This is an optimization exercise on Yosys and OpenROAD, whose aim is small area and a short achievable clock period, not a production implementation. At most, simulation tests tie the RTL to the original design; equivalence was not proved. The series may have gaps, and a smaller design here may also do less where the tests do not look. Only the layout flow was run in runs 3 and 4; the RTL was not checked for function there. No activity file was given, so power comes from the tool's default toggle rates.

==> flow/design.v <==
module cmul(input clk, input [22:0] xm, input [4:0] xe, input xs, input [22:0] wm, input [7:0] we, input ws,
            output reg [31:0] p);
  reg t1_213;
  reg t1_214;
  reg t1_215;
  reg t1_216;
  reg t1_217;
  reg t1_218;
  reg t1_219;
  reg t1_220;
  reg t1_221;
  reg t1_222;
  reg t1_223;
  reg t1_224;
  reg t1_225;
  reg t1_226;
  reg t1_227;
  reg t1_228;
  reg t1_229;
  reg t1_230;
  reg t1_231;
  reg t1_232;
  reg t1_233;
  reg t1_234;
  reg t1_235;
  reg t1_236;
  reg t1_237;
  reg t1_238;
  reg t1_239;
  reg t1_240;
  reg t1_241;
  reg t1_242;
  reg t1_243;
  reg t1_244;
  reg t1_245;
  reg t1_246;
  reg t1_247;
  reg t1_248;
  reg t1_249;
  reg t1_250;
  reg t1_251;
  reg t1_252;
  reg t1_253;
  reg t1_254;
  reg t1_255;
  reg t1_256;
  reg t1_257;
  reg t1_258;
  reg t1_259;
  reg t1_260;
  reg t1_261;
  reg t1_262;
  reg t1_263;
  reg t1_264;
  reg t1_265;
  reg t1_266;
  reg t1_267;
  reg t1_268;
  reg t1_269;
  reg t1_270;
  reg t1_271;
  reg t1_272;
  reg t1_273;
  reg t1_274;
  reg t1_275;
  reg t1_276;
  reg t1_277;
  reg t1_278;
  reg t1_279;
  reg t1_280;
  reg t1_281;
  reg t1_282;
  reg t1_283;
  reg t1_284;
  reg t1_285;
  reg t1_286;
  reg t1_287;
  reg t1_288;
  reg t1_289;
  reg t1_290;
  reg t1_291;
  reg t1_292;
  reg t1_293;
  reg t1_294;
  reg t1_295;
  reg t1_296;
  reg t1_297;
  reg t1_298;
  reg t1_299;
  reg t1_300;
  reg t1_301;
  reg t1_302;
  reg t1_303;
  reg t1_304;
  reg t1_305;
  reg t1_306;
  reg t1_307;
  reg t1_308;
  reg t1_309;
  reg t1_310;
  reg t1_311;
  reg t1_312;
  reg t1_313;
  reg t1_314;
  reg t1_315;
  reg t1_316;
  reg t1_317;
  reg t1_318;
  reg t1_319;
  reg t1_320;
  reg t1_321;
  reg t1_322;
  reg t1_323;
  reg t1_324;
  reg t1_325;
  reg t1_326;
  reg t1_327;
  reg t1_328;
  reg t1_329;
  reg t1_330;
  reg t1_331;
  reg t1_332;
  reg t1_333;
  reg t1_334;
  reg t1_335;
  reg t1_336;
  reg t1_337;
  reg t1_338;
  reg t1_339;
  reg t1_340;
  reg t1_341;
  reg t1_342;
  reg t1_343;
  reg t1_344;
  reg t1_345;
  reg t1_346;
  reg t1_347;
  reg t1_348;
  reg t1_349;
  reg t1_350;
  reg t1_351;
  reg t1_352;
  reg t1_353;
  reg t2_lc;
  reg [24:0] t2_ha;
  reg [24:0] t2_hb;
  reg [22:15] xh;
  reg pz1, ps1, pz2, ps2; reg [7:0] pe1, pe2;
  wire [7:0] esum = {3'b0, xe} + we - 8'd16;    
  wire one0 = xm[0] ^ 1'b0;
  wire two0 = (xm[1] & ~xm[0] & ~1'b0) | (~xm[1] & xm[0] & 1'b0);
  wire neg0 = xm[1] & ~(xm[0] & 1'b0);
  wire pp0_0 = neg0 ^ ((one0 & wm[0]));
  wire pp0_1 = neg0 ^ ((one0 & wm[1]) | (two0 & wm[0]));
  wire pp0_2 = neg0 ^ ((one0 & wm[2]) | (two0 & wm[1]));
  wire pp0_3 = neg0 ^ ((one0 & wm[3]) | (two0 & wm[2]));
  wire pp0_4 = neg0 ^ ((one0 & wm[4]) | (two0 & wm[3]));
  wire pp0_5 = neg0 ^ ((one0 & wm[5]) | (two0 & wm[4]));
  wire pp0_6 = neg0 ^ ((one0 & wm[6]) | (two0 & wm[5]));
  wire pp0_7 = neg0 ^ ((one0 & wm[7]) | (two0 & wm[6]));
  wire pp0_8 = neg0 ^ ((one0 & wm[8]) | (two0 & wm[7]));
  wire pp0_9 = neg0 ^ ((one0 & wm[9]) | (two0 & wm[8]));
  wire pp0_10 = neg0 ^ ((one0 & wm[10]) | (two0 & wm[9]));
  wire pp0_11 = neg0 ^ ((one0 & wm[11]) | (two0 & wm[10]));
  wire pp0_12 = neg0 ^ ((one0 & wm[12]) | (two0 & wm[11]));
  wire pp0_13 = neg0 ^ ((one0 & wm[13]) | (two0 & wm[12]));
  wire pp0_14 = neg0 ^ ((one0 & wm[14]) | (two0 & wm[13]));
  wire pp0_15 = neg0 ^ ((one0 & wm[15]) | (two0 & wm[14]));
  wire pp0_16 = neg0 ^ ((one0 & wm[16]) | (two0 & wm[15]));
  wire pp0_17 = neg0 ^ ((one0 & wm[17]) | (two0 & wm[16]));
  wire pp0_18 = neg0 ^ ((one0 & wm[18]) | (two0 & wm[17]));
  wire pp0_19 = neg0 ^ ((one0 & wm[19]) | (two0 & wm[18]));
  wire pp0_20 = neg0 ^ ((one0 & wm[20]) | (two0 & wm[19]));
  wire pp0_21 = neg0 ^ ((one0 & wm[21]) | (two0 & wm[20]));
  wire pp0_22 = neg0 ^ ((one0 & wm[22]) | (two0 & wm[21]));
  wire pp0_23 = neg0 ^ ((one0 & 1'b1) | (two0 & wm[22]));
  wire pp0_24 = neg0 ^ ((two0 & 1'b1));
  wire one1 = xm[2] ^ xm[1];
  wire two1 = (xm[3] & ~xm[2] & ~xm[1]) | (~xm[3] & xm[2] & xm[1]);
  wire neg1 = xm[3] & ~(xm[2] & xm[1]);
  wire pp1_0 = neg1 ^ ((one1 & wm[0]));
  wire pp1_1 = neg1 ^ ((one1 & wm[1]) | (two1 & wm[0]));
  wire pp1_2 = neg1 ^ ((one1 & wm[2]) | (two1 & wm[1]));
  wire pp1_3 = neg1 ^ ((one1 & wm[3]) | (two1 & wm[2]));
  wire pp1_4 = neg1 ^ ((one1 & wm[4]) | (two1 & wm[3]));
  wire pp1_5 = neg1 ^ ((one1 & wm[5]) | (two1 & wm[4]));
  wire pp1_6 = neg1 ^ ((one1 & wm[6]) | (two1 & wm[5]));
  wire pp1_7 = neg1 ^ ((one1 & wm[7]) | (two1 & wm[6]));
  wire pp1_8 = neg1 ^ ((one1 & wm[8]) | (two1 & wm[7]));
  wire pp1_9 = neg1 ^ ((one1 & wm[9]) | (two1 & wm[8]));
  wire pp1_10 = neg1 ^ ((one1 & wm[10]) | (two1 & wm[9]));
  wire pp1_11 = neg1 ^ ((one1 & wm[11]) | (two1 & wm[10]));
  wire pp1_12 = neg1 ^ ((one1 & wm[12]) | (two1 & wm[11]));
  wire pp1_13 = neg1 ^ ((one1 & wm[13]) | (two1 & wm[12]));
  wire pp1_14 = neg1 ^ ((one1 & wm[14]) | (two1 & wm[13]));
  wire pp1_15 = neg1 ^ ((one1 & wm[15]) | (two1 & wm[14]));
  wire pp1_16 = neg1 ^ ((one1 & wm[16]) | (two1 & wm[15]));
  wire pp1_17 = neg1 ^ ((one1 & wm[17]) | (two1 & wm[16]));
  wire pp1_18 = neg1 ^ ((one1 & wm[18]) | (two1 & wm[17]));
  wire pp1_19 = neg1 ^ ((one1 & wm[19]) | (two1 & wm[18]));
  wire pp1_20 = neg1 ^ ((one1 & wm[20]) | (two1 & wm[19]));
  wire pp1_21 = neg1 ^ ((one1 & wm[21]) | (two1 & wm[20]));
  wire pp1_22 = neg1 ^ ((one1 & wm[22]) | (two1 & wm[21]));
  wire pp1_23 = neg1 ^ ((one1 & 1'b1) | (two1 & wm[22]));
  wire pp1_24 = neg1 ^ ((two1 & 1'b1));
  wire one2 = xm[4] ^ xm[3];
  wire two2 = (xm[5] & ~xm[4] & ~xm[3]) | (~xm[5] & xm[4] & xm[3]);
  wire neg2 = xm[5] & ~(xm[4] & xm[3]);
  wire pp2_0 = neg2 ^ ((one2 & wm[0]));
  wire pp2_1 = neg2 ^ ((one2 & wm[1]) | (two2 & wm[0]));
  wire pp2_2 = neg2 ^ ((one2 & wm[2]) | (two2 & wm[1]));
  wire pp2_3 = neg2 ^ ((one2 & wm[3]) | (two2 & wm[2]));
  wire pp2_4 = neg2 ^ ((one2 & wm[4]) | (two2 & wm[3]));
  wire pp2_5 = neg2 ^ ((one2 & wm[5]) | (two2 & wm[4]));
  wire pp2_6 = neg2 ^ ((one2 & wm[6]) | (two2 & wm[5]));
  wire pp2_7 = neg2 ^ ((one2 & wm[7]) | (two2 & wm[6]));
  wire pp2_8 = neg2 ^ ((one2 & wm[8]) | (two2 & wm[7]));
  wire pp2_9 = neg2 ^ ((one2 & wm[9]) | (two2 & wm[8]));
  wire pp2_10 = neg2 ^ ((one2 & wm[10]) | (two2 & wm[9]));
  wire pp2_11 = neg2 ^ ((one2 & wm[11]) | (two2 & wm[10]));
  wire pp2_12 = neg2 ^ ((one2 & wm[12]) | (two2 & wm[11]));
  wire pp2_13 = neg2 ^ ((one2 & wm[13]) | (two2 & wm[12]));
  wire pp2_14 = neg2 ^ ((one2 & wm[14]) | (two2 & wm[13]));
  wire pp2_15 = neg2 ^ ((one2 & wm[15]) | (two2 & wm[14]));
  wire pp2_16 = neg2 ^ ((one2 & wm[16]) | (two2 & wm[15]));
  wire pp2_17 = neg2 ^ ((one2 & wm[17]) | (two2 & wm[16]));
  wire pp2_18 = neg2 ^ ((one2 & wm[18]) | (two2 & wm[17]));
  wire pp2_19 = neg2 ^ ((one2 & wm[19]) | (two2 & wm[18]));
  wire pp2_20 = neg2 ^ ((one2 & wm[20]) | (two2 & wm[19]));
  wire pp2_21 = neg2 ^ ((one2 & wm[21]) | (two2 & wm[20]));
  wire pp2_22 = neg2 ^ ((one2 & wm[22]) | (two2 & wm[21]));
  wire pp2_23 = neg2 ^ ((one2 & 1'b1) | (two2 & wm[22]));
  wire pp2_24 = neg2 ^ ((two2 & 1'b1));
  wire one3 = xm[6] ^ xm[5];
  wire two3 = (xm[7] & ~xm[6] & ~xm[5]) | (~xm[7] & xm[6] & xm[5]);
  wire neg3 = xm[7] & ~(xm[6] & xm[5]);
  wire pp3_0 = neg3 ^ ((one3 & wm[0]));
  wire pp3_1 = neg3 ^ ((one3 & wm[1]) | (two3 & wm[0]));
  wire pp3_2 = neg3 ^ ((one3 & wm[2]) | (two3 & wm[1]));
  wire pp3_3 = neg3 ^ ((one3 & wm[3]) | (two3 & wm[2]));
  wire pp3_4 = neg3 ^ ((one3 & wm[4]) | (two3 & wm[3]));
  wire pp3_5 = neg3 ^ ((one3 & wm[5]) | (two3 & wm[4]));
  wire pp3_6 = neg3 ^ ((one3 & wm[6]) | (two3 & wm[5]));
  wire pp3_7 = neg3 ^ ((one3 & wm[7]) | (two3 & wm[6]));
  wire pp3_8 = neg3 ^ ((one3 & wm[8]) | (two3 & wm[7]));
  wire pp3_9 = neg3 ^ ((one3 & wm[9]) | (two3 & wm[8]));
  wire pp3_10 = neg3 ^ ((one3 & wm[10]) | (two3 & wm[9]));
  wire pp3_11 = neg3 ^ ((one3 & wm[11]) | (two3 & wm[10]));
  wire pp3_12 = neg3 ^ ((one3 & wm[12]) | (two3 & wm[11]));
  wire pp3_13 = neg3 ^ ((one3 & wm[13]) | (two3 & wm[12]));
  wire pp3_14 = neg3 ^ ((one3 & wm[14]) | (two3 & wm[13]));
  wire pp3_15 = neg3 ^ ((one3 & wm[15]) | (two3 & wm[14]));
  wire pp3_16 = neg3 ^ ((one3 & wm[16]) | (two3 & wm[15]));
  wire pp3_17 = neg3 ^ ((one3 & wm[17]) | (two3 & wm[16]));
  wire pp3_18 = neg3 ^ ((one3 & wm[18]) | (two3 & wm[17]));
  wire pp3_19 = neg3 ^ ((one3 & wm[19]) | (two3 & wm[18]));
  wire pp3_20 = neg3 ^ ((one3 & wm[20]) | (two3 & wm[19]));
  wire pp3_21 = neg3 ^ ((one3 & wm[21]) | (two3 & wm[20]));
  wire pp3_22 = neg3 ^ ((one3 & wm[22]) | (two3 & wm[21]));
  wire pp3_23 = neg3 ^ ((one3 & 1'b1) | (two3 & wm[22]));
  wire pp3_24 = neg3 ^ ((two3 & 1'b1));
  wire one4 = xm[8] ^ xm[7];
  wire two4 = (xm[9] & ~xm[8] & ~xm[7]) | (~xm[9] & xm[8] & xm[7]);
  wire neg4 = xm[9] & ~(xm[8] & xm[7]);
  wire pp4_0 = neg4 ^ ((one4 & wm[0]));
  wire pp4_1 = neg4 ^ ((one4 & wm[1]) | (two4 & wm[0]));
  wire pp4_2 = neg4 ^ ((one4 & wm[2]) | (two4 & wm[1]));
  wire pp4_3 = neg4 ^ ((one4 & wm[3]) | (two4 & wm[2]));
  wire pp4_4 = neg4 ^ ((one4 & wm[4]) | (two4 & wm[3]));
  wire pp4_5 = neg4 ^ ((one4 & wm[5]) | (two4 & wm[4]));
  wire pp4_6 = neg4 ^ ((one4 & wm[6]) | (two4 & wm[5]));
  wire pp4_7 = neg4 ^ ((one4 & wm[7]) | (two4 & wm[6]));
  wire pp4_8 = neg4 ^ ((one4 & wm[8]) | (two4 & wm[7]));
  wire pp4_9 = neg4 ^ ((one4 & wm[9]) | (two4 & wm[8]));
  wire pp4_10 = neg4 ^ ((one4 & wm[10]) | (two4 & wm[9]));
  wire pp4_11 = neg4 ^ ((one4 & wm[11]) | (two4 & wm[10]));
  wire pp4_12 = neg4 ^ ((one4 & wm[12]) | (two4 & wm[11]));
  wire pp4_13 = neg4 ^ ((one4 & wm[13]) | (two4 & wm[12]));
  wire pp4_14 = neg4 ^ ((one4 & wm[14]) | (two4 & wm[13]));
  wire pp4_15 = neg4 ^ ((one4 & wm[15]) | (two4 & wm[14]));
  wire pp4_16 = neg4 ^ ((one4 & wm[16]) | (two4 & wm[15]));
  wire pp4_17 = neg4 ^ ((one4 & wm[17]) | (two4 & wm[16]));
  wire pp4_18 = neg4 ^ ((one4 & wm[18]) | (two4 & wm[17]));
  wire pp4_19 = neg4 ^ ((one4 & wm[19]) | (two4 & wm[18]));
  wire pp4_20 = neg4 ^ ((one4 & wm[20]) | (two4 & wm[19]));
  wire pp4_21 = neg4 ^ ((one4 & wm[21]) | (two4 & wm[20]));
  wire pp4_22 = neg4 ^ ((one4 & wm[22]) | (two4 & wm[21]));
  wire pp4_23 = neg4 ^ ((one4 & 1'b1) | (two4 & wm[22]));
  wire pp4_24 = neg4 ^ ((two4 & 1'b1));
  wire one5 = xm[10] ^ xm[9];
  wire two5 = (xm[11] & ~xm[10] & ~xm[9]) | (~xm[11] & xm[10] & xm[9]);
  wire neg5 = xm[11] & ~(xm[10] & xm[9]);
  wire pp5_0 = neg5 ^ ((one5 & wm[0]));
  wire pp5_1 = neg5 ^ ((one5 & wm[1]) | (two5 & wm[0]));
  wire pp5_2 = neg5 ^ ((one5 & wm[2]) | (two5 & wm[1]));
  wire pp5_3 = neg5 ^ ((one5 & wm[3]) | (two5 & wm[2]));
  wire pp5_4 = neg5 ^ ((one5 & wm[4]) | (two5 & wm[3]));
  wire pp5_5 = neg5 ^ ((one5 & wm[5]) | (two5 & wm[4]));
  wire pp5_6 = neg5 ^ ((one5 & wm[6]) | (two5 & wm[5]));
  wire pp5_7 = neg5 ^ ((one5 & wm[7]) | (two5 & wm[6]));
  wire pp5_8 = neg5 ^ ((one5 & wm[8]) | (two5 & wm[7]));
  wire pp5_9 = neg5 ^ ((one5 & wm[9]) | (two5 & wm[8]));
  wire pp5_10 = neg5 ^ ((one5 & wm[10]) | (two5 & wm[9]));
  wire pp5_11 = neg5 ^ ((one5 & wm[11]) | (two5 & wm[10]));
  wire pp5_12 = neg5 ^ ((one5 & wm[12]) | (two5 & wm[11]));
  wire pp5_13 = neg5 ^ ((one5 & wm[13]) | (two5 & wm[12]));
  wire pp5_14 = neg5 ^ ((one5 & wm[14]) | (two5 & wm[13]));
  wire pp5_15 = neg5 ^ ((one5 & wm[15]) | (two5 & wm[14]));
  wire pp5_16 = neg5 ^ ((one5 & wm[16]) | (two5 & wm[15]));
  wire pp5_17 = neg5 ^ ((one5 & wm[17]) | (two5 & wm[16]));
  wire pp5_18 = neg5 ^ ((one5 & wm[18]) | (two5 & wm[17]));
  wire pp5_19 = neg5 ^ ((one5 & wm[19]) | (two5 & wm[18]));
  wire pp5_20 = neg5 ^ ((one5 & wm[20]) | (two5 & wm[19]));
  wire pp5_21 = neg5 ^ ((one5 & wm[21]) | (two5 & wm[20]));
  wire pp5_22 = neg5 ^ ((one5 & wm[22]) | (two5 & wm[21]));
  wire pp5_23 = neg5 ^ ((one5 & 1'b1) | (two5 & wm[22]));
  wire pp5_24 = neg5 ^ ((two5 & 1'b1));
  wire one6 = xm[12] ^ xm[11];
  wire two6 = (xm[13] & ~xm[12] & ~xm[11]) | (~xm[13] & xm[12] & xm[11]);
  wire neg6 = xm[13] & ~(xm[12] & xm[11]);
  wire pp6_0 = neg6 ^ ((one6 & wm[0]));
  wire pp6_1 = neg6 ^ ((one6 & wm[1]) | (two6 & wm[0]));
  wire pp6_2 = neg6 ^ ((one6 & wm[2]) | (two6 & wm[1]));
  wire pp6_3 = neg6 ^ ((one6 & wm[3]) | (two6 & wm[2]));
  wire pp6_4 = neg6 ^ ((one6 & wm[4]) | (two6 & wm[3]));
  wire pp6_5 = neg6 ^ ((one6 & wm[5]) | (two6 & wm[4]));
  wire pp6_6 = neg6 ^ ((one6 & wm[6]) | (two6 & wm[5]));
  wire pp6_7 = neg6 ^ ((one6 & wm[7]) | (two6 & wm[6]));
  wire pp6_8 = neg6 ^ ((one6 & wm[8]) | (two6 & wm[7]));
  wire pp6_9 = neg6 ^ ((one6 & wm[9]) | (two6 & wm[8]));
  wire pp6_10 = neg6 ^ ((one6 & wm[10]) | (two6 & wm[9]));
  wire pp6_11 = neg6 ^ ((one6 & wm[11]) | (two6 & wm[10]));
  wire pp6_12 = neg6 ^ ((one6 & wm[12]) | (two6 & wm[11]));
  wire pp6_13 = neg6 ^ ((one6 & wm[13]) | (two6 & wm[12]));
  wire pp6_14 = neg6 ^ ((one6 & wm[14]) | (two6 & wm[13]));
  wire pp6_15 = neg6 ^ ((one6 & wm[15]) | (two6 & wm[14]));
  wire pp6_16 = neg6 ^ ((one6 & wm[16]) | (two6 & wm[15]));
  wire pp6_17 = neg6 ^ ((one6 & wm[17]) | (two6 & wm[16]));
  wire pp6_18 = neg6 ^ ((one6 & wm[18]) | (two6 & wm[17]));
  wire pp6_19 = neg6 ^ ((one6 & wm[19]) | (two6 & wm[18]));
  wire pp6_20 = neg6 ^ ((one6 & wm[20]) | (two6 & wm[19]));
  wire pp6_21 = neg6 ^ ((one6 & wm[21]) | (two6 & wm[20]));
  wire pp6_22 = neg6 ^ ((one6 & wm[22]) | (two6 & wm[21]));
  wire pp6_23 = neg6 ^ ((one6 & 1'b1) | (two6 & wm[22]));
  wire pp6_24 = neg6 ^ ((two6 & 1'b1));
  wire one7 = xm[14] ^ xm[13];
  wire two7 = (xm[15] & ~xm[14] & ~xm[13]) | (~xm[15] & xm[14] & xm[13]);
  wire neg7 = xm[15] & ~(xm[14] & xm[13]);
  wire pp7_0 = neg7 ^ ((one7 & wm[0]));
  wire pp7_1 = neg7 ^ ((one7 & wm[1]) | (two7 & wm[0]));
  wire pp7_2 = neg7 ^ ((one7 & wm[2]) | (two7 & wm[1]));
  wire pp7_3 = neg7 ^ ((one7 & wm[3]) | (two7 & wm[2]));
  wire pp7_4 = neg7 ^ ((one7 & wm[4]) | (two7 & wm[3]));
  wire pp7_5 = neg7 ^ ((one7 & wm[5]) | (two7 & wm[4]));
  wire pp7_6 = neg7 ^ ((one7 & wm[6]) | (two7 & wm[5]));
  wire pp7_7 = neg7 ^ ((one7 & wm[7]) | (two7 & wm[6]));
  wire pp7_8 = neg7 ^ ((one7 & wm[8]) | (two7 & wm[7]));
  wire pp7_9 = neg7 ^ ((one7 & wm[9]) | (two7 & wm[8]));
  wire pp7_10 = neg7 ^ ((one7 & wm[10]) | (two7 & wm[9]));
  wire pp7_11 = neg7 ^ ((one7 & wm[11]) | (two7 & wm[10]));
  wire pp7_12 = neg7 ^ ((one7 & wm[12]) | (two7 & wm[11]));
  wire pp7_13 = neg7 ^ ((one7 & wm[13]) | (two7 & wm[12]));
  wire pp7_14 = neg7 ^ ((one7 & wm[14]) | (two7 & wm[13]));
  wire pp7_15 = neg7 ^ ((one7 & wm[15]) | (two7 & wm[14]));
  wire pp7_16 = neg7 ^ ((one7 & wm[16]) | (two7 & wm[15]));
  wire pp7_17 = neg7 ^ ((one7 & wm[17]) | (two7 & wm[16]));
  wire pp7_18 = neg7 ^ ((one7 & wm[18]) | (two7 & wm[17]));
  wire pp7_19 = neg7 ^ ((one7 & wm[19]) | (two7 & wm[18]));
  wire pp7_20 = neg7 ^ ((one7 & wm[20]) | (two7 & wm[19]));
  wire pp7_21 = neg7 ^ ((one7 & wm[21]) | (two7 & wm[20]));
  wire pp7_22 = neg7 ^ ((one7 & wm[22]) | (two7 & wm[21]));
  wire pp7_23 = neg7 ^ ((one7 & 1'b1) | (two7 & wm[22]));
  wire pp7_24 = neg7 ^ ((two7 & 1'b1));
  wire s1 = pp0_10 ^ pp1_8;
  wire c2 = pp0_10 & pp1_8;
  wire s3 = pp0_11 ^ pp1_9;
  wire c4 = pp0_11 & pp1_9;
  wire s5 = pp0_12 ^ pp1_10 ^ pp2_8;
  wire c6 = (pp0_12 & pp1_10) | (pp0_12 & pp2_8) | (pp1_10 & pp2_8);
  wire s7 = pp3_6 ^ pp4_4;
  wire c8 = pp3_6 & pp4_4;
  wire s9 = pp0_13 ^ pp1_11 ^ pp2_9;
  wire c10 = (pp0_13 & pp1_11) | (pp0_13 & pp2_9) | (pp1_11 & pp2_9);
  wire s11 = pp3_7 ^ pp4_5;
  wire c12 = pp3_7 & pp4_5;
  wire s13 = pp0_14 ^ pp1_12 ^ pp2_10;
  wire c14 = (pp0_14 & pp1_12) | (pp0_14 & pp2_10) | (pp1_12 & pp2_10);
  wire s15 = pp3_8 ^ pp4_6 ^ pp5_4;
  wire c16 = (pp3_8 & pp4_6) | (pp3_8 & pp5_4) | (pp4_6 & pp5_4);
  wire s17 = pp6_2 ^ pp7_0;
  wire c18 = pp6_2 & pp7_0;
  wire s19 = pp0_15 ^ pp1_13 ^ pp2_11;
  wire c20 = (pp0_15 & pp1_13) | (pp0_15 & pp2_11) | (pp1_13 & pp2_11);
  wire s21 = pp3_9 ^ pp4_7 ^ pp5_5;
  wire c22 = (pp3_9 & pp4_7) | (pp3_9 & pp5_5) | (pp4_7 & pp5_5);
  wire s23 = pp6_3 ^ pp7_1;
  wire c24 = pp6_3 & pp7_1;
  wire s25 = pp0_16 ^ pp1_14 ^ pp2_12;
  wire c26 = (pp0_16 & pp1_14) | (pp0_16 & pp2_12) | (pp1_14 & pp2_12);
  wire s27 = pp3_10 ^ pp4_8 ^ pp5_6;
  wire c28 = (pp3_10 & pp4_8) | (pp3_10 & pp5_6) | (pp4_8 & pp5_6);
  wire s29 = pp6_4 ^ pp7_2;
  wire c30 = pp6_4 & pp7_2;
  wire s31 = pp0_17 ^ pp1_15 ^ pp2_13;
  wire c32 = (pp0_17 & pp1_15) | (pp0_17 & pp2_13) | (pp1_15 & pp2_13);
  wire s33 = pp3_11 ^ pp4_9 ^ pp5_7;
  wire c34 = (pp3_11 & pp4_9) | (pp3_11 & pp5_7) | (pp4_9 & pp5_7);
  wire s35 = pp6_5 ^ pp7_3;
  wire c36 = pp6_5 & pp7_3;
  wire s37 = pp0_18 ^ pp1_16 ^ pp2_14;
  wire c38 = (pp0_18 & pp1_16) | (pp0_18 & pp2_14) | (pp1_16 & pp2_14);
  wire s39 = pp3_12 ^ pp4_10 ^ pp5_8;
  wire c40 = (pp3_12 & pp4_10) | (pp3_12 & pp5_8) | (pp4_10 & pp5_8);
  wire s41 = pp6_6 ^ pp7_4;
  wire c42 = pp6_6 & pp7_4;
  wire s43 = pp0_19 ^ pp1_17 ^ pp2_15;
  wire c44 = (pp0_19 & pp1_17) | (pp0_19 & pp2_15) | (pp1_17 & pp2_15);
  wire s45 = pp3_13 ^ pp4_11 ^ pp5_9;
  wire c46 = (pp3_13 & pp4_11) | (pp3_13 & pp5_9) | (pp4_11 & pp5_9);
  wire s47 = pp6_7 ^ pp7_5;
  wire c48 = pp6_7 & pp7_5;
  wire s49 = pp0_20 ^ pp1_18 ^ pp2_16;
  wire c50 = (pp0_20 & pp1_18) | (pp0_20 & pp2_16) | (pp1_18 & pp2_16);
  wire s51 = pp3_14 ^ pp4_12 ^ pp5_10;
  wire c52 = (pp3_14 & pp4_12) | (pp3_14 & pp5_10) | (pp4_12 & pp5_10);
  wire s53 = pp6_8 ^ pp7_6;
  wire c54 = pp6_8 & pp7_6;
  wire s55 = pp0_21 ^ pp1_19 ^ pp2_17;
  wire c56 = (pp0_21 & pp1_19) | (pp0_21 & pp2_17) | (pp1_19 & pp2_17);
  wire s57 = pp3_15 ^ pp4_13 ^ pp5_11;
  wire c58 = (pp3_15 & pp4_13) | (pp3_15 & pp5_11) | (pp4_13 & pp5_11);
  wire s59 = pp6_9 ^ pp7_7;
  wire c60 = pp6_9 & pp7_7;
  wire s61 = pp0_22 ^ pp1_20 ^ pp2_18;
  wire c62 = (pp0_22 & pp1_20) | (pp0_22 & pp2_18) | (pp1_20 & pp2_18);
  wire s63 = pp3_16 ^ pp4_14 ^ pp5_12;
  wire c64 = (pp3_16 & pp4_14) | (pp3_16 & pp5_12) | (pp4_14 & pp5_12);
  wire s65 = pp6_10 ^ pp7_8;
  wire c66 = pp6_10 & pp7_8;
  wire s67 = pp0_23 ^ pp1_21 ^ pp2_19;
  wire c68 = (pp0_23 & pp1_21) | (pp0_23 & pp2_19) | (pp1_21 & pp2_19);
  wire s69 = pp3_17 ^ pp4_15 ^ pp5_13;
  wire c70 = (pp3_17 & pp4_15) | (pp3_17 & pp5_13) | (pp4_15 & pp5_13);
  wire s71 = pp6_11 ^ pp7_9;
  wire c72 = pp6_11 & pp7_9;
  wire s73 = pp0_24 ^ pp1_22 ^ pp2_20;
  wire c74 = (pp0_24 & pp1_22) | (pp0_24 & pp2_20) | (pp1_22 & pp2_20);
  wire s75 = pp3_18 ^ pp4_16 ^ pp5_14;
  wire c76 = (pp3_18 & pp4_16) | (pp3_18 & pp5_14) | (pp4_16 & pp5_14);
  wire s77 = pp6_12 ^ pp7_10;
  wire c78 = pp6_12 & pp7_10;
  wire s79 = neg0 ^ pp1_23 ^ pp2_21;
  wire c80 = (neg0 & pp1_23) | (neg0 & pp2_21) | (pp1_23 & pp2_21);
  wire s81 = pp3_19 ^ pp4_17 ^ pp5_15;
  wire c82 = (pp3_19 & pp4_17) | (pp3_19 & pp5_15) | (pp4_17 & pp5_15);
  wire s83 = pp6_13 ^ pp7_11;
  wire c84 = pp6_13 & pp7_11;
  wire s85 = neg0 ^ pp1_24 ^ pp2_22;
  wire c86 = (neg0 & pp1_24) | (neg0 & pp2_22) | (pp1_24 & pp2_22);
  wire s87 = pp3_20 ^ pp4_18 ^ pp5_16;
  wire c88 = (pp3_20 & pp4_18) | (pp3_20 & pp5_16) | (pp4_18 & pp5_16);
  wire s89 = pp6_14 ^ pp7_12;
  wire c90 = pp6_14 & pp7_12;
  wire s91 = ~neg0 ^ ~neg1 ^ pp2_23;
  wire c92 = (~neg0 & ~neg1) | (~neg0 & pp2_23) | (~neg1 & pp2_23);
  wire s93 = pp3_21 ^ pp4_19 ^ pp5_17;
  wire c94 = (pp3_21 & pp4_19) | (pp3_21 & pp5_17) | (pp4_19 & pp5_17);
  wire s95 = pp6_15 ^ pp7_13;
  wire c96 = pp6_15 & pp7_13;
  wire s97 = 1'b1 ^ pp2_24 ^ pp3_22;
  wire c98 = (1'b1 & pp2_24) | (1'b1 & pp3_22) | (pp2_24 & pp3_22);
  wire s99 = pp4_20 ^ pp5_18 ^ pp6_16;
  wire c100 = (pp4_20 & pp5_18) | (pp4_20 & pp6_16) | (pp5_18 & pp6_16);
  wire s101 = ~neg2 ^ pp3_23 ^ pp4_21;
  wire c102 = (~neg2 & pp3_23) | (~neg2 & pp4_21) | (pp3_23 & pp4_21);
  wire s103 = 1'b1 ^ pp3_24;
  wire c104 = 1'b1 & pp3_24;
  wire s105 = pp0_6 ^ pp1_4;
  wire c106 = pp0_6 & pp1_4;
  wire s107 = pp0_7 ^ pp1_5;
  wire c108 = pp0_7 & pp1_5;
  wire s109 = pp0_8 ^ pp1_6 ^ pp2_4;
  wire c110 = (pp0_8 & pp1_6) | (pp0_8 & pp2_4) | (pp1_6 & pp2_4);
  wire s111 = pp3_2 ^ pp4_0;
  wire c112 = pp3_2 & pp4_0;
  wire s113 = pp0_9 ^ pp1_7 ^ pp2_5;
  wire c114 = (pp0_9 & pp1_7) | (pp0_9 & pp2_5) | (pp1_7 & pp2_5);
  wire s115 = pp3_3 ^ pp4_1;
  wire c116 = pp3_3 & pp4_1;
  wire s117 = pp2_6 ^ pp3_4 ^ pp4_2;
  wire c118 = (pp2_6 & pp3_4) | (pp2_6 & pp4_2) | (pp3_4 & pp4_2);
  wire s119 = pp5_0 ^ neg5 ^ s1;
  wire c120 = (pp5_0 & neg5) | (pp5_0 & s1) | (neg5 & s1);
  wire s121 = pp2_7 ^ pp3_5 ^ pp4_3;
  wire c122 = (pp2_7 & pp3_5) | (pp2_7 & pp4_3) | (pp3_5 & pp4_3);
  wire s123 = pp5_1 ^ c2 ^ s3;
  wire c124 = (pp5_1 & c2) | (pp5_1 & s3) | (c2 & s3);
  wire s125 = pp5_2 ^ pp6_0 ^ neg6;
  wire c126 = (pp5_2 & pp6_0) | (pp5_2 & neg6) | (pp6_0 & neg6);
  wire s127 = c4 ^ s5 ^ s7;
  wire c128 = (c4 & s5) | (c4 & s7) | (s5 & s7);
  wire s129 = pp5_3 ^ pp6_1 ^ c6;
  wire c130 = (pp5_3 & pp6_1) | (pp5_3 & c6) | (pp6_1 & c6);
  wire s131 = c8 ^ s9 ^ s11;
  wire c132 = (c8 & s9) | (c8 & s11) | (s9 & s11);
  wire s133 = neg7 ^ c10 ^ c12;
  wire c134 = (neg7 & c10) | (neg7 & c12) | (c10 & c12);
  wire s135 = s13 ^ s15 ^ s17;
  wire c136 = (s13 & s15) | (s13 & s17) | (s15 & s17);
  wire s137 = c14 ^ c16 ^ c18;
  wire c138 = (c14 & c16) | (c14 & c18) | (c16 & c18);
  wire s139 = s19 ^ s21 ^ s23;
  wire c140 = (s19 & s21) | (s19 & s23) | (s21 & s23);
  wire s141 = c20 ^ c22 ^ c24;
  wire c142 = (c20 & c22) | (c20 & c24) | (c22 & c24);
  wire s143 = s25 ^ s27 ^ s29;
  wire c144 = (s25 & s27) | (s25 & s29) | (s27 & s29);
  wire s145 = c26 ^ c28 ^ c30;
  wire c146 = (c26 & c28) | (c26 & c30) | (c28 & c30);
  wire s147 = s31 ^ s33 ^ s35;
  wire c148 = (s31 & s33) | (s31 & s35) | (s33 & s35);
  wire s149 = c32 ^ c34 ^ c36;
  wire c150 = (c32 & c34) | (c32 & c36) | (c34 & c36);
  wire s151 = s37 ^ s39 ^ s41;
  wire c152 = (s37 & s39) | (s37 & s41) | (s39 & s41);
  wire s153 = c38 ^ c40 ^ c42;
  wire c154 = (c38 & c40) | (c38 & c42) | (c40 & c42);
  wire s155 = s43 ^ s45 ^ s47;
  wire c156 = (s43 & s45) | (s43 & s47) | (s45 & s47);
  wire s157 = c44 ^ c46 ^ c48;
  wire c158 = (c44 & c46) | (c44 & c48) | (c46 & c48);
  wire s159 = s49 ^ s51 ^ s53;
  wire c160 = (s49 & s51) | (s49 & s53) | (s51 & s53);
  wire s161 = c50 ^ c52 ^ c54;
  wire c162 = (c50 & c52) | (c50 & c54) | (c52 & c54);
  wire s163 = s55 ^ s57 ^ s59;
  wire c164 = (s55 & s57) | (s55 & s59) | (s57 & s59);
  wire s165 = c56 ^ c58 ^ c60;
  wire c166 = (c56 & c58) | (c56 & c60) | (c58 & c60);
  wire s167 = s61 ^ s63 ^ s65;
  wire c168 = (s61 & s63) | (s61 & s65) | (s63 & s65);
  wire s169 = c62 ^ c64 ^ c66;
  wire c170 = (c62 & c64) | (c62 & c66) | (c64 & c66);
  wire s171 = s67 ^ s69 ^ s71;
  wire c172 = (s67 & s69) | (s67 & s71) | (s69 & s71);
  wire s173 = c68 ^ c70 ^ c72;
  wire c174 = (c68 & c70) | (c68 & c72) | (c70 & c72);
  wire s175 = s73 ^ s75 ^ s77;
  wire c176 = (s73 & s75) | (s73 & s77) | (s75 & s77);
  wire s177 = c74 ^ c76 ^ c78;
  wire c178 = (c74 & c76) | (c74 & c78) | (c76 & c78);
  wire s179 = s79 ^ s81 ^ s83;
  wire c180 = (s79 & s81) | (s79 & s83) | (s81 & s83);
  wire s181 = c80 ^ c82 ^ c84;
  wire c182 = (c80 & c82) | (c80 & c84) | (c82 & c84);
  wire s183 = s85 ^ s87 ^ s89;
  wire c184 = (s85 & s87) | (s85 & s89) | (s87 & s89);
  wire s185 = c86 ^ c88 ^ c90;
  wire c186 = (c86 & c88) | (c86 & c90) | (c88 & c90);
  wire s187 = s91 ^ s93 ^ s95;
  wire c188 = (s91 & s93) | (s91 & s95) | (s93 & s95);
  wire s189 = pp7_14 ^ c92 ^ c94;
  wire c190 = (pp7_14 & c92) | (pp7_14 & c94) | (c92 & c94);
  wire s191 = c96 ^ s97 ^ s99;
  wire c192 = (c96 & s97) | (c96 & s99) | (s97 & s99);
  wire s193 = pp5_19 ^ pp6_17 ^ pp7_15;
  wire c194 = (pp5_19 & pp6_17) | (pp5_19 & pp7_15) | (pp6_17 & pp7_15);
  wire s195 = c98 ^ c100 ^ s101;
  wire c196 = (c98 & c100) | (c98 & s101) | (c100 & s101);
  wire s197 = pp4_22 ^ pp5_20 ^ pp6_18;
  wire c198 = (pp4_22 & pp5_20) | (pp4_22 & pp6_18) | (pp5_20 & pp6_18);
  wire s199 = pp7_16 ^ c102 ^ s103;
  wire c200 = (pp7_16 & c102) | (pp7_16 & s103) | (c102 & s103);
  wire s201 = ~neg3 ^ pp4_23 ^ pp5_21;
  wire c202 = (~neg3 & pp4_23) | (~neg3 & pp5_21) | (pp4_23 & pp5_21);
  wire s203 = pp6_19 ^ pp7_17 ^ c104;
  wire c204 = (pp6_19 & pp7_17) | (pp6_19 & c104) | (pp7_17 & c104);
  wire s205 = 1'b1 ^ pp4_24 ^ pp5_22;
  wire c206 = (1'b1 & pp4_24) | (1'b1 & pp5_22) | (pp4_24 & pp5_22);
  wire s207 = pp6_20 ^ pp7_18;
  wire c208 = pp6_20 & pp7_18;
  wire s209 = ~neg4 ^ pp5_23 ^ pp6_21;
  wire c210 = (~neg4 & pp5_23) | (~neg4 & pp6_21) | (pp5_23 & pp6_21);
  wire s211 = 1'b1 ^ pp5_24;
  wire c212 = 1'b1 & pp5_24;
  wire one8 = xh[16] ^ xh[15];
  wire two8 = (xh[17] & ~xh[16] & ~xh[15]) | (~xh[17] & xh[16] & xh[15]);
  wire neg8 = xh[17] & ~(xh[16] & xh[15]);
  wire pp8_0 = neg8 ^ ((one8 & wm[0]));
  wire pp8_1 = neg8 ^ ((one8 & wm[1]) | (two8 & wm[0]));
  wire pp8_2 = neg8 ^ ((one8 & wm[2]) | (two8 & wm[1]));
  wire pp8_3 = neg8 ^ ((one8 & wm[3]) | (two8 & wm[2]));
  wire pp8_4 = neg8 ^ ((one8 & wm[4]) | (two8 & wm[3]));
  wire pp8_5 = neg8 ^ ((one8 & wm[5]) | (two8 & wm[4]));
  wire pp8_6 = neg8 ^ ((one8 & wm[6]) | (two8 & wm[5]));
  wire pp8_7 = neg8 ^ ((one8 & wm[7]) | (two8 & wm[6]));
  wire pp8_8 = neg8 ^ ((one8 & wm[8]) | (two8 & wm[7]));
  wire pp8_9 = neg8 ^ ((one8 & wm[9]) | (two8 & wm[8]));
  wire pp8_10 = neg8 ^ ((one8 & wm[10]) | (two8 & wm[9]));
  wire pp8_11 = neg8 ^ ((one8 & wm[11]) | (two8 & wm[10]));
  wire pp8_12 = neg8 ^ ((one8 & wm[12]) | (two8 & wm[11]));
  wire pp8_13 = neg8 ^ ((one8 & wm[13]) | (two8 & wm[12]));
  wire pp8_14 = neg8 ^ ((one8 & wm[14]) | (two8 & wm[13]));
  wire pp8_15 = neg8 ^ ((one8 & wm[15]) | (two8 & wm[14]));
  wire pp8_16 = neg8 ^ ((one8 & wm[16]) | (two8 & wm[15]));
  wire pp8_17 = neg8 ^ ((one8 & wm[17]) | (two8 & wm[16]));
  wire pp8_18 = neg8 ^ ((one8 & wm[18]) | (two8 & wm[17]));
  wire pp8_19 = neg8 ^ ((one8 & wm[19]) | (two8 & wm[18]));
  wire pp8_20 = neg8 ^ ((one8 & wm[20]) | (two8 & wm[19]));
  wire pp8_21 = neg8 ^ ((one8 & wm[21]) | (two8 & wm[20]));
  wire pp8_22 = neg8 ^ ((one8 & wm[22]) | (two8 & wm[21]));
  wire pp8_23 = neg8 ^ ((one8 & 1'b1) | (two8 & wm[22]));
  wire pp8_24 = neg8 ^ ((two8 & 1'b1));
  wire one9 = xh[18] ^ xh[17];
  wire two9 = (xh[19] & ~xh[18] & ~xh[17]) | (~xh[19] & xh[18] & xh[17]);
  wire neg9 = xh[19] & ~(xh[18] & xh[17]);
  wire pp9_0 = neg9 ^ ((one9 & wm[0]));
  wire pp9_1 = neg9 ^ ((one9 & wm[1]) | (two9 & wm[0]));
  wire pp9_2 = neg9 ^ ((one9 & wm[2]) | (two9 & wm[1]));
  wire pp9_3 = neg9 ^ ((one9 & wm[3]) | (two9 & wm[2]));
  wire pp9_4 = neg9 ^ ((one9 & wm[4]) | (two9 & wm[3]));
  wire pp9_5 = neg9 ^ ((one9 & wm[5]) | (two9 & wm[4]));
  wire pp9_6 = neg9 ^ ((one9 & wm[6]) | (two9 & wm[5]));
  wire pp9_7 = neg9 ^ ((one9 & wm[7]) | (two9 & wm[6]));
  wire pp9_8 = neg9 ^ ((one9 & wm[8]) | (two9 & wm[7]));
  wire pp9_9 = neg9 ^ ((one9 & wm[9]) | (two9 & wm[8]));
  wire pp9_10 = neg9 ^ ((one9 & wm[10]) | (two9 & wm[9]));
  wire pp9_11 = neg9 ^ ((one9 & wm[11]) | (two9 & wm[10]));
  wire pp9_12 = neg9 ^ ((one9 & wm[12]) | (two9 & wm[11]));
  wire pp9_13 = neg9 ^ ((one9 & wm[13]) | (two9 & wm[12]));
  wire pp9_14 = neg9 ^ ((one9 & wm[14]) | (two9 & wm[13]));
  wire pp9_15 = neg9 ^ ((one9 & wm[15]) | (two9 & wm[14]));
  wire pp9_16 = neg9 ^ ((one9 & wm[16]) | (two9 & wm[15]));
  wire pp9_17 = neg9 ^ ((one9 & wm[17]) | (two9 & wm[16]));
  wire pp9_18 = neg9 ^ ((one9 & wm[18]) | (two9 & wm[17]));
  wire pp9_19 = neg9 ^ ((one9 & wm[19]) | (two9 & wm[18]));
  wire pp9_20 = neg9 ^ ((one9 & wm[20]) | (two9 & wm[19]));
  wire pp9_21 = neg9 ^ ((one9 & wm[21]) | (two9 & wm[20]));
  wire pp9_22 = neg9 ^ ((one9 & wm[22]) | (two9 & wm[21]));
  wire pp9_23 = neg9 ^ ((one9 & 1'b1) | (two9 & wm[22]));
  wire pp9_24 = neg9 ^ ((two9 & 1'b1));
  wire one10 = xh[20] ^ xh[19];
  wire two10 = (xh[21] & ~xh[20] & ~xh[19]) | (~xh[21] & xh[20] & xh[19]);
  wire neg10 = xh[21] & ~(xh[20] & xh[19]);
  wire pp10_0 = neg10 ^ ((one10 & wm[0]));
  wire pp10_1 = neg10 ^ ((one10 & wm[1]) | (two10 & wm[0]));
  wire pp10_2 = neg10 ^ ((one10 & wm[2]) | (two10 & wm[1]));
  wire pp10_3 = neg10 ^ ((one10 & wm[3]) | (two10 & wm[2]));
  wire pp10_4 = neg10 ^ ((one10 & wm[4]) | (two10 & wm[3]));
  wire pp10_5 = neg10 ^ ((one10 & wm[5]) | (two10 & wm[4]));
  wire pp10_6 = neg10 ^ ((one10 & wm[6]) | (two10 & wm[5]));
  wire pp10_7 = neg10 ^ ((one10 & wm[7]) | (two10 & wm[6]));
  wire pp10_8 = neg10 ^ ((one10 & wm[8]) | (two10 & wm[7]));
  wire pp10_9 = neg10 ^ ((one10 & wm[9]) | (two10 & wm[8]));
  wire pp10_10 = neg10 ^ ((one10 & wm[10]) | (two10 & wm[9]));
  wire pp10_11 = neg10 ^ ((one10 & wm[11]) | (two10 & wm[10]));
  wire pp10_12 = neg10 ^ ((one10 & wm[12]) | (two10 & wm[11]));
  wire pp10_13 = neg10 ^ ((one10 & wm[13]) | (two10 & wm[12]));
  wire pp10_14 = neg10 ^ ((one10 & wm[14]) | (two10 & wm[13]));
  wire pp10_15 = neg10 ^ ((one10 & wm[15]) | (two10 & wm[14]));
  wire pp10_16 = neg10 ^ ((one10 & wm[16]) | (two10 & wm[15]));
  wire pp10_17 = neg10 ^ ((one10 & wm[17]) | (two10 & wm[16]));
  wire pp10_18 = neg10 ^ ((one10 & wm[18]) | (two10 & wm[17]));
  wire pp10_19 = neg10 ^ ((one10 & wm[19]) | (two10 & wm[18]));
  wire pp10_20 = neg10 ^ ((one10 & wm[20]) | (two10 & wm[19]));
  wire pp10_21 = neg10 ^ ((one10 & wm[21]) | (two10 & wm[20]));
  wire pp10_22 = neg10 ^ ((one10 & wm[22]) | (two10 & wm[21]));
  wire pp10_23 = neg10 ^ ((one10 & 1'b1) | (two10 & wm[22]));
  wire pp10_24 = neg10 ^ ((two10 & 1'b1));
  wire one11 = xh[22] ^ xh[21];
  wire two11 = (1'b1 & ~xh[22] & ~xh[21]) | (~1'b1 & xh[22] & xh[21]);
  wire neg11 = 1'b1 & ~(xh[22] & xh[21]);
  wire pp11_0 = neg11 ^ ((one11 & wm[0]));
  wire pp11_1 = neg11 ^ ((one11 & wm[1]) | (two11 & wm[0]));
  wire pp11_2 = neg11 ^ ((one11 & wm[2]) | (two11 & wm[1]));
  wire pp11_3 = neg11 ^ ((one11 & wm[3]) | (two11 & wm[2]));
  wire pp11_4 = neg11 ^ ((one11 & wm[4]) | (two11 & wm[3]));
  wire pp11_5 = neg11 ^ ((one11 & wm[5]) | (two11 & wm[4]));
  wire pp11_6 = neg11 ^ ((one11 & wm[6]) | (two11 & wm[5]));
  wire pp11_7 = neg11 ^ ((one11 & wm[7]) | (two11 & wm[6]));
  wire pp11_8 = neg11 ^ ((one11 & wm[8]) | (two11 & wm[7]));
  wire pp11_9 = neg11 ^ ((one11 & wm[9]) | (two11 & wm[8]));
  wire pp11_10 = neg11 ^ ((one11 & wm[10]) | (two11 & wm[9]));
  wire pp11_11 = neg11 ^ ((one11 & wm[11]) | (two11 & wm[10]));
  wire pp11_12 = neg11 ^ ((one11 & wm[12]) | (two11 & wm[11]));
  wire pp11_13 = neg11 ^ ((one11 & wm[13]) | (two11 & wm[12]));
  wire pp11_14 = neg11 ^ ((one11 & wm[14]) | (two11 & wm[13]));
  wire pp11_15 = neg11 ^ ((one11 & wm[15]) | (two11 & wm[14]));
  wire pp11_16 = neg11 ^ ((one11 & wm[16]) | (two11 & wm[15]));
  wire pp11_17 = neg11 ^ ((one11 & wm[17]) | (two11 & wm[16]));
  wire pp11_18 = neg11 ^ ((one11 & wm[18]) | (two11 & wm[17]));
  wire pp11_19 = neg11 ^ ((one11 & wm[19]) | (two11 & wm[18]));
  wire pp11_20 = neg11 ^ ((one11 & wm[20]) | (two11 & wm[19]));
  wire pp11_21 = neg11 ^ ((one11 & wm[21]) | (two11 & wm[20]));
  wire pp11_22 = neg11 ^ ((one11 & wm[22]) | (two11 & wm[21]));
  wire pp11_23 = neg11 ^ ((one11 & 1'b1) | (two11 & wm[22]));
  wire pp11_24 = neg11 ^ ((two11 & 1'b1));
  wire s354 = t1_276 ^ t1_277;
  wire c355 = t1_276 & t1_277;
  wire s356 = t1_280 ^ t1_281;
  wire c357 = t1_280 & t1_281;
  wire s358 = t1_284 ^ t1_285 ^ t1_286;
  wire c359 = (t1_284 & t1_285) | (t1_284 & t1_286) | (t1_285 & t1_286);
  wire s360 = t1_287 ^ pp8_4;
  wire c361 = t1_287 & pp8_4;
  wire s362 = t1_288 ^ t1_289 ^ t1_290;
  wire c363 = (t1_288 & t1_289) | (t1_288 & t1_290) | (t1_289 & t1_290);
  wire s364 = t1_291 ^ pp8_5;
  wire c365 = t1_291 & pp8_5;
  wire s366 = t1_292 ^ t1_293 ^ t1_294;
  wire c367 = (t1_292 & t1_293) | (t1_292 & t1_294) | (t1_293 & t1_294);
  wire s368 = t1_295 ^ pp8_6 ^ pp9_4;
  wire c369 = (t1_295 & pp8_6) | (t1_295 & pp9_4) | (pp8_6 & pp9_4);
  wire s370 = pp10_2 ^ pp11_0;
  wire c371 = pp10_2 & pp11_0;
  wire s372 = t1_296 ^ t1_297 ^ t1_298;
  wire c373 = (t1_296 & t1_297) | (t1_296 & t1_298) | (t1_297 & t1_298);
  wire s374 = t1_299 ^ pp8_7 ^ pp9_5;
  wire c375 = (t1_299 & pp8_7) | (t1_299 & pp9_5) | (pp8_7 & pp9_5);
  wire s376 = pp10_3 ^ pp11_1;
  wire c377 = pp10_3 & pp11_1;
  wire s378 = t1_300 ^ t1_301 ^ t1_302;
  wire c379 = (t1_300 & t1_301) | (t1_300 & t1_302) | (t1_301 & t1_302);
  wire s380 = t1_303 ^ pp8_8 ^ pp9_6;
  wire c381 = (t1_303 & pp8_8) | (t1_303 & pp9_6) | (pp8_8 & pp9_6);
  wire s382 = pp10_4 ^ pp11_2 ^ wm[0];
  wire c383 = (pp10_4 & pp11_2) | (pp10_4 & wm[0]) | (pp11_2 & wm[0]);
  wire s384 = t1_304 ^ t1_305 ^ t1_306;
  wire c385 = (t1_304 & t1_305) | (t1_304 & t1_306) | (t1_305 & t1_306);
  wire s386 = t1_307 ^ pp8_9 ^ pp9_7;
  wire c387 = (t1_307 & pp8_9) | (t1_307 & pp9_7) | (pp8_9 & pp9_7);
  wire s388 = pp10_5 ^ pp11_3 ^ wm[1];
  wire c389 = (pp10_5 & pp11_3) | (pp10_5 & wm[1]) | (pp11_3 & wm[1]);
  wire s390 = t1_308 ^ t1_309 ^ t1_310;
  wire c391 = (t1_308 & t1_309) | (t1_308 & t1_310) | (t1_309 & t1_310);
  wire s392 = t1_311 ^ pp8_10 ^ pp9_8;
  wire c393 = (t1_311 & pp8_10) | (t1_311 & pp9_8) | (pp8_10 & pp9_8);
  wire s394 = pp10_6 ^ pp11_4 ^ wm[2];
  wire c395 = (pp10_6 & pp11_4) | (pp10_6 & wm[2]) | (pp11_4 & wm[2]);
  wire s396 = t1_312 ^ t1_313 ^ t1_314;
  wire c397 = (t1_312 & t1_313) | (t1_312 & t1_314) | (t1_313 & t1_314);
  wire s398 = t1_315 ^ pp8_11 ^ pp9_9;
  wire c399 = (t1_315 & pp8_11) | (t1_315 & pp9_9) | (pp8_11 & pp9_9);
  wire s400 = pp10_7 ^ pp11_5 ^ wm[3];
  wire c401 = (pp10_7 & pp11_5) | (pp10_7 & wm[3]) | (pp11_5 & wm[3]);
  wire s402 = t1_316 ^ t1_317 ^ t1_318;
  wire c403 = (t1_316 & t1_317) | (t1_316 & t1_318) | (t1_317 & t1_318);
  wire s404 = t1_319 ^ pp8_12 ^ pp9_10;
  wire c405 = (t1_319 & pp8_12) | (t1_319 & pp9_10) | (pp8_12 & pp9_10);
  wire s406 = pp10_8 ^ pp11_6 ^ wm[4];
  wire c407 = (pp10_8 & pp11_6) | (pp10_8 & wm[4]) | (pp11_6 & wm[4]);
  wire s408 = t1_320 ^ t1_321 ^ t1_322;
  wire c409 = (t1_320 & t1_321) | (t1_320 & t1_322) | (t1_321 & t1_322);
  wire s410 = t1_323 ^ pp8_13 ^ pp9_11;
  wire c411 = (t1_323 & pp8_13) | (t1_323 & pp9_11) | (pp8_13 & pp9_11);
  wire s412 = pp10_9 ^ pp11_7 ^ wm[5];
  wire c413 = (pp10_9 & pp11_7) | (pp10_9 & wm[5]) | (pp11_7 & wm[5]);
  wire s414 = t1_324 ^ t1_325 ^ t1_326;
  wire c415 = (t1_324 & t1_325) | (t1_324 & t1_326) | (t1_325 & t1_326);
  wire s416 = t1_327 ^ pp8_14 ^ pp9_12;
  wire c417 = (t1_327 & pp8_14) | (t1_327 & pp9_12) | (pp8_14 & pp9_12);
  wire s418 = pp10_10 ^ pp11_8 ^ wm[6];
  wire c419 = (pp10_10 & pp11_8) | (pp10_10 & wm[6]) | (pp11_8 & wm[6]);
  wire s420 = t1_328 ^ t1_329 ^ t1_330;
  wire c421 = (t1_328 & t1_329) | (t1_328 & t1_330) | (t1_329 & t1_330);
  wire s422 = t1_331 ^ pp8_15 ^ pp9_13;
  wire c423 = (t1_331 & pp8_15) | (t1_331 & pp9_13) | (pp8_15 & pp9_13);
  wire s424 = pp10_11 ^ pp11_9 ^ wm[7];
  wire c425 = (pp10_11 & pp11_9) | (pp10_11 & wm[7]) | (pp11_9 & wm[7]);
  wire s426 = t1_332 ^ t1_333 ^ t1_334;
  wire c427 = (t1_332 & t1_333) | (t1_332 & t1_334) | (t1_333 & t1_334);
  wire s428 = t1_335 ^ pp8_16 ^ pp9_14;
  wire c429 = (t1_335 & pp8_16) | (t1_335 & pp9_14) | (pp8_16 & pp9_14);
  wire s430 = pp10_12 ^ pp11_10 ^ wm[8];
  wire c431 = (pp10_12 & pp11_10) | (pp10_12 & wm[8]) | (pp11_10 & wm[8]);
  wire s432 = t1_336 ^ t1_337 ^ t1_338;
  wire c433 = (t1_336 & t1_337) | (t1_336 & t1_338) | (t1_337 & t1_338);
  wire s434 = t1_339 ^ pp8_17 ^ pp9_15;
  wire c435 = (t1_339 & pp8_17) | (t1_339 & pp9_15) | (pp8_17 & pp9_15);
  wire s436 = pp10_13 ^ pp11_11 ^ wm[9];
  wire c437 = (pp10_13 & pp11_11) | (pp10_13 & wm[9]) | (pp11_11 & wm[9]);
  wire s438 = t1_340 ^ t1_341 ^ t1_342;
  wire c439 = (t1_340 & t1_341) | (t1_340 & t1_342) | (t1_341 & t1_342);
  wire s440 = t1_343 ^ pp8_18 ^ pp9_16;
  wire c441 = (t1_343 & pp8_18) | (t1_343 & pp9_16) | (pp8_18 & pp9_16);
  wire s442 = pp10_14 ^ pp11_12 ^ wm[10];
  wire c443 = (pp10_14 & pp11_12) | (pp10_14 & wm[10]) | (pp11_12 & wm[10]);
  wire s444 = t1_344 ^ t1_345 ^ t1_346;
  wire c445 = (t1_344 & t1_345) | (t1_344 & t1_346) | (t1_345 & t1_346);
  wire s446 = t1_347 ^ pp8_19 ^ pp9_17;
  wire c447 = (t1_347 & pp8_19) | (t1_347 & pp9_17) | (pp8_19 & pp9_17);
  wire s448 = pp10_15 ^ pp11_13 ^ wm[11];
  wire c449 = (pp10_15 & pp11_13) | (pp10_15 & wm[11]) | (pp11_13 & wm[11]);
  wire s450 = 1'b1 ^ t1_348 ^ t1_349;
  wire c451 = (1'b1 & t1_348) | (1'b1 & t1_349) | (t1_348 & t1_349);
  wire s452 = pp8_20 ^ pp9_18 ^ pp10_16;
  wire c453 = (pp8_20 & pp9_18) | (pp8_20 & pp10_16) | (pp9_18 & pp10_16);
  wire s454 = pp11_14 ^ wm[12];
  wire c455 = pp11_14 & wm[12];
  wire s456 = t1_350 ^ t1_351 ^ pp8_21;
  wire c457 = (t1_350 & t1_351) | (t1_350 & pp8_21) | (t1_351 & pp8_21);
  wire s458 = pp9_19 ^ pp10_17 ^ pp11_15;
  wire c459 = (pp9_19 & pp10_17) | (pp9_19 & pp11_15) | (pp10_17 & pp11_15);
  wire s460 = 1'b1 ^ t1_352 ^ pp8_22;
  wire c461 = (1'b1 & t1_352) | (1'b1 & pp8_22) | (t1_352 & pp8_22);
  wire s462 = pp9_20 ^ pp10_18;
  wire c463 = pp9_20 & pp10_18;
  wire s464 = t1_353 ^ pp8_23 ^ pp9_21;
  wire c465 = (t1_353 & pp8_23) | (t1_353 & pp9_21) | (pp8_23 & pp9_21);
  wire s466 = 1'b1 ^ pp8_24;
  wire c467 = 1'b1 & pp8_24;
  wire s468 = t1_268 ^ t1_269 ^ t1_270;
  wire c469 = (t1_268 & t1_269) | (t1_268 & t1_270) | (t1_269 & t1_270);
  wire s470 = t1_272 ^ t1_273 ^ t1_274;
  wire c471 = (t1_272 & t1_273) | (t1_272 & t1_274) | (t1_273 & t1_274);
  wire s472 = t1_278 ^ t1_279 ^ pp8_2;
  wire c473 = (t1_278 & t1_279) | (t1_278 & pp8_2) | (t1_279 & pp8_2);
  wire s474 = pp9_0 ^ neg9;
  wire c475 = pp9_0 & neg9;
  wire s476 = t1_282 ^ t1_283 ^ pp8_3;
  wire c477 = (t1_282 & t1_283) | (t1_282 & pp8_3) | (t1_283 & pp8_3);
  wire s478 = pp9_1 ^ c355 ^ s356;
  wire c479 = (pp9_1 & c355) | (pp9_1 & s356) | (c355 & s356);
  wire s480 = pp9_2 ^ pp10_0 ^ neg10;
  wire c481 = (pp9_2 & pp10_0) | (pp9_2 & neg10) | (pp10_0 & neg10);
  wire s482 = c357 ^ s358 ^ s360;
  wire c483 = (c357 & s358) | (c357 & s360) | (s358 & s360);
  wire s484 = pp9_3 ^ pp10_1 ^ c359;
  wire c485 = (pp9_3 & pp10_1) | (pp9_3 & c359) | (pp10_1 & c359);
  wire s486 = c361 ^ s362 ^ s364;
  wire c487 = (c361 & s362) | (c361 & s364) | (s362 & s364);
  wire s488 = neg11 ^ c363 ^ c365;
  wire c489 = (neg11 & c363) | (neg11 & c365) | (c363 & c365);
  wire s490 = s366 ^ s368 ^ s370;
  wire c491 = (s366 & s368) | (s366 & s370) | (s368 & s370);
  wire s492 = c367 ^ c369 ^ c371;
  wire c493 = (c367 & c369) | (c367 & c371) | (c369 & c371);
  wire s494 = s372 ^ s374 ^ s376;
  wire c495 = (s372 & s374) | (s372 & s376) | (s374 & s376);
  wire s496 = c373 ^ c375 ^ c377;
  wire c497 = (c373 & c375) | (c373 & c377) | (c375 & c377);
  wire s498 = s378 ^ s380 ^ s382;
  wire c499 = (s378 & s380) | (s378 & s382) | (s380 & s382);
  wire s500 = c379 ^ c381 ^ c383;
  wire c501 = (c379 & c381) | (c379 & c383) | (c381 & c383);
  wire s502 = s384 ^ s386 ^ s388;
  wire c503 = (s384 & s386) | (s384 & s388) | (s386 & s388);
  wire s504 = c385 ^ c387 ^ c389;
  wire c505 = (c385 & c387) | (c385 & c389) | (c387 & c389);
  wire s506 = s390 ^ s392 ^ s394;
  wire c507 = (s390 & s392) | (s390 & s394) | (s392 & s394);
  wire s508 = c391 ^ c393 ^ c395;
  wire c509 = (c391 & c393) | (c391 & c395) | (c393 & c395);
  wire s510 = s396 ^ s398 ^ s400;
  wire c511 = (s396 & s398) | (s396 & s400) | (s398 & s400);
  wire s512 = c397 ^ c399 ^ c401;
  wire c513 = (c397 & c399) | (c397 & c401) | (c399 & c401);
  wire s514 = s402 ^ s404 ^ s406;
  wire c515 = (s402 & s404) | (s402 & s406) | (s404 & s406);
  wire s516 = c403 ^ c405 ^ c407;
  wire c517 = (c403 & c405) | (c403 & c407) | (c405 & c407);
  wire s518 = s408 ^ s410 ^ s412;
  wire c519 = (s408 & s410) | (s408 & s412) | (s410 & s412);
  wire s520 = c409 ^ c411 ^ c413;
  wire c521 = (c409 & c411) | (c409 & c413) | (c411 & c413);
  wire s522 = s414 ^ s416 ^ s418;
  wire c523 = (s414 & s416) | (s414 & s418) | (s416 & s418);
  wire s524 = c415 ^ c417 ^ c419;
  wire c525 = (c415 & c417) | (c415 & c419) | (c417 & c419);
  wire s526 = s420 ^ s422 ^ s424;
  wire c527 = (s420 & s422) | (s420 & s424) | (s422 & s424);
  wire s528 = c421 ^ c423 ^ c425;
  wire c529 = (c421 & c423) | (c421 & c425) | (c423 & c425);
  wire s530 = s426 ^ s428 ^ s430;
  wire c531 = (s426 & s428) | (s426 & s430) | (s428 & s430);
  wire s532 = c427 ^ c429 ^ c431;
  wire c533 = (c427 & c429) | (c427 & c431) | (c429 & c431);
  wire s534 = s432 ^ s434 ^ s436;
  wire c535 = (s432 & s434) | (s432 & s436) | (s434 & s436);
  wire s536 = c433 ^ c435 ^ c437;
  wire c537 = (c433 & c435) | (c433 & c437) | (c435 & c437);
  wire s538 = s438 ^ s440 ^ s442;
  wire c539 = (s438 & s440) | (s438 & s442) | (s440 & s442);
  wire s540 = c439 ^ c441 ^ c443;
  wire c541 = (c439 & c441) | (c439 & c443) | (c441 & c443);
  wire s542 = s444 ^ s446 ^ s448;
  wire c543 = (s444 & s446) | (s444 & s448) | (s446 & s448);
  wire s544 = c445 ^ c447 ^ c449;
  wire c545 = (c445 & c447) | (c445 & c449) | (c447 & c449);
  wire s546 = s450 ^ s452 ^ s454;
  wire c547 = (s450 & s452) | (s450 & s454) | (s452 & s454);
  wire s548 = wm[13] ^ c451 ^ c453;
  wire c549 = (wm[13] & c451) | (wm[13] & c453) | (c451 & c453);
  wire s550 = c455 ^ s456 ^ s458;
  wire c551 = (c455 & s456) | (c455 & s458) | (s456 & s458);
  wire s552 = pp11_16 ^ wm[14] ^ c457;
  wire c553 = (pp11_16 & wm[14]) | (pp11_16 & c457) | (wm[14] & c457);
  wire s554 = c459 ^ s460 ^ s462;
  wire c555 = (c459 & s460) | (c459 & s462) | (s460 & s462);
  wire s556 = pp10_19 ^ pp11_17 ^ wm[15];
  wire c557 = (pp10_19 & pp11_17) | (pp10_19 & wm[15]) | (pp11_17 & wm[15]);
  wire s558 = c461 ^ c463 ^ s464;
  wire c559 = (c461 & c463) | (c461 & s464) | (c463 & s464);
  wire s560 = pp9_22 ^ pp10_20 ^ pp11_18;
  wire c561 = (pp9_22 & pp10_20) | (pp9_22 & pp11_18) | (pp10_20 & pp11_18);
  wire s562 = wm[16] ^ c465 ^ s466;
  wire c563 = (wm[16] & c465) | (wm[16] & s466) | (c465 & s466);
  wire s564 = ~neg8 ^ pp9_23 ^ pp10_21;
  wire c565 = (~neg8 & pp9_23) | (~neg8 & pp10_21) | (pp9_23 & pp10_21);
  wire s566 = pp11_19 ^ wm[17] ^ c467;
  wire c567 = (pp11_19 & wm[17]) | (pp11_19 & c467) | (wm[17] & c467);
  wire s568 = 1'b1 ^ pp9_24 ^ pp10_22;
  wire c569 = (1'b1 & pp9_24) | (1'b1 & pp10_22) | (pp9_24 & pp10_22);
  wire s570 = pp11_20 ^ wm[18];
  wire c571 = pp11_20 & wm[18];
  wire s572 = ~neg9 ^ pp10_23 ^ pp11_21;
  wire c573 = (~neg9 & pp10_23) | (~neg9 & pp11_21) | (pp10_23 & pp11_21);
  wire s574 = 1'b1 ^ pp10_24;
  wire c575 = 1'b1 & pp10_24;
  wire s576 = t1_221 ^ t1_222;
  wire c577 = t1_221 & t1_222;
  wire s578 = t1_225 ^ t1_226;
  wire c579 = t1_225 & t1_226;
  wire s580 = t1_228 ^ t1_229 ^ t1_230;
  wire c581 = (t1_228 & t1_229) | (t1_228 & t1_230) | (t1_229 & t1_230);
  wire s582 = t1_232 ^ t1_233 ^ t1_234;
  wire c583 = (t1_232 & t1_233) | (t1_232 & t1_234) | (t1_233 & t1_234);
  wire s584 = t1_236 ^ t1_237 ^ t1_238;
  wire c585 = (t1_236 & t1_237) | (t1_236 & t1_238) | (t1_237 & t1_238);
  wire s586 = t1_240 ^ t1_241 ^ t1_242;
  wire c587 = (t1_240 & t1_241) | (t1_240 & t1_242) | (t1_241 & t1_242);
  wire s588 = t1_244 ^ t1_245 ^ t1_246;
  wire c589 = (t1_244 & t1_245) | (t1_244 & t1_246) | (t1_245 & t1_246);
  wire s590 = t1_248 ^ t1_249 ^ t1_250;
  wire c591 = (t1_248 & t1_249) | (t1_248 & t1_250) | (t1_249 & t1_250);
  wire s592 = t1_252 ^ t1_253 ^ t1_254;
  wire c593 = (t1_252 & t1_253) | (t1_252 & t1_254) | (t1_253 & t1_254);
  wire s594 = t1_256 ^ t1_257 ^ t1_258;
  wire c595 = (t1_256 & t1_257) | (t1_256 & t1_258) | (t1_257 & t1_258);
  wire s596 = t1_260 ^ t1_261 ^ t1_262;
  wire c597 = (t1_260 & t1_261) | (t1_260 & t1_262) | (t1_261 & t1_262);
  wire s598 = t1_264 ^ t1_265 ^ t1_266;
  wire c599 = (t1_264 & t1_265) | (t1_264 & t1_266) | (t1_265 & t1_266);
  wire s600 = t1_271 ^ pp8_0 ^ neg8;
  wire c601 = (t1_271 & pp8_0) | (t1_271 & neg8) | (pp8_0 & neg8);
  wire s602 = t1_275 ^ pp8_1 ^ c469;
  wire c603 = (t1_275 & pp8_1) | (t1_275 & c469) | (pp8_1 & c469);
  wire s604 = s354 ^ c471 ^ s472;
  wire c605 = (s354 & c471) | (s354 & s472) | (c471 & s472);
  wire s606 = c473 ^ c475 ^ s476;
  wire c607 = (c473 & c475) | (c473 & s476) | (c475 & s476);
  wire s608 = c477 ^ c479 ^ s480;
  wire c609 = (c477 & c479) | (c477 & s480) | (c479 & s480);
  wire s610 = c481 ^ c483 ^ s484;
  wire c611 = (c481 & c483) | (c481 & s484) | (c483 & s484);
  wire s612 = c485 ^ c487 ^ s488;
  wire c613 = (c485 & c487) | (c485 & s488) | (c487 & s488);
  wire s614 = c489 ^ c491 ^ s492;
  wire c615 = (c489 & c491) | (c489 & s492) | (c491 & s492);
  wire s616 = c493 ^ c495 ^ s496;
  wire c617 = (c493 & c495) | (c493 & s496) | (c495 & s496);
  wire s618 = c497 ^ c499 ^ s500;
  wire c619 = (c497 & c499) | (c497 & s500) | (c499 & s500);
  wire s620 = c501 ^ c503 ^ s504;
  wire c621 = (c501 & c503) | (c501 & s504) | (c503 & s504);
  wire s622 = c505 ^ c507 ^ s508;
  wire c623 = (c505 & c507) | (c505 & s508) | (c507 & s508);
  wire s624 = c509 ^ c511 ^ s512;
  wire c625 = (c509 & c511) | (c509 & s512) | (c511 & s512);
  wire s626 = c513 ^ c515 ^ s516;
  wire c627 = (c513 & c515) | (c513 & s516) | (c515 & s516);
  wire s628 = c517 ^ c519 ^ s520;
  wire c629 = (c517 & c519) | (c517 & s520) | (c519 & s520);
  wire s630 = c521 ^ c523 ^ s524;
  wire c631 = (c521 & c523) | (c521 & s524) | (c523 & s524);
  wire s632 = c525 ^ c527 ^ s528;
  wire c633 = (c525 & c527) | (c525 & s528) | (c527 & s528);
  wire s634 = c529 ^ c531 ^ s532;
  wire c635 = (c529 & c531) | (c529 & s532) | (c531 & s532);
  wire s636 = c533 ^ c535 ^ s536;
  wire c637 = (c533 & c535) | (c533 & s536) | (c535 & s536);
  wire s638 = c537 ^ c539 ^ s540;
  wire c639 = (c537 & c539) | (c537 & s540) | (c539 & s540);
  wire s640 = c541 ^ c543 ^ s544;
  wire c641 = (c541 & c543) | (c541 & s544) | (c543 & s544);
  wire s642 = c545 ^ c547 ^ s548;
  wire c643 = (c545 & c547) | (c545 & s548) | (c547 & s548);
  wire s644 = c549 ^ c551 ^ s552;
  wire c645 = (c549 & c551) | (c549 & s552) | (c551 & s552);
  wire s646 = c553 ^ c555 ^ s556;
  wire c647 = (c553 & c555) | (c553 & s556) | (c555 & s556);
  wire s648 = c557 ^ c559 ^ s560;
  wire c649 = (c557 & c559) | (c557 & s560) | (c559 & s560);
  wire s650 = c561 ^ c563 ^ s564;
  wire c651 = (c561 & c563) | (c561 & s564) | (c563 & s564);
  wire s652 = c565 ^ c567 ^ s568;
  wire c653 = (c565 & c567) | (c565 & s568) | (c567 & s568);
  wire s654 = wm[19] ^ c569 ^ c571;
  wire c655 = (wm[19] & c569) | (wm[19] & c571) | (c569 & c571);
  wire s656 = pp11_22 ^ wm[20] ^ c573;
  wire c657 = (pp11_22 & wm[20]) | (pp11_22 & c573) | (wm[20] & c573);
  wire s658 = ~neg10 ^ pp11_23 ^ wm[21];
  wire c659 = (~neg10 & pp11_23) | (~neg10 & wm[21]) | (pp11_23 & wm[21]);
  wire s660 = 1'b1 ^ pp11_24;
  wire c661 = 1'b1 & pp11_24;
  wire s662 = t1_216 ^ t1_217;
  wire c663 = t1_216 & t1_217;
  wire s664 = t1_219 ^ t1_220;
  wire c665 = t1_219 & t1_220;
  wire s666 = t1_223 ^ t1_224 ^ s576;
  wire c667 = (t1_223 & t1_224) | (t1_223 & s576) | (t1_224 & s576);
  wire s668 = t1_227 ^ c577 ^ s578;
  wire c669 = (t1_227 & c577) | (t1_227 & s578) | (c577 & s578);
  wire s670 = t1_231 ^ c579 ^ s580;
  wire c671 = (t1_231 & c579) | (t1_231 & s580) | (c579 & s580);
  wire s672 = t1_235 ^ c581 ^ s582;
  wire c673 = (t1_235 & c581) | (t1_235 & s582) | (c581 & s582);
  wire s674 = t1_239 ^ c583 ^ s584;
  wire c675 = (t1_239 & c583) | (t1_239 & s584) | (c583 & s584);
  wire s676 = t1_243 ^ c585 ^ s586;
  wire c677 = (t1_243 & c585) | (t1_243 & s586) | (c585 & s586);
  wire s678 = t1_247 ^ c587 ^ s588;
  wire c679 = (t1_247 & c587) | (t1_247 & s588) | (c587 & s588);
  wire s680 = t1_251 ^ c589 ^ s590;
  wire c681 = (t1_251 & c589) | (t1_251 & s590) | (c589 & s590);
  wire s682 = t1_255 ^ c591 ^ s592;
  wire c683 = (t1_255 & c591) | (t1_255 & s592) | (c591 & s592);
  wire s684 = t1_259 ^ c593 ^ s594;
  wire c685 = (t1_259 & c593) | (t1_259 & s594) | (c593 & s594);
  wire s686 = t1_263 ^ c595 ^ s596;
  wire c687 = (t1_263 & c595) | (t1_263 & s596) | (c595 & s596);
  wire s688 = t1_267 ^ c597 ^ s598;
  wire c689 = (t1_267 & c597) | (t1_267 & s598) | (c597 & s598);
  wire s690 = s468 ^ c599 ^ s600;
  wire c691 = (s468 & c599) | (s468 & s600) | (c599 & s600);
  wire s692 = s470 ^ c601 ^ s602;
  wire c693 = (s470 & c601) | (s470 & s602) | (c601 & s602);
  wire s694 = s474 ^ c603 ^ s604;
  wire c695 = (s474 & c603) | (s474 & s604) | (c603 & s604);
  wire s696 = s478 ^ c605 ^ s606;
  wire c697 = (s478 & c605) | (s478 & s606) | (c605 & s606);
  wire s698 = s482 ^ c607 ^ s608;
  wire c699 = (s482 & c607) | (s482 & s608) | (c607 & s608);
  wire s700 = s486 ^ c609 ^ s610;
  wire c701 = (s486 & c609) | (s486 & s610) | (c609 & s610);
  wire s702 = s490 ^ c611 ^ s612;
  wire c703 = (s490 & c611) | (s490 & s612) | (c611 & s612);
  wire s704 = s494 ^ c613 ^ s614;
  wire c705 = (s494 & c613) | (s494 & s614) | (c613 & s614);
  wire s706 = s498 ^ c615 ^ s616;
  wire c707 = (s498 & c615) | (s498 & s616) | (c615 & s616);
  wire s708 = s502 ^ c617 ^ s618;
  wire c709 = (s502 & c617) | (s502 & s618) | (c617 & s618);
  wire s710 = s506 ^ c619 ^ s620;
  wire c711 = (s506 & c619) | (s506 & s620) | (c619 & s620);
  wire s712 = s510 ^ c621 ^ s622;
  wire c713 = (s510 & c621) | (s510 & s622) | (c621 & s622);
  wire s714 = s514 ^ c623 ^ s624;
  wire c715 = (s514 & c623) | (s514 & s624) | (c623 & s624);
  wire s716 = s518 ^ c625 ^ s626;
  wire c717 = (s518 & c625) | (s518 & s626) | (c625 & s626);
  wire s718 = s522 ^ c627 ^ s628;
  wire c719 = (s522 & c627) | (s522 & s628) | (c627 & s628);
  wire s720 = s526 ^ c629 ^ s630;
  wire c721 = (s526 & c629) | (s526 & s630) | (c629 & s630);
  wire s722 = s530 ^ c631 ^ s632;
  wire c723 = (s530 & c631) | (s530 & s632) | (c631 & s632);
  wire s724 = s534 ^ c633 ^ s634;
  wire c725 = (s534 & c633) | (s534 & s634) | (c633 & s634);
  wire s726 = s538 ^ c635 ^ s636;
  wire c727 = (s538 & c635) | (s538 & s636) | (c635 & s636);
  wire s728 = s542 ^ c637 ^ s638;
  wire c729 = (s542 & c637) | (s542 & s638) | (c637 & s638);
  wire s730 = s546 ^ c639 ^ s640;
  wire c731 = (s546 & c639) | (s546 & s640) | (c639 & s640);
  wire s732 = s550 ^ c641 ^ s642;
  wire c733 = (s550 & c641) | (s550 & s642) | (c641 & s642);
  wire s734 = s554 ^ c643 ^ s644;
  wire c735 = (s554 & c643) | (s554 & s644) | (c643 & s644);
  wire s736 = s558 ^ c645 ^ s646;
  wire c737 = (s558 & c645) | (s558 & s646) | (c645 & s646);
  wire s738 = s562 ^ c647 ^ s648;
  wire c739 = (s562 & c647) | (s562 & s648) | (c647 & s648);
  wire s740 = s566 ^ c649 ^ s650;
  wire c741 = (s566 & c649) | (s566 & s650) | (c649 & s650);
  wire s742 = s570 ^ c651 ^ s652;
  wire c743 = (s570 & c651) | (s570 & s652) | (c651 & s652);
  wire s744 = s572 ^ c653 ^ s654;
  wire c745 = (s572 & c653) | (s572 & s654) | (c653 & s654);
  wire s746 = s574 ^ c655 ^ s656;
  wire c747 = (s574 & c655) | (s574 & s656) | (c655 & s656);
  wire s748 = c575 ^ c657 ^ s658;
  wire c749 = (c575 & c657) | (c575 & s658) | (c657 & s658);
  wire s750 = wm[22] ^ c659 ^ s660;
  wire c751 = (wm[22] & c659) | (wm[22] & s660) | (c659 & s660);
  wire s752 = ~neg11 ^ 1'b1 ^ c661;
  wire c753 = (~neg11 & 1'b1) | (~neg11 & c661) | (1'b1 & c661);
  wire [22:0] la = {c701, c699, c697, c695, c693, c691, c689, c687, c685, c683, c681, c679, c677, c675, c673, c671, c669, c667, c665, c663, t1_218, t1_215, t1_213};
  wire [22:0] lb_ = {s702, s700, s698, s696, s694, s692, s690, s688, s686, s684, s682, s680, s678, s676, s674, s672, s670, s668, s666, s664, s662, 1'b0, t1_214};
  wire lc_g0_0 = la[0] & lb_[0];
  wire lc_p0_0 = la[0] ^ lb_[0];
  wire lc_g0_1 = la[1] & lb_[1];
  wire lc_p0_1 = la[1] ^ lb_[1];
  wire lc_g0_2 = la[2] & lb_[2];
  wire lc_p0_2 = la[2] ^ lb_[2];
  wire lc_g0_3 = la[3] & lb_[3];
  wire lc_p0_3 = la[3] ^ lb_[3];
  wire lc_g0_4 = la[4] & lb_[4];
  wire lc_p0_4 = la[4] ^ lb_[4];
  wire lc_g0_5 = la[5] & lb_[5];
  wire lc_p0_5 = la[5] ^ lb_[5];
  wire lc_g0_6 = la[6] & lb_[6];
  wire lc_p0_6 = la[6] ^ lb_[6];
  wire lc_g0_7 = la[7] & lb_[7];
  wire lc_p0_7 = la[7] ^ lb_[7];
  wire lc_g0_8 = la[8] & lb_[8];
  wire lc_p0_8 = la[8] ^ lb_[8];
  wire lc_g0_9 = la[9] & lb_[9];
  wire lc_p0_9 = la[9] ^ lb_[9];
  wire lc_g0_10 = la[10] & lb_[10];
  wire lc_p0_10 = la[10] ^ lb_[10];
  wire lc_g0_11 = la[11] & lb_[11];
  wire lc_p0_11 = la[11] ^ lb_[11];
  wire lc_g0_12 = la[12] & lb_[12];
  wire lc_p0_12 = la[12] ^ lb_[12];
  wire lc_g0_13 = la[13] & lb_[13];
  wire lc_p0_13 = la[13] ^ lb_[13];
  wire lc_g0_14 = la[14] & lb_[14];
  wire lc_p0_14 = la[14] ^ lb_[14];
  wire lc_g0_15 = la[15] & lb_[15];
  wire lc_p0_15 = la[15] ^ lb_[15];
  wire lc_g0_16 = la[16] & lb_[16];
  wire lc_p0_16 = la[16] ^ lb_[16];
  wire lc_g0_17 = la[17] & lb_[17];
  wire lc_p0_17 = la[17] ^ lb_[17];
  wire lc_g0_18 = la[18] & lb_[18];
  wire lc_p0_18 = la[18] ^ lb_[18];
  wire lc_g0_19 = la[19] & lb_[19];
  wire lc_p0_19 = la[19] ^ lb_[19];
  wire lc_g0_20 = la[20] & lb_[20];
  wire lc_p0_20 = la[20] ^ lb_[20];
  wire lc_g0_21 = la[21] & lb_[21];
  wire lc_p0_21 = la[21] ^ lb_[21];
  wire lc_g0_22 = la[22] & lb_[22];
  wire lc_p0_22 = la[22] ^ lb_[22];
  wire lc_g1_1 = lc_g0_1 | (lc_p0_1 & lc_g0_0);
  wire lc_p1_1 = lc_p0_1 & lc_p0_0;
  wire lc_g1_3 = lc_g0_3 | (lc_p0_3 & lc_g0_2);
  wire lc_p1_3 = lc_p0_3 & lc_p0_2;
  wire lc_g1_5 = lc_g0_5 | (lc_p0_5 & lc_g0_4);
  wire lc_p1_5 = lc_p0_5 & lc_p0_4;
  wire lc_g1_7 = lc_g0_7 | (lc_p0_7 & lc_g0_6);
  wire lc_p1_7 = lc_p0_7 & lc_p0_6;
  wire lc_g1_9 = lc_g0_9 | (lc_p0_9 & lc_g0_8);
  wire lc_p1_9 = lc_p0_9 & lc_p0_8;
  wire lc_g1_11 = lc_g0_11 | (lc_p0_11 & lc_g0_10);
  wire lc_p1_11 = lc_p0_11 & lc_p0_10;
  wire lc_g1_13 = lc_g0_13 | (lc_p0_13 & lc_g0_12);
  wire lc_p1_13 = lc_p0_13 & lc_p0_12;
  wire lc_g1_15 = lc_g0_15 | (lc_p0_15 & lc_g0_14);
  wire lc_p1_15 = lc_p0_15 & lc_p0_14;
  wire lc_g1_17 = lc_g0_17 | (lc_p0_17 & lc_g0_16);
  wire lc_p1_17 = lc_p0_17 & lc_p0_16;
  wire lc_g1_19 = lc_g0_19 | (lc_p0_19 & lc_g0_18);
  wire lc_p1_19 = lc_p0_19 & lc_p0_18;
  wire lc_g1_21 = lc_g0_21 | (lc_p0_21 & lc_g0_20);
  wire lc_p1_21 = lc_p0_21 & lc_p0_20;
  wire lc_g2_2 = lc_g0_2 | (lc_p0_2 & lc_g1_1);
  wire lc_p2_2 = lc_p0_2 & lc_p1_1;
  wire lc_g2_3 = lc_g1_3 | (lc_p1_3 & lc_g1_1);
  wire lc_p2_3 = lc_p1_3 & lc_p1_1;
  wire lc_g2_6 = lc_g0_6 | (lc_p0_6 & lc_g1_5);
  wire lc_p2_6 = lc_p0_6 & lc_p1_5;
  wire lc_g2_7 = lc_g1_7 | (lc_p1_7 & lc_g1_5);
  wire lc_p2_7 = lc_p1_7 & lc_p1_5;
  wire lc_g2_10 = lc_g0_10 | (lc_p0_10 & lc_g1_9);
  wire lc_p2_10 = lc_p0_10 & lc_p1_9;
  wire lc_g2_11 = lc_g1_11 | (lc_p1_11 & lc_g1_9);
  wire lc_p2_11 = lc_p1_11 & lc_p1_9;
  wire lc_g2_14 = lc_g0_14 | (lc_p0_14 & lc_g1_13);
  wire lc_p2_14 = lc_p0_14 & lc_p1_13;
  wire lc_g2_15 = lc_g1_15 | (lc_p1_15 & lc_g1_13);
  wire lc_p2_15 = lc_p1_15 & lc_p1_13;
  wire lc_g2_18 = lc_g0_18 | (lc_p0_18 & lc_g1_17);
  wire lc_p2_18 = lc_p0_18 & lc_p1_17;
  wire lc_g2_19 = lc_g1_19 | (lc_p1_19 & lc_g1_17);
  wire lc_p2_19 = lc_p1_19 & lc_p1_17;
  wire lc_g2_22 = lc_g0_22 | (lc_p0_22 & lc_g1_21);
  wire lc_p2_22 = lc_p0_22 & lc_p1_21;
  wire lc_g3_4 = lc_g0_4 | (lc_p0_4 & lc_g2_3);
  wire lc_p3_4 = lc_p0_4 & lc_p2_3;
  wire lc_g3_5 = lc_g1_5 | (lc_p1_5 & lc_g2_3);
  wire lc_p3_5 = lc_p1_5 & lc_p2_3;
  wire lc_g3_6 = lc_g2_6 | (lc_p2_6 & lc_g2_3);
  wire lc_p3_6 = lc_p2_6 & lc_p2_3;
  wire lc_g3_7 = lc_g2_7 | (lc_p2_7 & lc_g2_3);
  wire lc_p3_7 = lc_p2_7 & lc_p2_3;
  wire lc_g3_12 = lc_g0_12 | (lc_p0_12 & lc_g2_11);
  wire lc_p3_12 = lc_p0_12 & lc_p2_11;
  wire lc_g3_13 = lc_g1_13 | (lc_p1_13 & lc_g2_11);
  wire lc_p3_13 = lc_p1_13 & lc_p2_11;
  wire lc_g3_14 = lc_g2_14 | (lc_p2_14 & lc_g2_11);
  wire lc_p3_14 = lc_p2_14 & lc_p2_11;
  wire lc_g3_15 = lc_g2_15 | (lc_p2_15 & lc_g2_11);
  wire lc_p3_15 = lc_p2_15 & lc_p2_11;
  wire lc_g3_20 = lc_g0_20 | (lc_p0_20 & lc_g2_19);
  wire lc_p3_20 = lc_p0_20 & lc_p2_19;
  wire lc_g3_21 = lc_g1_21 | (lc_p1_21 & lc_g2_19);
  wire lc_p3_21 = lc_p1_21 & lc_p2_19;
  wire lc_g3_22 = lc_g2_22 | (lc_p2_22 & lc_g2_19);
  wire lc_p3_22 = lc_p2_22 & lc_p2_19;
  wire lc_g4_8 = lc_g0_8 | (lc_p0_8 & lc_g3_7);
  wire lc_p4_8 = lc_p0_8 & lc_p3_7;
  wire lc_g4_9 = lc_g1_9 | (lc_p1_9 & lc_g3_7);
  wire lc_p4_9 = lc_p1_9 & lc_p3_7;
  wire lc_g4_10 = lc_g2_10 | (lc_p2_10 & lc_g3_7);
  wire lc_p4_10 = lc_p2_10 & lc_p3_7;
  wire lc_g4_11 = lc_g2_11 | (lc_p2_11 & lc_g3_7);
  wire lc_p4_11 = lc_p2_11 & lc_p3_7;
  wire lc_g4_12 = lc_g3_12 | (lc_p3_12 & lc_g3_7);
  wire lc_p4_12 = lc_p3_12 & lc_p3_7;
  wire lc_g4_13 = lc_g3_13 | (lc_p3_13 & lc_g3_7);
  wire lc_p4_13 = lc_p3_13 & lc_p3_7;
  wire lc_g4_14 = lc_g3_14 | (lc_p3_14 & lc_g3_7);
  wire lc_p4_14 = lc_p3_14 & lc_p3_7;
  wire lc_g4_15 = lc_g3_15 | (lc_p3_15 & lc_g3_7);
  wire lc_p4_15 = lc_p3_15 & lc_p3_7;
  wire lc_g5_16 = lc_g0_16 | (lc_p0_16 & lc_g4_15);
  wire lc_p5_16 = lc_p0_16 & lc_p4_15;
  wire lc_g5_17 = lc_g1_17 | (lc_p1_17 & lc_g4_15);
  wire lc_p5_17 = lc_p1_17 & lc_p4_15;
  wire lc_g5_18 = lc_g2_18 | (lc_p2_18 & lc_g4_15);
  wire lc_p5_18 = lc_p2_18 & lc_p4_15;
  wire lc_g5_19 = lc_g2_19 | (lc_p2_19 & lc_g4_15);
  wire lc_p5_19 = lc_p2_19 & lc_p4_15;
  wire lc_g5_20 = lc_g3_20 | (lc_p3_20 & lc_g4_15);
  wire lc_p5_20 = lc_p3_20 & lc_p4_15;
  wire lc_g5_21 = lc_g3_21 | (lc_p3_21 & lc_g4_15);
  wire lc_p5_21 = lc_p3_21 & lc_p4_15;
  wire lc_g5_22 = lc_g3_22 | (lc_p3_22 & lc_g4_15);
  wire lc_p5_22 = lc_p3_22 & lc_p4_15;
  wire lc = lc_g5_22;
  wire [24:0] ha = {c751, c749, c747, c745, c743, c741, c739, c737, c735, c733, c731, c729, c727, c725, c723, c721, c719, c717, c715, c713, c711, c709, c707, c705, c703};
  wire [24:0] hb = {s752, s750, s748, s746, s744, s742, s740, s738, s736, s734, s732, s730, s728, s726, s724, s722, s720, s718, s716, s714, s712, s710, s708, s706, s704};
  always @(posedge clk) begin
    t1_213 <= pp0_0;
    t1_214 <= neg0;
    t1_215 <= pp0_1;
    t1_216 <= pp0_2;
    t1_217 <= pp1_0;
    t1_218 <= neg1;
    t1_219 <= pp0_3;
    t1_220 <= pp1_1;
    t1_221 <= pp0_4;
    t1_222 <= pp1_2;
    t1_223 <= pp2_0;
    t1_224 <= neg2;
    t1_225 <= pp0_5;
    t1_226 <= pp1_3;
    t1_227 <= pp2_1;
    t1_228 <= pp2_2;
    t1_229 <= pp3_0;
    t1_230 <= neg3;
    t1_231 <= s105;
    t1_232 <= pp2_3;
    t1_233 <= pp3_1;
    t1_234 <= c106;
    t1_235 <= s107;
    t1_236 <= neg4;
    t1_237 <= c108;
    t1_238 <= s109;
    t1_239 <= s111;
    t1_240 <= c110;
    t1_241 <= c112;
    t1_242 <= s113;
    t1_243 <= s115;
    t1_244 <= c114;
    t1_245 <= c116;
    t1_246 <= s117;
    t1_247 <= s119;
    t1_248 <= c118;
    t1_249 <= c120;
    t1_250 <= s121;
    t1_251 <= s123;
    t1_252 <= c122;
    t1_253 <= c124;
    t1_254 <= s125;
    t1_255 <= s127;
    t1_256 <= c126;
    t1_257 <= c128;
    t1_258 <= s129;
    t1_259 <= s131;
    t1_260 <= c130;
    t1_261 <= c132;
    t1_262 <= s133;
    t1_263 <= s135;
    t1_264 <= c134;
    t1_265 <= c136;
    t1_266 <= s137;
    t1_267 <= s139;
    t1_268 <= c138;
    t1_269 <= c140;
    t1_270 <= s141;
    t1_271 <= s143;
    t1_272 <= c142;
    t1_273 <= c144;
    t1_274 <= s145;
    t1_275 <= s147;
    t1_276 <= c146;
    t1_277 <= c148;
    t1_278 <= s149;
    t1_279 <= s151;
    t1_280 <= c150;
    t1_281 <= c152;
    t1_282 <= s153;
    t1_283 <= s155;
    t1_284 <= c154;
    t1_285 <= c156;
    t1_286 <= s157;
    t1_287 <= s159;
    t1_288 <= c158;
    t1_289 <= c160;
    t1_290 <= s161;
    t1_291 <= s163;
    t1_292 <= c162;
    t1_293 <= c164;
    t1_294 <= s165;
    t1_295 <= s167;
    t1_296 <= c166;
    t1_297 <= c168;
    t1_298 <= s169;
    t1_299 <= s171;
    t1_300 <= c170;
    t1_301 <= c172;
    t1_302 <= s173;
    t1_303 <= s175;
    t1_304 <= c174;
    t1_305 <= c176;
    t1_306 <= s177;
    t1_307 <= s179;
    t1_308 <= c178;
    t1_309 <= c180;
    t1_310 <= s181;
    t1_311 <= s183;
    t1_312 <= c182;
    t1_313 <= c184;
    t1_314 <= s185;
    t1_315 <= s187;
    t1_316 <= c186;
    t1_317 <= c188;
    t1_318 <= s189;
    t1_319 <= s191;
    t1_320 <= c190;
    t1_321 <= c192;
    t1_322 <= s193;
    t1_323 <= s195;
    t1_324 <= c194;
    t1_325 <= c196;
    t1_326 <= s197;
    t1_327 <= s199;
    t1_328 <= c198;
    t1_329 <= c200;
    t1_330 <= s201;
    t1_331 <= s203;
    t1_332 <= c202;
    t1_333 <= c204;
    t1_334 <= s205;
    t1_335 <= s207;
    t1_336 <= pp7_19;
    t1_337 <= c206;
    t1_338 <= c208;
    t1_339 <= s209;
    t1_340 <= pp6_22;
    t1_341 <= pp7_20;
    t1_342 <= c210;
    t1_343 <= s211;
    t1_344 <= ~neg5;
    t1_345 <= pp6_23;
    t1_346 <= pp7_21;
    t1_347 <= c212;
    t1_348 <= pp6_24;
    t1_349 <= pp7_22;
    t1_350 <= ~neg6;
    t1_351 <= pp7_23;
    t1_352 <= pp7_24;
    t1_353 <= ~neg7;
    xh <= xm[22:15];
    pz1 <= (xe == 5'd0) | (we == 8'd0); ps1 <= xs ^ ws; pe1 <= esum;
    t2_lc <= lc;
    t2_ha <= ha;
    t2_hb <= hb;
    pz2 <= pz1; ps2 <= ps1; pe2 <= pe1;
  end
  wire hs_g0_0 = t2_ha[0] & t2_hb[0];
  wire hs_p0_0 = t2_ha[0] ^ t2_hb[0];
  wire hs_g0_1 = t2_ha[1] & t2_hb[1];
  wire hs_p0_1 = t2_ha[1] ^ t2_hb[1];
  wire hs_g0_2 = t2_ha[2] & t2_hb[2];
  wire hs_p0_2 = t2_ha[2] ^ t2_hb[2];
  wire hs_g0_3 = t2_ha[3] & t2_hb[3];
  wire hs_p0_3 = t2_ha[3] ^ t2_hb[3];
  wire hs_g0_4 = t2_ha[4] & t2_hb[4];
  wire hs_p0_4 = t2_ha[4] ^ t2_hb[4];
  wire hs_g0_5 = t2_ha[5] & t2_hb[5];
  wire hs_p0_5 = t2_ha[5] ^ t2_hb[5];
  wire hs_g0_6 = t2_ha[6] & t2_hb[6];
  wire hs_p0_6 = t2_ha[6] ^ t2_hb[6];
  wire hs_g0_7 = t2_ha[7] & t2_hb[7];
  wire hs_p0_7 = t2_ha[7] ^ t2_hb[7];
  wire hs_g0_8 = t2_ha[8] & t2_hb[8];
  wire hs_p0_8 = t2_ha[8] ^ t2_hb[8];
  wire hs_g0_9 = t2_ha[9] & t2_hb[9];
  wire hs_p0_9 = t2_ha[9] ^ t2_hb[9];
  wire hs_g0_10 = t2_ha[10] & t2_hb[10];
  wire hs_p0_10 = t2_ha[10] ^ t2_hb[10];
  wire hs_g0_11 = t2_ha[11] & t2_hb[11];
  wire hs_p0_11 = t2_ha[11] ^ t2_hb[11];
  wire hs_g0_12 = t2_ha[12] & t2_hb[12];
  wire hs_p0_12 = t2_ha[12] ^ t2_hb[12];
  wire hs_g0_13 = t2_ha[13] & t2_hb[13];
  wire hs_p0_13 = t2_ha[13] ^ t2_hb[13];
  wire hs_g0_14 = t2_ha[14] & t2_hb[14];
  wire hs_p0_14 = t2_ha[14] ^ t2_hb[14];
  wire hs_g0_15 = t2_ha[15] & t2_hb[15];
  wire hs_p0_15 = t2_ha[15] ^ t2_hb[15];
  wire hs_g0_16 = t2_ha[16] & t2_hb[16];
  wire hs_p0_16 = t2_ha[16] ^ t2_hb[16];
  wire hs_g0_17 = t2_ha[17] & t2_hb[17];
  wire hs_p0_17 = t2_ha[17] ^ t2_hb[17];
  wire hs_g0_18 = t2_ha[18] & t2_hb[18];
  wire hs_p0_18 = t2_ha[18] ^ t2_hb[18];
  wire hs_g0_19 = t2_ha[19] & t2_hb[19];
  wire hs_p0_19 = t2_ha[19] ^ t2_hb[19];
  wire hs_g0_20 = t2_ha[20] & t2_hb[20];
  wire hs_p0_20 = t2_ha[20] ^ t2_hb[20];
  wire hs_g0_21 = t2_ha[21] & t2_hb[21];
  wire hs_p0_21 = t2_ha[21] ^ t2_hb[21];
  wire hs_g0_22 = t2_ha[22] & t2_hb[22];
  wire hs_p0_22 = t2_ha[22] ^ t2_hb[22];
  wire hs_g0_23 = t2_ha[23] & t2_hb[23];
  wire hs_p0_23 = t2_ha[23] ^ t2_hb[23];
  wire hs_g0_24 = t2_ha[24] & t2_hb[24];
  wire hs_p0_24 = t2_ha[24] ^ t2_hb[24];
  wire hs_gc = hs_g0_0 | (hs_p0_0 & t2_lc);
  wire hs_g1_1 = hs_g0_1 | (hs_p0_1 & hs_gc);
  wire hs_p1_1 = hs_p0_1 & hs_p0_0;
  wire hs_g1_3 = hs_g0_3 | (hs_p0_3 & hs_g0_2);
  wire hs_p1_3 = hs_p0_3 & hs_p0_2;
  wire hs_g1_5 = hs_g0_5 | (hs_p0_5 & hs_g0_4);
  wire hs_p1_5 = hs_p0_5 & hs_p0_4;
  wire hs_g1_7 = hs_g0_7 | (hs_p0_7 & hs_g0_6);
  wire hs_p1_7 = hs_p0_7 & hs_p0_6;
  wire hs_g1_9 = hs_g0_9 | (hs_p0_9 & hs_g0_8);
  wire hs_p1_9 = hs_p0_9 & hs_p0_8;
  wire hs_g1_11 = hs_g0_11 | (hs_p0_11 & hs_g0_10);
  wire hs_p1_11 = hs_p0_11 & hs_p0_10;
  wire hs_g1_13 = hs_g0_13 | (hs_p0_13 & hs_g0_12);
  wire hs_p1_13 = hs_p0_13 & hs_p0_12;
  wire hs_g1_15 = hs_g0_15 | (hs_p0_15 & hs_g0_14);
  wire hs_p1_15 = hs_p0_15 & hs_p0_14;
  wire hs_g1_17 = hs_g0_17 | (hs_p0_17 & hs_g0_16);
  wire hs_p1_17 = hs_p0_17 & hs_p0_16;
  wire hs_g1_19 = hs_g0_19 | (hs_p0_19 & hs_g0_18);
  wire hs_p1_19 = hs_p0_19 & hs_p0_18;
  wire hs_g1_21 = hs_g0_21 | (hs_p0_21 & hs_g0_20);
  wire hs_p1_21 = hs_p0_21 & hs_p0_20;
  wire hs_g1_23 = hs_g0_23 | (hs_p0_23 & hs_g0_22);
  wire hs_p1_23 = hs_p0_23 & hs_p0_22;
  wire hs_g2_2 = hs_g0_2 | (hs_p0_2 & hs_g1_1);
  wire hs_p2_2 = hs_p0_2 & hs_p1_1;
  wire hs_g2_3 = hs_g1_3 | (hs_p1_3 & hs_g1_1);
  wire hs_p2_3 = hs_p1_3 & hs_p1_1;
  wire hs_g2_6 = hs_g0_6 | (hs_p0_6 & hs_g1_5);
  wire hs_p2_6 = hs_p0_6 & hs_p1_5;
  wire hs_g2_7 = hs_g1_7 | (hs_p1_7 & hs_g1_5);
  wire hs_p2_7 = hs_p1_7 & hs_p1_5;
  wire hs_g2_10 = hs_g0_10 | (hs_p0_10 & hs_g1_9);
  wire hs_p2_10 = hs_p0_10 & hs_p1_9;
  wire hs_g2_11 = hs_g1_11 | (hs_p1_11 & hs_g1_9);
  wire hs_p2_11 = hs_p1_11 & hs_p1_9;
  wire hs_g2_14 = hs_g0_14 | (hs_p0_14 & hs_g1_13);
  wire hs_p2_14 = hs_p0_14 & hs_p1_13;
  wire hs_g2_15 = hs_g1_15 | (hs_p1_15 & hs_g1_13);
  wire hs_p2_15 = hs_p1_15 & hs_p1_13;
  wire hs_g2_18 = hs_g0_18 | (hs_p0_18 & hs_g1_17);
  wire hs_p2_18 = hs_p0_18 & hs_p1_17;
  wire hs_g2_19 = hs_g1_19 | (hs_p1_19 & hs_g1_17);
  wire hs_p2_19 = hs_p1_19 & hs_p1_17;
  wire hs_g2_22 = hs_g0_22 | (hs_p0_22 & hs_g1_21);
  wire hs_p2_22 = hs_p0_22 & hs_p1_21;
  wire hs_g2_23 = hs_g1_23 | (hs_p1_23 & hs_g1_21);
  wire hs_p2_23 = hs_p1_23 & hs_p1_21;
  wire hs_g3_4 = hs_g0_4 | (hs_p0_4 & hs_g2_3);
  wire hs_p3_4 = hs_p0_4 & hs_p2_3;
  wire hs_g3_5 = hs_g1_5 | (hs_p1_5 & hs_g2_3);
  wire hs_p3_5 = hs_p1_5 & hs_p2_3;
  wire hs_g3_6 = hs_g2_6 | (hs_p2_6 & hs_g2_3);
  wire hs_p3_6 = hs_p2_6 & hs_p2_3;
  wire hs_g3_7 = hs_g2_7 | (hs_p2_7 & hs_g2_3);
  wire hs_p3_7 = hs_p2_7 & hs_p2_3;
  wire hs_g3_12 = hs_g0_12 | (hs_p0_12 & hs_g2_11);
  wire hs_p3_12 = hs_p0_12 & hs_p2_11;
  wire hs_g3_13 = hs_g1_13 | (hs_p1_13 & hs_g2_11);
  wire hs_p3_13 = hs_p1_13 & hs_p2_11;
  wire hs_g3_14 = hs_g2_14 | (hs_p2_14 & hs_g2_11);
  wire hs_p3_14 = hs_p2_14 & hs_p2_11;
  wire hs_g3_15 = hs_g2_15 | (hs_p2_15 & hs_g2_11);
  wire hs_p3_15 = hs_p2_15 & hs_p2_11;
  wire hs_g3_20 = hs_g0_20 | (hs_p0_20 & hs_g2_19);
  wire hs_p3_20 = hs_p0_20 & hs_p2_19;
  wire hs_g3_21 = hs_g1_21 | (hs_p1_21 & hs_g2_19);
  wire hs_p3_21 = hs_p1_21 & hs_p2_19;
  wire hs_g3_22 = hs_g2_22 | (hs_p2_22 & hs_g2_19);
  wire hs_p3_22 = hs_p2_22 & hs_p2_19;
  wire hs_g3_23 = hs_g2_23 | (hs_p2_23 & hs_g2_19);
  wire hs_p3_23 = hs_p2_23 & hs_p2_19;
  wire hs_g4_8 = hs_g0_8 | (hs_p0_8 & hs_g3_7);
  wire hs_p4_8 = hs_p0_8 & hs_p3_7;
  wire hs_g4_9 = hs_g1_9 | (hs_p1_9 & hs_g3_7);
  wire hs_p4_9 = hs_p1_9 & hs_p3_7;
  wire hs_g4_10 = hs_g2_10 | (hs_p2_10 & hs_g3_7);
  wire hs_p4_10 = hs_p2_10 & hs_p3_7;
  wire hs_g4_11 = hs_g2_11 | (hs_p2_11 & hs_g3_7);
  wire hs_p4_11 = hs_p2_11 & hs_p3_7;
  wire hs_g4_12 = hs_g3_12 | (hs_p3_12 & hs_g3_7);
  wire hs_p4_12 = hs_p3_12 & hs_p3_7;
  wire hs_g4_13 = hs_g3_13 | (hs_p3_13 & hs_g3_7);
  wire hs_p4_13 = hs_p3_13 & hs_p3_7;
  wire hs_g4_14 = hs_g3_14 | (hs_p3_14 & hs_g3_7);
  wire hs_p4_14 = hs_p3_14 & hs_p3_7;
  wire hs_g4_15 = hs_g3_15 | (hs_p3_15 & hs_g3_7);
  wire hs_p4_15 = hs_p3_15 & hs_p3_7;
  wire hs_g4_24 = hs_g0_24 | (hs_p0_24 & hs_g3_23);
  wire hs_p4_24 = hs_p0_24 & hs_p3_23;
  wire hs_g5_16 = hs_g0_16 | (hs_p0_16 & hs_g4_15);
  wire hs_p5_16 = hs_p0_16 & hs_p4_15;
  wire hs_g5_17 = hs_g1_17 | (hs_p1_17 & hs_g4_15);
  wire hs_p5_17 = hs_p1_17 & hs_p4_15;
  wire hs_g5_18 = hs_g2_18 | (hs_p2_18 & hs_g4_15);
  wire hs_p5_18 = hs_p2_18 & hs_p4_15;
  wire hs_g5_19 = hs_g2_19 | (hs_p2_19 & hs_g4_15);
  wire hs_p5_19 = hs_p2_19 & hs_p4_15;
  wire hs_g5_20 = hs_g3_20 | (hs_p3_20 & hs_g4_15);
  wire hs_p5_20 = hs_p3_20 & hs_p4_15;
  wire hs_g5_21 = hs_g3_21 | (hs_p3_21 & hs_g4_15);
  wire hs_p5_21 = hs_p3_21 & hs_p4_15;
  wire hs_g5_22 = hs_g3_22 | (hs_p3_22 & hs_g4_15);
  wire hs_p5_22 = hs_p3_22 & hs_p4_15;
  wire hs_g5_23 = hs_g3_23 | (hs_p3_23 & hs_g4_15);
  wire hs_p5_23 = hs_p3_23 & hs_p4_15;
  wire hs_g5_24 = hs_g4_24 | (hs_p4_24 & hs_g4_15);
  wire hs_p5_24 = hs_p4_24 & hs_p4_15;
  wire hs_s0 = hs_p0_0 ^ t2_lc;
  wire hs_s1 = hs_p0_1 ^ hs_gc;
  wire hs_s2 = hs_p0_2 ^ hs_g1_1;
  wire hs_s3 = hs_p0_3 ^ hs_g2_2;
  wire hs_s4 = hs_p0_4 ^ hs_g2_3;
  wire hs_s5 = hs_p0_5 ^ hs_g3_4;
  wire hs_s6 = hs_p0_6 ^ hs_g3_5;
  wire hs_s7 = hs_p0_7 ^ hs_g3_6;
  wire hs_s8 = hs_p0_8 ^ hs_g3_7;
  wire hs_s9 = hs_p0_9 ^ hs_g4_8;
  wire hs_s10 = hs_p0_10 ^ hs_g4_9;
  wire hs_s11 = hs_p0_11 ^ hs_g4_10;
  wire hs_s12 = hs_p0_12 ^ hs_g4_11;
  wire hs_s13 = hs_p0_13 ^ hs_g4_12;
  wire hs_s14 = hs_p0_14 ^ hs_g4_13;
  wire hs_s15 = hs_p0_15 ^ hs_g4_14;
  wire hs_s16 = hs_p0_16 ^ hs_g4_15;
  wire hs_s17 = hs_p0_17 ^ hs_g5_16;
  wire hs_s18 = hs_p0_18 ^ hs_g5_17;
  wire hs_s19 = hs_p0_19 ^ hs_g5_18;
  wire hs_s20 = hs_p0_20 ^ hs_g5_19;
  wire hs_s21 = hs_p0_21 ^ hs_g5_20;
  wire hs_s22 = hs_p0_22 ^ hs_g5_21;
  wire hs_s23 = hs_p0_23 ^ hs_g5_22;
  wire hs_s24 = hs_p0_24 ^ hs_g5_23;
  wire [24:0] hs = {hs_s24, hs_s23, hs_s22, hs_s21, hs_s20, hs_s19, hs_s18, hs_s17, hs_s16, hs_s15, hs_s14, hs_s13, hs_s12, hs_s11, hs_s10, hs_s9, hs_s8, hs_s7, hs_s6, hs_s5, hs_s4, hs_s3, hs_s2, hs_s1, hs_s0};
  wire [31:0] pn = pz2 ? 32'd0 : hs[24] ? {ps2, pe2 + 8'd1, hs[23:1]} : {ps2, pe2, hs[22:0]};
  always @(posedge clk) p <= pn;
endmodule
module fadd(input clk, input [31:0] a, input [31:0] b, output reg [31:0] y);
  wire [7:0] ea = a[30:23], eb = b[30:23];
  wire cmp_g0_0 = a[0] & ~b[0];
  wire cmp_p0_0 = a[0] ^ ~b[0];
  wire cmp_g0_1 = a[1] & ~b[1];
  wire cmp_p0_1 = a[1] ^ ~b[1];
  wire cmp_g0_2 = a[2] & ~b[2];
  wire cmp_p0_2 = a[2] ^ ~b[2];
  wire cmp_g0_3 = a[3] & ~b[3];
  wire cmp_p0_3 = a[3] ^ ~b[3];
  wire cmp_g0_4 = a[4] & ~b[4];
  wire cmp_p0_4 = a[4] ^ ~b[4];
  wire cmp_g0_5 = a[5] & ~b[5];
  wire cmp_p0_5 = a[5] ^ ~b[5];
  wire cmp_g0_6 = a[6] & ~b[6];
  wire cmp_p0_6 = a[6] ^ ~b[6];
  wire cmp_g0_7 = a[7] & ~b[7];
  wire cmp_p0_7 = a[7] ^ ~b[7];
  wire cmp_g0_8 = a[8] & ~b[8];
  wire cmp_p0_8 = a[8] ^ ~b[8];
  wire cmp_g0_9 = a[9] & ~b[9];
  wire cmp_p0_9 = a[9] ^ ~b[9];
  wire cmp_g0_10 = a[10] & ~b[10];
  wire cmp_p0_10 = a[10] ^ ~b[10];
  wire cmp_g0_11 = a[11] & ~b[11];
  wire cmp_p0_11 = a[11] ^ ~b[11];
  wire cmp_g0_12 = a[12] & ~b[12];
  wire cmp_p0_12 = a[12] ^ ~b[12];
  wire cmp_g0_13 = a[13] & ~b[13];
  wire cmp_p0_13 = a[13] ^ ~b[13];
  wire cmp_g0_14 = a[14] & ~b[14];
  wire cmp_p0_14 = a[14] ^ ~b[14];
  wire cmp_g0_15 = a[15] & ~b[15];
  wire cmp_p0_15 = a[15] ^ ~b[15];
  wire cmp_g0_16 = a[16] & ~b[16];
  wire cmp_p0_16 = a[16] ^ ~b[16];
  wire cmp_g0_17 = a[17] & ~b[17];
  wire cmp_p0_17 = a[17] ^ ~b[17];
  wire cmp_g0_18 = a[18] & ~b[18];
  wire cmp_p0_18 = a[18] ^ ~b[18];
  wire cmp_g0_19 = a[19] & ~b[19];
  wire cmp_p0_19 = a[19] ^ ~b[19];
  wire cmp_g0_20 = a[20] & ~b[20];
  wire cmp_p0_20 = a[20] ^ ~b[20];
  wire cmp_g0_21 = a[21] & ~b[21];
  wire cmp_p0_21 = a[21] ^ ~b[21];
  wire cmp_g0_22 = a[22] & ~b[22];
  wire cmp_p0_22 = a[22] ^ ~b[22];
  wire cmp_g0_23 = a[23] & ~b[23];
  wire cmp_p0_23 = a[23] ^ ~b[23];
  wire cmp_g0_24 = a[24] & ~b[24];
  wire cmp_p0_24 = a[24] ^ ~b[24];
  wire cmp_g0_25 = a[25] & ~b[25];
  wire cmp_p0_25 = a[25] ^ ~b[25];
  wire cmp_g0_26 = a[26] & ~b[26];
  wire cmp_p0_26 = a[26] ^ ~b[26];
  wire cmp_g0_27 = a[27] & ~b[27];
  wire cmp_p0_27 = a[27] ^ ~b[27];
  wire cmp_g0_28 = a[28] & ~b[28];
  wire cmp_p0_28 = a[28] ^ ~b[28];
  wire cmp_g0_29 = a[29] & ~b[29];
  wire cmp_p0_29 = a[29] ^ ~b[29];
  wire cmp_g0_30 = a[30] & ~b[30];
  wire cmp_p0_30 = a[30] ^ ~b[30];
  wire cmp_gc = cmp_g0_0 | (cmp_p0_0 & 1'b1);
  wire cmp_g1_1 = cmp_g0_1 | (cmp_p0_1 & cmp_gc);
  wire cmp_p1_1 = cmp_p0_1 & cmp_p0_0;
  wire cmp_g1_3 = cmp_g0_3 | (cmp_p0_3 & cmp_g0_2);
  wire cmp_p1_3 = cmp_p0_3 & cmp_p0_2;
  wire cmp_g1_5 = cmp_g0_5 | (cmp_p0_5 & cmp_g0_4);
  wire cmp_p1_5 = cmp_p0_5 & cmp_p0_4;
  wire cmp_g1_7 = cmp_g0_7 | (cmp_p0_7 & cmp_g0_6);
  wire cmp_p1_7 = cmp_p0_7 & cmp_p0_6;
  wire cmp_g1_9 = cmp_g0_9 | (cmp_p0_9 & cmp_g0_8);
  wire cmp_p1_9 = cmp_p0_9 & cmp_p0_8;
  wire cmp_g1_11 = cmp_g0_11 | (cmp_p0_11 & cmp_g0_10);
  wire cmp_p1_11 = cmp_p0_11 & cmp_p0_10;
  wire cmp_g1_13 = cmp_g0_13 | (cmp_p0_13 & cmp_g0_12);
  wire cmp_p1_13 = cmp_p0_13 & cmp_p0_12;
  wire cmp_g1_15 = cmp_g0_15 | (cmp_p0_15 & cmp_g0_14);
  wire cmp_p1_15 = cmp_p0_15 & cmp_p0_14;
  wire cmp_g1_17 = cmp_g0_17 | (cmp_p0_17 & cmp_g0_16);
  wire cmp_p1_17 = cmp_p0_17 & cmp_p0_16;
  wire cmp_g1_19 = cmp_g0_19 | (cmp_p0_19 & cmp_g0_18);
  wire cmp_p1_19 = cmp_p0_19 & cmp_p0_18;
  wire cmp_g1_21 = cmp_g0_21 | (cmp_p0_21 & cmp_g0_20);
  wire cmp_p1_21 = cmp_p0_21 & cmp_p0_20;
  wire cmp_g1_23 = cmp_g0_23 | (cmp_p0_23 & cmp_g0_22);
  wire cmp_p1_23 = cmp_p0_23 & cmp_p0_22;
  wire cmp_g1_25 = cmp_g0_25 | (cmp_p0_25 & cmp_g0_24);
  wire cmp_p1_25 = cmp_p0_25 & cmp_p0_24;
  wire cmp_g1_27 = cmp_g0_27 | (cmp_p0_27 & cmp_g0_26);
  wire cmp_p1_27 = cmp_p0_27 & cmp_p0_26;
  wire cmp_g1_29 = cmp_g0_29 | (cmp_p0_29 & cmp_g0_28);
  wire cmp_p1_29 = cmp_p0_29 & cmp_p0_28;
  wire cmp_g2_2 = cmp_g0_2 | (cmp_p0_2 & cmp_g1_1);
  wire cmp_p2_2 = cmp_p0_2 & cmp_p1_1;
  wire cmp_g2_3 = cmp_g1_3 | (cmp_p1_3 & cmp_g1_1);
  wire cmp_p2_3 = cmp_p1_3 & cmp_p1_1;
  wire cmp_g2_6 = cmp_g0_6 | (cmp_p0_6 & cmp_g1_5);
  wire cmp_p2_6 = cmp_p0_6 & cmp_p1_5;
  wire cmp_g2_7 = cmp_g1_7 | (cmp_p1_7 & cmp_g1_5);
  wire cmp_p2_7 = cmp_p1_7 & cmp_p1_5;
  wire cmp_g2_10 = cmp_g0_10 | (cmp_p0_10 & cmp_g1_9);
  wire cmp_p2_10 = cmp_p0_10 & cmp_p1_9;
  wire cmp_g2_11 = cmp_g1_11 | (cmp_p1_11 & cmp_g1_9);
  wire cmp_p2_11 = cmp_p1_11 & cmp_p1_9;
  wire cmp_g2_14 = cmp_g0_14 | (cmp_p0_14 & cmp_g1_13);
  wire cmp_p2_14 = cmp_p0_14 & cmp_p1_13;
  wire cmp_g2_15 = cmp_g1_15 | (cmp_p1_15 & cmp_g1_13);
  wire cmp_p2_15 = cmp_p1_15 & cmp_p1_13;
  wire cmp_g2_18 = cmp_g0_18 | (cmp_p0_18 & cmp_g1_17);
  wire cmp_p2_18 = cmp_p0_18 & cmp_p1_17;
  wire cmp_g2_19 = cmp_g1_19 | (cmp_p1_19 & cmp_g1_17);
  wire cmp_p2_19 = cmp_p1_19 & cmp_p1_17;
  wire cmp_g2_22 = cmp_g0_22 | (cmp_p0_22 & cmp_g1_21);
  wire cmp_p2_22 = cmp_p0_22 & cmp_p1_21;
  wire cmp_g2_23 = cmp_g1_23 | (cmp_p1_23 & cmp_g1_21);
  wire cmp_p2_23 = cmp_p1_23 & cmp_p1_21;
  wire cmp_g2_26 = cmp_g0_26 | (cmp_p0_26 & cmp_g1_25);
  wire cmp_p2_26 = cmp_p0_26 & cmp_p1_25;
  wire cmp_g2_27 = cmp_g1_27 | (cmp_p1_27 & cmp_g1_25);
  wire cmp_p2_27 = cmp_p1_27 & cmp_p1_25;
  wire cmp_g2_30 = cmp_g0_30 | (cmp_p0_30 & cmp_g1_29);
  wire cmp_p2_30 = cmp_p0_30 & cmp_p1_29;
  wire cmp_g3_4 = cmp_g0_4 | (cmp_p0_4 & cmp_g2_3);
  wire cmp_p3_4 = cmp_p0_4 & cmp_p2_3;
  wire cmp_g3_5 = cmp_g1_5 | (cmp_p1_5 & cmp_g2_3);
  wire cmp_p3_5 = cmp_p1_5 & cmp_p2_3;
  wire cmp_g3_6 = cmp_g2_6 | (cmp_p2_6 & cmp_g2_3);
  wire cmp_p3_6 = cmp_p2_6 & cmp_p2_3;
  wire cmp_g3_7 = cmp_g2_7 | (cmp_p2_7 & cmp_g2_3);
  wire cmp_p3_7 = cmp_p2_7 & cmp_p2_3;
  wire cmp_g3_12 = cmp_g0_12 | (cmp_p0_12 & cmp_g2_11);
  wire cmp_p3_12 = cmp_p0_12 & cmp_p2_11;
  wire cmp_g3_13 = cmp_g1_13 | (cmp_p1_13 & cmp_g2_11);
  wire cmp_p3_13 = cmp_p1_13 & cmp_p2_11;
  wire cmp_g3_14 = cmp_g2_14 | (cmp_p2_14 & cmp_g2_11);
  wire cmp_p3_14 = cmp_p2_14 & cmp_p2_11;
  wire cmp_g3_15 = cmp_g2_15 | (cmp_p2_15 & cmp_g2_11);
  wire cmp_p3_15 = cmp_p2_15 & cmp_p2_11;
  wire cmp_g3_20 = cmp_g0_20 | (cmp_p0_20 & cmp_g2_19);
  wire cmp_p3_20 = cmp_p0_20 & cmp_p2_19;
  wire cmp_g3_21 = cmp_g1_21 | (cmp_p1_21 & cmp_g2_19);
  wire cmp_p3_21 = cmp_p1_21 & cmp_p2_19;
  wire cmp_g3_22 = cmp_g2_22 | (cmp_p2_22 & cmp_g2_19);
  wire cmp_p3_22 = cmp_p2_22 & cmp_p2_19;
  wire cmp_g3_23 = cmp_g2_23 | (cmp_p2_23 & cmp_g2_19);
  wire cmp_p3_23 = cmp_p2_23 & cmp_p2_19;
  wire cmp_g3_28 = cmp_g0_28 | (cmp_p0_28 & cmp_g2_27);
  wire cmp_p3_28 = cmp_p0_28 & cmp_p2_27;
  wire cmp_g3_29 = cmp_g1_29 | (cmp_p1_29 & cmp_g2_27);
  wire cmp_p3_29 = cmp_p1_29 & cmp_p2_27;
  wire cmp_g3_30 = cmp_g2_30 | (cmp_p2_30 & cmp_g2_27);
  wire cmp_p3_30 = cmp_p2_30 & cmp_p2_27;
  wire cmp_g4_8 = cmp_g0_8 | (cmp_p0_8 & cmp_g3_7);
  wire cmp_p4_8 = cmp_p0_8 & cmp_p3_7;
  wire cmp_g4_9 = cmp_g1_9 | (cmp_p1_9 & cmp_g3_7);
  wire cmp_p4_9 = cmp_p1_9 & cmp_p3_7;
  wire cmp_g4_10 = cmp_g2_10 | (cmp_p2_10 & cmp_g3_7);
  wire cmp_p4_10 = cmp_p2_10 & cmp_p3_7;
  wire cmp_g4_11 = cmp_g2_11 | (cmp_p2_11 & cmp_g3_7);
  wire cmp_p4_11 = cmp_p2_11 & cmp_p3_7;
  wire cmp_g4_12 = cmp_g3_12 | (cmp_p3_12 & cmp_g3_7);
  wire cmp_p4_12 = cmp_p3_12 & cmp_p3_7;
  wire cmp_g4_13 = cmp_g3_13 | (cmp_p3_13 & cmp_g3_7);
  wire cmp_p4_13 = cmp_p3_13 & cmp_p3_7;
  wire cmp_g4_14 = cmp_g3_14 | (cmp_p3_14 & cmp_g3_7);
  wire cmp_p4_14 = cmp_p3_14 & cmp_p3_7;
  wire cmp_g4_15 = cmp_g3_15 | (cmp_p3_15 & cmp_g3_7);
  wire cmp_p4_15 = cmp_p3_15 & cmp_p3_7;
  wire cmp_g4_24 = cmp_g0_24 | (cmp_p0_24 & cmp_g3_23);
  wire cmp_p4_24 = cmp_p0_24 & cmp_p3_23;
  wire cmp_g4_25 = cmp_g1_25 | (cmp_p1_25 & cmp_g3_23);
  wire cmp_p4_25 = cmp_p1_25 & cmp_p3_23;
  wire cmp_g4_26 = cmp_g2_26 | (cmp_p2_26 & cmp_g3_23);
  wire cmp_p4_26 = cmp_p2_26 & cmp_p3_23;
  wire cmp_g4_27 = cmp_g2_27 | (cmp_p2_27 & cmp_g3_23);
  wire cmp_p4_27 = cmp_p2_27 & cmp_p3_23;
  wire cmp_g4_28 = cmp_g3_28 | (cmp_p3_28 & cmp_g3_23);
  wire cmp_p4_28 = cmp_p3_28 & cmp_p3_23;
  wire cmp_g4_29 = cmp_g3_29 | (cmp_p3_29 & cmp_g3_23);
  wire cmp_p4_29 = cmp_p3_29 & cmp_p3_23;
  wire cmp_g4_30 = cmp_g3_30 | (cmp_p3_30 & cmp_g3_23);
  wire cmp_p4_30 = cmp_p3_30 & cmp_p3_23;
  wire cmp_g5_16 = cmp_g0_16 | (cmp_p0_16 & cmp_g4_15);
  wire cmp_p5_16 = cmp_p0_16 & cmp_p4_15;
  wire cmp_g5_17 = cmp_g1_17 | (cmp_p1_17 & cmp_g4_15);
  wire cmp_p5_17 = cmp_p1_17 & cmp_p4_15;
  wire cmp_g5_18 = cmp_g2_18 | (cmp_p2_18 & cmp_g4_15);
  wire cmp_p5_18 = cmp_p2_18 & cmp_p4_15;
  wire cmp_g5_19 = cmp_g2_19 | (cmp_p2_19 & cmp_g4_15);
  wire cmp_p5_19 = cmp_p2_19 & cmp_p4_15;
  wire cmp_g5_20 = cmp_g3_20 | (cmp_p3_20 & cmp_g4_15);
  wire cmp_p5_20 = cmp_p3_20 & cmp_p4_15;
  wire cmp_g5_21 = cmp_g3_21 | (cmp_p3_21 & cmp_g4_15);
  wire cmp_p5_21 = cmp_p3_21 & cmp_p4_15;
  wire cmp_g5_22 = cmp_g3_22 | (cmp_p3_22 & cmp_g4_15);
  wire cmp_p5_22 = cmp_p3_22 & cmp_p4_15;
  wire cmp_g5_23 = cmp_g3_23 | (cmp_p3_23 & cmp_g4_15);
  wire cmp_p5_23 = cmp_p3_23 & cmp_p4_15;
  wire cmp_g5_24 = cmp_g4_24 | (cmp_p4_24 & cmp_g4_15);
  wire cmp_p5_24 = cmp_p4_24 & cmp_p4_15;
  wire cmp_g5_25 = cmp_g4_25 | (cmp_p4_25 & cmp_g4_15);
  wire cmp_p5_25 = cmp_p4_25 & cmp_p4_15;
  wire cmp_g5_26 = cmp_g4_26 | (cmp_p4_26 & cmp_g4_15);
  wire cmp_p5_26 = cmp_p4_26 & cmp_p4_15;
  wire cmp_g5_27 = cmp_g4_27 | (cmp_p4_27 & cmp_g4_15);
  wire cmp_p5_27 = cmp_p4_27 & cmp_p4_15;
  wire cmp_g5_28 = cmp_g4_28 | (cmp_p4_28 & cmp_g4_15);
  wire cmp_p5_28 = cmp_p4_28 & cmp_p4_15;
  wire cmp_g5_29 = cmp_g4_29 | (cmp_p4_29 & cmp_g4_15);
  wire cmp_p5_29 = cmp_p4_29 & cmp_p4_15;
  wire cmp_g5_30 = cmp_g4_30 | (cmp_p4_30 & cmp_g4_15);
  wire cmp_p5_30 = cmp_p4_30 & cmp_p4_15;
  wire agb = cmp_g5_30;
  wire [7:0] dab = ea - eb, dba = eb - ea;
  wire [7:0] d0 = agb ? dab : dba;
  wire [30:0] big0 = agb ? a[30:0] : b[30:0];
  wire [22:0] sm0 = agb ? b[22:0] : a[22:0];
  wire [7:0] es0 = agb ? eb : ea;
  wire kill0 = (d0 > 8'd23) | (es0 == 8'd0);
  wire sgn0 = agb ? a[31] : b[31];
  wire sub0 = a[31] ^ b[31];
  wire [23:0] msa0 = {1'b1, sm0};
  reg [22:0] mb1; reg [7:0] eb1; reg [23:0] ms1; reg [4:0] d1; reg kill1, sub1, sgn1;
  always @(posedge clk) begin
    mb1 <= big0[22:0]; eb1 <= big0[30:23]; ms1 <= msa0; d1 <= d0[4:0]; kill1 <= kill0; sub1 <= sub0; sgn1 <= sgn0;
  end
  wire [23:0] sh1 = kill1 ? 24'd0 : (ms1 >> d1);
  wire [24:0] bx1 = {1'b0, sh1} ^ {25{sub1}};
  wire add_g0_0 = mb1[0] & bx1[0];
  wire add_p0_0 = mb1[0] ^ bx1[0];
  wire add_g0_1 = mb1[1] & bx1[1];
  wire add_p0_1 = mb1[1] ^ bx1[1];
  wire add_g0_2 = mb1[2] & bx1[2];
  wire add_p0_2 = mb1[2] ^ bx1[2];
  wire add_g0_3 = mb1[3] & bx1[3];
  wire add_p0_3 = mb1[3] ^ bx1[3];
  wire add_g0_4 = mb1[4] & bx1[4];
  wire add_p0_4 = mb1[4] ^ bx1[4];
  wire add_g0_5 = mb1[5] & bx1[5];
  wire add_p0_5 = mb1[5] ^ bx1[5];
  wire add_g0_6 = mb1[6] & bx1[6];
  wire add_p0_6 = mb1[6] ^ bx1[6];
  wire add_g0_7 = mb1[7] & bx1[7];
  wire add_p0_7 = mb1[7] ^ bx1[7];
  wire add_g0_8 = mb1[8] & bx1[8];
  wire add_p0_8 = mb1[8] ^ bx1[8];
  wire add_g0_9 = mb1[9] & bx1[9];
  wire add_p0_9 = mb1[9] ^ bx1[9];
  wire add_g0_10 = mb1[10] & bx1[10];
  wire add_p0_10 = mb1[10] ^ bx1[10];
  wire add_g0_11 = mb1[11] & bx1[11];
  wire add_p0_11 = mb1[11] ^ bx1[11];
  wire add_g0_12 = mb1[12] & bx1[12];
  wire add_p0_12 = mb1[12] ^ bx1[12];
  wire add_g0_13 = mb1[13] & bx1[13];
  wire add_p0_13 = mb1[13] ^ bx1[13];
  wire add_g0_14 = mb1[14] & bx1[14];
  wire add_p0_14 = mb1[14] ^ bx1[14];
  wire add_g0_15 = mb1[15] & bx1[15];
  wire add_p0_15 = mb1[15] ^ bx1[15];
  wire add_g0_16 = mb1[16] & bx1[16];
  wire add_p0_16 = mb1[16] ^ bx1[16];
  wire add_g0_17 = mb1[17] & bx1[17];
  wire add_p0_17 = mb1[17] ^ bx1[17];
  wire add_g0_18 = mb1[18] & bx1[18];
  wire add_p0_18 = mb1[18] ^ bx1[18];
  wire add_g0_19 = mb1[19] & bx1[19];
  wire add_p0_19 = mb1[19] ^ bx1[19];
  wire add_g0_20 = mb1[20] & bx1[20];
  wire add_p0_20 = mb1[20] ^ bx1[20];
  wire add_g0_21 = mb1[21] & bx1[21];
  wire add_p0_21 = mb1[21] ^ bx1[21];
  wire add_g0_22 = mb1[22] & bx1[22];
  wire add_p0_22 = mb1[22] ^ bx1[22];
  wire add_g0_23 = (eb1 != 8'd0) & bx1[23];
  wire add_p0_23 = (eb1 != 8'd0) ^ bx1[23];
  wire add_g0_24 = 1'b0 & bx1[24];
  wire add_p0_24 = 1'b0 ^ bx1[24];
  wire add_gc = add_g0_0 | (add_p0_0 & sub1);
  wire add_g1_1 = add_g0_1 | (add_p0_1 & add_gc);
  wire add_p1_1 = add_p0_1 & add_p0_0;
  wire add_g1_3 = add_g0_3 | (add_p0_3 & add_g0_2);
  wire add_p1_3 = add_p0_3 & add_p0_2;
  wire add_g1_5 = add_g0_5 | (add_p0_5 & add_g0_4);
  wire add_p1_5 = add_p0_5 & add_p0_4;
  wire add_g1_7 = add_g0_7 | (add_p0_7 & add_g0_6);
  wire add_p1_7 = add_p0_7 & add_p0_6;
  wire add_g1_9 = add_g0_9 | (add_p0_9 & add_g0_8);
  wire add_p1_9 = add_p0_9 & add_p0_8;
  wire add_g1_11 = add_g0_11 | (add_p0_11 & add_g0_10);
  wire add_p1_11 = add_p0_11 & add_p0_10;
  wire add_g1_13 = add_g0_13 | (add_p0_13 & add_g0_12);
  wire add_p1_13 = add_p0_13 & add_p0_12;
  wire add_g1_15 = add_g0_15 | (add_p0_15 & add_g0_14);
  wire add_p1_15 = add_p0_15 & add_p0_14;
  wire add_g1_17 = add_g0_17 | (add_p0_17 & add_g0_16);
  wire add_p1_17 = add_p0_17 & add_p0_16;
  wire add_g1_19 = add_g0_19 | (add_p0_19 & add_g0_18);
  wire add_p1_19 = add_p0_19 & add_p0_18;
  wire add_g1_21 = add_g0_21 | (add_p0_21 & add_g0_20);
  wire add_p1_21 = add_p0_21 & add_p0_20;
  wire add_g1_23 = add_g0_23 | (add_p0_23 & add_g0_22);
  wire add_p1_23 = add_p0_23 & add_p0_22;
  wire add_g2_2 = add_g0_2 | (add_p0_2 & add_g1_1);
  wire add_p2_2 = add_p0_2 & add_p1_1;
  wire add_g2_3 = add_g1_3 | (add_p1_3 & add_g1_1);
  wire add_p2_3 = add_p1_3 & add_p1_1;
  wire add_g2_6 = add_g0_6 | (add_p0_6 & add_g1_5);
  wire add_p2_6 = add_p0_6 & add_p1_5;
  wire add_g2_7 = add_g1_7 | (add_p1_7 & add_g1_5);
  wire add_p2_7 = add_p1_7 & add_p1_5;
  wire add_g2_10 = add_g0_10 | (add_p0_10 & add_g1_9);
  wire add_p2_10 = add_p0_10 & add_p1_9;
  wire add_g2_11 = add_g1_11 | (add_p1_11 & add_g1_9);
  wire add_p2_11 = add_p1_11 & add_p1_9;
  wire add_g2_14 = add_g0_14 | (add_p0_14 & add_g1_13);
  wire add_p2_14 = add_p0_14 & add_p1_13;
  wire add_g2_15 = add_g1_15 | (add_p1_15 & add_g1_13);
  wire add_p2_15 = add_p1_15 & add_p1_13;
  wire add_g2_18 = add_g0_18 | (add_p0_18 & add_g1_17);
  wire add_p2_18 = add_p0_18 & add_p1_17;
  wire add_g2_19 = add_g1_19 | (add_p1_19 & add_g1_17);
  wire add_p2_19 = add_p1_19 & add_p1_17;
  wire add_g2_22 = add_g0_22 | (add_p0_22 & add_g1_21);
  wire add_p2_22 = add_p0_22 & add_p1_21;
  wire add_g2_23 = add_g1_23 | (add_p1_23 & add_g1_21);
  wire add_p2_23 = add_p1_23 & add_p1_21;
  wire add_g3_4 = add_g0_4 | (add_p0_4 & add_g2_3);
  wire add_p3_4 = add_p0_4 & add_p2_3;
  wire add_g3_5 = add_g1_5 | (add_p1_5 & add_g2_3);
  wire add_p3_5 = add_p1_5 & add_p2_3;
  wire add_g3_6 = add_g2_6 | (add_p2_6 & add_g2_3);
  wire add_p3_6 = add_p2_6 & add_p2_3;
  wire add_g3_7 = add_g2_7 | (add_p2_7 & add_g2_3);
  wire add_p3_7 = add_p2_7 & add_p2_3;
  wire add_g3_12 = add_g0_12 | (add_p0_12 & add_g2_11);
  wire add_p3_12 = add_p0_12 & add_p2_11;
  wire add_g3_13 = add_g1_13 | (add_p1_13 & add_g2_11);
  wire add_p3_13 = add_p1_13 & add_p2_11;
  wire add_g3_14 = add_g2_14 | (add_p2_14 & add_g2_11);
  wire add_p3_14 = add_p2_14 & add_p2_11;
  wire add_g3_15 = add_g2_15 | (add_p2_15 & add_g2_11);
  wire add_p3_15 = add_p2_15 & add_p2_11;
  wire add_g3_20 = add_g0_20 | (add_p0_20 & add_g2_19);
  wire add_p3_20 = add_p0_20 & add_p2_19;
  wire add_g3_21 = add_g1_21 | (add_p1_21 & add_g2_19);
  wire add_p3_21 = add_p1_21 & add_p2_19;
  wire add_g3_22 = add_g2_22 | (add_p2_22 & add_g2_19);
  wire add_p3_22 = add_p2_22 & add_p2_19;
  wire add_g3_23 = add_g2_23 | (add_p2_23 & add_g2_19);
  wire add_p3_23 = add_p2_23 & add_p2_19;
  wire add_g4_8 = add_g0_8 | (add_p0_8 & add_g3_7);
  wire add_p4_8 = add_p0_8 & add_p3_7;
  wire add_g4_9 = add_g1_9 | (add_p1_9 & add_g3_7);
  wire add_p4_9 = add_p1_9 & add_p3_7;
  wire add_g4_10 = add_g2_10 | (add_p2_10 & add_g3_7);
  wire add_p4_10 = add_p2_10 & add_p3_7;
  wire add_g4_11 = add_g2_11 | (add_p2_11 & add_g3_7);
  wire add_p4_11 = add_p2_11 & add_p3_7;
  wire add_g4_12 = add_g3_12 | (add_p3_12 & add_g3_7);
  wire add_p4_12 = add_p3_12 & add_p3_7;
  wire add_g4_13 = add_g3_13 | (add_p3_13 & add_g3_7);
  wire add_p4_13 = add_p3_13 & add_p3_7;
  wire add_g4_14 = add_g3_14 | (add_p3_14 & add_g3_7);
  wire add_p4_14 = add_p3_14 & add_p3_7;
  wire add_g4_15 = add_g3_15 | (add_p3_15 & add_g3_7);
  wire add_p4_15 = add_p3_15 & add_p3_7;
  wire add_g4_24 = add_g0_24 | (add_p0_24 & add_g3_23);
  wire add_p4_24 = add_p0_24 & add_p3_23;
  wire add_g5_16 = add_g0_16 | (add_p0_16 & add_g4_15);
  wire add_p5_16 = add_p0_16 & add_p4_15;
  wire add_g5_17 = add_g1_17 | (add_p1_17 & add_g4_15);
  wire add_p5_17 = add_p1_17 & add_p4_15;
  wire add_g5_18 = add_g2_18 | (add_p2_18 & add_g4_15);
  wire add_p5_18 = add_p2_18 & add_p4_15;
  wire add_g5_19 = add_g2_19 | (add_p2_19 & add_g4_15);
  wire add_p5_19 = add_p2_19 & add_p4_15;
  wire add_g5_20 = add_g3_20 | (add_p3_20 & add_g4_15);
  wire add_p5_20 = add_p3_20 & add_p4_15;
  wire add_g5_21 = add_g3_21 | (add_p3_21 & add_g4_15);
  wire add_p5_21 = add_p3_21 & add_p4_15;
  wire add_g5_22 = add_g3_22 | (add_p3_22 & add_g4_15);
  wire add_p5_22 = add_p3_22 & add_p4_15;
  wire add_g5_23 = add_g3_23 | (add_p3_23 & add_g4_15);
  wire add_p5_23 = add_p3_23 & add_p4_15;
  wire add_g5_24 = add_g4_24 | (add_p4_24 & add_g4_15);
  wire add_p5_24 = add_p4_24 & add_p4_15;
  wire add_s0 = add_p0_0 ^ sub1;
  wire add_s1 = add_p0_1 ^ add_gc;
  wire add_s2 = add_p0_2 ^ add_g1_1;
  wire add_s3 = add_p0_3 ^ add_g2_2;
  wire add_s4 = add_p0_4 ^ add_g2_3;
  wire add_s5 = add_p0_5 ^ add_g3_4;
  wire add_s6 = add_p0_6 ^ add_g3_5;
  wire add_s7 = add_p0_7 ^ add_g3_6;
  wire add_s8 = add_p0_8 ^ add_g3_7;
  wire add_s9 = add_p0_9 ^ add_g4_8;
  wire add_s10 = add_p0_10 ^ add_g4_9;
  wire add_s11 = add_p0_11 ^ add_g4_10;
  wire add_s12 = add_p0_12 ^ add_g4_11;
  wire add_s13 = add_p0_13 ^ add_g4_12;
  wire add_s14 = add_p0_14 ^ add_g4_13;
  wire add_s15 = add_p0_15 ^ add_g4_14;
  wire add_s16 = add_p0_16 ^ add_g4_15;
  wire add_s17 = add_p0_17 ^ add_g5_16;
  wire add_s18 = add_p0_18 ^ add_g5_17;
  wire add_s19 = add_p0_19 ^ add_g5_18;
  wire add_s20 = add_p0_20 ^ add_g5_19;
  wire add_s21 = add_p0_21 ^ add_g5_20;
  wire add_s22 = add_p0_22 ^ add_g5_21;
  wire add_s23 = add_p0_23 ^ add_g5_22;
  wire add_s24 = add_p0_24 ^ add_g5_23;
  wire [24:0] r1 = {add_s24, add_s23, add_s22, add_s21, add_s20, add_s19, add_s18, add_s17, add_s16, add_s15, add_s14, add_s13, add_s12, add_s11, add_s10, add_s9, add_s8, add_s7, add_s6, add_s5, add_s4, add_s3, add_s2, add_s1, add_s0};
  reg [24:0] r2; reg [7:0] eb2; reg sgn2;
  always @(posedge clk) begin r2 <= r1; eb2 <= eb1; sgn2 <= sgn1; end
  reg [4:0] lz2; integer i;
  always @* begin lz2 = 5'd0; for (i = 0; i < 24; i = i + 1) if (r2[i]) lz2 = 5'd23 - i[4:0]; end
  wire z2 = (r2 == 25'd0);
  wire [23:0] nl = r2[23:0] << lz2;
  wire [31:0] yn = r2[24] ? {sgn2, eb2 + 8'd1, r2[23:1]} : z2 ? 32'd0 : {sgn2, eb2 - {3'b0, lz2}, nl[22:0]};
  always @(posedge clk) y <= yn;
endmodule
module conv3x3_fp32(
    input         clk,
    input         resetn,
    input         valid_in,
    input  [31:0] data,
    input  [31:0] w1, w2, w3, w4, w5, w6, w7, w8, w9,
    output        valid_out,
    output [31:0] data_out
);
  reg [3:0] col, row;
  always @(posedge clk or negedge resetn) begin
    if (!resetn) begin col <= 4'd0; row <= 4'd0; end
    else if (valid_in) begin
      if (col == 4'd13) begin col <= 4'd0; row <= (row == 4'd13) ? 4'd0 : row + 4'd1; end
      else col <= col + 4'd1;
    end
  end
  wire win = valid_in & (row >= 4'd2) & (col >= 4'd2);
  reg [15:0] vp;
  always @(posedge clk or negedge resetn) begin
    if (!resetn) vp <= 16'd0;
    else vp <= {vp[14:0], win};
  end
  assign valid_out = vp[15];
  wire [4:0] de = (data[30:23] == 8'd0) ? 5'd0 : data[27:23] + 5'd17;
  wire [28:0] din = {data[31], de, data[22:0]};
  reg [28:0] lb [1:31];
  integer k;
  always @(posedge clk) if (valid_in) begin
    lb[1] <= din;
    for (k = 2; k <= 31; k = k + 1) lb[k] <= lb[k-1];
  end
  reg [22:0] wm1; always @(posedge clk) wm1 <= w1[22:0];
  reg [22:0] wm2; always @(posedge clk) wm2 <= w2[22:0];
  reg [22:0] wm3; always @(posedge clk) wm3 <= w3[22:0];
  reg [22:0] wm4; always @(posedge clk) wm4 <= w4[22:0];
  reg [22:0] wm5; always @(posedge clk) wm5 <= w5[22:0];
  reg [22:0] wm6; always @(posedge clk) wm6 <= w6[22:0];
  reg [22:0] wm7; always @(posedge clk) wm7 <= w7[22:0];
  reg [22:0] wm8; always @(posedge clk) wm8 <= w8[22:0];
  reg [22:0] wm9; always @(posedge clk) wm9 <= w9[22:0];
  reg [28:0] p1d [1:9];
  always @(posedge clk) begin
    p1d[1] <= lb[31];
    for (k = 2; k <= 9; k = k + 1) p1d[k] <= p1d[k-1];
  end
  wire [31:0] P1;
  cmul u_m1(.clk(clk), .xm(p1d[9][22:0]), .xe(p1d[9][27:23]), .xs(p1d[9][28]), .wm(wm1), .we(w1[30:23]), .ws(w1[31]), .p(P1));
  wire [31:0] P2;
  cmul u_m2(.clk(clk), .xm(lb[30][22:0]), .xe(lb[30][27:23]), .xs(lb[30][28]), .wm(wm2), .we(w2[30:23]), .ws(w2[31]), .p(P2));
  wire [31:0] P3;
  cmul u_m3(.clk(clk), .xm(lb[29][22:0]), .xe(lb[29][27:23]), .xs(lb[29][28]), .wm(wm3), .we(w3[30:23]), .ws(w3[31]), .p(P3));
  wire [31:0] P4;
  cmul u_m4(.clk(clk), .xm(lb[17][22:0]), .xe(lb[17][27:23]), .xs(lb[17][28]), .wm(wm4), .we(w4[30:23]), .ws(w4[31]), .p(P4));
  wire [31:0] P5;
  cmul u_m5(.clk(clk), .xm(lb[16][22:0]), .xe(lb[16][27:23]), .xs(lb[16][28]), .wm(wm5), .we(w5[30:23]), .ws(w5[31]), .p(P5));
  wire [31:0] P6;
  cmul u_m6(.clk(clk), .xm(lb[15][22:0]), .xe(lb[15][27:23]), .xs(lb[15][28]), .wm(wm6), .we(w6[30:23]), .ws(w6[31]), .p(P6));
  wire [31:0] P7;
  cmul u_m7(.clk(clk), .xm(lb[3][22:0]), .xe(lb[3][27:23]), .xs(lb[3][28]), .wm(wm7), .we(w7[30:23]), .ws(w7[31]), .p(P7));
  wire [31:0] P8;
  cmul u_m8(.clk(clk), .xm(lb[2][22:0]), .xe(lb[2][27:23]), .xs(lb[2][28]), .wm(wm8), .we(w8[30:23]), .ws(w8[31]), .p(P8));
  wire [31:0] P9;
  cmul u_m9(.clk(clk), .xm(lb[1][22:0]), .xe(lb[1][27:23]), .xs(lb[1][28]), .wm(wm9), .we(w9[30:23]), .ws(w9[31]), .p(P9));
  wire [31:0] s98, s76, s54, s32, s9876, s5432, s8, y;
  fadd a0(.clk(clk), .a(P9), .b(P8), .y(s98));
  fadd a1(.clk(clk), .a(P7), .b(P6), .y(s76));
  fadd a2(.clk(clk), .a(P5), .b(P4), .y(s54));
  fadd a3(.clk(clk), .a(P3), .b(P2), .y(s32));
  fadd a4(.clk(clk), .a(s98), .b(s76), .y(s9876));
  fadd a5(.clk(clk), .a(s54), .b(s32), .y(s5432));
  fadd a6(.clk(clk), .a(s5432), .b(s9876), .y(s8));
  fadd a7(.clk(clk), .a(s8), .b(P1), .y(y));
  assign data_out = y;
endmodule
==> flow/run.sh <==
#!/bin/bash
# synth_recipe.tcl (not shown) runs the flow's synth.tcl, then flattens the netlist and writes it again
# the make line also repeats each setting of config.mk as NAME=value (left out here)
make -C /OpenROAD-flow-scripts/flow DESIGN_CONFIG=/design/flow/config.mk WORK_HOME=/design/flow/orfs CLKGATE_MAP_FILE= SYNTH_SCRIPT=/design/flow/synth_recipe.tcl finish
==> flow/config.mk <==
export PLATFORM = sky130hd
export DESIGN_NAME = conv3x3_fp32
export DESIGN_NICKNAME = conv3x3_fp32
export VERILOG_FILES = /design/flow/design.v
export SDC_FILE = /design/flow/constraint.sdc
export NUM_CORES = 8
export LEC_CHECK = 0
export CAP_MARGIN = 30
export CORE_MARGIN = 2
export CORE_UTILIZATION = 55
export SETUP_SLACK_MARGIN = 4.5
export SLEW_MARGIN = 20
==> flow/constraint.sdc <==
create_clock -name core_clock -period 8.0 [get_ports {clk}]
set_input_delay 1.6000 -clock core_clock [delete_from_list [all_inputs] [get_ports {clk}]]
set_output_delay 1.6000 -clock core_clock [all_outputs]
set_load 0.01 [all_outputs]
run_1/floorplan.png
Drawn at 0.5 px/µm. Pins as bars on the die edge. Tap cells in grey.
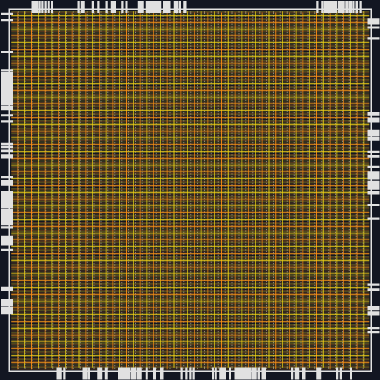
| net | colour |
|---|---|
| VDD | yellow |
| VSS | orange |
tap cells: 6,757
met1 rails: 264
met4 straps: 52
rows: 263
met5 straps: 52

run_1/class_map.png
Drawn at 1 px/µm.
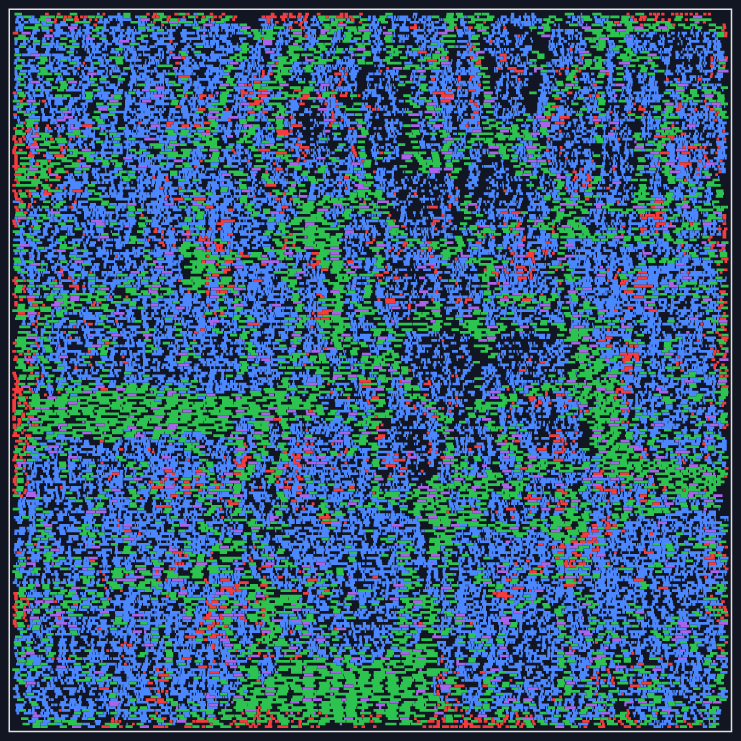
| class | colour | cells |
|---|---|---|
| sequential cells | green | 4,683 |
| clock drivers and dummy loads | purple | 970 |
| remaining buffers and delay cells | red | 1,705 |
| remaining logic cells | blue | 20,452 |

run_1/clock_wires.png
Drawn at 1 px/µm.
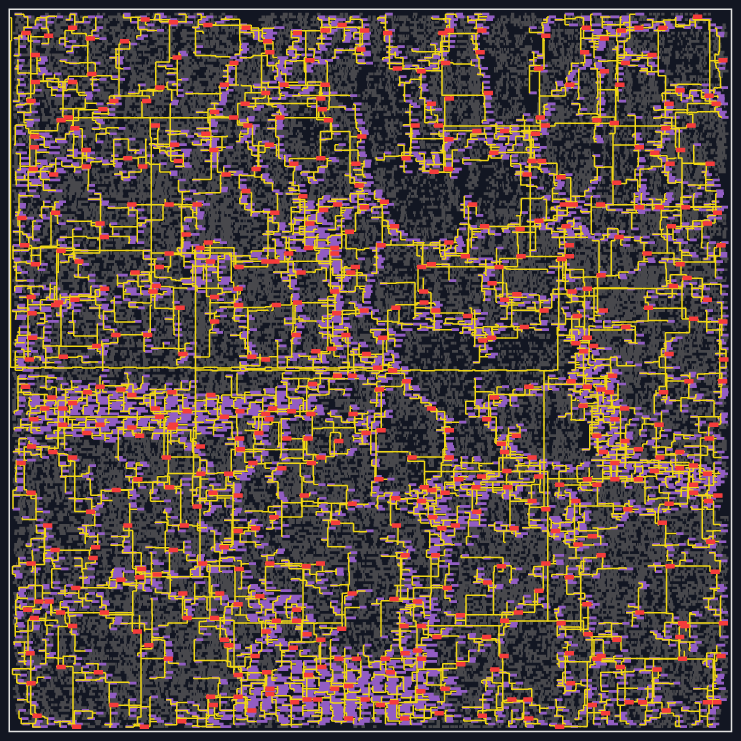
[flip-flops] purple | count: 4,683
[clock-net drivers] red | count: 531
[clock wires] yellow | length: 59.6 mm
routed clock nets: 532
flops lie: widely spread

==> run 1: final timing paths <==
kind                            cells after the start             endpoint                start
min in group asynchronous                           1     vp[15]$_DFF_PN0_               resetn
max in group asynchronous                           2      vp[3]$_DFF_PN0_               resetn
worst min register to register                      0  u_m5.pe2[4]$_DFF_P_  u_m5.pe1[4]$_DFF_P_
worst max-delay path                               22    a0.r2[17]$_DFF_P_     a0.d1[0]$_DFF_P_
worst max register to register                     22    a0.r2[17]$_DFF_P_     a0.d1[0]$_DFF_P_
worst min-delay path                                0  u_m5.pe2[4]$_DFF_P_  u_m5.pe1[4]$_DFF_P_
==> run 1: critical path: stages (launching register included) <==
cell     delay, ns
dfxtp_4       0.38
buf_8         0.15
buf_12        0.14
mux2i_1       0.13
mux2i_1       0.18
nand2_1       0.09
nand2_2       0.12
nor2_1        0.05
o32a_1        0.35
nor2_2        0.09
xor2_1        0.20
ha_1          0.27
nor2b_4       0.13
o31a_1        0.25
o41a_1        0.35
a21o_1        0.20
buf_4         0.14
buf_6         0.11
a21o_1        0.18
a21oi_2       0.18
o21ai_2       0.09
fa_2          0.37
xor2_1        0.16
==> run 1: layer usage <==
layer	wire [µm]	vias up	track usage [%]
li1	-	91653	-
met1	340100	99915	40.63
met2	384400	7943	50.43
met3	61300	1855	5.199
met4	37660	2	12.86
met5	14	-	0
==> run 1: metrics by stage <==
stage | total power [mW] | cell area [µm²]
floorplan | 98.49 | 284200
global route | 176.7 | 329800
finish | 162.9 | 329800
CTS | 157.2 | 321500
detailed placement | 124.7 | 294500
global placement | 123.3 | 293800
==> run 1: logic make-up (layout without fill, tap and decap cells) <==
| logic type | Yosys count | after routing | synth area share [%] |
|---|---|---|---|
| adders and majority gates | 3941 | 3941 | 23.84 |
| muxes | 899 | 899 | 3.627 |
| DFF | 4683 | 4683 | 36.40 |
| and+or+nand+nor | 3823 | 3829 | 6.250 |
| buffers and inverters | 4574 | 5582 | 6.148 |
| AOI/OAI and AO/OA | 5469 | 5472 | 13.18 |
| other | 0 | 7 | 0 |
| xor gates and xnor gates | 3404 | 3404 | 10.56 |
==> run 1: report_power, final <==
| group | switching, mW | total (mW) | internal [mW] | leakage, nW |
|---|---|---|---|---|
| Combinational | 53.6 | 97.9 | 44.3 | 89.7 |
| Sequential | 6.45 | 39.7 | 33.2 | 40.8 |
| Clock | 10.4 | 25.3 | 14.9 | 8.90 |
==> run 1: cell usage in the layout (no fill, tap or decap), types with 223 or more instances in the layout <==
master	synthesis	final
dfxtp_1	3760	3625
inv_1	2814	2632
fa_1	2404	2190
a22oi_1	2218	2068
xnor2_1	2179	2053
ha_1	1537	1476
nand2_1	1363	1326
xor2_1	1222	1196
nor2_1	1035	947
buf_4	9	911
edfxtp_1	899	899
a21oi_1	907	785
o21ai_0	746	659
clkbuf_16	0	568
mux2i_1	503	440
clkdlybuf4s50_1	0	321
mux2_2	327	304
a21o_1	256	254
nand2b_1	287	247
o31ai_1	242	223
==> run 1: what timing repair did <==
item,in CTS,in global routing
hold buffers,0,0
resized for setup,1030,1367
pin swaps,430,718
setup endpoints to repair,1449,838
gates cloned,68,34
buffers inserted,397,270
==> run 1: final cells by class <==
class                      instances  area, µm²
fill                           40897     182600
multi-input combinational      17545     170500
sequential                      4683     103200
timing repair buffer            1705      18120
clock buffer                     719      14870
inverter                        2900      11170
tap                             6757       8454
clock inverter                   251       3453
timing repair inverter             7      61.31
antenna                            7      17.52
==> flow_summary_export.csv, run 1 <==
group,metric,value,unit
place,dp.cells,32822,
sta,post-route-period-util,55.24,%
synth,synth_commonest_cells,"dfxtp_1 (3,760), inv_1 (2,814), fa_1 (2,404)",
die,rows,263,
sta,worst_slew_pin_slew,1.057,ns
detailed_routing,vias_per_cell,5.824,
final_layout,largest_reg_flops,899,
global_route,antenna_found_initial,17,
clock_tree,clkLatencyLatePin,1.10,ns
global_route,grt_pass1_vias,207054,
synth,synthFlopType,"dfxtp_1",
sta,slew_headroom,29.52,%
job,maxCapViolCount,0,
synth,synth_most_common_cell,"dfxtp_1",
clock_tree,clock_path_buffers,4,
synth,yosysSeqAreaShare,36.40,%
sta,layout_min_cycle_time,4.420,ns
sta,tns,0,ns
worst_setup_path,setup.worst_path.class,"reg2reg",
die,die_h,720.8,µm
worst_setup_path,crit_fanout,6,
synth,synth_area_leader_cell,"dfxtp_1",
power,ir_drop,375.4,µV
final_layout,final_util,64.37,%
sta,max_freq,226.3,MHz
global_route,grt_first_pass_wirelength,1247000,µm
sta,setup_viol,0,
final_layout,regMostFlops,"lb",
detailed_routing,drt_iter0_drc,16638,
global_route,grt_use_total,30.82,%
synth,synth.distinct_cells,112,
synth,syn_nets,31057,
worst_setup_path,end_kind,"register",
outcome,status,"no timing/DRC/antenna violations",
clock_tree,cts_buffers,531,
die,core,0.5124,mm²
synth,ys_top_cells_by_area,"dfxtp_1 (27%), fa_1 (17%), edfxtp_1 (9.6%)",
clock_tree,clkSlewWorstSetupHoldPaths,0.06,ns
synth,synth_edf_count,899,
final_layout,drive_gt1_share,15.78,%
sta,whs,0.2970,ns
run_1/cts.png
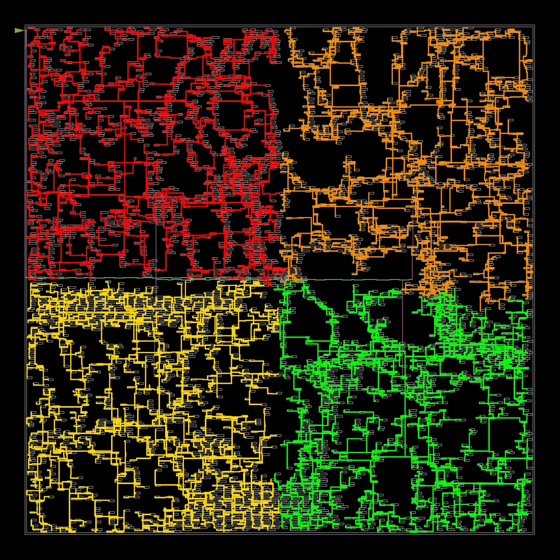

## Run 2: what changed since run 1
--- a/flow/config.mk
+++ b/flow/config.mk
@@ -9,4 +9,3 @@
 export CORE_MARGIN = 2
-export CORE_UTILIZATION = 55
-export SETUP_SLACK_MARGIN = 4.5
+export CORE_UTILIZATION = 45
 export SLEW_MARGIN = 20
run_2/cts.png
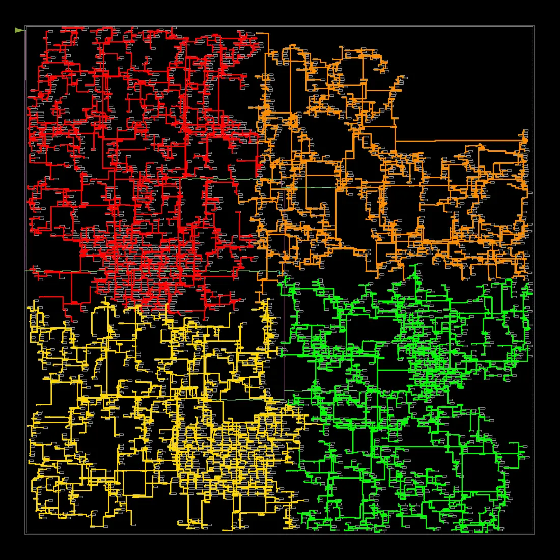
clk sinks: 4,683
CTS root buffer: clkbuf_16
TritonCTS Buffers: 539
Seq cells: 4,683
H-tree depth: 6

run_2/congestion_map.png
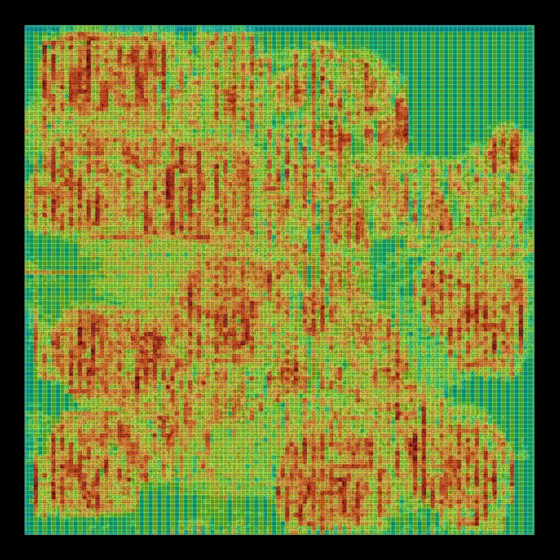
global route hottest layer: met2
GR Util met3: 3.885%
grt met1 use: 32.92%

==> flow_summary_export.csv, run 2 <==
group,metric,value,unit
outcome,status,"no timing/DRC/antenna violations",
final_layout,nFillCells,56413,
power,seqPwrFrac,26.4,%
power,ir_drop,318.9,µV
detailed_routing,vias_per_cell,5.528,
power,swShare,43.71,%
final_layout,final_common_cell,"dfxtp_1",
sta,slew_headroom,29.35,%
global_route,grt_first_pass_wirelength,1225000,µm
power,p_comb_share,56.4,%
clock_tree,ctsHoldBuffers,0,
worst_setup_path,cp_num_buf_inv,1,
final_layout,layout_common_cells,"dfxtp_1 (3,750), inv_1 (2,811), fa_1 (2,404), a22oi_1 (2,218), xnor2_1 (2,176)",
worst_setup_path,end_kind,"register",
sta,layout_min_cycle_time,5.867,ns
worst_setup_path,crit_path_frequent_cell,"a21oi_1",
final_layout,regMostFlops,"lb",
global_route,grt_use_total,24.57,%
clock_tree,clock_path_buffers,4,
place,postPlaceCellArea,0.2956,mm²
synth,synth_area_leader_cell,"dfxtp_1",
synth,synth_edf_count,899,
worst_setup_path,cp_top_family,"compound AO/OA/AOI/OAI gates",
worst_setup_path,crit_fanout,27,
sta,max_freq,170.4,MHz
run_2/clock_wires.png
Drawn at 1 px/µm.
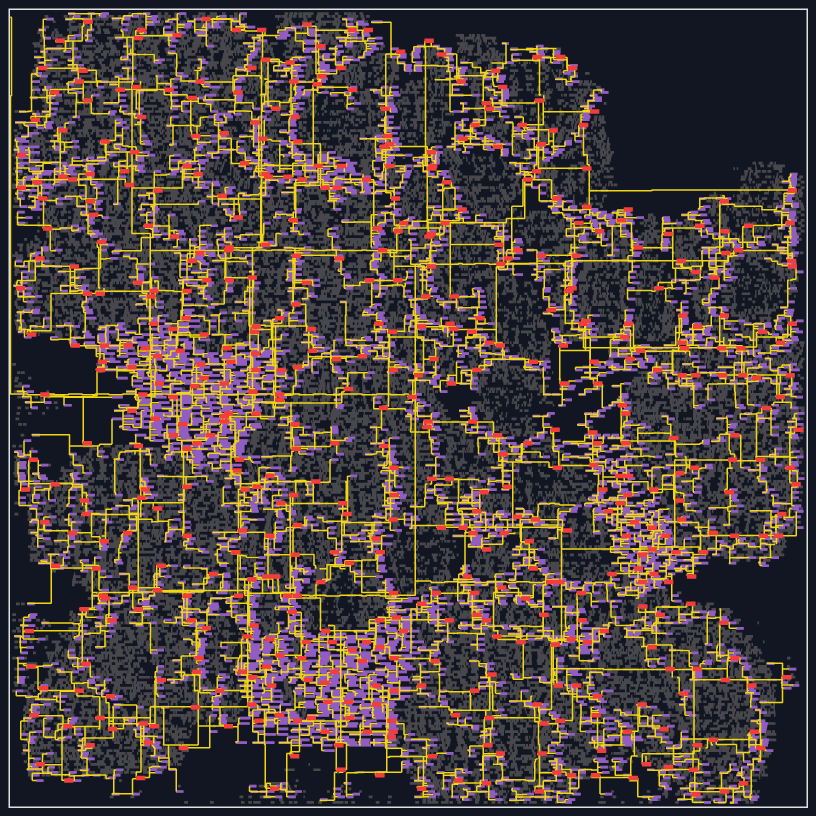
[clock wires] yellow | length: 62.5 mm
[clock-net drivers] red | count: 539
[flip-flops] purple | count: 4,683
flops lie: widely spread

run_2/floorplan.png
Drawn at 0.5 px/µm. Pins as bars on the die edge. Tap cells in grey.
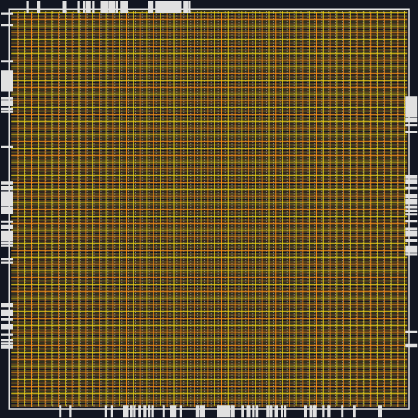
| net | colour |
|---|---|
| VSS | orange |
| VDD | yellow |
tap cells: 8,350
rows: 291
met1 rails: 292

run 2: cell counts after synthesis:
No cell type changed its count.
run 2: per-layer routing:
metal	wire [µm]	track usage [%]
met5	114	0
met4	31260	9.109
met3	54540	3.885
met2	367400	40.21
met1	341800	32.92
run 2: area by class of cell:
cell class | instances | area, µm² | area share (%)
Timing Repair Buffer | 971 | 8922 | 2.833
Inverter | 2900 | 10890 | 3.457
Clock inverter | 261 | 3752 | 1.192
Tap cell | 8350 | 10450 | 3.318
Sequential cell | 4683 | 102900 | 32.67
Antenna cell | 28 | 70.07 | 0.02225
Clock buffer | 721 | 15000 | 4.763
Multi-Input combinational cell | 17536 | 163000 | 51.75
run 2: power groups by stage:
stage	sequential, mW	clock [mW]	combinational (mW)
floorplan	36.9	0	60.7
global placement	39.8	0	82.4
global route	40.3	27.3	95.9
detailed placement	39.9	0	84.0
finish	39.4	25.7	84.4
CTS	39.4	26.4	84.6
run 2: path summary, 6_finish.rpt:
path / slack, ns / depth (start not counted) / endpoint / start
setup / recovery: 2.13 / 21 / a5.r2[24]$_DFF_P_ / a5.d1[1]$_DFF_P_
hold / removal: 0.27 / 0 / p1d[7][22]$_DFF_P_ / p1d[6][22]$_DFF_P_
setup reg to reg: 2.13 / 21 / a5.r2[24]$_DFF_P_ / a5.d1[1]$_DFF_P_
hold reg to reg: 0.27 / 0 / p1d[7][22]$_DFF_P_ / p1d[6][22]$_DFF_P_
max in group asynchronous: 6.81 / 2 / col[3]$_DFFE_PN0P_ / resetn
min in group asynchronous: 0.90 / 2 / vp[15]$_DFF_PN0_ / resetn
run 2: logic make-up after synthesis:
group                    share of synthesized area [%]
AND/OR/NAND/NOR                                  6.250
buffers and inverters                            6.148
XOR/XNOR                                         10.56
AO/OA/AOI/OAI                                    13.18
multiplexers                                     3.627
adder cells (fa/ha/maj)                          23.84
flip-flops                                       36.40
run 2: worst register-to-register path: stages, from the launching register on:
cell and delay, ns:
dfxtp_1 0.91, clkinv_1 0.71, a211oi_1 0.37, a21oi_1 0.11, mux2i_1 0.20, nor2_1 0.06, a21oi_1 0.12, o22a_1 0.15
nor2_1 0.07, mux2i_1 0.17, fa_1 0.46, nand2b_1 0.19, a21oi_1 0.24, o221ai_1 0.18, a21oi_1 0.23, o21ai_0 0.21
a311oi_1 0.44, o21ai_0 0.16, a21oi_1 0.30, o41ai_1 0.15, o21bai_1 0.17, xor2_1 0.15
run 2: through the flow:
| step | setup slack (ns) | power (mW) | std cells | utilization, % |
|---|---|---|---|---|
| final | 2.133 | 149.5 | 35450 | 50.23 |
| after global routing | 1.455 | 163.5 | 35433 | 50.22 |
| after CTS | 2.134 | 150.4 | 35393 | 50.14 |
| after detailed placement | 2.198 | 123.9 | 34411 | 47.15 |
| after global placement | 2.157 | 122.2 | 34372 | 47.03 |
| after floorplan | 3.186 | 97.68 | 26793 | - |
run_2/class_map.png
Drawn at 1 px/µm.
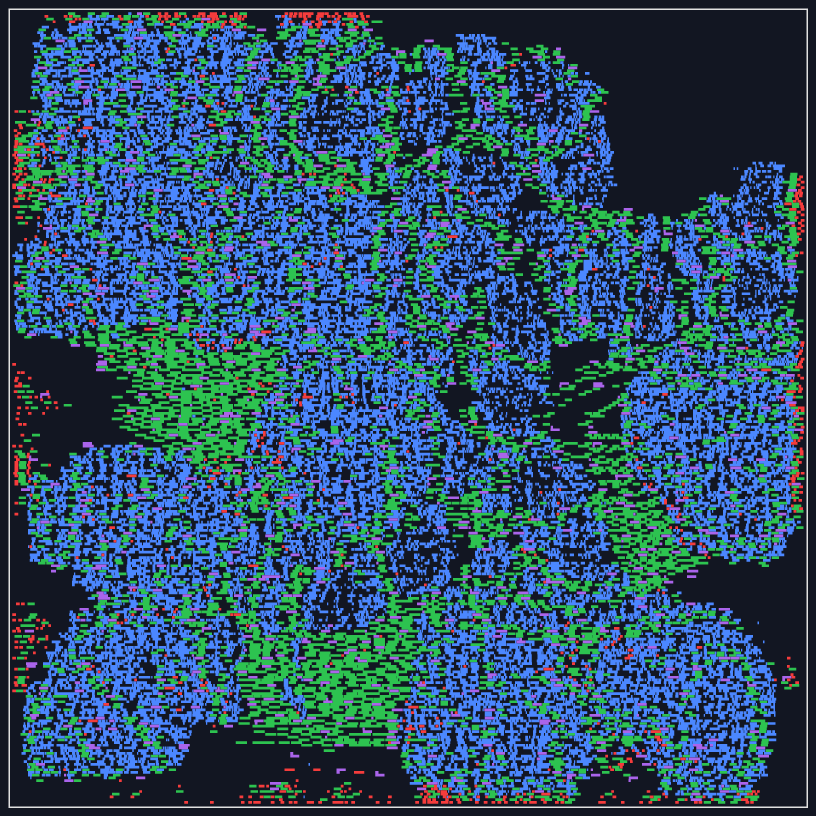

## Run 3: large edit since run 2, in outline
flow/design.v: 2081 -> 2030 lines; modules unchanged: 0
  cmul: edited, 1581 -> 1575 lines
  fadd: edited, 425 -> 380 lines
  conv3x3_fp32: edited, 75 -> 75 lines
==> module conv3x3_fp32 as of run 3 <==
module conv3x3_fp32(
    input         clk,
    input         resetn,
    input         valid_in,
    input  [31:0] data,
    input  [31:0] w1, w2, w3, w4, w5, w6, w7, w8, w9,
    output        valid_out,
    output [31:0] data_out
);
  reg [3:0] col, row;
  always @(posedge clk or negedge resetn) begin
    if (!resetn) begin col <= 4'd0; row <= 4'd0; end
    else if (valid_in) begin
      if (col == 4'd13) begin col <= 4'd0; row <= (row == 4'd13) ? 4'd0 : row + 4'd1; end
      else col <= col + 4'd1;
    end
  end
  wire win = valid_in & (row >= 4'd2) & (col >= 4'd2);
  reg [20:0] vp;
  always @(posedge clk or negedge resetn) begin
    if (!resetn) vp <= 21'd0;
    else vp <= {vp[19:0], win};
  end
  assign valid_out = vp[20];
  wire [4:0] de = (data[30:23] == 8'd0) ? 5'd0 : data[27:23] + 5'd17;
  wire [28:0] din = {data[31], de, data[22:0]};
  reg [28:0] lb [1:31];
  integer k;
  always @(posedge clk) if (valid_in) begin
    lb[1] <= din;
    for (k = 2; k <= 31; k = k + 1) lb[k] <= lb[k-1];
  end
  wire [22:0] wm1 = w1[22:0];
  wire [22:0] wm2 = w2[22:0];
  wire [22:0] wm3 = w3[22:0];
  wire [22:0] wm4 = w4[22:0];
  wire [22:0] wm5 = w5[22:0];
  wire [22:0] wm6 = w6[22:0];
  wire [22:0] wm7 = w7[22:0];
  wire [22:0] wm8 = w8[22:0];
  wire [22:0] wm9 = w9[22:0];
  reg [28:0] p1d [1:12];
  always @(posedge clk) begin
    p1d[1] <= lb[31];
    for (k = 2; k <= 12; k = k + 1) p1d[k] <= p1d[k-1];
  end
  wire [31:0] P1;
  cmul u_m1(.clk(clk), .xm(p1d[12][22:0]), .xe(p1d[12][27:23]), .xs(p1d[12][28]), .wm(wm1), .we(w1[30:23]), .ws(w1[31]), .p(P1));
  wire [31:0] P2;
  cmul u_m2(.clk(clk), .xm(lb[30][22:0]), .xe(lb[30][27:23]), .xs(lb[30][28]), .wm(wm2), .we(w2[30:23]), .ws(w2[31]), .p(P2));
  wire [31:0] P3;
  cmul u_m3(.clk(clk), .xm(lb[29][22:0]), .xe(lb[29][27:23]), .xs(lb[29][28]), .wm(wm3), .we(w3[30:23]), .ws(w3[31]), .p(P3));
  wire [31:0] P4;
  cmul u_m4(.clk(clk), .xm(lb[17][22:0]), .xe(lb[17][27:23]), .xs(lb[17][28]), .wm(wm4), .we(w4[30:23]), .ws(w4[31]), .p(P4));
  wire [31:0] P5;
  cmul u_m5(.clk(clk), .xm(lb[16][22:0]), .xe(lb[16][27:23]), .xs(lb[16][28]), .wm(wm5), .we(w5[30:23]), .ws(w5[31]), .p(P5));
  wire [31:0] P6;
  cmul u_m6(.clk(clk), .xm(lb[15][22:0]), .xe(lb[15][27:23]), .xs(lb[15][28]), .wm(wm6), .we(w6[30:23]), .ws(w6[31]), .p(P6));
  wire [31:0] P7;
  cmul u_m7(.clk(clk), .xm(lb[3][22:0]), .xe(lb[3][27:23]), .xs(lb[3][28]), .wm(wm7), .we(w7[30:23]), .ws(w7[31]), .p(P7));
  wire [31:0] P8;
  cmul u_m8(.clk(clk), .xm(lb[2][22:0]), .xe(lb[2][27:23]), .xs(lb[2][28]), .wm(wm8), .we(w8[30:23]), .ws(w8[31]), .p(P8));
  wire [31:0] P9;
  cmul u_m9(.clk(clk), .xm(lb[1][22:0]), .xe(lb[1][27:23]), .xs(lb[1][28]), .wm(wm9), .we(w9[30:23]), .ws(w9[31]), .p(P9));
  wire [31:0] s98, s76, s54, s32, s9876, s5432, s8, y;
  fadd a0(.clk(clk), .a(P9), .b(P8), .y(s98));
  fadd a1(.clk(clk), .a(P7), .b(P6), .y(s76));
  fadd a2(.clk(clk), .a(P5), .b(P4), .y(s54));
  fadd a3(.clk(clk), .a(P3), .b(P2), .y(s32));
  fadd a4(.clk(clk), .a(s98), .b(s76), .y(s9876));
  fadd a5(.clk(clk), .a(s54), .b(s32), .y(s5432));
  fadd a6(.clk(clk), .a(s5432), .b(s9876), .y(s8));
  fadd a7(.clk(clk), .a(s8), .b(P1), .y(y));
  assign data_out = y;
endmodule
==> flow/flow/run.sh (new file) <==
#!/bin/bash
set -euo pipefail
export BUFFER_PORTS_ARGS="-buffer_cell sky130_fd_sc_hd__buf_4"
bash standard.sh > standard_flow.log 2>&1
==> flow/standard.sh (new file) <==
#!/bin/bash
# synth_recipe.tcl (not shown) runs the flow's synth.tcl, then flattens the netlist and writes it again
# the make line also repeats each setting of config.mk as NAME=value (left out here)
make -C /OpenROAD-flow-scripts/flow DESIGN_CONFIG=/design/flow/config.mk WORK_HOME=/design/flow/orfs CLKGATE_MAP_FILE= SYNTH_SCRIPT=/design/flow/synth_recipe.tcl "${@:-finish}"
--- a/flow/config.mk
+++ b/flow/config.mk
@@ -8,4 +8,5 @@
 export CAP_MARGIN = 30
 export CORE_MARGIN = 2
-export CORE_UTILIZATION = 45
+export CORE_UTILIZATION = 55
+export SETUP_SLACK_MARGIN = 4.2
 export SLEW_MARGIN = 20
removed: flow/run.sh
run_3/class_map.png
Drawn at 1 px/µm.
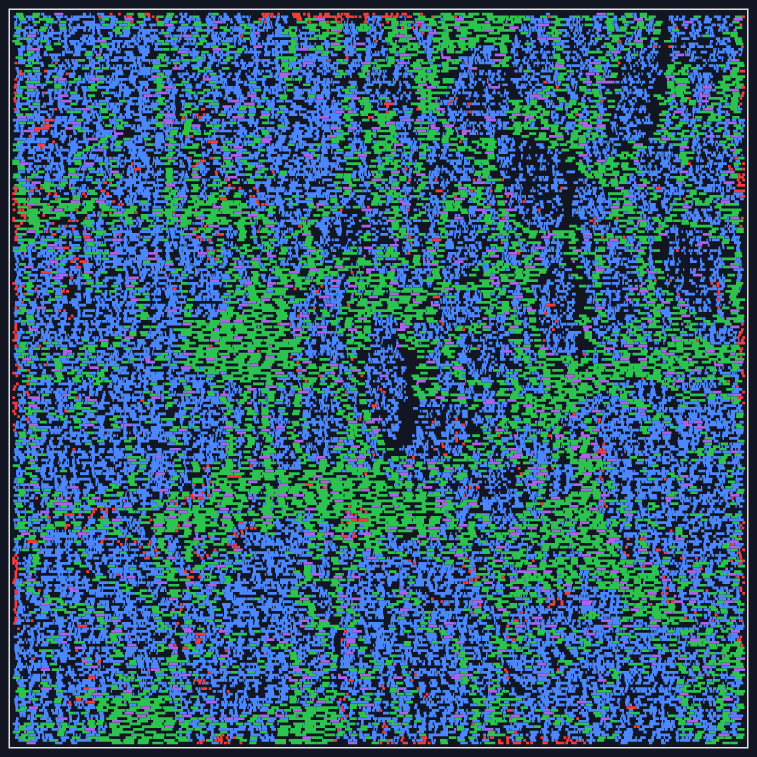
| class | colour | cells |
|---|---|---|
| remaining logic cells | blue | 20,301 |
| remaining buffers and delay cells | red | 804 |
| sequential cells | green | 5,365 |
| clock drivers and dummy loads | purple | 1,070 |

run_3/clock_wires.png
Drawn at 1 px/µm.
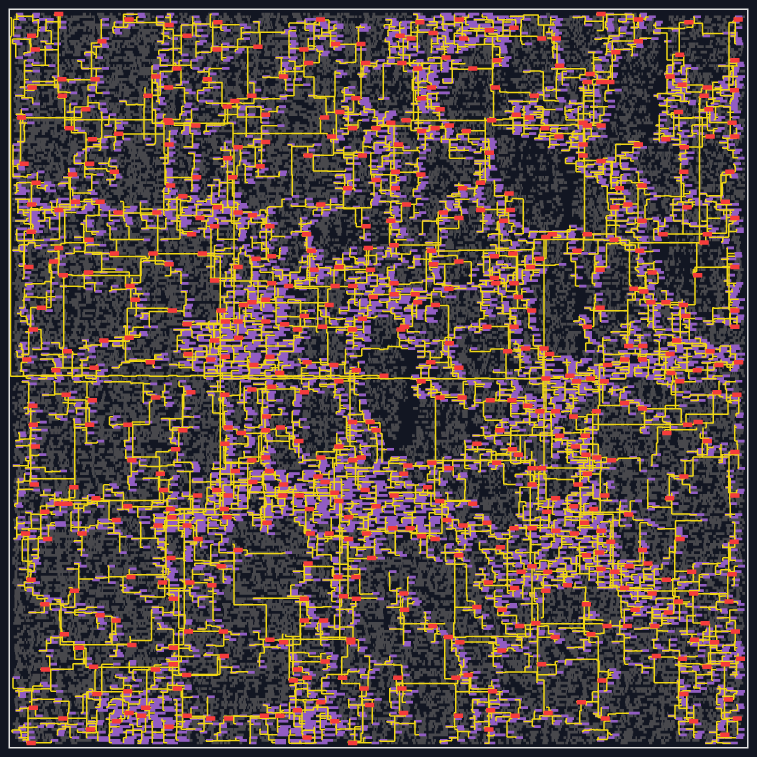
[clock wires] yellow | length: 65.5 mm
[clock-net drivers] red | count: 582
[flip-flops] purple | count: 5,365
flops lie: widely spread

==> flow_summary_export.csv, run 3 <==
group,metric,value,unit
final_layout,fin_area,0.3300,mm²
synth,synth_top_family_by_area,"adder cells",
die,core,0.5362,mm²
sta,post-route-period-util,46.35,%
clock_tree,clkSlewWorstSetupHoldPaths,0.06,ns
detailed_routing,wirelength,811300,µm
synth,synth_commonest_cells,"dfxtp_1 (4,437), inv_1 (2,946), fa_1 (2,319)",
sta,rsz0062_at_grt,"yes",
final_layout,multi_input_area,0.1665,mm²
detailed_routing,vias_per_cell,5.672,
worst_setup_path,worstSetupEndpoint,"u_m4.t2_hb[15]$_DFF_P_",
final_layout,layout_common_cells,"dfxtp_1 (4,424), inv_1 (2,717), xnor2_1 (2,278), fa_1 (1,821), a22oi_1 (1,688)",
final_layout,final_common_cell,"dfxtp_1",
sta,tns,0,ns
worst_setup_path,r2r-start,"u_m4.xh[22]$_DFF_P_",
final_layout,regMostFlops,"lb",
worst_setup_path,worstSetupStartpoint,"u_m4.xh[22]$_DFF_P_",
sta,max_freq,269.7,MHz
worst_setup_path,end_kind,"register",
synth,synth_edf_count,899,
place,post-dp-hpwl,573600,µm
worst_setup_path,start_kind,"register",
synth,synthMuxAreaShare,4.280,%
global_route,grt_use_total,29.43,%
synth,synth-simple-area-share,5.486,%
sta,slew_headroom,26.69,%
synth,synth-compound-area-share,12.08,%
clock_tree,clock_path_buffers,4,
die,die_h,737.1,µm
synth,syn_nets,31575,
sta,whs,0.2893,ns
worst_setup_path,crit_fanout,25,
outcome,status,"no timing/DRC/antenna violations",
place,postPlaceCellArea,0.3089,mm²
final_layout,regArea,0.1166,mm²
synth,synth-xor-area-share,10.18,%
synth,yosysSeqAreaShare,39.43,%
job,maxCapViolCount,0,
synth,synth_area_leader_cell,"dfxtp_1",
worst_setup_path,worstReg2RegEnd,"u_m4.t2_hb[15]$_DFF_P_",
worst_setup_path,rrSetupSlack,4.29,ns
clock_tree,clkLatencyLatePin,1.10,ns
clock_tree,root_buffer,"clkbuf_16",
synth,synth_most_common_cell,"dfxtp_1",
synth,ys_top_cells_by_area,"dfxtp_1 (30%), fa_1 (16%), edfxtp_1 (9.1%)",
sta,layout_min_cycle_time,3.708,ns
detailed_routing,drt_iter0_drc,15097,
synth,syn_area,0.2956,mm²
global_route,grt_first_pass_wirelength,1241000,µm
worst_setup_path,reg2reg_depth,11,
sta,worst_slew_pin_slew,1.069,ns
synth,synth.distinct_cells,104,
synth,synth_fa_ha_area_share,22.56,%
sta,setup_viol,0,
final_layout,drive_gt1_share,13.83,%
worst_setup_path,setup.worst_path.class,"reg2reg",
synth,synthFlopType,"dfxtp_1",
global_route,grt_pass1_vias,202354,
final_layout,nFillCells,44067,
final_layout,largest_reg_flops,899,
run_3/floorplan.png
Drawn at 0.5 px/µm. Pins as bars on the die edge. Tap cells in grey.
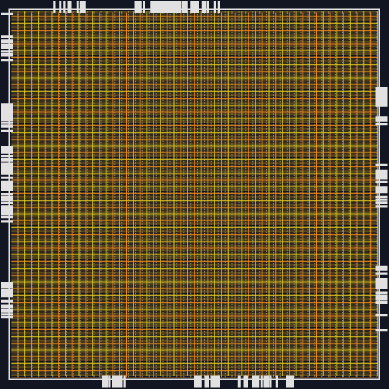
| net | colour |
|---|---|
| VSS | orange |
| VDD | yellow |
rows: 269
met5 straps: 53
met4 straps: 54
signal pins: 356

run_3/cts.png
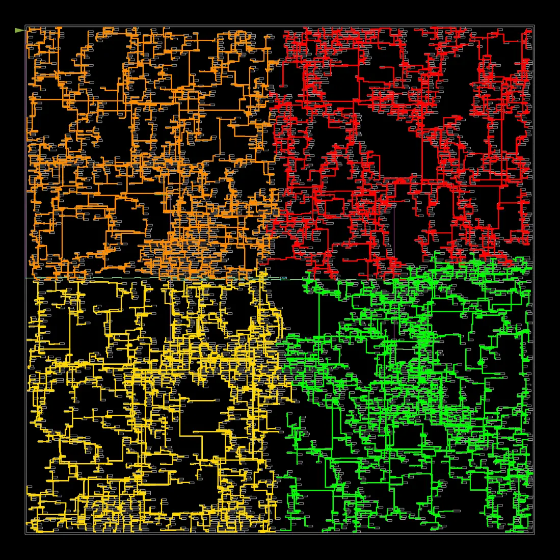
Seq cells: 5,365
clk sinks: 5,365
TritonCTS Buffers: 582

==> run 3: cell types whose count changed after synthesis, sizes merged, moves of 85 or more <==
cell	previous run	this run
xnor2	2181	2288
dfxtp	3760	4437
nand2	1363	1133
a21oi	911	816
inv	2843	2985
o21ai	856	734
nor2	1036	1205
fa	2404	2319
mux2i	503	663
a211oi	232	113
==> run 3: timing repair <==
action,in CTS,in global routing
cloned,3,6
setup endpoints to repair,558,424
resized for setup,59,131
buffers inserted,8,34
hold buffers,0,0
pin swaps,13,31
==> run 3: metal layers <==
layer | up-vias | track usage [%] | part of all wire [%]
met2 | 6539 | 48.31 | 47
met3 | 1527 | 4.154 | 6.2
met4 | 8 | 11.16 | 4.0
met1 | 97821 | 39.71 | 43
li1 | 91127 | - | -
met5 | - | 0 | 0.0059
==> run 3: critical path: stages (launching register included) <==
cell,delay [ns]
dfxtp_1,0.51
inv_1,0.12
ha_1,0.29
buf_4,0.36
a22oi_2,0.15
xnor2_1,0.18
fa_1,0.57
inv_1,0.05
fa_2,0.34
fa_1,0.50
inv_1,0.05
fa_2,0.51
==> run 3: final cells by class <==
| cell class | instances | area share (%) |
|---|---|---|
| timing repair buffer | 804 | 2.026 |
| clock inverter | 300 | 1.111 |
| inverter | 3028 | 3.471 |
| timing repair inverter | 2 | 0.003033 |
| multi-input combinational | 17271 | 50.44 |
| tap | 7181 | 2.722 |
| sequential | 5365 | 35.32 |
| clock buffer | 770 | 4.893 |
| antenna | 15 | 0.01137 |
==> run 3: cells by family (layout without fill, tap and decap cells) <==
group / after synthesis / after routing
compound gates: 5196 / 5201
xor+xnor: 3437 / 3437
fa+ha+maj: 3938 / 3938
buf+inv: 4683 / 4904
flops: 5365 / 5365
mux: 1119 / 1119
other cells: 0 / 15
simple gates: 3576 / 3576
==> run 3: power by group <==
group / total [mW] / internal [mW] / switching (mW)
logic: 75.9 / 32.8 / 43.1
registers: 46.2 / 38.6 / 7.62
clock network: 27.5 / 16.0 / 11.5
total: 150 / 87.4 / 62.3
==> run 3: metrics by stage <==
step	setup slack (ns)	util, %	power (mW)	instances
after global routing	4.079	61.55	162.9	34729
after global placement	3.550	57.49	120.5	33548
final	4.292	61.55	149.7	34736
after floorplan	3.967	-	97.45	27314
after CTS	4.200	61.36	150.3	34671
after detailed placement	3.522	57.62	122.0	33590
==> run 3: worst min path at each step <==
stage | cells past startpoint | slack (ns) | end | start
detailed placement | 0 | 0.31 | a1.eb2[1]$_DFF_P_ | a1.ebq[1]$_DFF_P_
global route | 0 | 0.30 | u_m1.xe1[2]$_DFF_P_ | p1d[12][25]$_DFF_P_
CTS | 0 | 0.28 | p1d[11][26]$_DFF_P_ | p1d[10][26]$_DFF_P_
floorplan | 0 | 0.31 | a0.eb2[0]$_DFF_P_ | a0.ebq[0]$_DFF_P_
finish | 0 | 0.29 | p1d[11][26]$_DFF_P_ | p1d[10][26]$_DFF_P_
global placement | 0 | 0.31 | u_m4.xe3[1]$_DFF_P_ | u_m4.xe2[1]$_DFF_P_
run_3/congestion_map.png
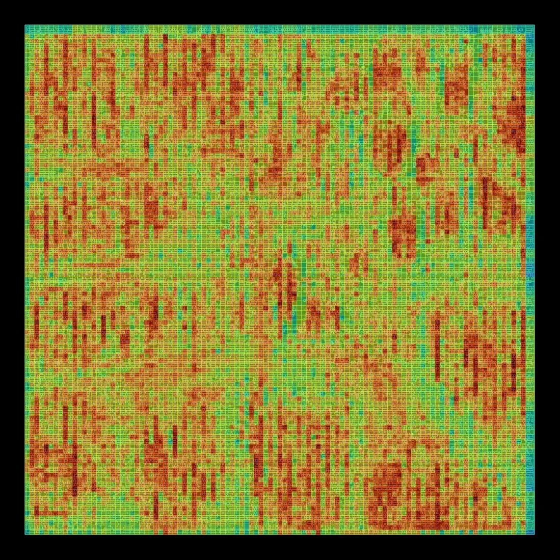

## Run 4: what changed since run 3
--- a/flow/design.v
+++ b/flow/design.v
@@ -1568,7 +1568,5 @@
   wire [24:0] hs = {hs_s24, hs_s23, hs_s22, hs_s21, hs_s20, hs_s19, hs_s18, hs_s17, hs_s16, hs_s15, hs_s14, hs_s13, hs_s12, hs_s11, hs_s10, hs_s9, hs_s8, hs_s7, hs_s6, hs_s5, hs_s4, hs_s3, hs_s2, hs_s1, hs_s0};
-  reg [24:0] hq; reg xs3; reg [4:0] xe3;
-  always @(posedge clk) begin hq <= hs; xs3 <= xs2; xe3 <= xe2; end
-  wire pz = (xe3 == 5'd0) | (we == 8'd0), ps = xs3 ^ ws;
-  wire [7:0] pe = {3'b0, xe3} + we - 8'd16;    
-  wire [31:0] pn = pz ? 32'd0 : hq[24] ? {ps, pe + 8'd1, hq[23:1]} : {ps, pe, hq[22:0]};
+  wire pz = (xe2 == 5'd0) | (we == 8'd0), ps = xs2 ^ ws;
+  wire [7:0] pe = {3'b0, xe2} + we - 8'd16;    
+  wire [31:0] pn = pz ? 32'd0 : hs[24] ? {ps, pe + 8'd1, hs[23:1]} : {ps, pe, hs[22:0]};
   always @(posedge clk) p <= pn;
@@ -1973,8 +1971,8 @@
   wire win = valid_in & (row >= 4'd2) & (col >= 4'd2);
-  reg [20:0] vp;
+  reg [19:0] vp;
   always @(posedge clk or negedge resetn) begin
-    if (!resetn) vp <= 21'd0;
-    else vp <= {vp[19:0], win};
+    if (!resetn) vp <= 20'd0;
+    else vp <= {vp[18:0], win};
   end
-  assign valid_out = vp[20];
+  assign valid_out = vp[19];
   wire [4:0] de = (data[30:23] == 8'd0) ? 5'd0 : data[27:23] + 5'd17;
run_4/congestion_map.png
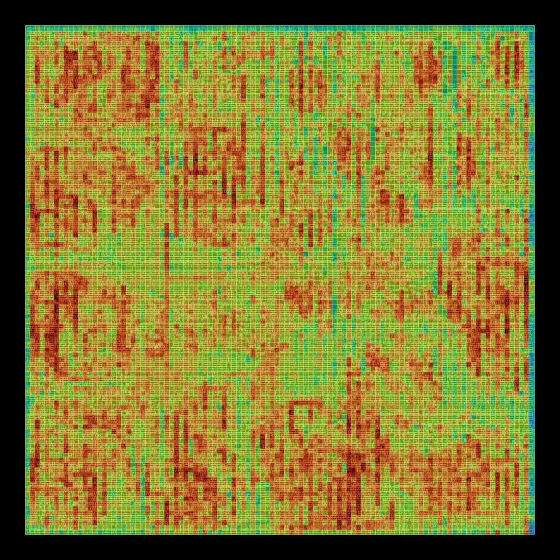
grt met1 use: 39.58%
GRT Util Overall: 29.78%
routed wire length per instance: 23.30 µm

run_4/layers.png
Drawn at 1 px/µm.
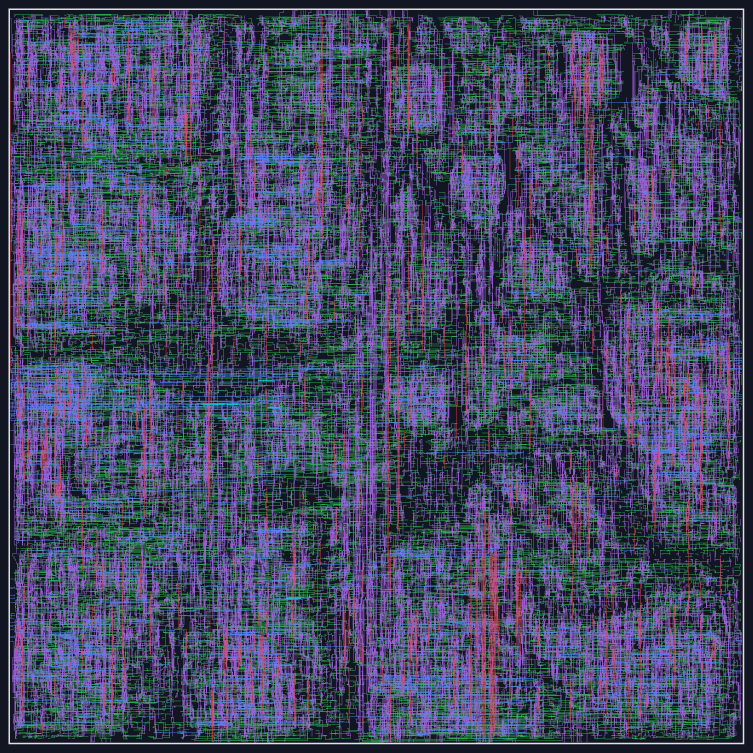
| layer | colour | wire length |
|---|---|---|
| M1 | green | 346 mm |
| M5 | cyan | 90.2 µm |
| M3 | blue | 54.4 mm |
| M4 | red | 30.4 mm |
| M2 | purple | 380 mm |

==> flow_summary_export.csv, run 4 <==
group,metric,value,unit
synth,syn_nets,31865,
sta,rsz0062_at_grt,"no",
outcome,status,"no timing/DRC/antenna violations",
synth,synthMuxAreaShare,3.357,%
synth,syn_area,0.2920,mm²
synth,synth_most_common_cell,"dfxtp_1",
worst_setup_path,end_kind,"register",
power,powerDensity,466.0,mW/mm²
sta,slew_headroom,21.88,%
die,core,0.5288,mm²
sta,worst_slew_pin_slew,1.163,ns
worst_setup_path,r2r-start,"lb[30][3]$_DFFE_PP_",
clock_tree,cts_tree,"done",
synth,synth-xor-area-share,10.33,%
clock_tree,root_buffer,"clkbuf_16",
global_route,antenna_found_initial,35,
synth,synth_top_family_by_area,"adder cells",
final_layout,regMostFlops,"lb",
sta,whs,0.3060,ns
die,rows,267,
worst_setup_path,worstSetupStartpoint,"lb[30][3]$_DFFE_PP_",
worst_setup_path,crit_fanout,24,
power,power,151.8,mW
sta,setup_viol,0,
clock_tree,clkLatencyLatePin,1.08,ns
final_layout,fin_nets,31573,
global_route,grt_pass1_vias,207025,
synth,synth_fa_ha_area_share,22.84,%
final_layout,drive_gt1_share,13.46,%
die,die_h,732.6,µm
detailed_routing,drc,0,
synth,synth-simple-area-share,6.337,%
synth,synth_edf_count,899,
sta,max_freq,269.5,MHz
clock_tree,h-tree-depth,6,
sta,post-route-period-util,46.38,%
detailed_routing,wirelength,810500,µm
power,ir_drop,316.5,µV
job,maxCapViolCount,0,
sta,tns,0,ns
detailed_routing,drt_iter0_drc,16138,
final_layout,largest_reg_flops,899,
synth,synth.distinct_cells,99,
synth,synth_area_leader_cell,"dfxtp_1",
final_layout,layout_common_cells,"dfxtp_1 (4,153), inv_1 (2,713), xnor2_1 (2,243), fa_1 (1,838), a22oi_1 (1,688)",
detailed_routing,vias_per_cell,5.757,
worst_setup_path,start_kind,"register",
final_layout,final_common_cell,"dfxtp_1",
synth,synthFlopType,"dfxtp_1",
synth,ys_top_cells_by_area,"dfxtp_1 (29%), fa_1 (16%), edfxtp_1 (9.2%)",
synth,synth_commonest_cells,"dfxtp_1 (4,158), inv_1 (2,938), fa_1 (2,319)",
worst_setup_path,setup.worst_path.class,"reg2reg",
synth,yosysSeqAreaShare,37.99,%
sta,layout_min_cycle_time,3.710,ns
final_layout,nFillCells,43726,
place,post-dp-hpwl,567400,µm
synth,synth-compound-area-share,13.04,%
final_layout,multi_input_area,0.1685,mm²
run_4/cts.png
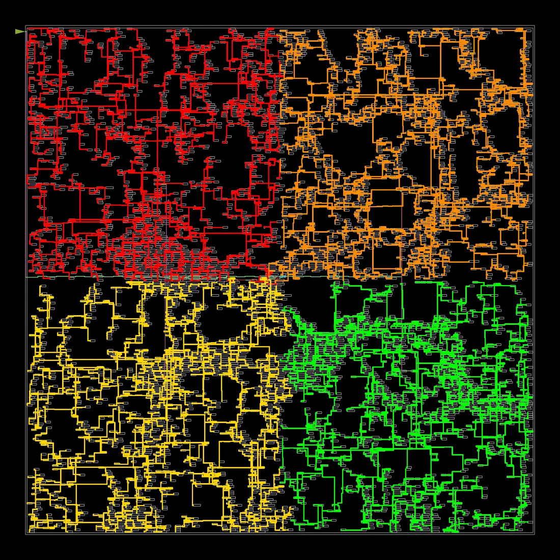
TritonCTS Buffers: 566
clk sinks: 5,085
Seq cells: 5,085

run_4/clock_wires.png
Drawn at 1 px/µm.
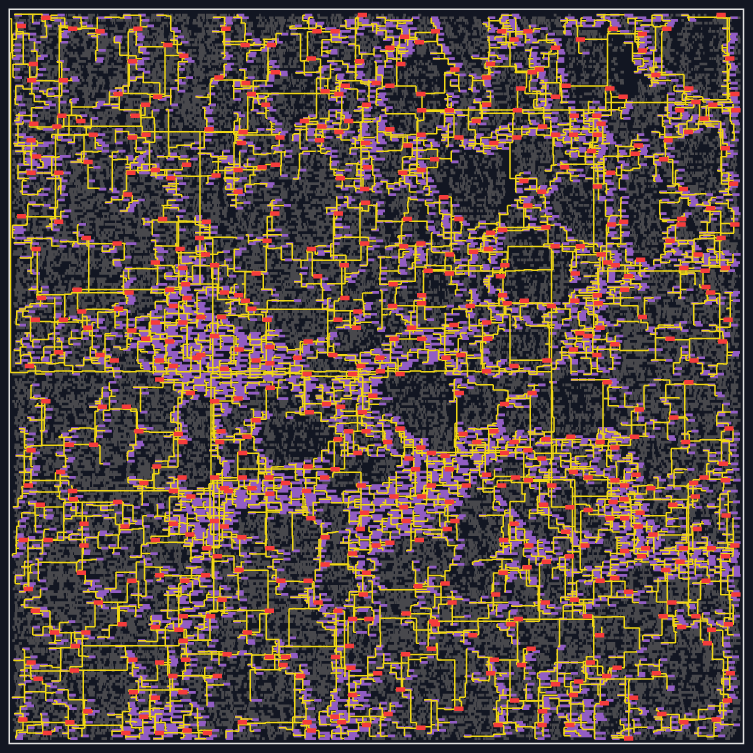
[clock-net drivers] red | count: 566
[clock wires] yellow | length: 63.5 mm
[flip-flops] purple | count: 5,085
routed clock nets: 567
flops lie: widely spread

-- run 4: changes by cell type in the layout (fill, tap and decap cells not counted), moves of 61 or more --
cell      delta
mux2i_1    -171
a21oi_1    +126
dfxtp_1    -271
nor2_1     -228
a211oi_1    +82
nand2_1    +421
o21ai_0     +61
-- run 4: repair_timing --
action,in CTS,in global routing
hold buffers,0,0
endpoints found under the setup margin,448,351
buffers inserted,21,35
hold endpoints to repair,0,0
pin swaps,12,16
gates cloned,9,1
gates resized for setup,72,96
-- run 4: worst paths after layout --
path	cells past startpoint	to	slack, ns
max	7	u_m2.t1_318$_DFF_P_	4.29
min	0	p1d[4][21]$_DFF_P_	0.31
max reg2reg	7	u_m2.t1_318$_DFF_P_	4.29
min reg2reg	0	p1d[4][21]$_DFF_P_	0.31
max in group asynchronous	1	vp[4]$_DFF_PN0_	7.29
min in group asynchronous	1	vp[18]$_DFF_PN0_	0.45
-- run 4: final cells by class --
type | count | area share, %
clock buffers | 751 | 4.850
clock inverters | 287 | 1.096
repair buffers | 816 | 2.078
diodes | 14 | 0.01075
inverters | 3032 | 3.519
flip-flops and latches | 5085 | 34.05
repair inverters | 3 | 0.004608
multi-input cells | 17808 | 51.70
well taps | 6994 | 2.686
-- run 4: metal layers --
layer  track usage (%)  routed length, µm
met4             10.47              30400
met3             4.945              54400
met1             39.58             345900
met5           0.08901                 90
met2             49.33             379800
-- run 4: power by group --
part / total [mW] / switching [mW] / leakage [nW] / internal, mW
clock: 26.9 / 11.0 / 9.46 / 15.9
combinational: 81.2 / 46.5 / 84.0 / 34.7
sequential: 43.8 / 7.16 / 44.2 / 36.6
total: 152 / 64.6 / 138 / 87.2
-- run 4: critical path, stage by stage (launching register included) --
cell,delay [ns]
edfxtp_1,0.57
ha_1,0.28
nand2b_1,0.32
inv_2,0.72
xnor2_2,0.28
o21ai_0,0.16
a21oi_1,0.65
fa_1,0.54
-- run 4: per-stage QoR --
step	area (µm²)	worst slack [ns]	cells	util, %
floorplan	300400	3.982	27604	-
global placement	304400	3.350	33635	57.56
detailed placement	304900	3.541	33658	57.65
CTS	324900	4.172	34726	61.43
global route	325800	4.187	34782	61.60
finish	325800	4.290	34790	61.61
-- run 4: cell families after synthesis --
| logic type | Yosys count |
|---|---|
| muxes | 880 |
| buffers and inverters | 4717 |
| AOI/OAI and AO/OA | 5544 |
| adders and majority gates | 3938 |
| xor gates and xnor gates | 3437 |
| and+or+nand+nor | 4003 |
| DFF | 5085 |
run_4/floorplan.png
Drawn at 0.5 px/µm. Pins as bars on the die edge. Tap cells in grey.
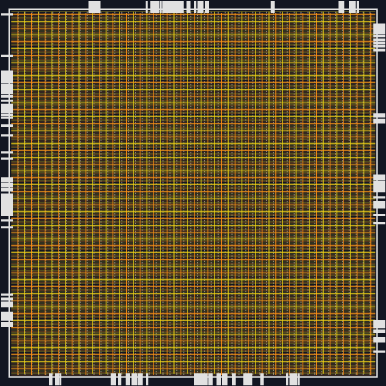

==> run 5: too many edits to list; what changed since run 4 <==
flow/design.v: 2028 -> 2085 lines; modules unchanged: 0
  cmul: edited, 1573 -> 1582 lines
  fadd: edited, 380 -> 428 lines
  conv3x3_fp32: edited, 75 -> 75 lines
==> module conv3x3_fp32 as of run 5 <==
module conv3x3_fp32(
    input         clk,
    input         resetn,
    input         valid_in,
    input  [31:0] data,
    input  [31:0] w1, w2, w3, w4, w5, w6, w7, w8, w9,
    output        valid_out,
    output [31:0] data_out
);
  reg [3:0] col, row;
  always @(posedge clk or negedge resetn) begin
    if (!resetn) begin col <= 4'd0; row <= 4'd0; end
    else if (valid_in) begin
      if (col == 4'd13) begin col <= 4'd0; row <= (row == 4'd13) ? 4'd0 : row + 4'd1; end
      else col <= col + 4'd1;
    end
  end
  wire win = valid_in & (row >= 4'd2) & (col >= 4'd2);
  reg [19:0] vp;
  always @(posedge clk or negedge resetn) begin
    if (!resetn) vp <= 20'd0;
    else vp <= {vp[18:0], win};
  end
  assign valid_out = vp[19];
  wire [4:0] de = (data[30:23] == 8'd0) ? 5'd0 : data[27:23] + 5'd17;
  wire [28:0] din = {data[31], de, data[22:0]};
  reg [28:0] lb [1:31];
  integer k;
  always @(posedge clk) if (valid_in) begin
    lb[1] <= din;
    for (k = 2; k <= 31; k = k + 1) lb[k] <= lb[k-1];
  end
  reg [22:0] wm1; always @(posedge clk) wm1 <= w1[22:0];
  reg [22:0] wm2; always @(posedge clk) wm2 <= w2[22:0];
  reg [22:0] wm3; always @(posedge clk) wm3 <= w3[22:0];
  reg [22:0] wm4; always @(posedge clk) wm4 <= w4[22:0];
  reg [22:0] wm5; always @(posedge clk) wm5 <= w5[22:0];
  reg [22:0] wm6; always @(posedge clk) wm6 <= w6[22:0];
  reg [22:0] wm7; always @(posedge clk) wm7 <= w7[22:0];
  reg [22:0] wm8; always @(posedge clk) wm8 <= w8[22:0];
  reg [22:0] wm9; always @(posedge clk) wm9 <= w9[22:0];
  reg [28:0] p1d [1:12];
  always @(posedge clk) begin
    p1d[1] <= lb[31];
    for (k = 2; k <= 12; k = k + 1) p1d[k] <= p1d[k-1];
  end
  wire [31:0] P1;
  cmul u_m1(.clk(clk), .xm(p1d[12][22:0]), .xe(p1d[12][27:23]), .xs(p1d[12][28]), .wm(wm1), .we(w1[30:23]), .ws(w1[31]), .p(P1));
  wire [31:0] P2;
  cmul u_m2(.clk(clk), .xm(lb[30][22:0]), .xe(lb[30][27:23]), .xs(lb[30][28]), .wm(wm2), .we(w2[30:23]), .ws(w2[31]), .p(P2));
  wire [31:0] P3;
  cmul u_m3(.clk(clk), .xm(lb[29][22:0]), .xe(lb[29][27:23]), .xs(lb[29][28]), .wm(wm3), .we(w3[30:23]), .ws(w3[31]), .p(P3));
  wire [31:0] P4;
  cmul u_m4(.clk(clk), .xm(lb[17][22:0]), .xe(lb[17][27:23]), .xs(lb[17][28]), .wm(wm4), .we(w4[30:23]), .ws(w4[31]), .p(P4));
  wire [31:0] P5;
  cmul u_m5(.clk(clk), .xm(lb[16][22:0]), .xe(lb[16][27:23]), .xs(lb[16][28]), .wm(wm5), .we(w5[30:23]), .ws(w5[31]), .p(P5));
  wire [31:0] P6;
  cmul u_m6(.clk(clk), .xm(lb[15][22:0]), .xe(lb[15][27:23]), .xs(lb[15][28]), .wm(wm6), .we(w6[30:23]), .ws(w6[31]), .p(P6));
  wire [31:0] P7;
  cmul u_m7(.clk(clk), .xm(lb[3][22:0]), .xe(lb[3][27:23]), .xs(lb[3][28]), .wm(wm7), .we(w7[30:23]), .ws(w7[31]), .p(P7));
  wire [31:0] P8;
  cmul u_m8(.clk(clk), .xm(lb[2][22:0]), .xe(lb[2][27:23]), .xs(lb[2][28]), .wm(wm8), .we(w8[30:23]), .ws(w8[31]), .p(P8));
  wire [31:0] P9;
  cmul u_m9(.clk(clk), .xm(lb[1][22:0]), .xe(lb[1][27:23]), .xs(lb[1][28]), .wm(wm9), .we(w9[30:23]), .ws(w9[31]), .p(P9));
  wire [31:0] s98, s76, s54, s32, s9876, s5432, s8, y;
  fadd a0(.clk(clk), .a(P9), .b(P8), .y(s98));
  fadd a1(.clk(clk), .a(P7), .b(P6), .y(s76));
  fadd a2(.clk(clk), .a(P5), .b(P4), .y(s54));
  fadd a3(.clk(clk), .a(P3), .b(P2), .y(s32));
  fadd a4(.clk(clk), .a(s98), .b(s76), .y(s9876));
  fadd a5(.clk(clk), .a(s54), .b(s32), .y(s5432));
  fadd a6(.clk(clk), .a(s5432), .b(s9876), .y(s8));
  fadd a7(.clk(clk), .a(s8), .b(P1), .y(y));
  assign data_out = y;
endmodule
==> flow/run.sh (new file) <==
#!/bin/bash
# synth_recipe.tcl (not shown) runs the flow's synth.tcl, then flattens the netlist and writes it again
# the make line also repeats each setting of config.mk as NAME=value (left out here)
make -C /OpenROAD-flow-scripts/flow DESIGN_CONFIG=/design/flow/config.mk WORK_HOME=/design/flow/orfs CLKGATE_MAP_FILE= SYNTH_SCRIPT=/design/flow/synth_recipe.tcl finish
--- a/flow/config.mk
+++ b/flow/config.mk
@@ -9,4 +9,4 @@
 export CORE_MARGIN = 2
 export CORE_UTILIZATION = 55
-export SETUP_SLACK_MARGIN = 4.2
+export SETUP_SLACK_MARGIN = 4.0
 export SLEW_MARGIN = 20
removed: flow/flow/run.sh
removed: flow/standard.sh
run_5/floorplan.png
Drawn at 0.5 px/µm. Pins as bars on the die edge. Tap cells in grey.
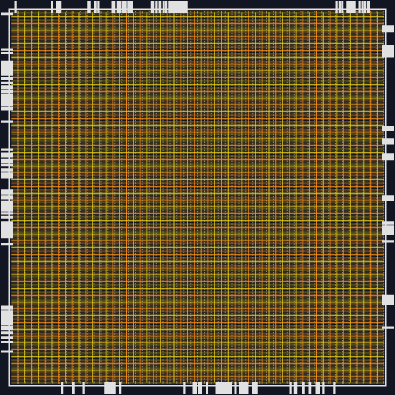
| net | colour |
|---|---|
| VSS | orange |
| VDD | yellow |
met1 rails: 275
met5 straps: 54
signal pins: 356
tap cells: 7,452

run_5/class_map.png
Drawn at 1 px/µm.
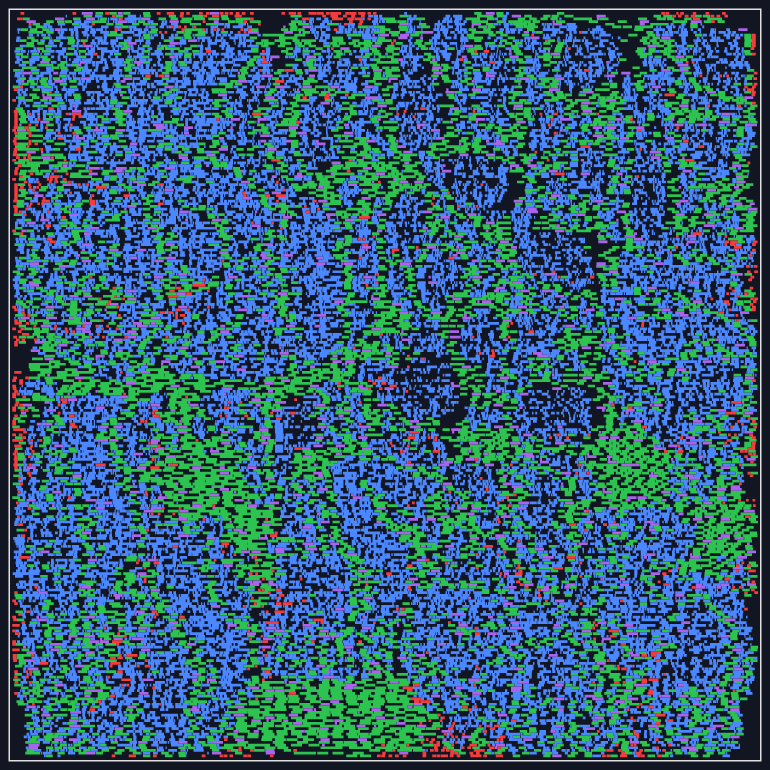
| class | colour | cells |
|---|---|---|
| remaining logic cells | blue | 20,498 |
| remaining buffers and delay cells | red | 1,028 |
| clock drivers and dummy loads | purple | 1,153 |
| sequential cells | green | 5,769 |

run_5/congestion_map.png
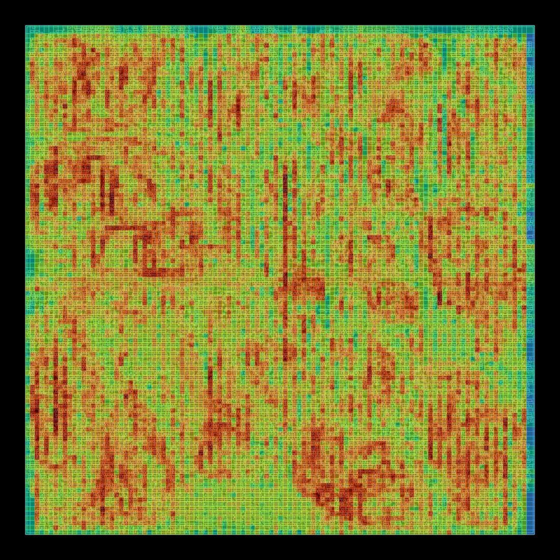
routed wire length per instance: 22.50 µm
met2 Usage GRT: 45.67%
GR Util met3: 4.914%

run_5/cts.png
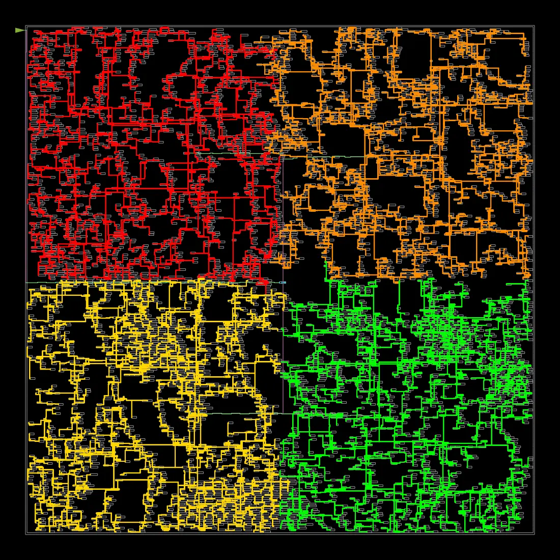
TritonCTS Buffers: 622
Seq cells: 5,769

==> flow_summary_export.csv, run 5 <==
group,metric,value,unit
hold_path,hold-path-endpoint,"p1d[3][9]$_DFF_P_",
worst_setup_path,setup.worst_path.class,"reg2reg",
synth,synthFlopType,"dfxtp_1",
global_route,antenna_found_initial,32,
worst_setup_path,rrSetupSlack,4.11,ns
final_layout,drive_gt1_share,9.073,%
power,p_comb_share,50.3,%
detailed_routing,drc,0,
clock_tree,cts.sinks,5769,
global_route,grt_first_pass_wirelength,1244000,µm
synth,ys_top_cells_by_area,"dfxtp_1 (32%), fa_1 (15%), edfxtp_1 (8.8%)",
sta,slew_headroom,22.55,%
power,internal_power,92.65,mW
worst_setup_path,worstReg2RegEnd,"a7.kill1$_DFF_P_",
synth,synth_most_common_cell,"dfxtp_1",
clock_tree,h-tree-depth,6,
final_layout,largest_reg_flops,899,
sta,layout_min_cycle_time,3.893,ns
clock_tree,clock_path_buffers,4,
final_layout,fin_nets,32164,
worst_setup_path,r2r-start,"u_m1.p[13]$_SDFF_PP0_",
power,swShare,40.86,%
sta,rsz0062_at_grt,"yes",
outcome,status,"no timing/DRC/antenna violations",
sta,worst_slew_pin_slew,1.151,ns
sta,post-route-period-util,48.67,%
sta,tns,0,ns
hold_path,hold_path_depth,0,
power,power.share.clock,19.0,%
hold_path,holdCritStartpoint,"p1d[2][9]$_DFF_P_",
power,ir_drop,287.0,µV
clock_tree,clkSlewWorstSetupHoldPaths,0.06,ns
final_layout,final_common_cell,"dfxtp_1",
sta,max_freq,256.8,MHz
die,core,0.5557,mm²
detailed_routing,drt_iter0_drc,16983,
detailed_routing,vias_per_cell,5.647,
synth,syn_nets,32382,
sta,setup_viol,0,
synth,syn_area,0.3061,mm²
power,seqPwrFrac,30.7,%
detailed_routing,wirelength,808000,µm
synth,synth_commonest_cells,"dfxtp_1 (4,842), inv_1 (2,954), fa_1 (2,367)",
worst_setup_path,reg2reg_depth,11,
synth,synth.distinct_cells,104,
## run 5: changes by cell type in the layout (fill, tap and decap cells not counted), moves of 61 or more
| cell | delta |
|---|---|
| a22oi_1 | +510 |
| a22oi_2 | -520 |
| buf_4 | -239 |
| clkbuf_16 | +73 |
| clkdlybuf4s50_1 | +353 |
| dfxtp_1 | +671 |
| fa_1 | +529 |
| fa_2 | -481 |
| ha_1 | -83 |
| inv_1 | +240 |
| inv_2 | -212 |
| mux4_2 | +61 |
| nand2_1 | -216 |
| xnor2_1 | -68 |
## run 5: worst max path at each step
| stage | from | to | slack, ns | cells past startpoint |
|---|---|---|---|---|
| final | u_m1.p[13]$_SDFF_PP0_ | a7.kill1$_DFF_P_ | 4.11 | 11 |
| after global routing | a2.r2[5]$_DFF_P_ | a2.y[30]$_DFF_P_ | 3.79 | 18 |
| after CTS | u_m1.t2_lb[2]$_DFF_P_ | u_m1.p[29]$_SDFF_PP0_ | 4.00 | 15 |
| after detailed placement | u_m3.t2_lb[2]$_DFF_P_ | u_m3.p[22]$_SDFF_PP0_ | 3.00 | 14 |
| after global placement | u_m2.t2_lb[10]$_DFF_P_ | u_m2.p[30]$_SDFF_PP0_ | 2.58 | 16 |
| after floorplan | a2.r2[0]$_DFF_P_ | a2.y[29]$_DFF_P_ | 4.18 | 20 |
## run 5: metal layers
| metal | GRT usage (%) | part of all wire [%] | vias up |
|---|---|---|---|
| met2 | 45.67 | 46 | 7327 |
| met5 | 0 | 0.019 | - |
| met3 | 4.914 | 7.3 | 1458 |
| met1 | 38.73 | 43 | 100007 |
| met4 | 8.868 | 3.1 | 16 |
| li1 | - | - | 93974 |
## run 5: cell type report
cell class	count	area, µm²
multi-input combinational	17460	164700
clock inverter	295	3687
clock buffer	858	17920
fill	45367	213800
antenna	12	30.03
timing repair buffer	1028	10210
sequential	5769	124700
tap	7452	9324
inverter	3037	11480
timing repair inverter	1	5.005
## run 5: per-stage QoR
stage | std cells | power (mW) | worst slack (ns) | area, µm²
final | 35912 | 156.6 | 4.107 | 342000
after global routing | 35902 | 170.5 | 3.790 | 341900
after detailed placement | 34559 | 124.5 | 3.002 | 316600
after CTS | 35765 | 155.9 | 4.000 | 339300
after global placement | 34490 | 123.3 | 2.584 | 315400
after floorplan | 28137 | 100.6 | 4.178 | 306100
## run 5: cell families (layout without fill, tap and decap cells)
kind of cell | after synthesis | in the layout | synth area share (%)
xor+xnor | 3408 | 3412 | 9.759
compound gates | 5403 | 5409 | 12.09
buf+inv | 4918 | 5219 | 6.132
simple gates | 3738 | 3738 | 5.675
flops | 5769 | 5769 | 40.72
fa+ha+maj | 3922 | 3922 | 21.84
mux | 979 | 979 | 3.786
other cells | 0 | 12 | 0
## run 5: worst max-delay path, cell delays in order, from the launching register on
cell      delay [ns]
dfxtp_1         0.37
inv_1           0.07
ha_1            0.30
nand4_1         0.13
nor4_1          1.00
a31o_4          0.43
buf_16          0.24
mux2i_1         0.14
a221o_1         0.31
a21oi_1         0.22
xnor2_1         0.13
a2111o_1        0.42
## run 5: what timing repair did
action | CTS | global route
cloned | 9 | 15
setup endpoints to repair | 786 | 400
setup buffers | 44 | 69
endpoints found under the hold margin | 0 | 0
gates resized for setup | 130 | 209
hold buffers | 0 | 0
pin swaps | 38 | 74
## run 5: power groups by stage
stage / combinational [mW] / sequential (mW) / clock (mW)
floorplan: 55.8 / 44.9 / 0
global placement: 74.6 / 48.7 / 0
detailed placement: 75.8 / 48.7 / 0
CTS: 77.4 / 48.1 / 30.4
global route: 89.9 / 49.0 / 31.6
finish: 78.9 / 48.0 / 29.8
run_5/clock_wires.png
Drawn at 1 px/µm.
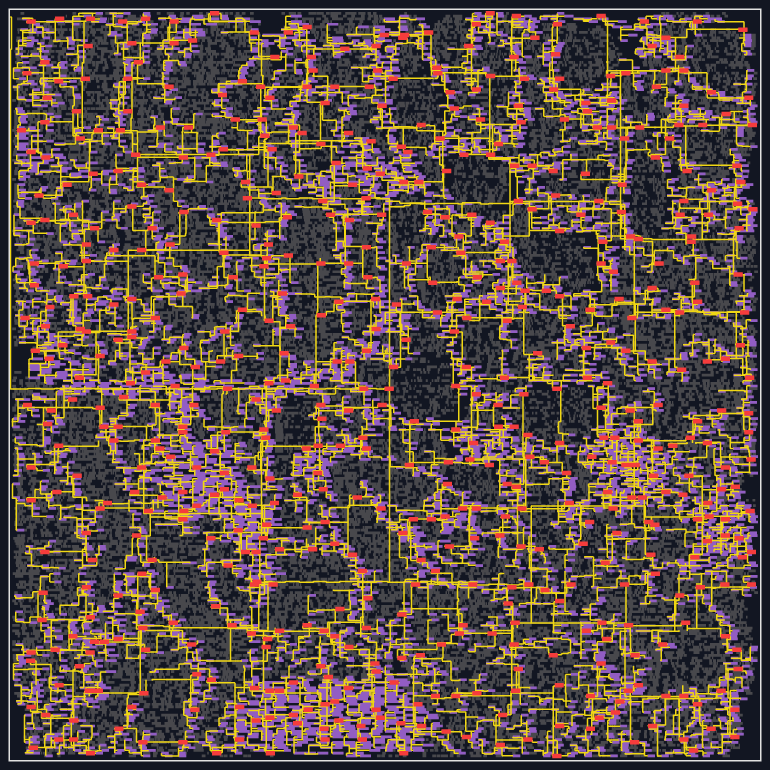

## Run 6: what changed since run 5
--- a/flow/config.mk
+++ b/flow/config.mk
@@ -9,3 +9,3 @@
 export CORE_MARGIN = 2
-export CORE_UTILIZATION = 55
+export CORE_UTILIZATION = 65
 export SETUP_SLACK_MARGIN = 4.0
run_6/clock_wires.png
Drawn at 1 px/µm.
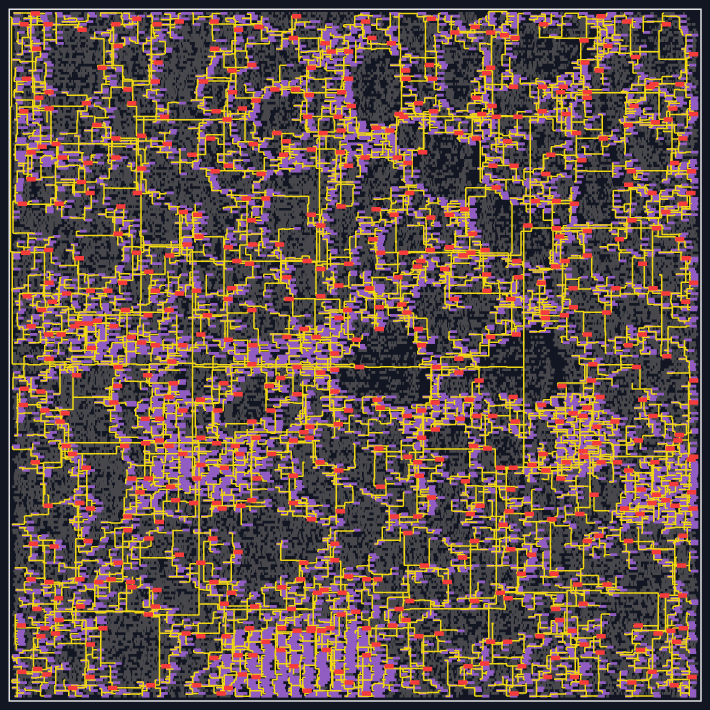
[clock-net drivers] red | count: 601
[clock wires] yellow | length: 65.8 mm
[flip-flops] purple | count: 5,769
flops lie: widely spread

run_6/congestion_map.png
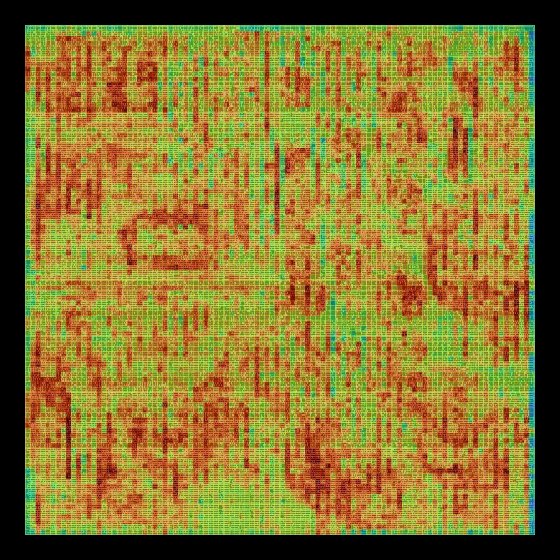
GR Util met3: 5.226%
met2 Usage GRT: 52.09%

==> flow_summary_export.csv, run 6 <==
group,metric,value,unit
outcome,status,"no timing/DRC/antenna violations",
global_route,grt_pass1_vias,210951,
sta,max_freq,252.7,MHz
synth,synthFlopType,"dfxtp_1",
synth,synth_commonest_cells,"dfxtp_1 (4,842), inv_1 (2,954), fa_1 (2,367)",
worst_setup_path,crit_path_frequent_cell,"buf_4",
die,rows,252,
clock_tree,cts_tree,"done",
synth,synth-simple-area-share,5.675,%
power,powerDensity,459.9,mW/mm²
final_layout,largest_reg_flops,899,
power,power.switching,63.82,mW
global_route,antenna_found_initial,36,
worst_setup_path,rrSetupSlack,4.04,ns
final_layout,layout_common_cells,"dfxtp_1 (4,825), inv_1 (2,950), fa_1 (2,367), a22oi_1 (2,198), xnor2_1 (2,175)",
synth,synth_area_leader_cell,"dfxtp_1",
synth,synth_fa_ha_area_share,21.84,%
clock_tree,h-tree-depth,6,
power,swShare,41.00,%
worst_setup_path,crit_fanout,7,
final_layout,nFillCells,33660,
final_layout,final_common_cell,"dfxtp_1",
sta,worst_slew_pin_slew,1.225,ns
clock_tree,clkSlewWorstSetupHoldPaths,0.06,ns
synth,ys_top_cells_by_area,"dfxtp_1 (32%), fa_1 (15%), edfxtp_1 (8.8%)",
job,maxCapViolCount,0,
detailed_routing,wirelength,781100,µm
sta,layout_min_cycle_time,3.957,ns
synth,syn_area,0.3061,mm²
final_layout,fin_nets,32082,
synth,synth-compound-area-share,12.09,%
worst_setup_path,max_stage_delay,0.34,ns
power,p_comb_share,50.7,%
synth,yosysSeqAreaShare,40.72,%
die,core,0.4701,mm²
global_route,grt_use_total,32.13,%
run_6/class_map.png
Drawn at 1 px/µm.
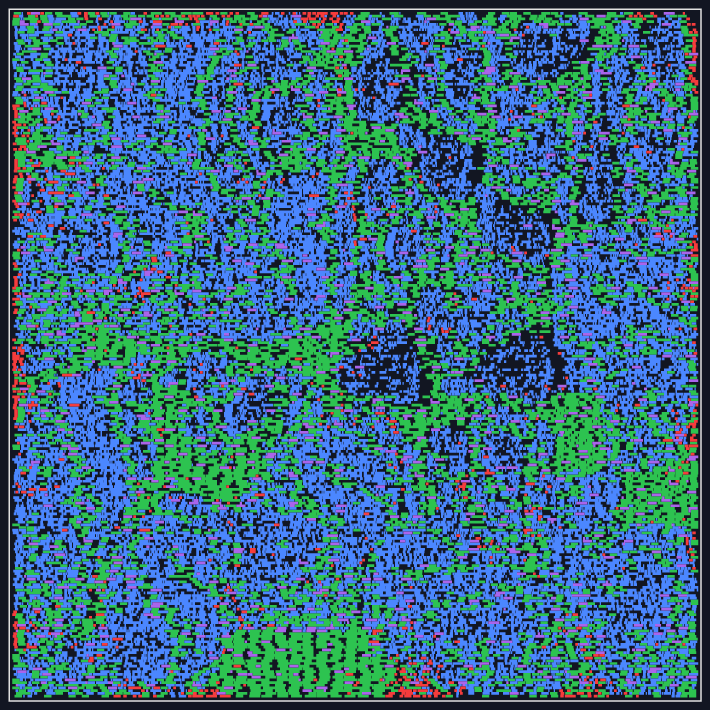
| class | colour | cells |
|---|---|---|
| remaining logic cells | blue | 20,500 |
| sequential cells | green | 5,769 |
| remaining buffers and delay cells | red | 965 |
| clock drivers and dummy loads | purple | 1,105 |

run_6/floorplan.png
Pins as bars on the die edge. Tap cells in grey.
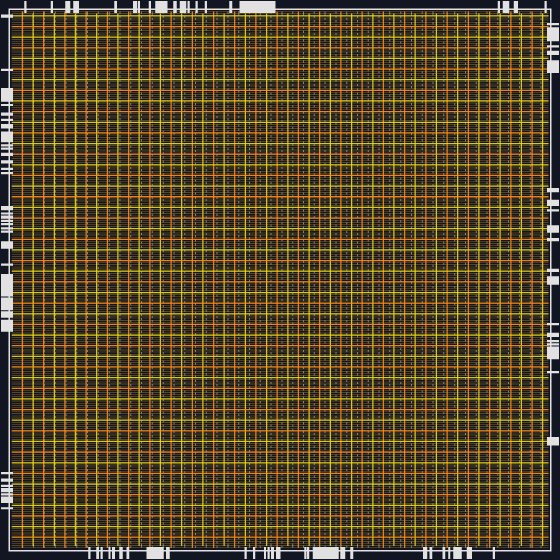
| net | colour |
|---|---|
| VSS | orange |
| VDD | yellow |
tap cells: 6,223
rows: 252

run 6: area by class of cell:
class                      instances  area share (%)
antenna                           15         0.01109
clock buffer                     837           5.089
multi-input combinational      17461           48.60
tap                             6223           2.300
timing repair buffer             965           2.791
timing repair inverter             2        0.002957
inverter                        3037           3.384
clock inverter                   268          0.9896
sequential                      5769           36.83
run 6: power groups by stage:
stage | combinational [mW] | sequential [mW] | clock [mW]
after floorplan | 55.8 | 44.9 | 0
after global placement | 73.4 | 48.5 | 0
after detailed placement | 75.5 | 48.6 | 0
after CTS | 77.0 | 48.0 | 29.2
after global routing | 89.1 | 48.9 | 30.3
final | 78.9 | 48.0 | 28.7
run 6: final timing paths:
path / startpoint / end / cells after the start
setup / recovery: u_m2.t2_la[10]$_DFF_P_ / u_m2.p[18]$_SDFF_PP0_ / 19
hold reg to reg: a2.mb1[22]$_DFF_P_ / a2.mhq[22]$_DFF_P_ / 0
setup reg to reg: u_m2.t2_la[10]$_DFF_P_ / u_m2.p[18]$_SDFF_PP0_ / 19
hold / removal: a2.mb1[22]$_DFF_P_ / a2.mhq[22]$_DFF_P_ / 0
min in group asynchronous: resetn / vp[19]$_DFF_PN0_ / 1
max in group asynchronous: resetn / col[3]$_DFFE_PN0P_ / 1
run 6: through the flow:
step                util [%]  total power [mW]  setup slack [ns]  cell area, µm²  std cells
finish                 72.00             155.7             4.043          338500      34577
global route           71.99             168.4             3.875          338400      34567
CTS                    71.44             154.2             4.004          335800      34426
detailed placement     66.88             124.1             3.136          314400      33275
global placement       66.69             121.9             2.509          313500      33225
floorplan                  -             100.6             4.178          306100      28137
run 6: timing repair:
item | in CTS | in global routing
setup endpoints to repair | 663 | 459
gates resized for setup | 97 | 251
gates cloned | 9 | 11
pin swaps | 29 | 77
setup buffers | 37 | 74
run 6: layer usage:
metal  global-route usage [%]  vias to the layer above  part of all wire, %
met1                    43.38                   101061                   42
met3                    5.226                     1921                  7.9
met4                    12.79                        6                  4.1
met2                    52.09                     8964                   46
met5                        0                        -               0.0038
li1                         -                    93781                    -
run 6: logic make-up after synthesis:
| group | after synthesis |
|---|---|
| AO/OA/AOI/OAI | 5403 |
| XOR/XNOR | 3408 |
| adder cells (fa/ha/maj) | 3922 |
| buffers and inverters | 4918 |
| flip-flops | 5769 |
| multiplexers | 979 |
| AND/OR/NAND/NOR | 3738 |
run_6/cts.png
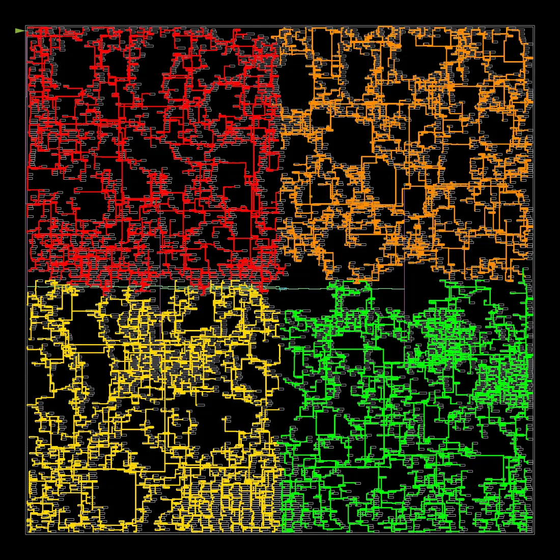

## Run 7: what changed since run 6
--- a/flow/config.mk
+++ b/flow/config.mk
@@ -9,4 +9,4 @@
 export CORE_MARGIN = 2
-export CORE_UTILIZATION = 65
-export SETUP_SLACK_MARGIN = 4.0
+export CORE_UTILIZATION = 55
+export SETUP_SLACK_MARGIN = 3.6
 export SLEW_MARGIN = 20
run_7/cts.png
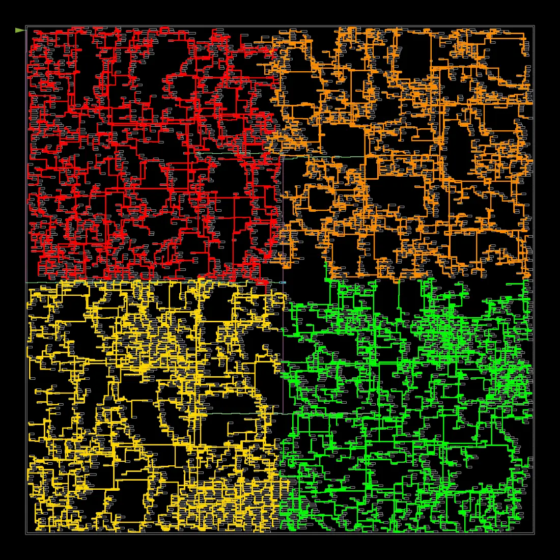
clk sinks: 5,769

run_7/class_map.png
Drawn at 1 px/µm.
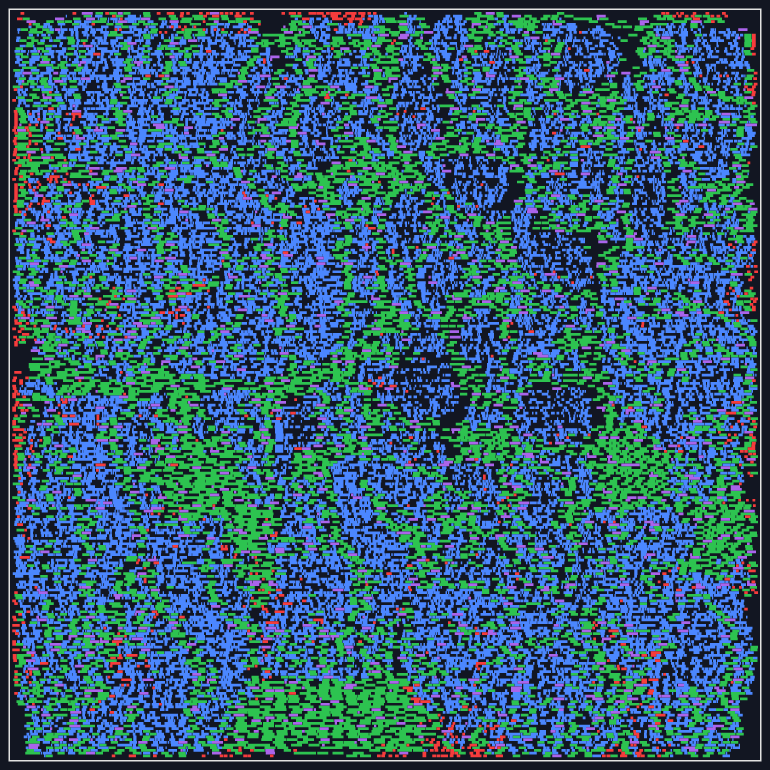
| class | colour | cells |
|---|---|---|
| remaining buffers and delay cells | red | 938 |
| sequential cells | green | 5,769 |
| clock drivers and dummy loads | purple | 1,153 |
| remaining logic cells | blue | 20,494 |

run_7/congestion_map.png
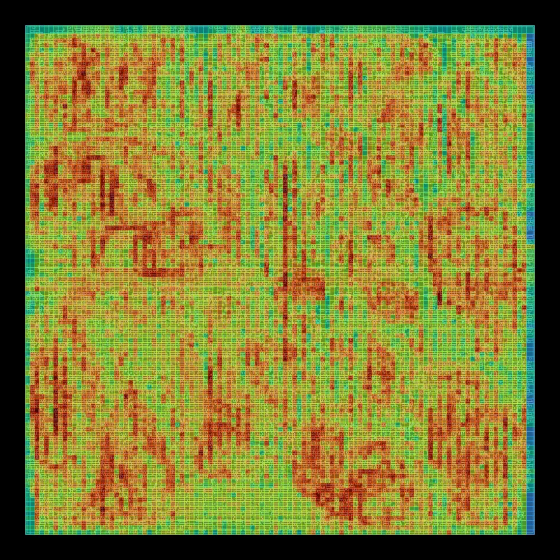
GRT Util Overall: 28.15%
grt met1 use: 38.72%

run_7/clock_wires.png
Drawn at 1 px/µm.
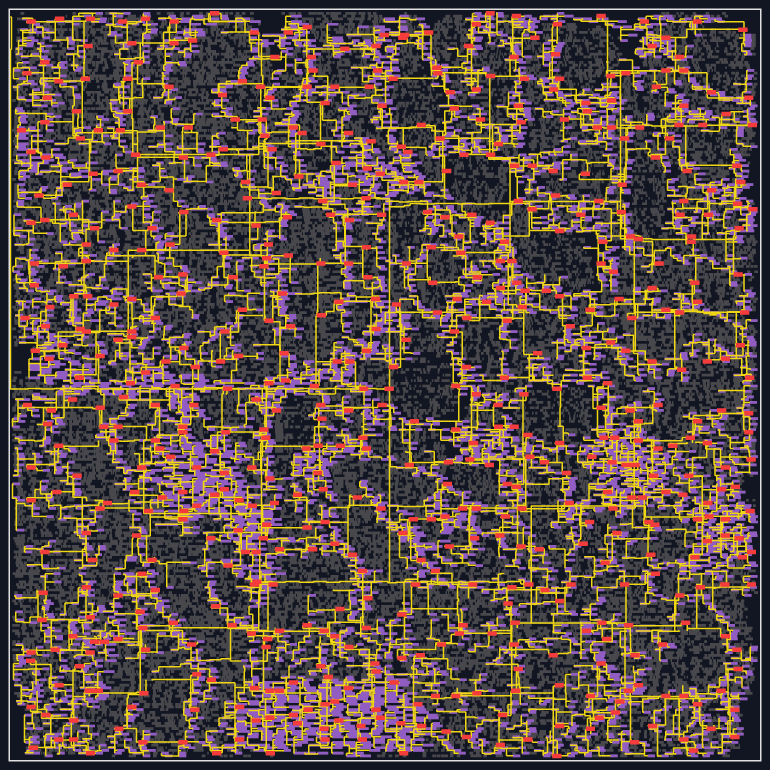
[flip-flops] purple | count: 5,769
[clock-net drivers] red | count: 622
[clock wires] yellow | length: 70.0 mm
routed clock nets: 623
flops lie: widely spread

==> flow_summary_export.csv, run 7 <==
group,metric,value,unit
outcome,status,"no timing/DRC/antenna violations",
synth,synth_commonest_cells,"dfxtp_1 (4,842), inv_1 (2,954), fa_1 (2,367)",
worst_setup_path,start_kind,"register",
place,post-dp-hpwl,569000,µm
power,powerDensity,454.3,mW/mm²
final_layout,nFillCells,45567,
clock_tree,clkLatencyLatePin,1.12,ns
synth,synthFlopType,"dfxtp_1",
final_layout,stdcell_count,35819,
global_route,grt_busiest_layer,"met2",
synth,synth_most_common_cell,"dfxtp_1",
final_layout,regMostFlops,"lb",
sta,max_freq,236.4,MHz
final_layout,largest_reg_flops,899,
synth,yosysSeqAreaShare,40.72,%
place,dp.cells,34559,
global_route,grt_first_pass_wirelength,1241000,µm
worst_setup_path,crit_fanout,19,
final_layout,fin_area,0.3399,mm²
sta,worst_slew_pin_slew,1.161,ns
detailed_routing,vias_per_cell,5.647,
die,die_h,750,µm
synth,synth_edf_count,899,
clock_tree,ctsHoldBuffers,0,
job,maxCapViolCount,0,
final_layout,final_common_cell,"dfxtp_1",
worst_setup_path,setup.worst_path.class,"reg2reg",
sta,post-route-period-util,52.87,%
-- run 7: cell counts after synthesis --
No cell type changed its count.
-- run 7: critical path: stages, from the launching register on --
cell      delay [ns]
dfxtp_1         0.47
ha_1            0.19
nand2b_1        0.61
inv_2           0.51
xnor2_1         0.38
fa_1            0.48
fa_1            0.39
inv_1           0.09
fa_1            0.42
inv_1           0.09
fa_1            0.44
-- run 7: repair_timing --
action                     CTS  global route
setup endpoints to repair  183           229
pin swaps                   11            15
resized for setup           20            51
gates cloned                 4             3
buffers inserted            11            21
-- run 7: cells by family after synthesis --
logic type / after synthesis / share of synthesized area (%)
xor gates and xnor gates: 3408 / 9.759
AOI/OAI and AO/OA: 5403 / 12.09
DFF: 5769 / 40.72
adders and majority gates: 3922 / 21.84
buffers and inverters: 4918 / 6.132
muxes: 979 / 3.786
and+or+nand+nor: 3738 / 5.675
-- run 7: through the flow --
stage	power (mW)	hold WS [ns]	setup WS, ns
floorplan	100.6	0.3096	4.178
global placement	123.3	0.3098	2.584
detailed placement	124.5	0.3121	3.002
CTS	155.2	0.3160	3.565
global route	168.3	0.3226	3.580
finish	154.4	0.3166	3.770
-- run 7: final cells by class --
cell class              instances  area (µm²)  share of cell area (%)
multi-input cells           17457      163700                   48.14
flip-flops and latches       5769      124600                   36.66
clock buffers                 858       17920                   5.271
inverters                    3037       11420                   3.360
well taps                    7452        9324                   2.743
repair buffers                938        9255                   2.723
clock inverters               295        3687                   1.085
diodes                         13       32.53                0.009570
-- run 7: final timing paths --
kind	startpoint	to	slack, ns	depth (start not counted)
max	wm9[17]$_DFF_P_	u_m9.t2_hb[4]$_DFF_P_	3.77	10
min	a5.mb1[6]$_DFF_P_	a5.mhq[6]$_DFF_P_	0.32	0
max reg2reg	wm9[17]$_DFF_P_	u_m9.t2_hb[4]$_DFF_P_	3.77	10
min reg2reg	a5.mb1[6]$_DFF_P_	a5.mhq[6]$_DFF_P_	0.32	0
max in group asynchronous	resetn	row[3]$_DFFE_PN0P_	6.91	1
min in group asynchronous	resetn	vp[19]$_DFF_PN0_	0.57	1
-- run 7: layer usage --
layer / share of wire (%) / wire [µm] / vias to the layer above
li1: - / - / 93740
met1: 44 / 349900 / 99802
met2: 46 / 369100 / 7228
met3: 7.2 / 57600 / 1470
met4: 3.2 / 25880 / 20
met5: 0.017 / 135 / -
-- run 7: power by group --
group	internal [mW]	switching, mW
Combinational	33.2	43.5
Clock	17.5	12.3
Sequential	40.7	7.28
run_7/layers.png
Drawn at 1 px/µm.
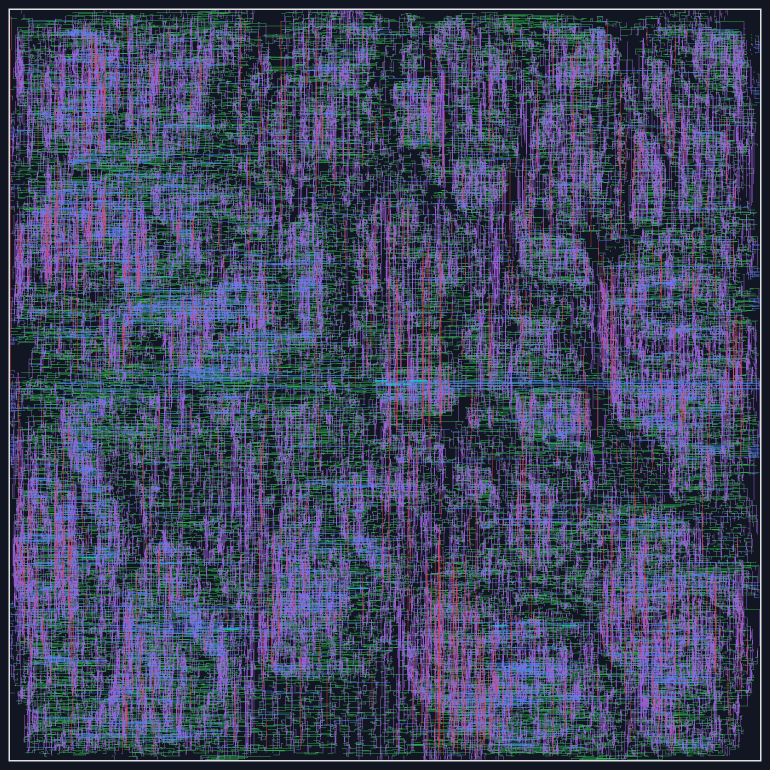

## Run 8: what changed since run 7
--- a/flow/config.mk
+++ b/flow/config.mk
@@ -10,3 +10,3 @@
 export CORE_UTILIZATION = 55
-export SETUP_SLACK_MARGIN = 3.6
+export SETUP_SLACK_MARGIN = 4.8
 export SLEW_MARGIN = 20
run_8/layers.png
Drawn at 1 px/µm.
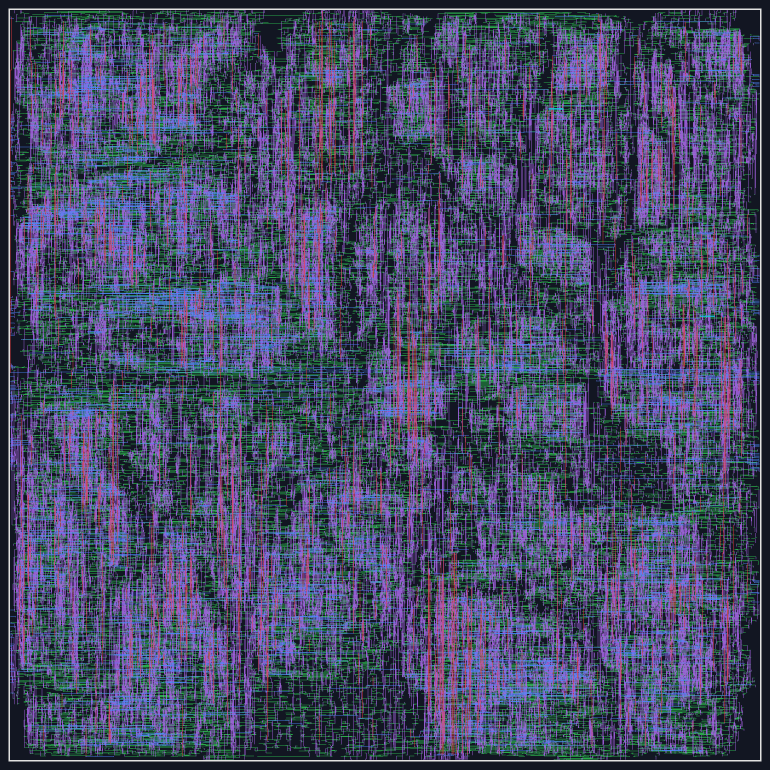
| layer | colour | wire length |
|---|---|---|
| M5 | cyan | 26.7 µm |
| M1 | green | 368 mm |
| M4 | red | 33.9 mm |
| M2 | purple | 408 mm |
| M3 | blue | 61.4 mm |

run_8/cts.png
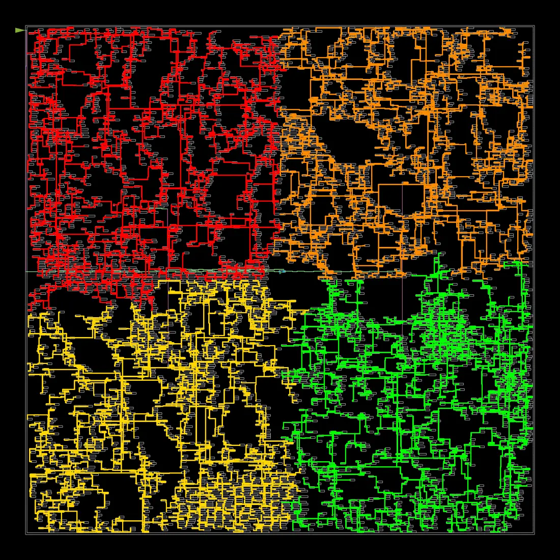

run_8/congestion_map.png
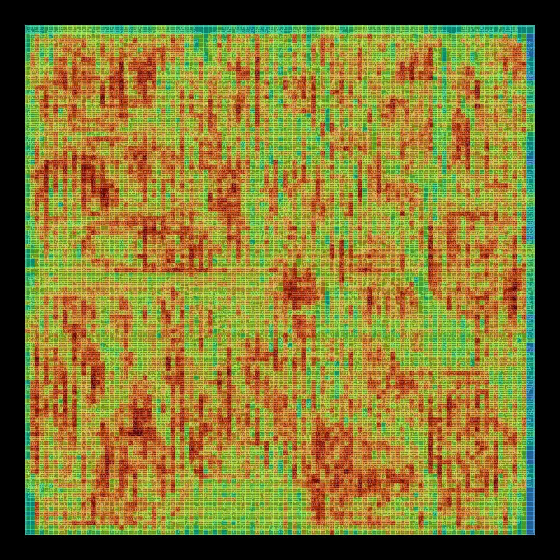
grt met1 use: 40.88%
GR Util met3: 4.549%
routed wire length per instance: 23.51 µm

run_8/floorplan.png
Drawn at 0.5 px/µm. Pins as bars on the die edge. Tap cells in grey.
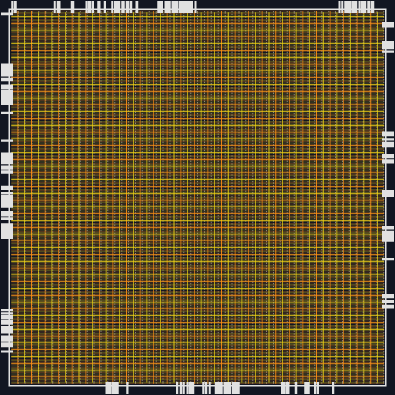
| net | colour |
|---|---|
| VSS | orange |
| VDD | yellow |
met1 rails: 275
tap cells: 7,452

==> flow_summary_export.csv, run 8 <==
group,metric,value,unit
sta,rsz0062_at_grt,"yes",
worst_setup_path,setup.worst_path.class,"reg2reg",
power,ir_drop,330.9,µV
clock_tree,clock_path_buffers,4,
synth,yosysSeqAreaShare,40.72,%
clock_tree,cts.sinks,5769,
sta,setup_slack,4.061,ns
sta,slew_headroom,25.48,%
place,dp.cells,34539,
global_route,grt_first_pass_wirelength,1317000,µm
final_layout,drive_gt1_share,24.50,%
synth,synth_edf_count,899,
worst_setup_path,start_kind,"register",
global_route,grt_use_total,30.07,%
synth,synth_area_leader_cell,"dfxtp_1",
worst_setup_path,cp_top_family,"compound AO/OA/AOI/OAI gates",
die,die_h,750,µm
synth,syn_area,0.3061,mm²
detailed_routing,drc,0,
place,dpl_worst_slack,3.211,ns
synth,ys_top_cells_by_area,"dfxtp_1 (32%), fa_1 (15%), edfxtp_1 (8.8%)",
sta,whs,0.2895,ns
final_layout,fin_area,0.3724,mm²
sta,layout_min_cycle_time,3.939,ns
worst_setup_path,cp_num_buf_inv,3,
detailed_routing,wirelength,871000,µm
final_layout,layout_common_cells,"dfxtp_1 (4,556), inv_1 (2,386), xnor2_1 (1,951), a22oi_1 (1,723), fa_1 (1,643)",
synth,synthFlopType,"dfxtp_1",
clock_tree,cts_buffers,622,
final_layout,stdcell_count,37055,
global_route,grt_pass1_vias,217857,
clock_tree,clkSlewWorstSetupHoldPaths,0.06,ns
die,rows,274,
final_layout,largest_reg_flops,899,
worst_setup_path,slowest_stage,"o311ai_4",
sta,worst_slew_pin_slew,1.118,ns
worst_setup_path,crit_path_frequent_cell,"o211ai_1",
sta,tns,0,ns
place,post-dp-hpwl,571200,µm
worst_setup_path,cp_cell_sequence,"ha_4 -> nand4_1 -> nor3_2 -> a221oi_2 -> nand3_2 -> o311ai_4 -> o211ai_1 -> a211oi_2 -> buf_4 -> a211oi_4 -> o211ai_1 -> and3_4 -> buf_12 -> buf_6 -> nand2_1 -> a21oi_4",
die,core,0.5557,mm²
job,maxCapViolCount,0,
detailed_routing,drt_iter0_drc,17543,
outcome,status,"no timing/DRC/antenna violations",
place,postPlaceCellArea,0.3177,mm²
global_route,antenna_found_initial,38,
final_layout,fin_nets,33306,
clock_tree,clkLatencyLatePin,1.13,ns
clock_tree,cts_tree,"done",
synth,synth_most_common_cell,"dfxtp_1",
synth,syn_nets,32382,
sta,setup_viol,0,
worst_setup_path,crit_fanout,7,
worst_setup_path,end_kind,"register",
clock_tree,root_buffer,"clkbuf_16",
final_layout,final_common_cell,"dfxtp_1",
run 8: changes by cell type in the layout (fill, tap and decap cells not counted), sizes merged, moves of 3 or more:
cell,previous run,this run
buf,584,1785
clkdlybuf4s50,353,320
clkinv,209,230
bufinv,50,65
bufbuf,0,13
clkbuf,859,847
clkinvlp,40,48
inv,3033,3039
xnor2,2185,2191
o21ai,792,796
nand3,188,191
run 8: layout make-up:
class	count	area, µm²
fillers	41786	183300
multi-input cells	17473	179600
flip-flops and latches	5769	125300
repair buffers	2143	24270
clock buffers	822	17570
inverters	3037	11920
well taps	7452	9324
clock inverters	330	4243
repair inverters	15	145.1
diodes	14	35.03
run 8: what timing repair did:
action                                  4_1_cts  5_1_grt
hold buffers                                  0        0
setup buffers                               769      379
pin swaps                                  1504     1344
endpoints found under the setup margin     1843     1217
gates cloned                                149       19
gates resized for setup                    3217     1941
run 8: metrics by stage:
stage / utilization, % / total power, mW
2_1_floorplan: - / 101.6
6_report: 67.02 / 178.2
3_3_place_gp: 56.98 / 124.3
5_1_grt: 67.01 / 191.4
3_5_place_dp: 57.17 / 125.7
4_1_cts: 64.87 / 169.6
run 8: layer usage:
metal | vias up | global-route usage [%] | share of wire (%)
met1 | 105222 | 40.88 | 42
met4 | 4 | 10.91 | 3.9
met3 | 1826 | 4.549 | 7.0
met2 | 8211 | 48.97 | 47
li1 | 96380 | - | -
met5 | - | 0 | 0.0030
run 8: worst paths after layout:
check | endpoint | slack [ns] | startpoint | cells after the start
hold / removal | u_m8.ps2$_DFF_P_ | 0.29 | u_m8.ps1$_DFF_P_ | 0
min in group asynchronous | vp[19]$_DFF_PN0_ | 0.58 | resetn | 1
max in group asynchronous | row[1]$_DFFE_PN0P_ | 6.90 | resetn | 1
setup reg to reg | u_m6.p[21]$_SDFF_PP0_ | 4.06 | u_m6.t2_lb[13]$_DFF_P_ | 16
setup / recovery | u_m6.p[21]$_SDFF_PP0_ | 4.06 | u_m6.t2_lb[13]$_DFF_P_ | 16
hold reg to reg | u_m8.ps2$_DFF_P_ | 0.29 | u_m8.ps1$_DFF_P_ | 0
run 8: report_power, final:
group	internal, mW	switching (mW)	leakage [nW]
Clock	17.7	12.5	10.6
Combinational	46.5	52.9	94.9
Sequential	40.9	7.71	50.0
Total	105	73.1	156
run 8: kinds of logic after synthesis:
kind of cell             after synthesis  synth area share [%]
buffers and inverters               4918                 6.132
flip-flops                          5769                 40.72
AND/OR/NAND/NOR                     3738                 5.675
AO/OA/AOI/OAI                       5403                 12.09
XOR/XNOR                            3408                 9.759
multiplexers                         979                 3.786
adder cells (fa/ha/maj)             3922                 21.84
run_8/clock_wires.png
Drawn at 1 px/µm.
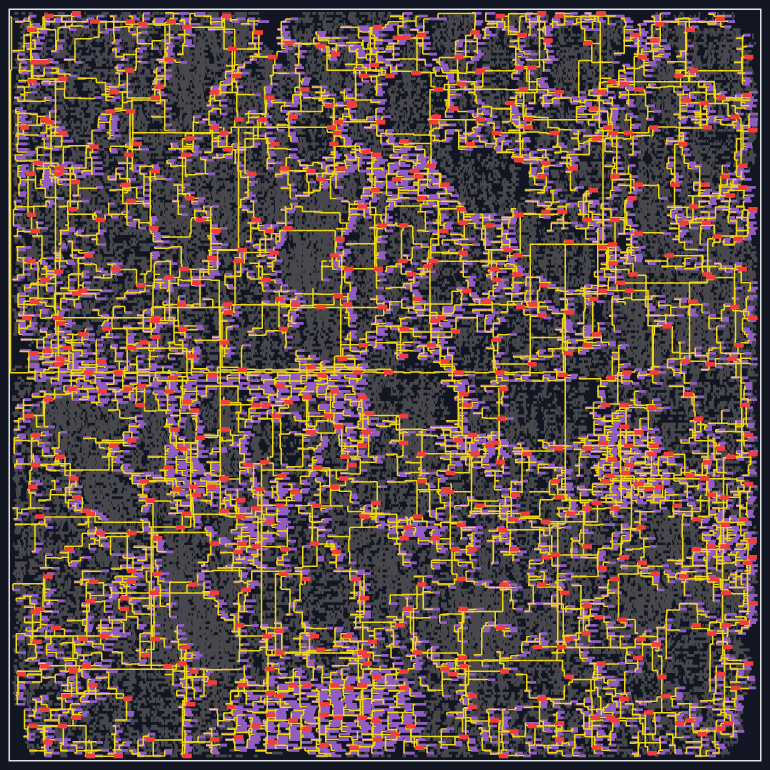

## Run 9: what changed since run 8
--- a/flow/design.v
+++ b/flow/design.v
@@ -1579,3 +1579,5 @@
   wire [24:0] hs = {hs_s24, hs_s23, hs_s22, hs_s21, hs_s20, hs_s19, hs_s18, hs_s17, hs_s16, hs_s15, hs_s14, hs_s13, hs_s12, hs_s11, hs_s10, hs_s9, hs_s8, hs_s7, hs_s6, hs_s5, hs_s4, hs_s3, hs_s2, hs_s1, hs_s0};
-  wire [31:0] pn = pz2 ? 32'd0 : hs[24] ? {ps2, pe2 + 8'd1, hs[23:1]} : {ps2, pe2, hs[22:0]};
+  reg [24:0] hq; reg pz3, ps3; reg [7:0] pe3;
+  always @(posedge clk) begin hq <= hs; pz3 <= pz2; ps3 <= ps2; pe3 <= pe2; end
+  wire [31:0] pn = pz3 ? 32'd0 : hq[24] ? {ps3, pe3 + 8'd1, hq[23:1]} : {ps3, pe3, hq[22:0]};
   always @(posedge clk) p <= pn;
@@ -1803,3 +1805,4 @@
   wire [7:0] es0 = agb ? eb : ea;
-  wire kill0 = (d0 > 8'd23) | (es0 == 8'd0);
+  wire kab = (dab > 8'd23) | (eb == 8'd0), kba = (dba > 8'd23) | (ea == 8'd0);
+  wire kill0 = agb ? kab : kba;
   wire sgn0 = agb ? a[31] : b[31];
@@ -1814,105 +1817,56 @@
   wire [23:0] mh1 = {eb1 != 8'd0, mb1};
-  reg [23:0] mhq; reg [24:0] bxq; reg [7:0] ebq; reg subq, sgnq;
-  always @(posedge clk) begin mhq <= mh1; bxq <= bx1; ebq <= eb1; subq <= sub1; sgnq <= sgn1; end
-  wire add_g0_0 = mhq[0] & bxq[0];
-  wire add_p0_0 = mhq[0] ^ bxq[0];
-  wire add_g0_1 = mhq[1] & bxq[1];
-  wire add_p0_1 = mhq[1] ^ bxq[1];
-  wire add_g0_2 = mhq[2] & bxq[2];
-  wire add_p0_2 = mhq[2] ^ bxq[2];
-  wire add_g0_3 = mhq[3] & bxq[3];
-  wire add_p0_3 = mhq[3] ^ bxq[3];
-  wire add_g0_4 = mhq[4] & bxq[4];
-  wire add_p0_4 = mhq[4] ^ bxq[4];
-  wire add_g0_5 = mhq[5] & bxq[5];
-  wire add_p0_5 = mhq[5] ^ bxq[5];
-  wire add_g0_6 = mhq[6] & bxq[6];
-  wire add_p0_6 = mhq[6] ^ bxq[6];
-  wire add_g0_7 = mhq[7] & bxq[7];
-  wire add_p0_7 = mhq[7] ^ bxq[7];
-  wire add_g0_8 = mhq[8] & bxq[8];
-  wire add_p0_8 = mhq[8] ^ bxq[8];
-  wire add_g0_9 = mhq[9] & bxq[9];
-  wire add_p0_9 = mhq[9] ^ bxq[9];
-  wire add_g0_10 = mhq[10] & bxq[10];
-  wire add_p0_10 = mhq[10] ^ bxq[10];
-  wire add_g0_11 = mhq[11] & bxq[11];
-  wire add_p0_11 = mhq[11] ^ bxq[11];
-  wire add_g0_12 = mhq[12] & bxq[12];
-  wire add_p0_12 = mhq[12] ^ bxq[12];
-  wire add_g0_13 = mhq[13] & bxq[13];
-  wire add_p0_13 = mhq[13] ^ bxq[13];
-  wire add_g0_14 = mhq[14] & bxq[14];
-  wire add_p0_14 = mhq[14] ^ bxq[14];
-  wire add_g0_15 = mhq[15] & bxq[15];
-  wire add_p0_15 = mhq[15] ^ bxq[15];
-  wire add_g0_16 = mhq[16] & bxq[16];
-  wire add_p0_16 = mhq[16] ^ bxq[16];
-  wire add_g0_17 = mhq[17] & bxq[17];
-  wire add_p0_17 = mhq[17] ^ bxq[17];
-  wire add_g0_18 = mhq[18] & bxq[18];
-  wire add_p0_18 = mhq[18] ^ bxq[18];
-  wire add_g0_19 = mhq[19] & bxq[19];
-  wire add_p0_19 = mhq[19] ^ bxq[19];
-  wire add_g0_20 = mhq[20] & bxq[20];
-  wire add_p0_20 = mhq[20] ^ bxq[20];
-  wire add_g0_21 = mhq[21] & bxq[21];
-  wire add_p0_21 = mhq[21] ^ bxq[21];
-  wire add_g0_22 = mhq[22] & bxq[22];
-  wire add_p0_22 = mhq[22] ^ bxq[22];
-  wire add_g0_23 = mhq[23] & bxq[23];
-  wire add_p0_23 = mhq[23] ^ bxq[23];
-  wire add_g0_24 = 1'b0 & bxq[24];
-  wire add_p0_24 = 1'b0 ^ bxq[24];
-  wire add_gc = add_g0_0 | (add_p0_0 & subq);
-  wire add_g1_1 = add_g0_1 | (add_p0_1 & add_gc);
-  wire add_p1_1 = add_p0_1 & add_p0_0;
-  wire add_g1_3 = add_g0_3 | (add_p0_3 & add_g0_2);
-  wire add_p1_3 = add_p0_3 & add_p0_2;
-  wire add_g1_5 = add_g0_5 | (add_p0_5 & add_g0_4);
-  wire add_p1_5 = add_p0_5 & add_p0_4;
-  wire add_g1_7 = add_g0_7 | (add_p0_7 & add_g0_6);
-  wire add_p1_7 = add_p0_7 & add_p0_6;
-  wire add_g1_9 = add_g0_9 | (add_p0_9 & add_g0_8);
-  wire add_p1_9 = add_p0_9 & add_p0_8;
-  wire add_g1_11 = add_g0_11 | (add_p0_11 & add_g0_10);
-  wire add_p1_11 = add_p0_11 & add_p0_10;
-  wire add_g1_13 = add_g0_13 | (add_p0_13 & add_g0_12);
-  wire add_p1_13 = add_p0_13 & add_p0_12;
-  wire add_g1_15 = add_g0_15 | (add_p0_15 & add_g0_14);
-  wire add_p1_15 = add_p0_15 & add_p0_14;
-  wire add_g1_17 = add_g0_17 | (add_p0_17 & add_g0_16);
-  wire add_p1_17 = add_p0_17 & add_p0_16;
-  wire add_g1_19 = add_g0_19 | (add_p0_19 & add_g0_18);
-  wire add_p1_19 = add_p0_19 & add_p0_18;
-  wire add_g1_21 = add_g0_21 | (add_p0_21 & add_g0_20);
-  wire add_p1_21 = add_p0_21 & add_p0_20;
-  wire add_g1_23 = add_g0_23 | (add_p0_23 & add_g0_22);
-  wire add_p1_23 = add_p0_23 & add_p0_22;
-  wire add_g2_2 = add_g0_2 | (add_p0_2 & add_g1_1);
-  wire add_p2_2 = add_p0_2 & add_p1_1;
+  wire [24:0] gb1 = {1'b0, mh1} & bx1, pb1 = {1'b0, mh1} ^ bx1;
+  reg [24:0] gq, pq; reg [7:0] ebq; reg subq, sgnq;
+  always @(posedge clk) begin gq <= gb1; pq <= pb1; ebq <= eb1; subq <= sub1; sgnq <= sgn1; end
+  wire add_gc = gq[0] | (pq[0] & subq);
+  wire add_g1_1 = gq[1] | (pq[1] & add_gc);
+  wire add_p1_1 = pq[1] & pq[0];
+  wire add_g1_3 = gq[3] | (pq[3] & gq[2]);
+  wire add_p1_3 = pq[3] & pq[2];
+  wire add_g1_5 = gq[5] | (pq[5] & gq[4]);
+  wire add_p1_5 = pq[5] & pq[4];
+  wire add_g1_7 = gq[7] | (pq[7] & gq[6]);
+  wire add_p1_7 = pq[7] & pq[6];
+  wire add_g1_9 = gq[9] | (pq[9] & gq[8]);
+  wire add_p1_9 = pq[9] & pq[8];
+  wire add_g1_11 = gq[11] | (pq[11] & gq[10]);
+  wire add_p1_11 = pq[11] & pq[10];
+  wire add_g1_13 = gq[13] | (pq[13] & gq[12]);
+  wire add_p1_13 = pq[13] & pq[12];
+  wire add_g1_15 = gq[15] | (pq[15] & gq[14]);
+  wire add_p1_15 = pq[15] & pq[14];
+  wire add_g1_17 = gq[17] | (pq[17] & gq[16]);
+  wire add_p1_17 = pq[17] & pq[16];
+  wire add_g1_19 = gq[19] | (pq[19] & gq[18]);
+  wire add_p1_19 = pq[19] & pq[18];
+  wire add_g1_21 = gq[21] | (pq[21] & gq[20]);
+  wire add_p1_21 = pq[21] & pq[20];
+  wire add_g1_23 = gq[23] | (pq[23] & gq[22]);
+  wire add_p1_23 = pq[23] & pq[22];
+  wire add_g2_2 = gq[2] | (pq[2] & add_g1_1);
+  wire add_p2_2 = pq[2] & add_p1_1;
   wire add_g2_3 = add_g1_3 | (add_p1_3 & add_g1_1);
   wire add_p2_3 = add_p1_3 & add_p1_1;
-  wire add_g2_6 = add_g0_6 | (add_p0_6 & add_g1_5);
-  wire add_p2_6 = add_p0_6 & add_p1_5;
+  wire add_g2_6 = gq[6] | (pq[6] & add_g1_5);
+  wire add_p2_6 = pq[6] & add_p1_5;
   wire add_g2_7 = add_g1_7 | (add_p1_7 & add_g1_5);
   wire add_p2_7 = add_p1_7 & add_p1_5;
-  wire add_g2_10 = add_g0_10 | (add_p0_10 & add_g1_9);
-  wire add_p2_10 = add_p0_10 & add_p1_9;
+  wire add_g2_10 = gq[10] | (pq[10] & add_g1_9);
+  wire add_p2_10 = pq[10] & add_p1_9;
   wire add_g2_11 = add_g1_11 | (add_p1_11 & add_g1_9);
   wire add_p2_11 = add_p1_11 & add_p1_9;
-  wire add_g2_14 = add_g0_14 | (add_p0_14 & add_g1_13);
-  wire add_p2_14 = add_p0_14 & add_p1_13;
+  wire add_g2_14 = gq[14] | (pq[14] & add_g1_13);
+  wire add_p2_14 = pq[14] & add_p1_13;
   wire add_g2_15 = add_g1_15 | (add_p1_15 & add_g1_13);
   wire add_p2_15 = add_p1_15 & add_p1_13;
-  wire add_g2_18 = add_g0_18 | (add_p0_18 & add_g1_17);
-  wire add_p2_18 = add_p0_18 & add_p1_17;
+  wire add_g2_18 = gq[18] | (pq[18] & add_g1_17);
+  wire add_p2_18 = pq[18] & add_p1_17;
   wire add_g2_19 = add_g1_19 | (add_p1_19 & add_g1_17);
   wire add_p2_19 = add_p1_19 & add_p1_17;
-  wire add_g2_22 = add_g0_22 | (add_p0_22 & add_g1_21);
-  wire add_p2_22 = add_p0_22 & add_p1_21;
+  wire add_g2_22 = gq[22] | (pq[22] & add_g1_21);
+  wire add_p2_22 = pq[22] & add_p1_21;
   wire add_g2_23 = add_g1_23 | (add_p1_23 & add_g1_21);
   wire add_p2_23 = add_p1_23 & add_p1_21;
-  wire add_g3_4 = add_g0_4 | (add_p0_4 & add_g2_3);
-  wire add_p3_4 = add_p0_4 & add_p2_3;
+  wire add_g3_4 = gq[4] | (pq[4] & add_g2_3);
+  wire add_p3_4 = pq[4] & add_p2_3;
   wire add_g3_5 = add_g1_5 | (add_p1_5 & add_g2_3);
@@ -1923,4 +1877,4 @@
   wire add_p3_7 = add_p2_7 & add_p2_3;
-  wire add_g3_12 = add_g0_12 | (add_p0_12 & add_g2_11);
-  wire add_p3_12 = add_p0_12 & add_p2_11;
+  wire add_g3_12 = gq[12] | (pq[12] & add_g2_11);
+  wire add_p3_12 = pq[12] & add_p2_11;
   wire add_g3_13 = add_g1_13 | (add_p1_13 & add_g2_11);
@@ -1931,4 +1885,4 @@
   wire add_p3_15 = add_p2_15 & add_p2_11;
-  wire add_g3_20 = add_g0_20 | (add_p0_20 & add_g2_19);
-  wire add_p3_20 = add_p0_20 & add_p2_19;
+  wire add_g3_20 = gq[20] | (pq[20] & add_g2_19);
+  wire add_p3_20 = pq[20] & add_p2_19;
   wire add_g3_21 = add_g1_21 | (add_p1_21 & add_g2_19);
@@ -1939,4 +1893,4 @@
   wire add_p3_23 = add_p2_23 & add_p2_19;
-  wire add_g4_8 = add_g0_8 | (add_p0_8 & add_g3_7);
-  wire add_p4_8 = add_p0_8 & add_p3_7;
+  wire add_g4_8 = gq[8] | (pq[8] & add_g3_7);
+  wire add_p4_8 = pq[8] & add_p3_7;
   wire add_g4_9 = add_g1_9 | (add_p1_9 & add_g3_7);
@@ -1955,6 +1909,6 @@
   wire add_p4_15 = add_p3_15 & add_p3_7;
-  wire add_g4_24 = add_g0_24 | (add_p0_24 & add_g3_23);
-  wire add_p4_24 = add_p0_24 & add_p3_23;
-  wire add_g5_16 = add_g0_16 | (add_p0_16 & add_g4_15);
-  wire add_p5_16 = add_p0_16 & add_p4_15;
+  wire add_g4_24 = gq[24] | (pq[24] & add_g3_23);
+  wire add_p4_24 = pq[24] & add_p3_23;
+  wire add_g5_16 = gq[16] | (pq[16] & add_g4_15);
+  wire add_p5_16 = pq[16] & add_p4_15;
   wire add_g5_17 = add_g1_17 | (add_p1_17 & add_g4_15);
@@ -1975,27 +1929,27 @@
   wire add_p5_24 = add_p4_24 & add_p4_15;
-  wire add_s0 = add_p0_0 ^ subq;
-  wire add_s1 = add_p0_1 ^ add_gc;
-  wire add_s2 = add_p0_2 ^ add_g1_1;
-  wire add_s3 = add_p0_3 ^ add_g2_2;
-  wire add_s4 = add_p0_4 ^ add_g2_3;
-  wire add_s5 = add_p0_5 ^ add_g3_4;
-  wire add_s6 = add_p0_6 ^ add_g3_5;
-  wire add_s7 = add_p0_7 ^ add_g3_6;
-  wire add_s8 = add_p0_8 ^ add_g3_7;
-  wire add_s9 = add_p0_9 ^ add_g4_8;
-  wire add_s10 = add_p0_10 ^ add_g4_9;
-  wire add_s11 = add_p0_11 ^ add_g4_10;
-  wire add_s12 = add_p0_12 ^ add_g4_11;
-  wire add_s13 = add_p0_13 ^ add_g4_12;
-  wire add_s14 = add_p0_14 ^ add_g4_13;
-  wire add_s15 = add_p0_15 ^ add_g4_14;
-  wire add_s16 = add_p0_16 ^ add_g4_15;
-  wire add_s17 = add_p0_17 ^ add_g5_16;
-  wire add_s18 = add_p0_18 ^ add_g5_17;
-  wire add_s19 = add_p0_19 ^ add_g5_18;
-  wire add_s20 = add_p0_20 ^ add_g5_19;
-  wire add_s21 = add_p0_21 ^ add_g5_20;
-  wire add_s22 = add_p0_22 ^ add_g5_21;
-  wire add_s23 = add_p0_23 ^ add_g5_22;
-  wire add_s24 = add_p0_24 ^ add_g5_23;
+  wire add_s0 = pq[0] ^ subq;
+  wire add_s1 = pq[1] ^ add_gc;
+  wire add_s2 = pq[2] ^ add_g1_1;
+  wire add_s3 = pq[3] ^ add_g2_2;
+  wire add_s4 = pq[4] ^ add_g2_3;
+  wire add_s5 = pq[5] ^ add_g3_4;
+  wire add_s6 = pq[6] ^ add_g3_5;
+  wire add_s7 = pq[7] ^ add_g3_6;
+  wire add_s8 = pq[8] ^ add_g3_7;
+  wire add_s9 = pq[9] ^ add_g4_8;
+  wire add_s10 = pq[10] ^ add_g4_9;
+  wire add_s11 = pq[11] ^ add_g4_10;
+  wire add_s12 = pq[12] ^ add_g4_11;
+  wire add_s13 = pq[13] ^ add_g4_12;
+  wire add_s14 = pq[14] ^ add_g4_13;
+  wire add_s15 = pq[15] ^ add_g4_14;
+  wire add_s16 = pq[16] ^ add_g4_15;
+  wire add_s17 = pq[17] ^ add_g5_16;
+  wire add_s18 = pq[18] ^ add_g5_17;
+  wire add_s19 = pq[19] ^ add_g5_18;
+  wire add_s20 = pq[20] ^ add_g5_19;
+  wire add_s21 = pq[21] ^ add_g5_20;
+  wire add_s22 = pq[22] ^ add_g5_21;
+  wire add_s23 = pq[23] ^ add_g5_22;
+  wire add_s24 = pq[24] ^ add_g5_23;
   wire [24:0] r1 = {add_s24, add_s23, add_s22, add_s21, add_s20, add_s19, add_s18, add_s17, add_s16, add_s15, add_s14, add_s13, add_s12, add_s11, add_s10, add_s9, add_s8, add_s7, add_s6, add_s5, add_s4, add_s3, add_s2, add_s1, add_s0};
@@ -2028,8 +1982,8 @@
   wire win = valid_in & (row >= 4'd2) & (col >= 4'd2);
-  reg [19:0] vp;
+  reg [20:0] vp;
   always @(posedge clk or negedge resetn) begin
-    if (!resetn) vp <= 20'd0;
-    else vp <= {vp[18:0], win};
+    if (!resetn) vp <= 21'd0;
+    else vp <= {vp[19:0], win};
   end
-  assign valid_out = vp[19];
+  assign valid_out = vp[20];
   wire [4:0] de = (data[30:23] == 8'd0) ? 5'd0 : data[27:23] + 5'd17;
@@ -2042,11 +1996,11 @@
   end
-  reg [22:0] wm1; always @(posedge clk) wm1 <= w1[22:0];
-  reg [22:0] wm2; always @(posedge clk) wm2 <= w2[22:0];
-  reg [22:0] wm3; always @(posedge clk) wm3 <= w3[22:0];
-  reg [22:0] wm4; always @(posedge clk) wm4 <= w4[22:0];
-  reg [22:0] wm5; always @(posedge clk) wm5 <= w5[22:0];
-  reg [22:0] wm6; always @(posedge clk) wm6 <= w6[22:0];
-  reg [22:0] wm7; always @(posedge clk) wm7 <= w7[22:0];
-  reg [22:0] wm8; always @(posedge clk) wm8 <= w8[22:0];
-  reg [22:0] wm9; always @(posedge clk) wm9 <= w9[22:0];
+  wire [22:0] wm1 = w1[22:0];
+  wire [22:0] wm2 = w2[22:0];
+  wire [22:0] wm3 = w3[22:0];
+  wire [22:0] wm4 = w4[22:0];
+  wire [22:0] wm5 = w5[22:0];
+  wire [22:0] wm6 = w6[22:0];
+  wire [22:0] wm7 = w7[22:0];
+  wire [22:0] wm8 = w8[22:0];
+  wire [22:0] wm9 = w9[22:0];
   reg [28:0] p1d [1:12];
--- a/flow/config.mk
+++ b/flow/config.mk
@@ -10,3 +10,3 @@
 export CORE_UTILIZATION = 55
-export SETUP_SLACK_MARGIN = 4.8
+export SETUP_SLACK_MARGIN = 4.6
 export SLEW_MARGIN = 20
run_9/clock_wires.png
Drawn at 1 px/µm.
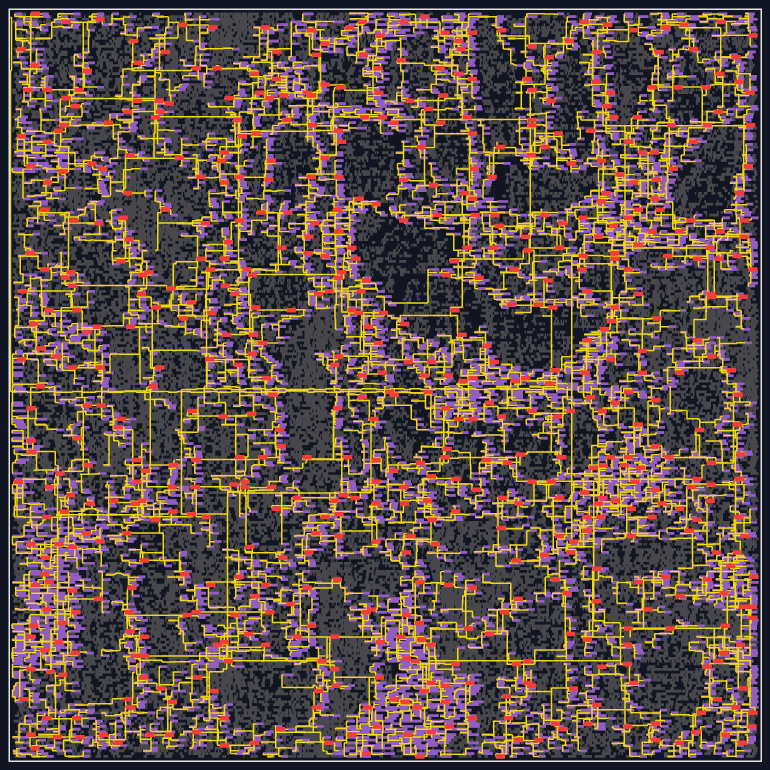
[clock wires] yellow | length: 71.1 mm
[clock-net drivers] red | count: 633
[flip-flops] purple | count: 5,878
flops lie: widely spread
routed clock nets: 634

run_9/floorplan.png
Drawn at 0.5 px/µm. Pins as bars on the die edge. Tap cells in grey.
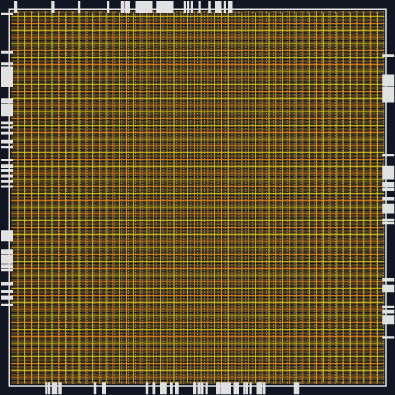
| net | colour |
|---|---|
| VSS | orange |
| VDD | yellow |
met5 straps: 54
signal pins: 356
rows: 274
met1 rails: 275
met4 straps: 54

run_9/cts.png
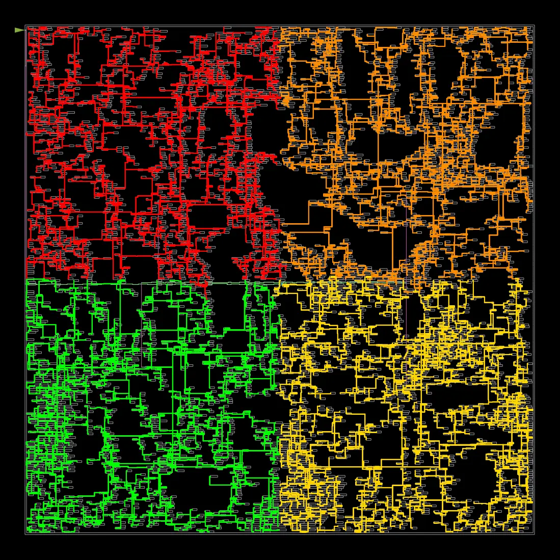
TritonCTS Buffers: 633
clk sinks: 5,878
Seq cells: 5,878

run_9/class_map.png
Drawn at 1 px/µm.
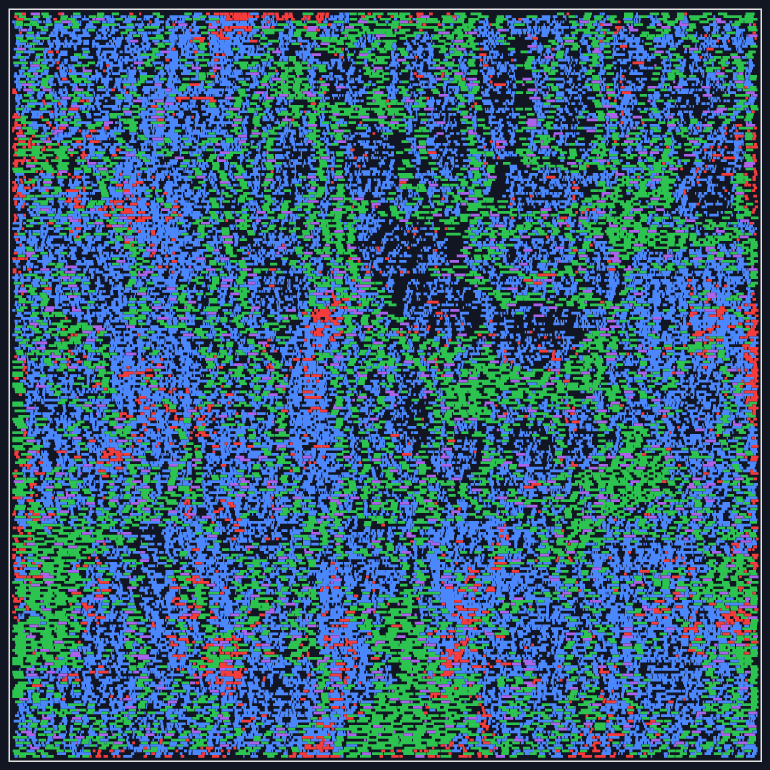
| class | colour | cells |
|---|---|---|
| clock drivers and dummy loads | purple | 1,158 |
| remaining buffers and delay cells | red | 1,663 |
| remaining logic cells | blue | 20,288 |
| sequential cells | green | 5,878 |

==> flow_summary_export.csv, run 9 <==
group,metric,value,unit
final_layout,layout_common_cells,"dfxtp_1 (4,868), inv_1 (2,276), xnor2_1 (1,901), ha_1 (1,471), a22oi_1 (1,384)",
detailed_routing,drt_iter0_drc,16059,
detailed_routing,wl_per_cell,24.15,µm
synth,syn_nets,32194,
final_layout,final_common_cell,"dfxtp_1",
die,core,0.5561,mm²
final_layout,largest_reg_flops,899,
synth,ys_top_cells_by_area,"dfxtp_1 (32%), fa_1 (15%), edfxtp_1 (8.8%)",
global_route,grt_use_total,30.55,%
place,post-dp-hpwl,587500,µm
sta,tns,0,ns
synth,synth.distinct_cells,97,
clock_tree,cts_tree,"done",
clock_tree,clkLatencyLatePin,1.10,ns
clock_tree,ctsHoldBuffers,0,
final_layout,nFillCells,42335,
clock_tree,root_buffer,"clkbuf_16",
outcome,status,"no timing/DRC/antenna violations",
power,ir_drop,293.5,µV
detailed_routing,dr_wl_met3,59700,µm
power,powerDensity,432.1,mW/mm²
synth,synthFlopType,"dfxtp_1",
clock_tree,clkSlewWorstSetupHoldPaths,0.06,ns
synth,yosysSeqAreaShare,41.38,%
job,maxCapViolCount,0,
clock_tree,h-tree-depth,6,
synth,synth_area_leader_cell,"dfxtp_1",
worst_setup_path,setup.worst_path.class,"in2reg",
final_layout,fin_nets,32725,
power,power,158.8,mW
global_route,antenna_found_initial,41,
die,rows,274,
==> run 9: worst paths after layout <==
check / endpoint / cells past startpoint
min in group asynchronous: vp[13]$_DFF_PN0_ / 2
worst min register to register: p1d[9][16]$_DFF_P_ / 0
worst max register to register: a6.y[21]$_DFF_P_ / 15
max in group asynchronous: row[1]$_DFFE_PN0P_ / 2
worst min-delay path: p1d[9][16]$_DFF_P_ / 0
worst max-delay path: u_m5.t2_hb[14]$_DFF_P_ / 15
==> run 9: routing by layer <==
metal / GRT usage (%) / vias up
met3: 5.093 / 2002
met1: 39.69 / 102955
met2: 50.87 / 7695
met5: 0 / -
li1: - / 94670
met4: 12.53 / 10
==> run 9: report_power, final <==
part           switching [mW]  total (mW)  internal [mW]
Clock                    12.6        30.0           17.4
Combinational            43.7        78.8           35.1
Sequential               7.94        49.9           42.0
Total                    64.2         159           94.5
==> run 9: logic make-up after synthesis <==
group | Yosys count | synth area share [%]
multiplexers | 1159 | 4.259
XOR/XNOR | 3457 | 9.880
buffers and inverters | 4823 | 5.999
flip-flops | 5878 | 41.38
adder cells (fa/ha/maj) | 3938 | 21.76
AND/OR/NAND/NOR | 3547 | 5.282
AO/OA/AOI/OAI | 5131 | 11.44
==> run 9: what timing repair did <==
| action | 4_1_cts | 5_1_grt |
|---|---|---|
| pin swaps | 890 | 974 |
| gates resized for setup | 1693 | 1028 |
| setup endpoints to repair | 1846 | 902 |
| cloned | 113 | 15 |
| setup buffers | 593 | 259 |
| hold endpoints to repair | 0 | 0 |
==> run 9: final cells by class <==
class                   count  area, µm²  area share [%]
multi-input cells       17293     177800           48.41
flip-flops and latches   5878     127000           34.56
repair buffers           1663      19400           5.280
clock buffers             850      17690           4.815
inverters                2979      12040           3.277
well taps                7452       9324           2.538
clock inverters           308       3891           1.059
repair inverters           16      150.1         0.04087
diodes                     21      52.55         0.01430
==> run 9: metrics by stage <==
stage | utilization [%] | setup WS, ns | cells | area [µm²] | hold WS, ns
after floorplan | - | 3.512 | 27933 | 322200 | 0.3096
after detailed placement | 58.70 | 2.137 | 34277 | 326400 | 0.3121
after global routing | 66.06 | 4.285 | 36454 | 367400 | 0.3037
after CTS | 64.85 | 4.390 | 36141 | 360600 | 0.2974
final | 66.07 | 4.259 | 36460 | 367400 | 0.2985
after global placement | 58.42 | 2.148 | 34195 | 324800 | 0.3100
==> run 9: worst max-delay path: stages <==
cell     delay [ns]
buf_12         0.09
inv_8          0.02
or3_4          0.38
o21ai_4        0.11
buf_12         0.16
buf_16         0.13
a22oi_2        0.08
xnor2_2        0.19
fa_1           0.43
inv_1          0.08
fa_1           0.42
inv_1          0.09
fa_1           0.42
inv_2          0.07
fa_1           0.40

## static timing again, ports no longer ideal
No port has a modelled driver above. Below, the same layouts with a new extraction and two added sets of constraints. Step 1 (the two cells are an assumption about what drives the block):
set clk [get_ports {clk}]
set_driving_cell -lib_cell sky130_fd_sc_hd__clkbuf_16 $clk
set_driving_cell -lib_cell sky130_fd_sc_hd__buf_2 [delete_from_list [all_inputs] $clk]
Step 2 moves the port delays by t, midway between the first and last clock arrival at a register: inputs arrive t later, outputs are due t later. That takes back most of the time a late clock gives input paths. Three values: no drivers, after step 1, after step 2; two values: the first two.
run	t (ns)	setup slack, ns	cell pins on the clock port's net
run 1	1.188	3.580 / 3.580 / 3.580	1
run 2	1.211	2.133 / 2.133 / 2.133	1
run 3	1.206	4.292 / 4.292 / 3.481	1
run 4	1.176	4.290 / 4.290 / 3.388	1
run 5	1.216	4.107 / 4.107 / 3.429	1
run 6	1.192	4.043 / 4.043 / 3.736	1
run 7	1.217	3.770 / 3.770 / 3.457	1
run 8	1.220	4.061 / 4.061 / 3.827	1
run 9	1.225	4.259 / 4.152 / 2.926	1
After both steps every run listed still meets setup and hold. The setup slack of run 9, which loses most, moves by -0.107 ns with the drivers and by -1.333 ns with both steps.
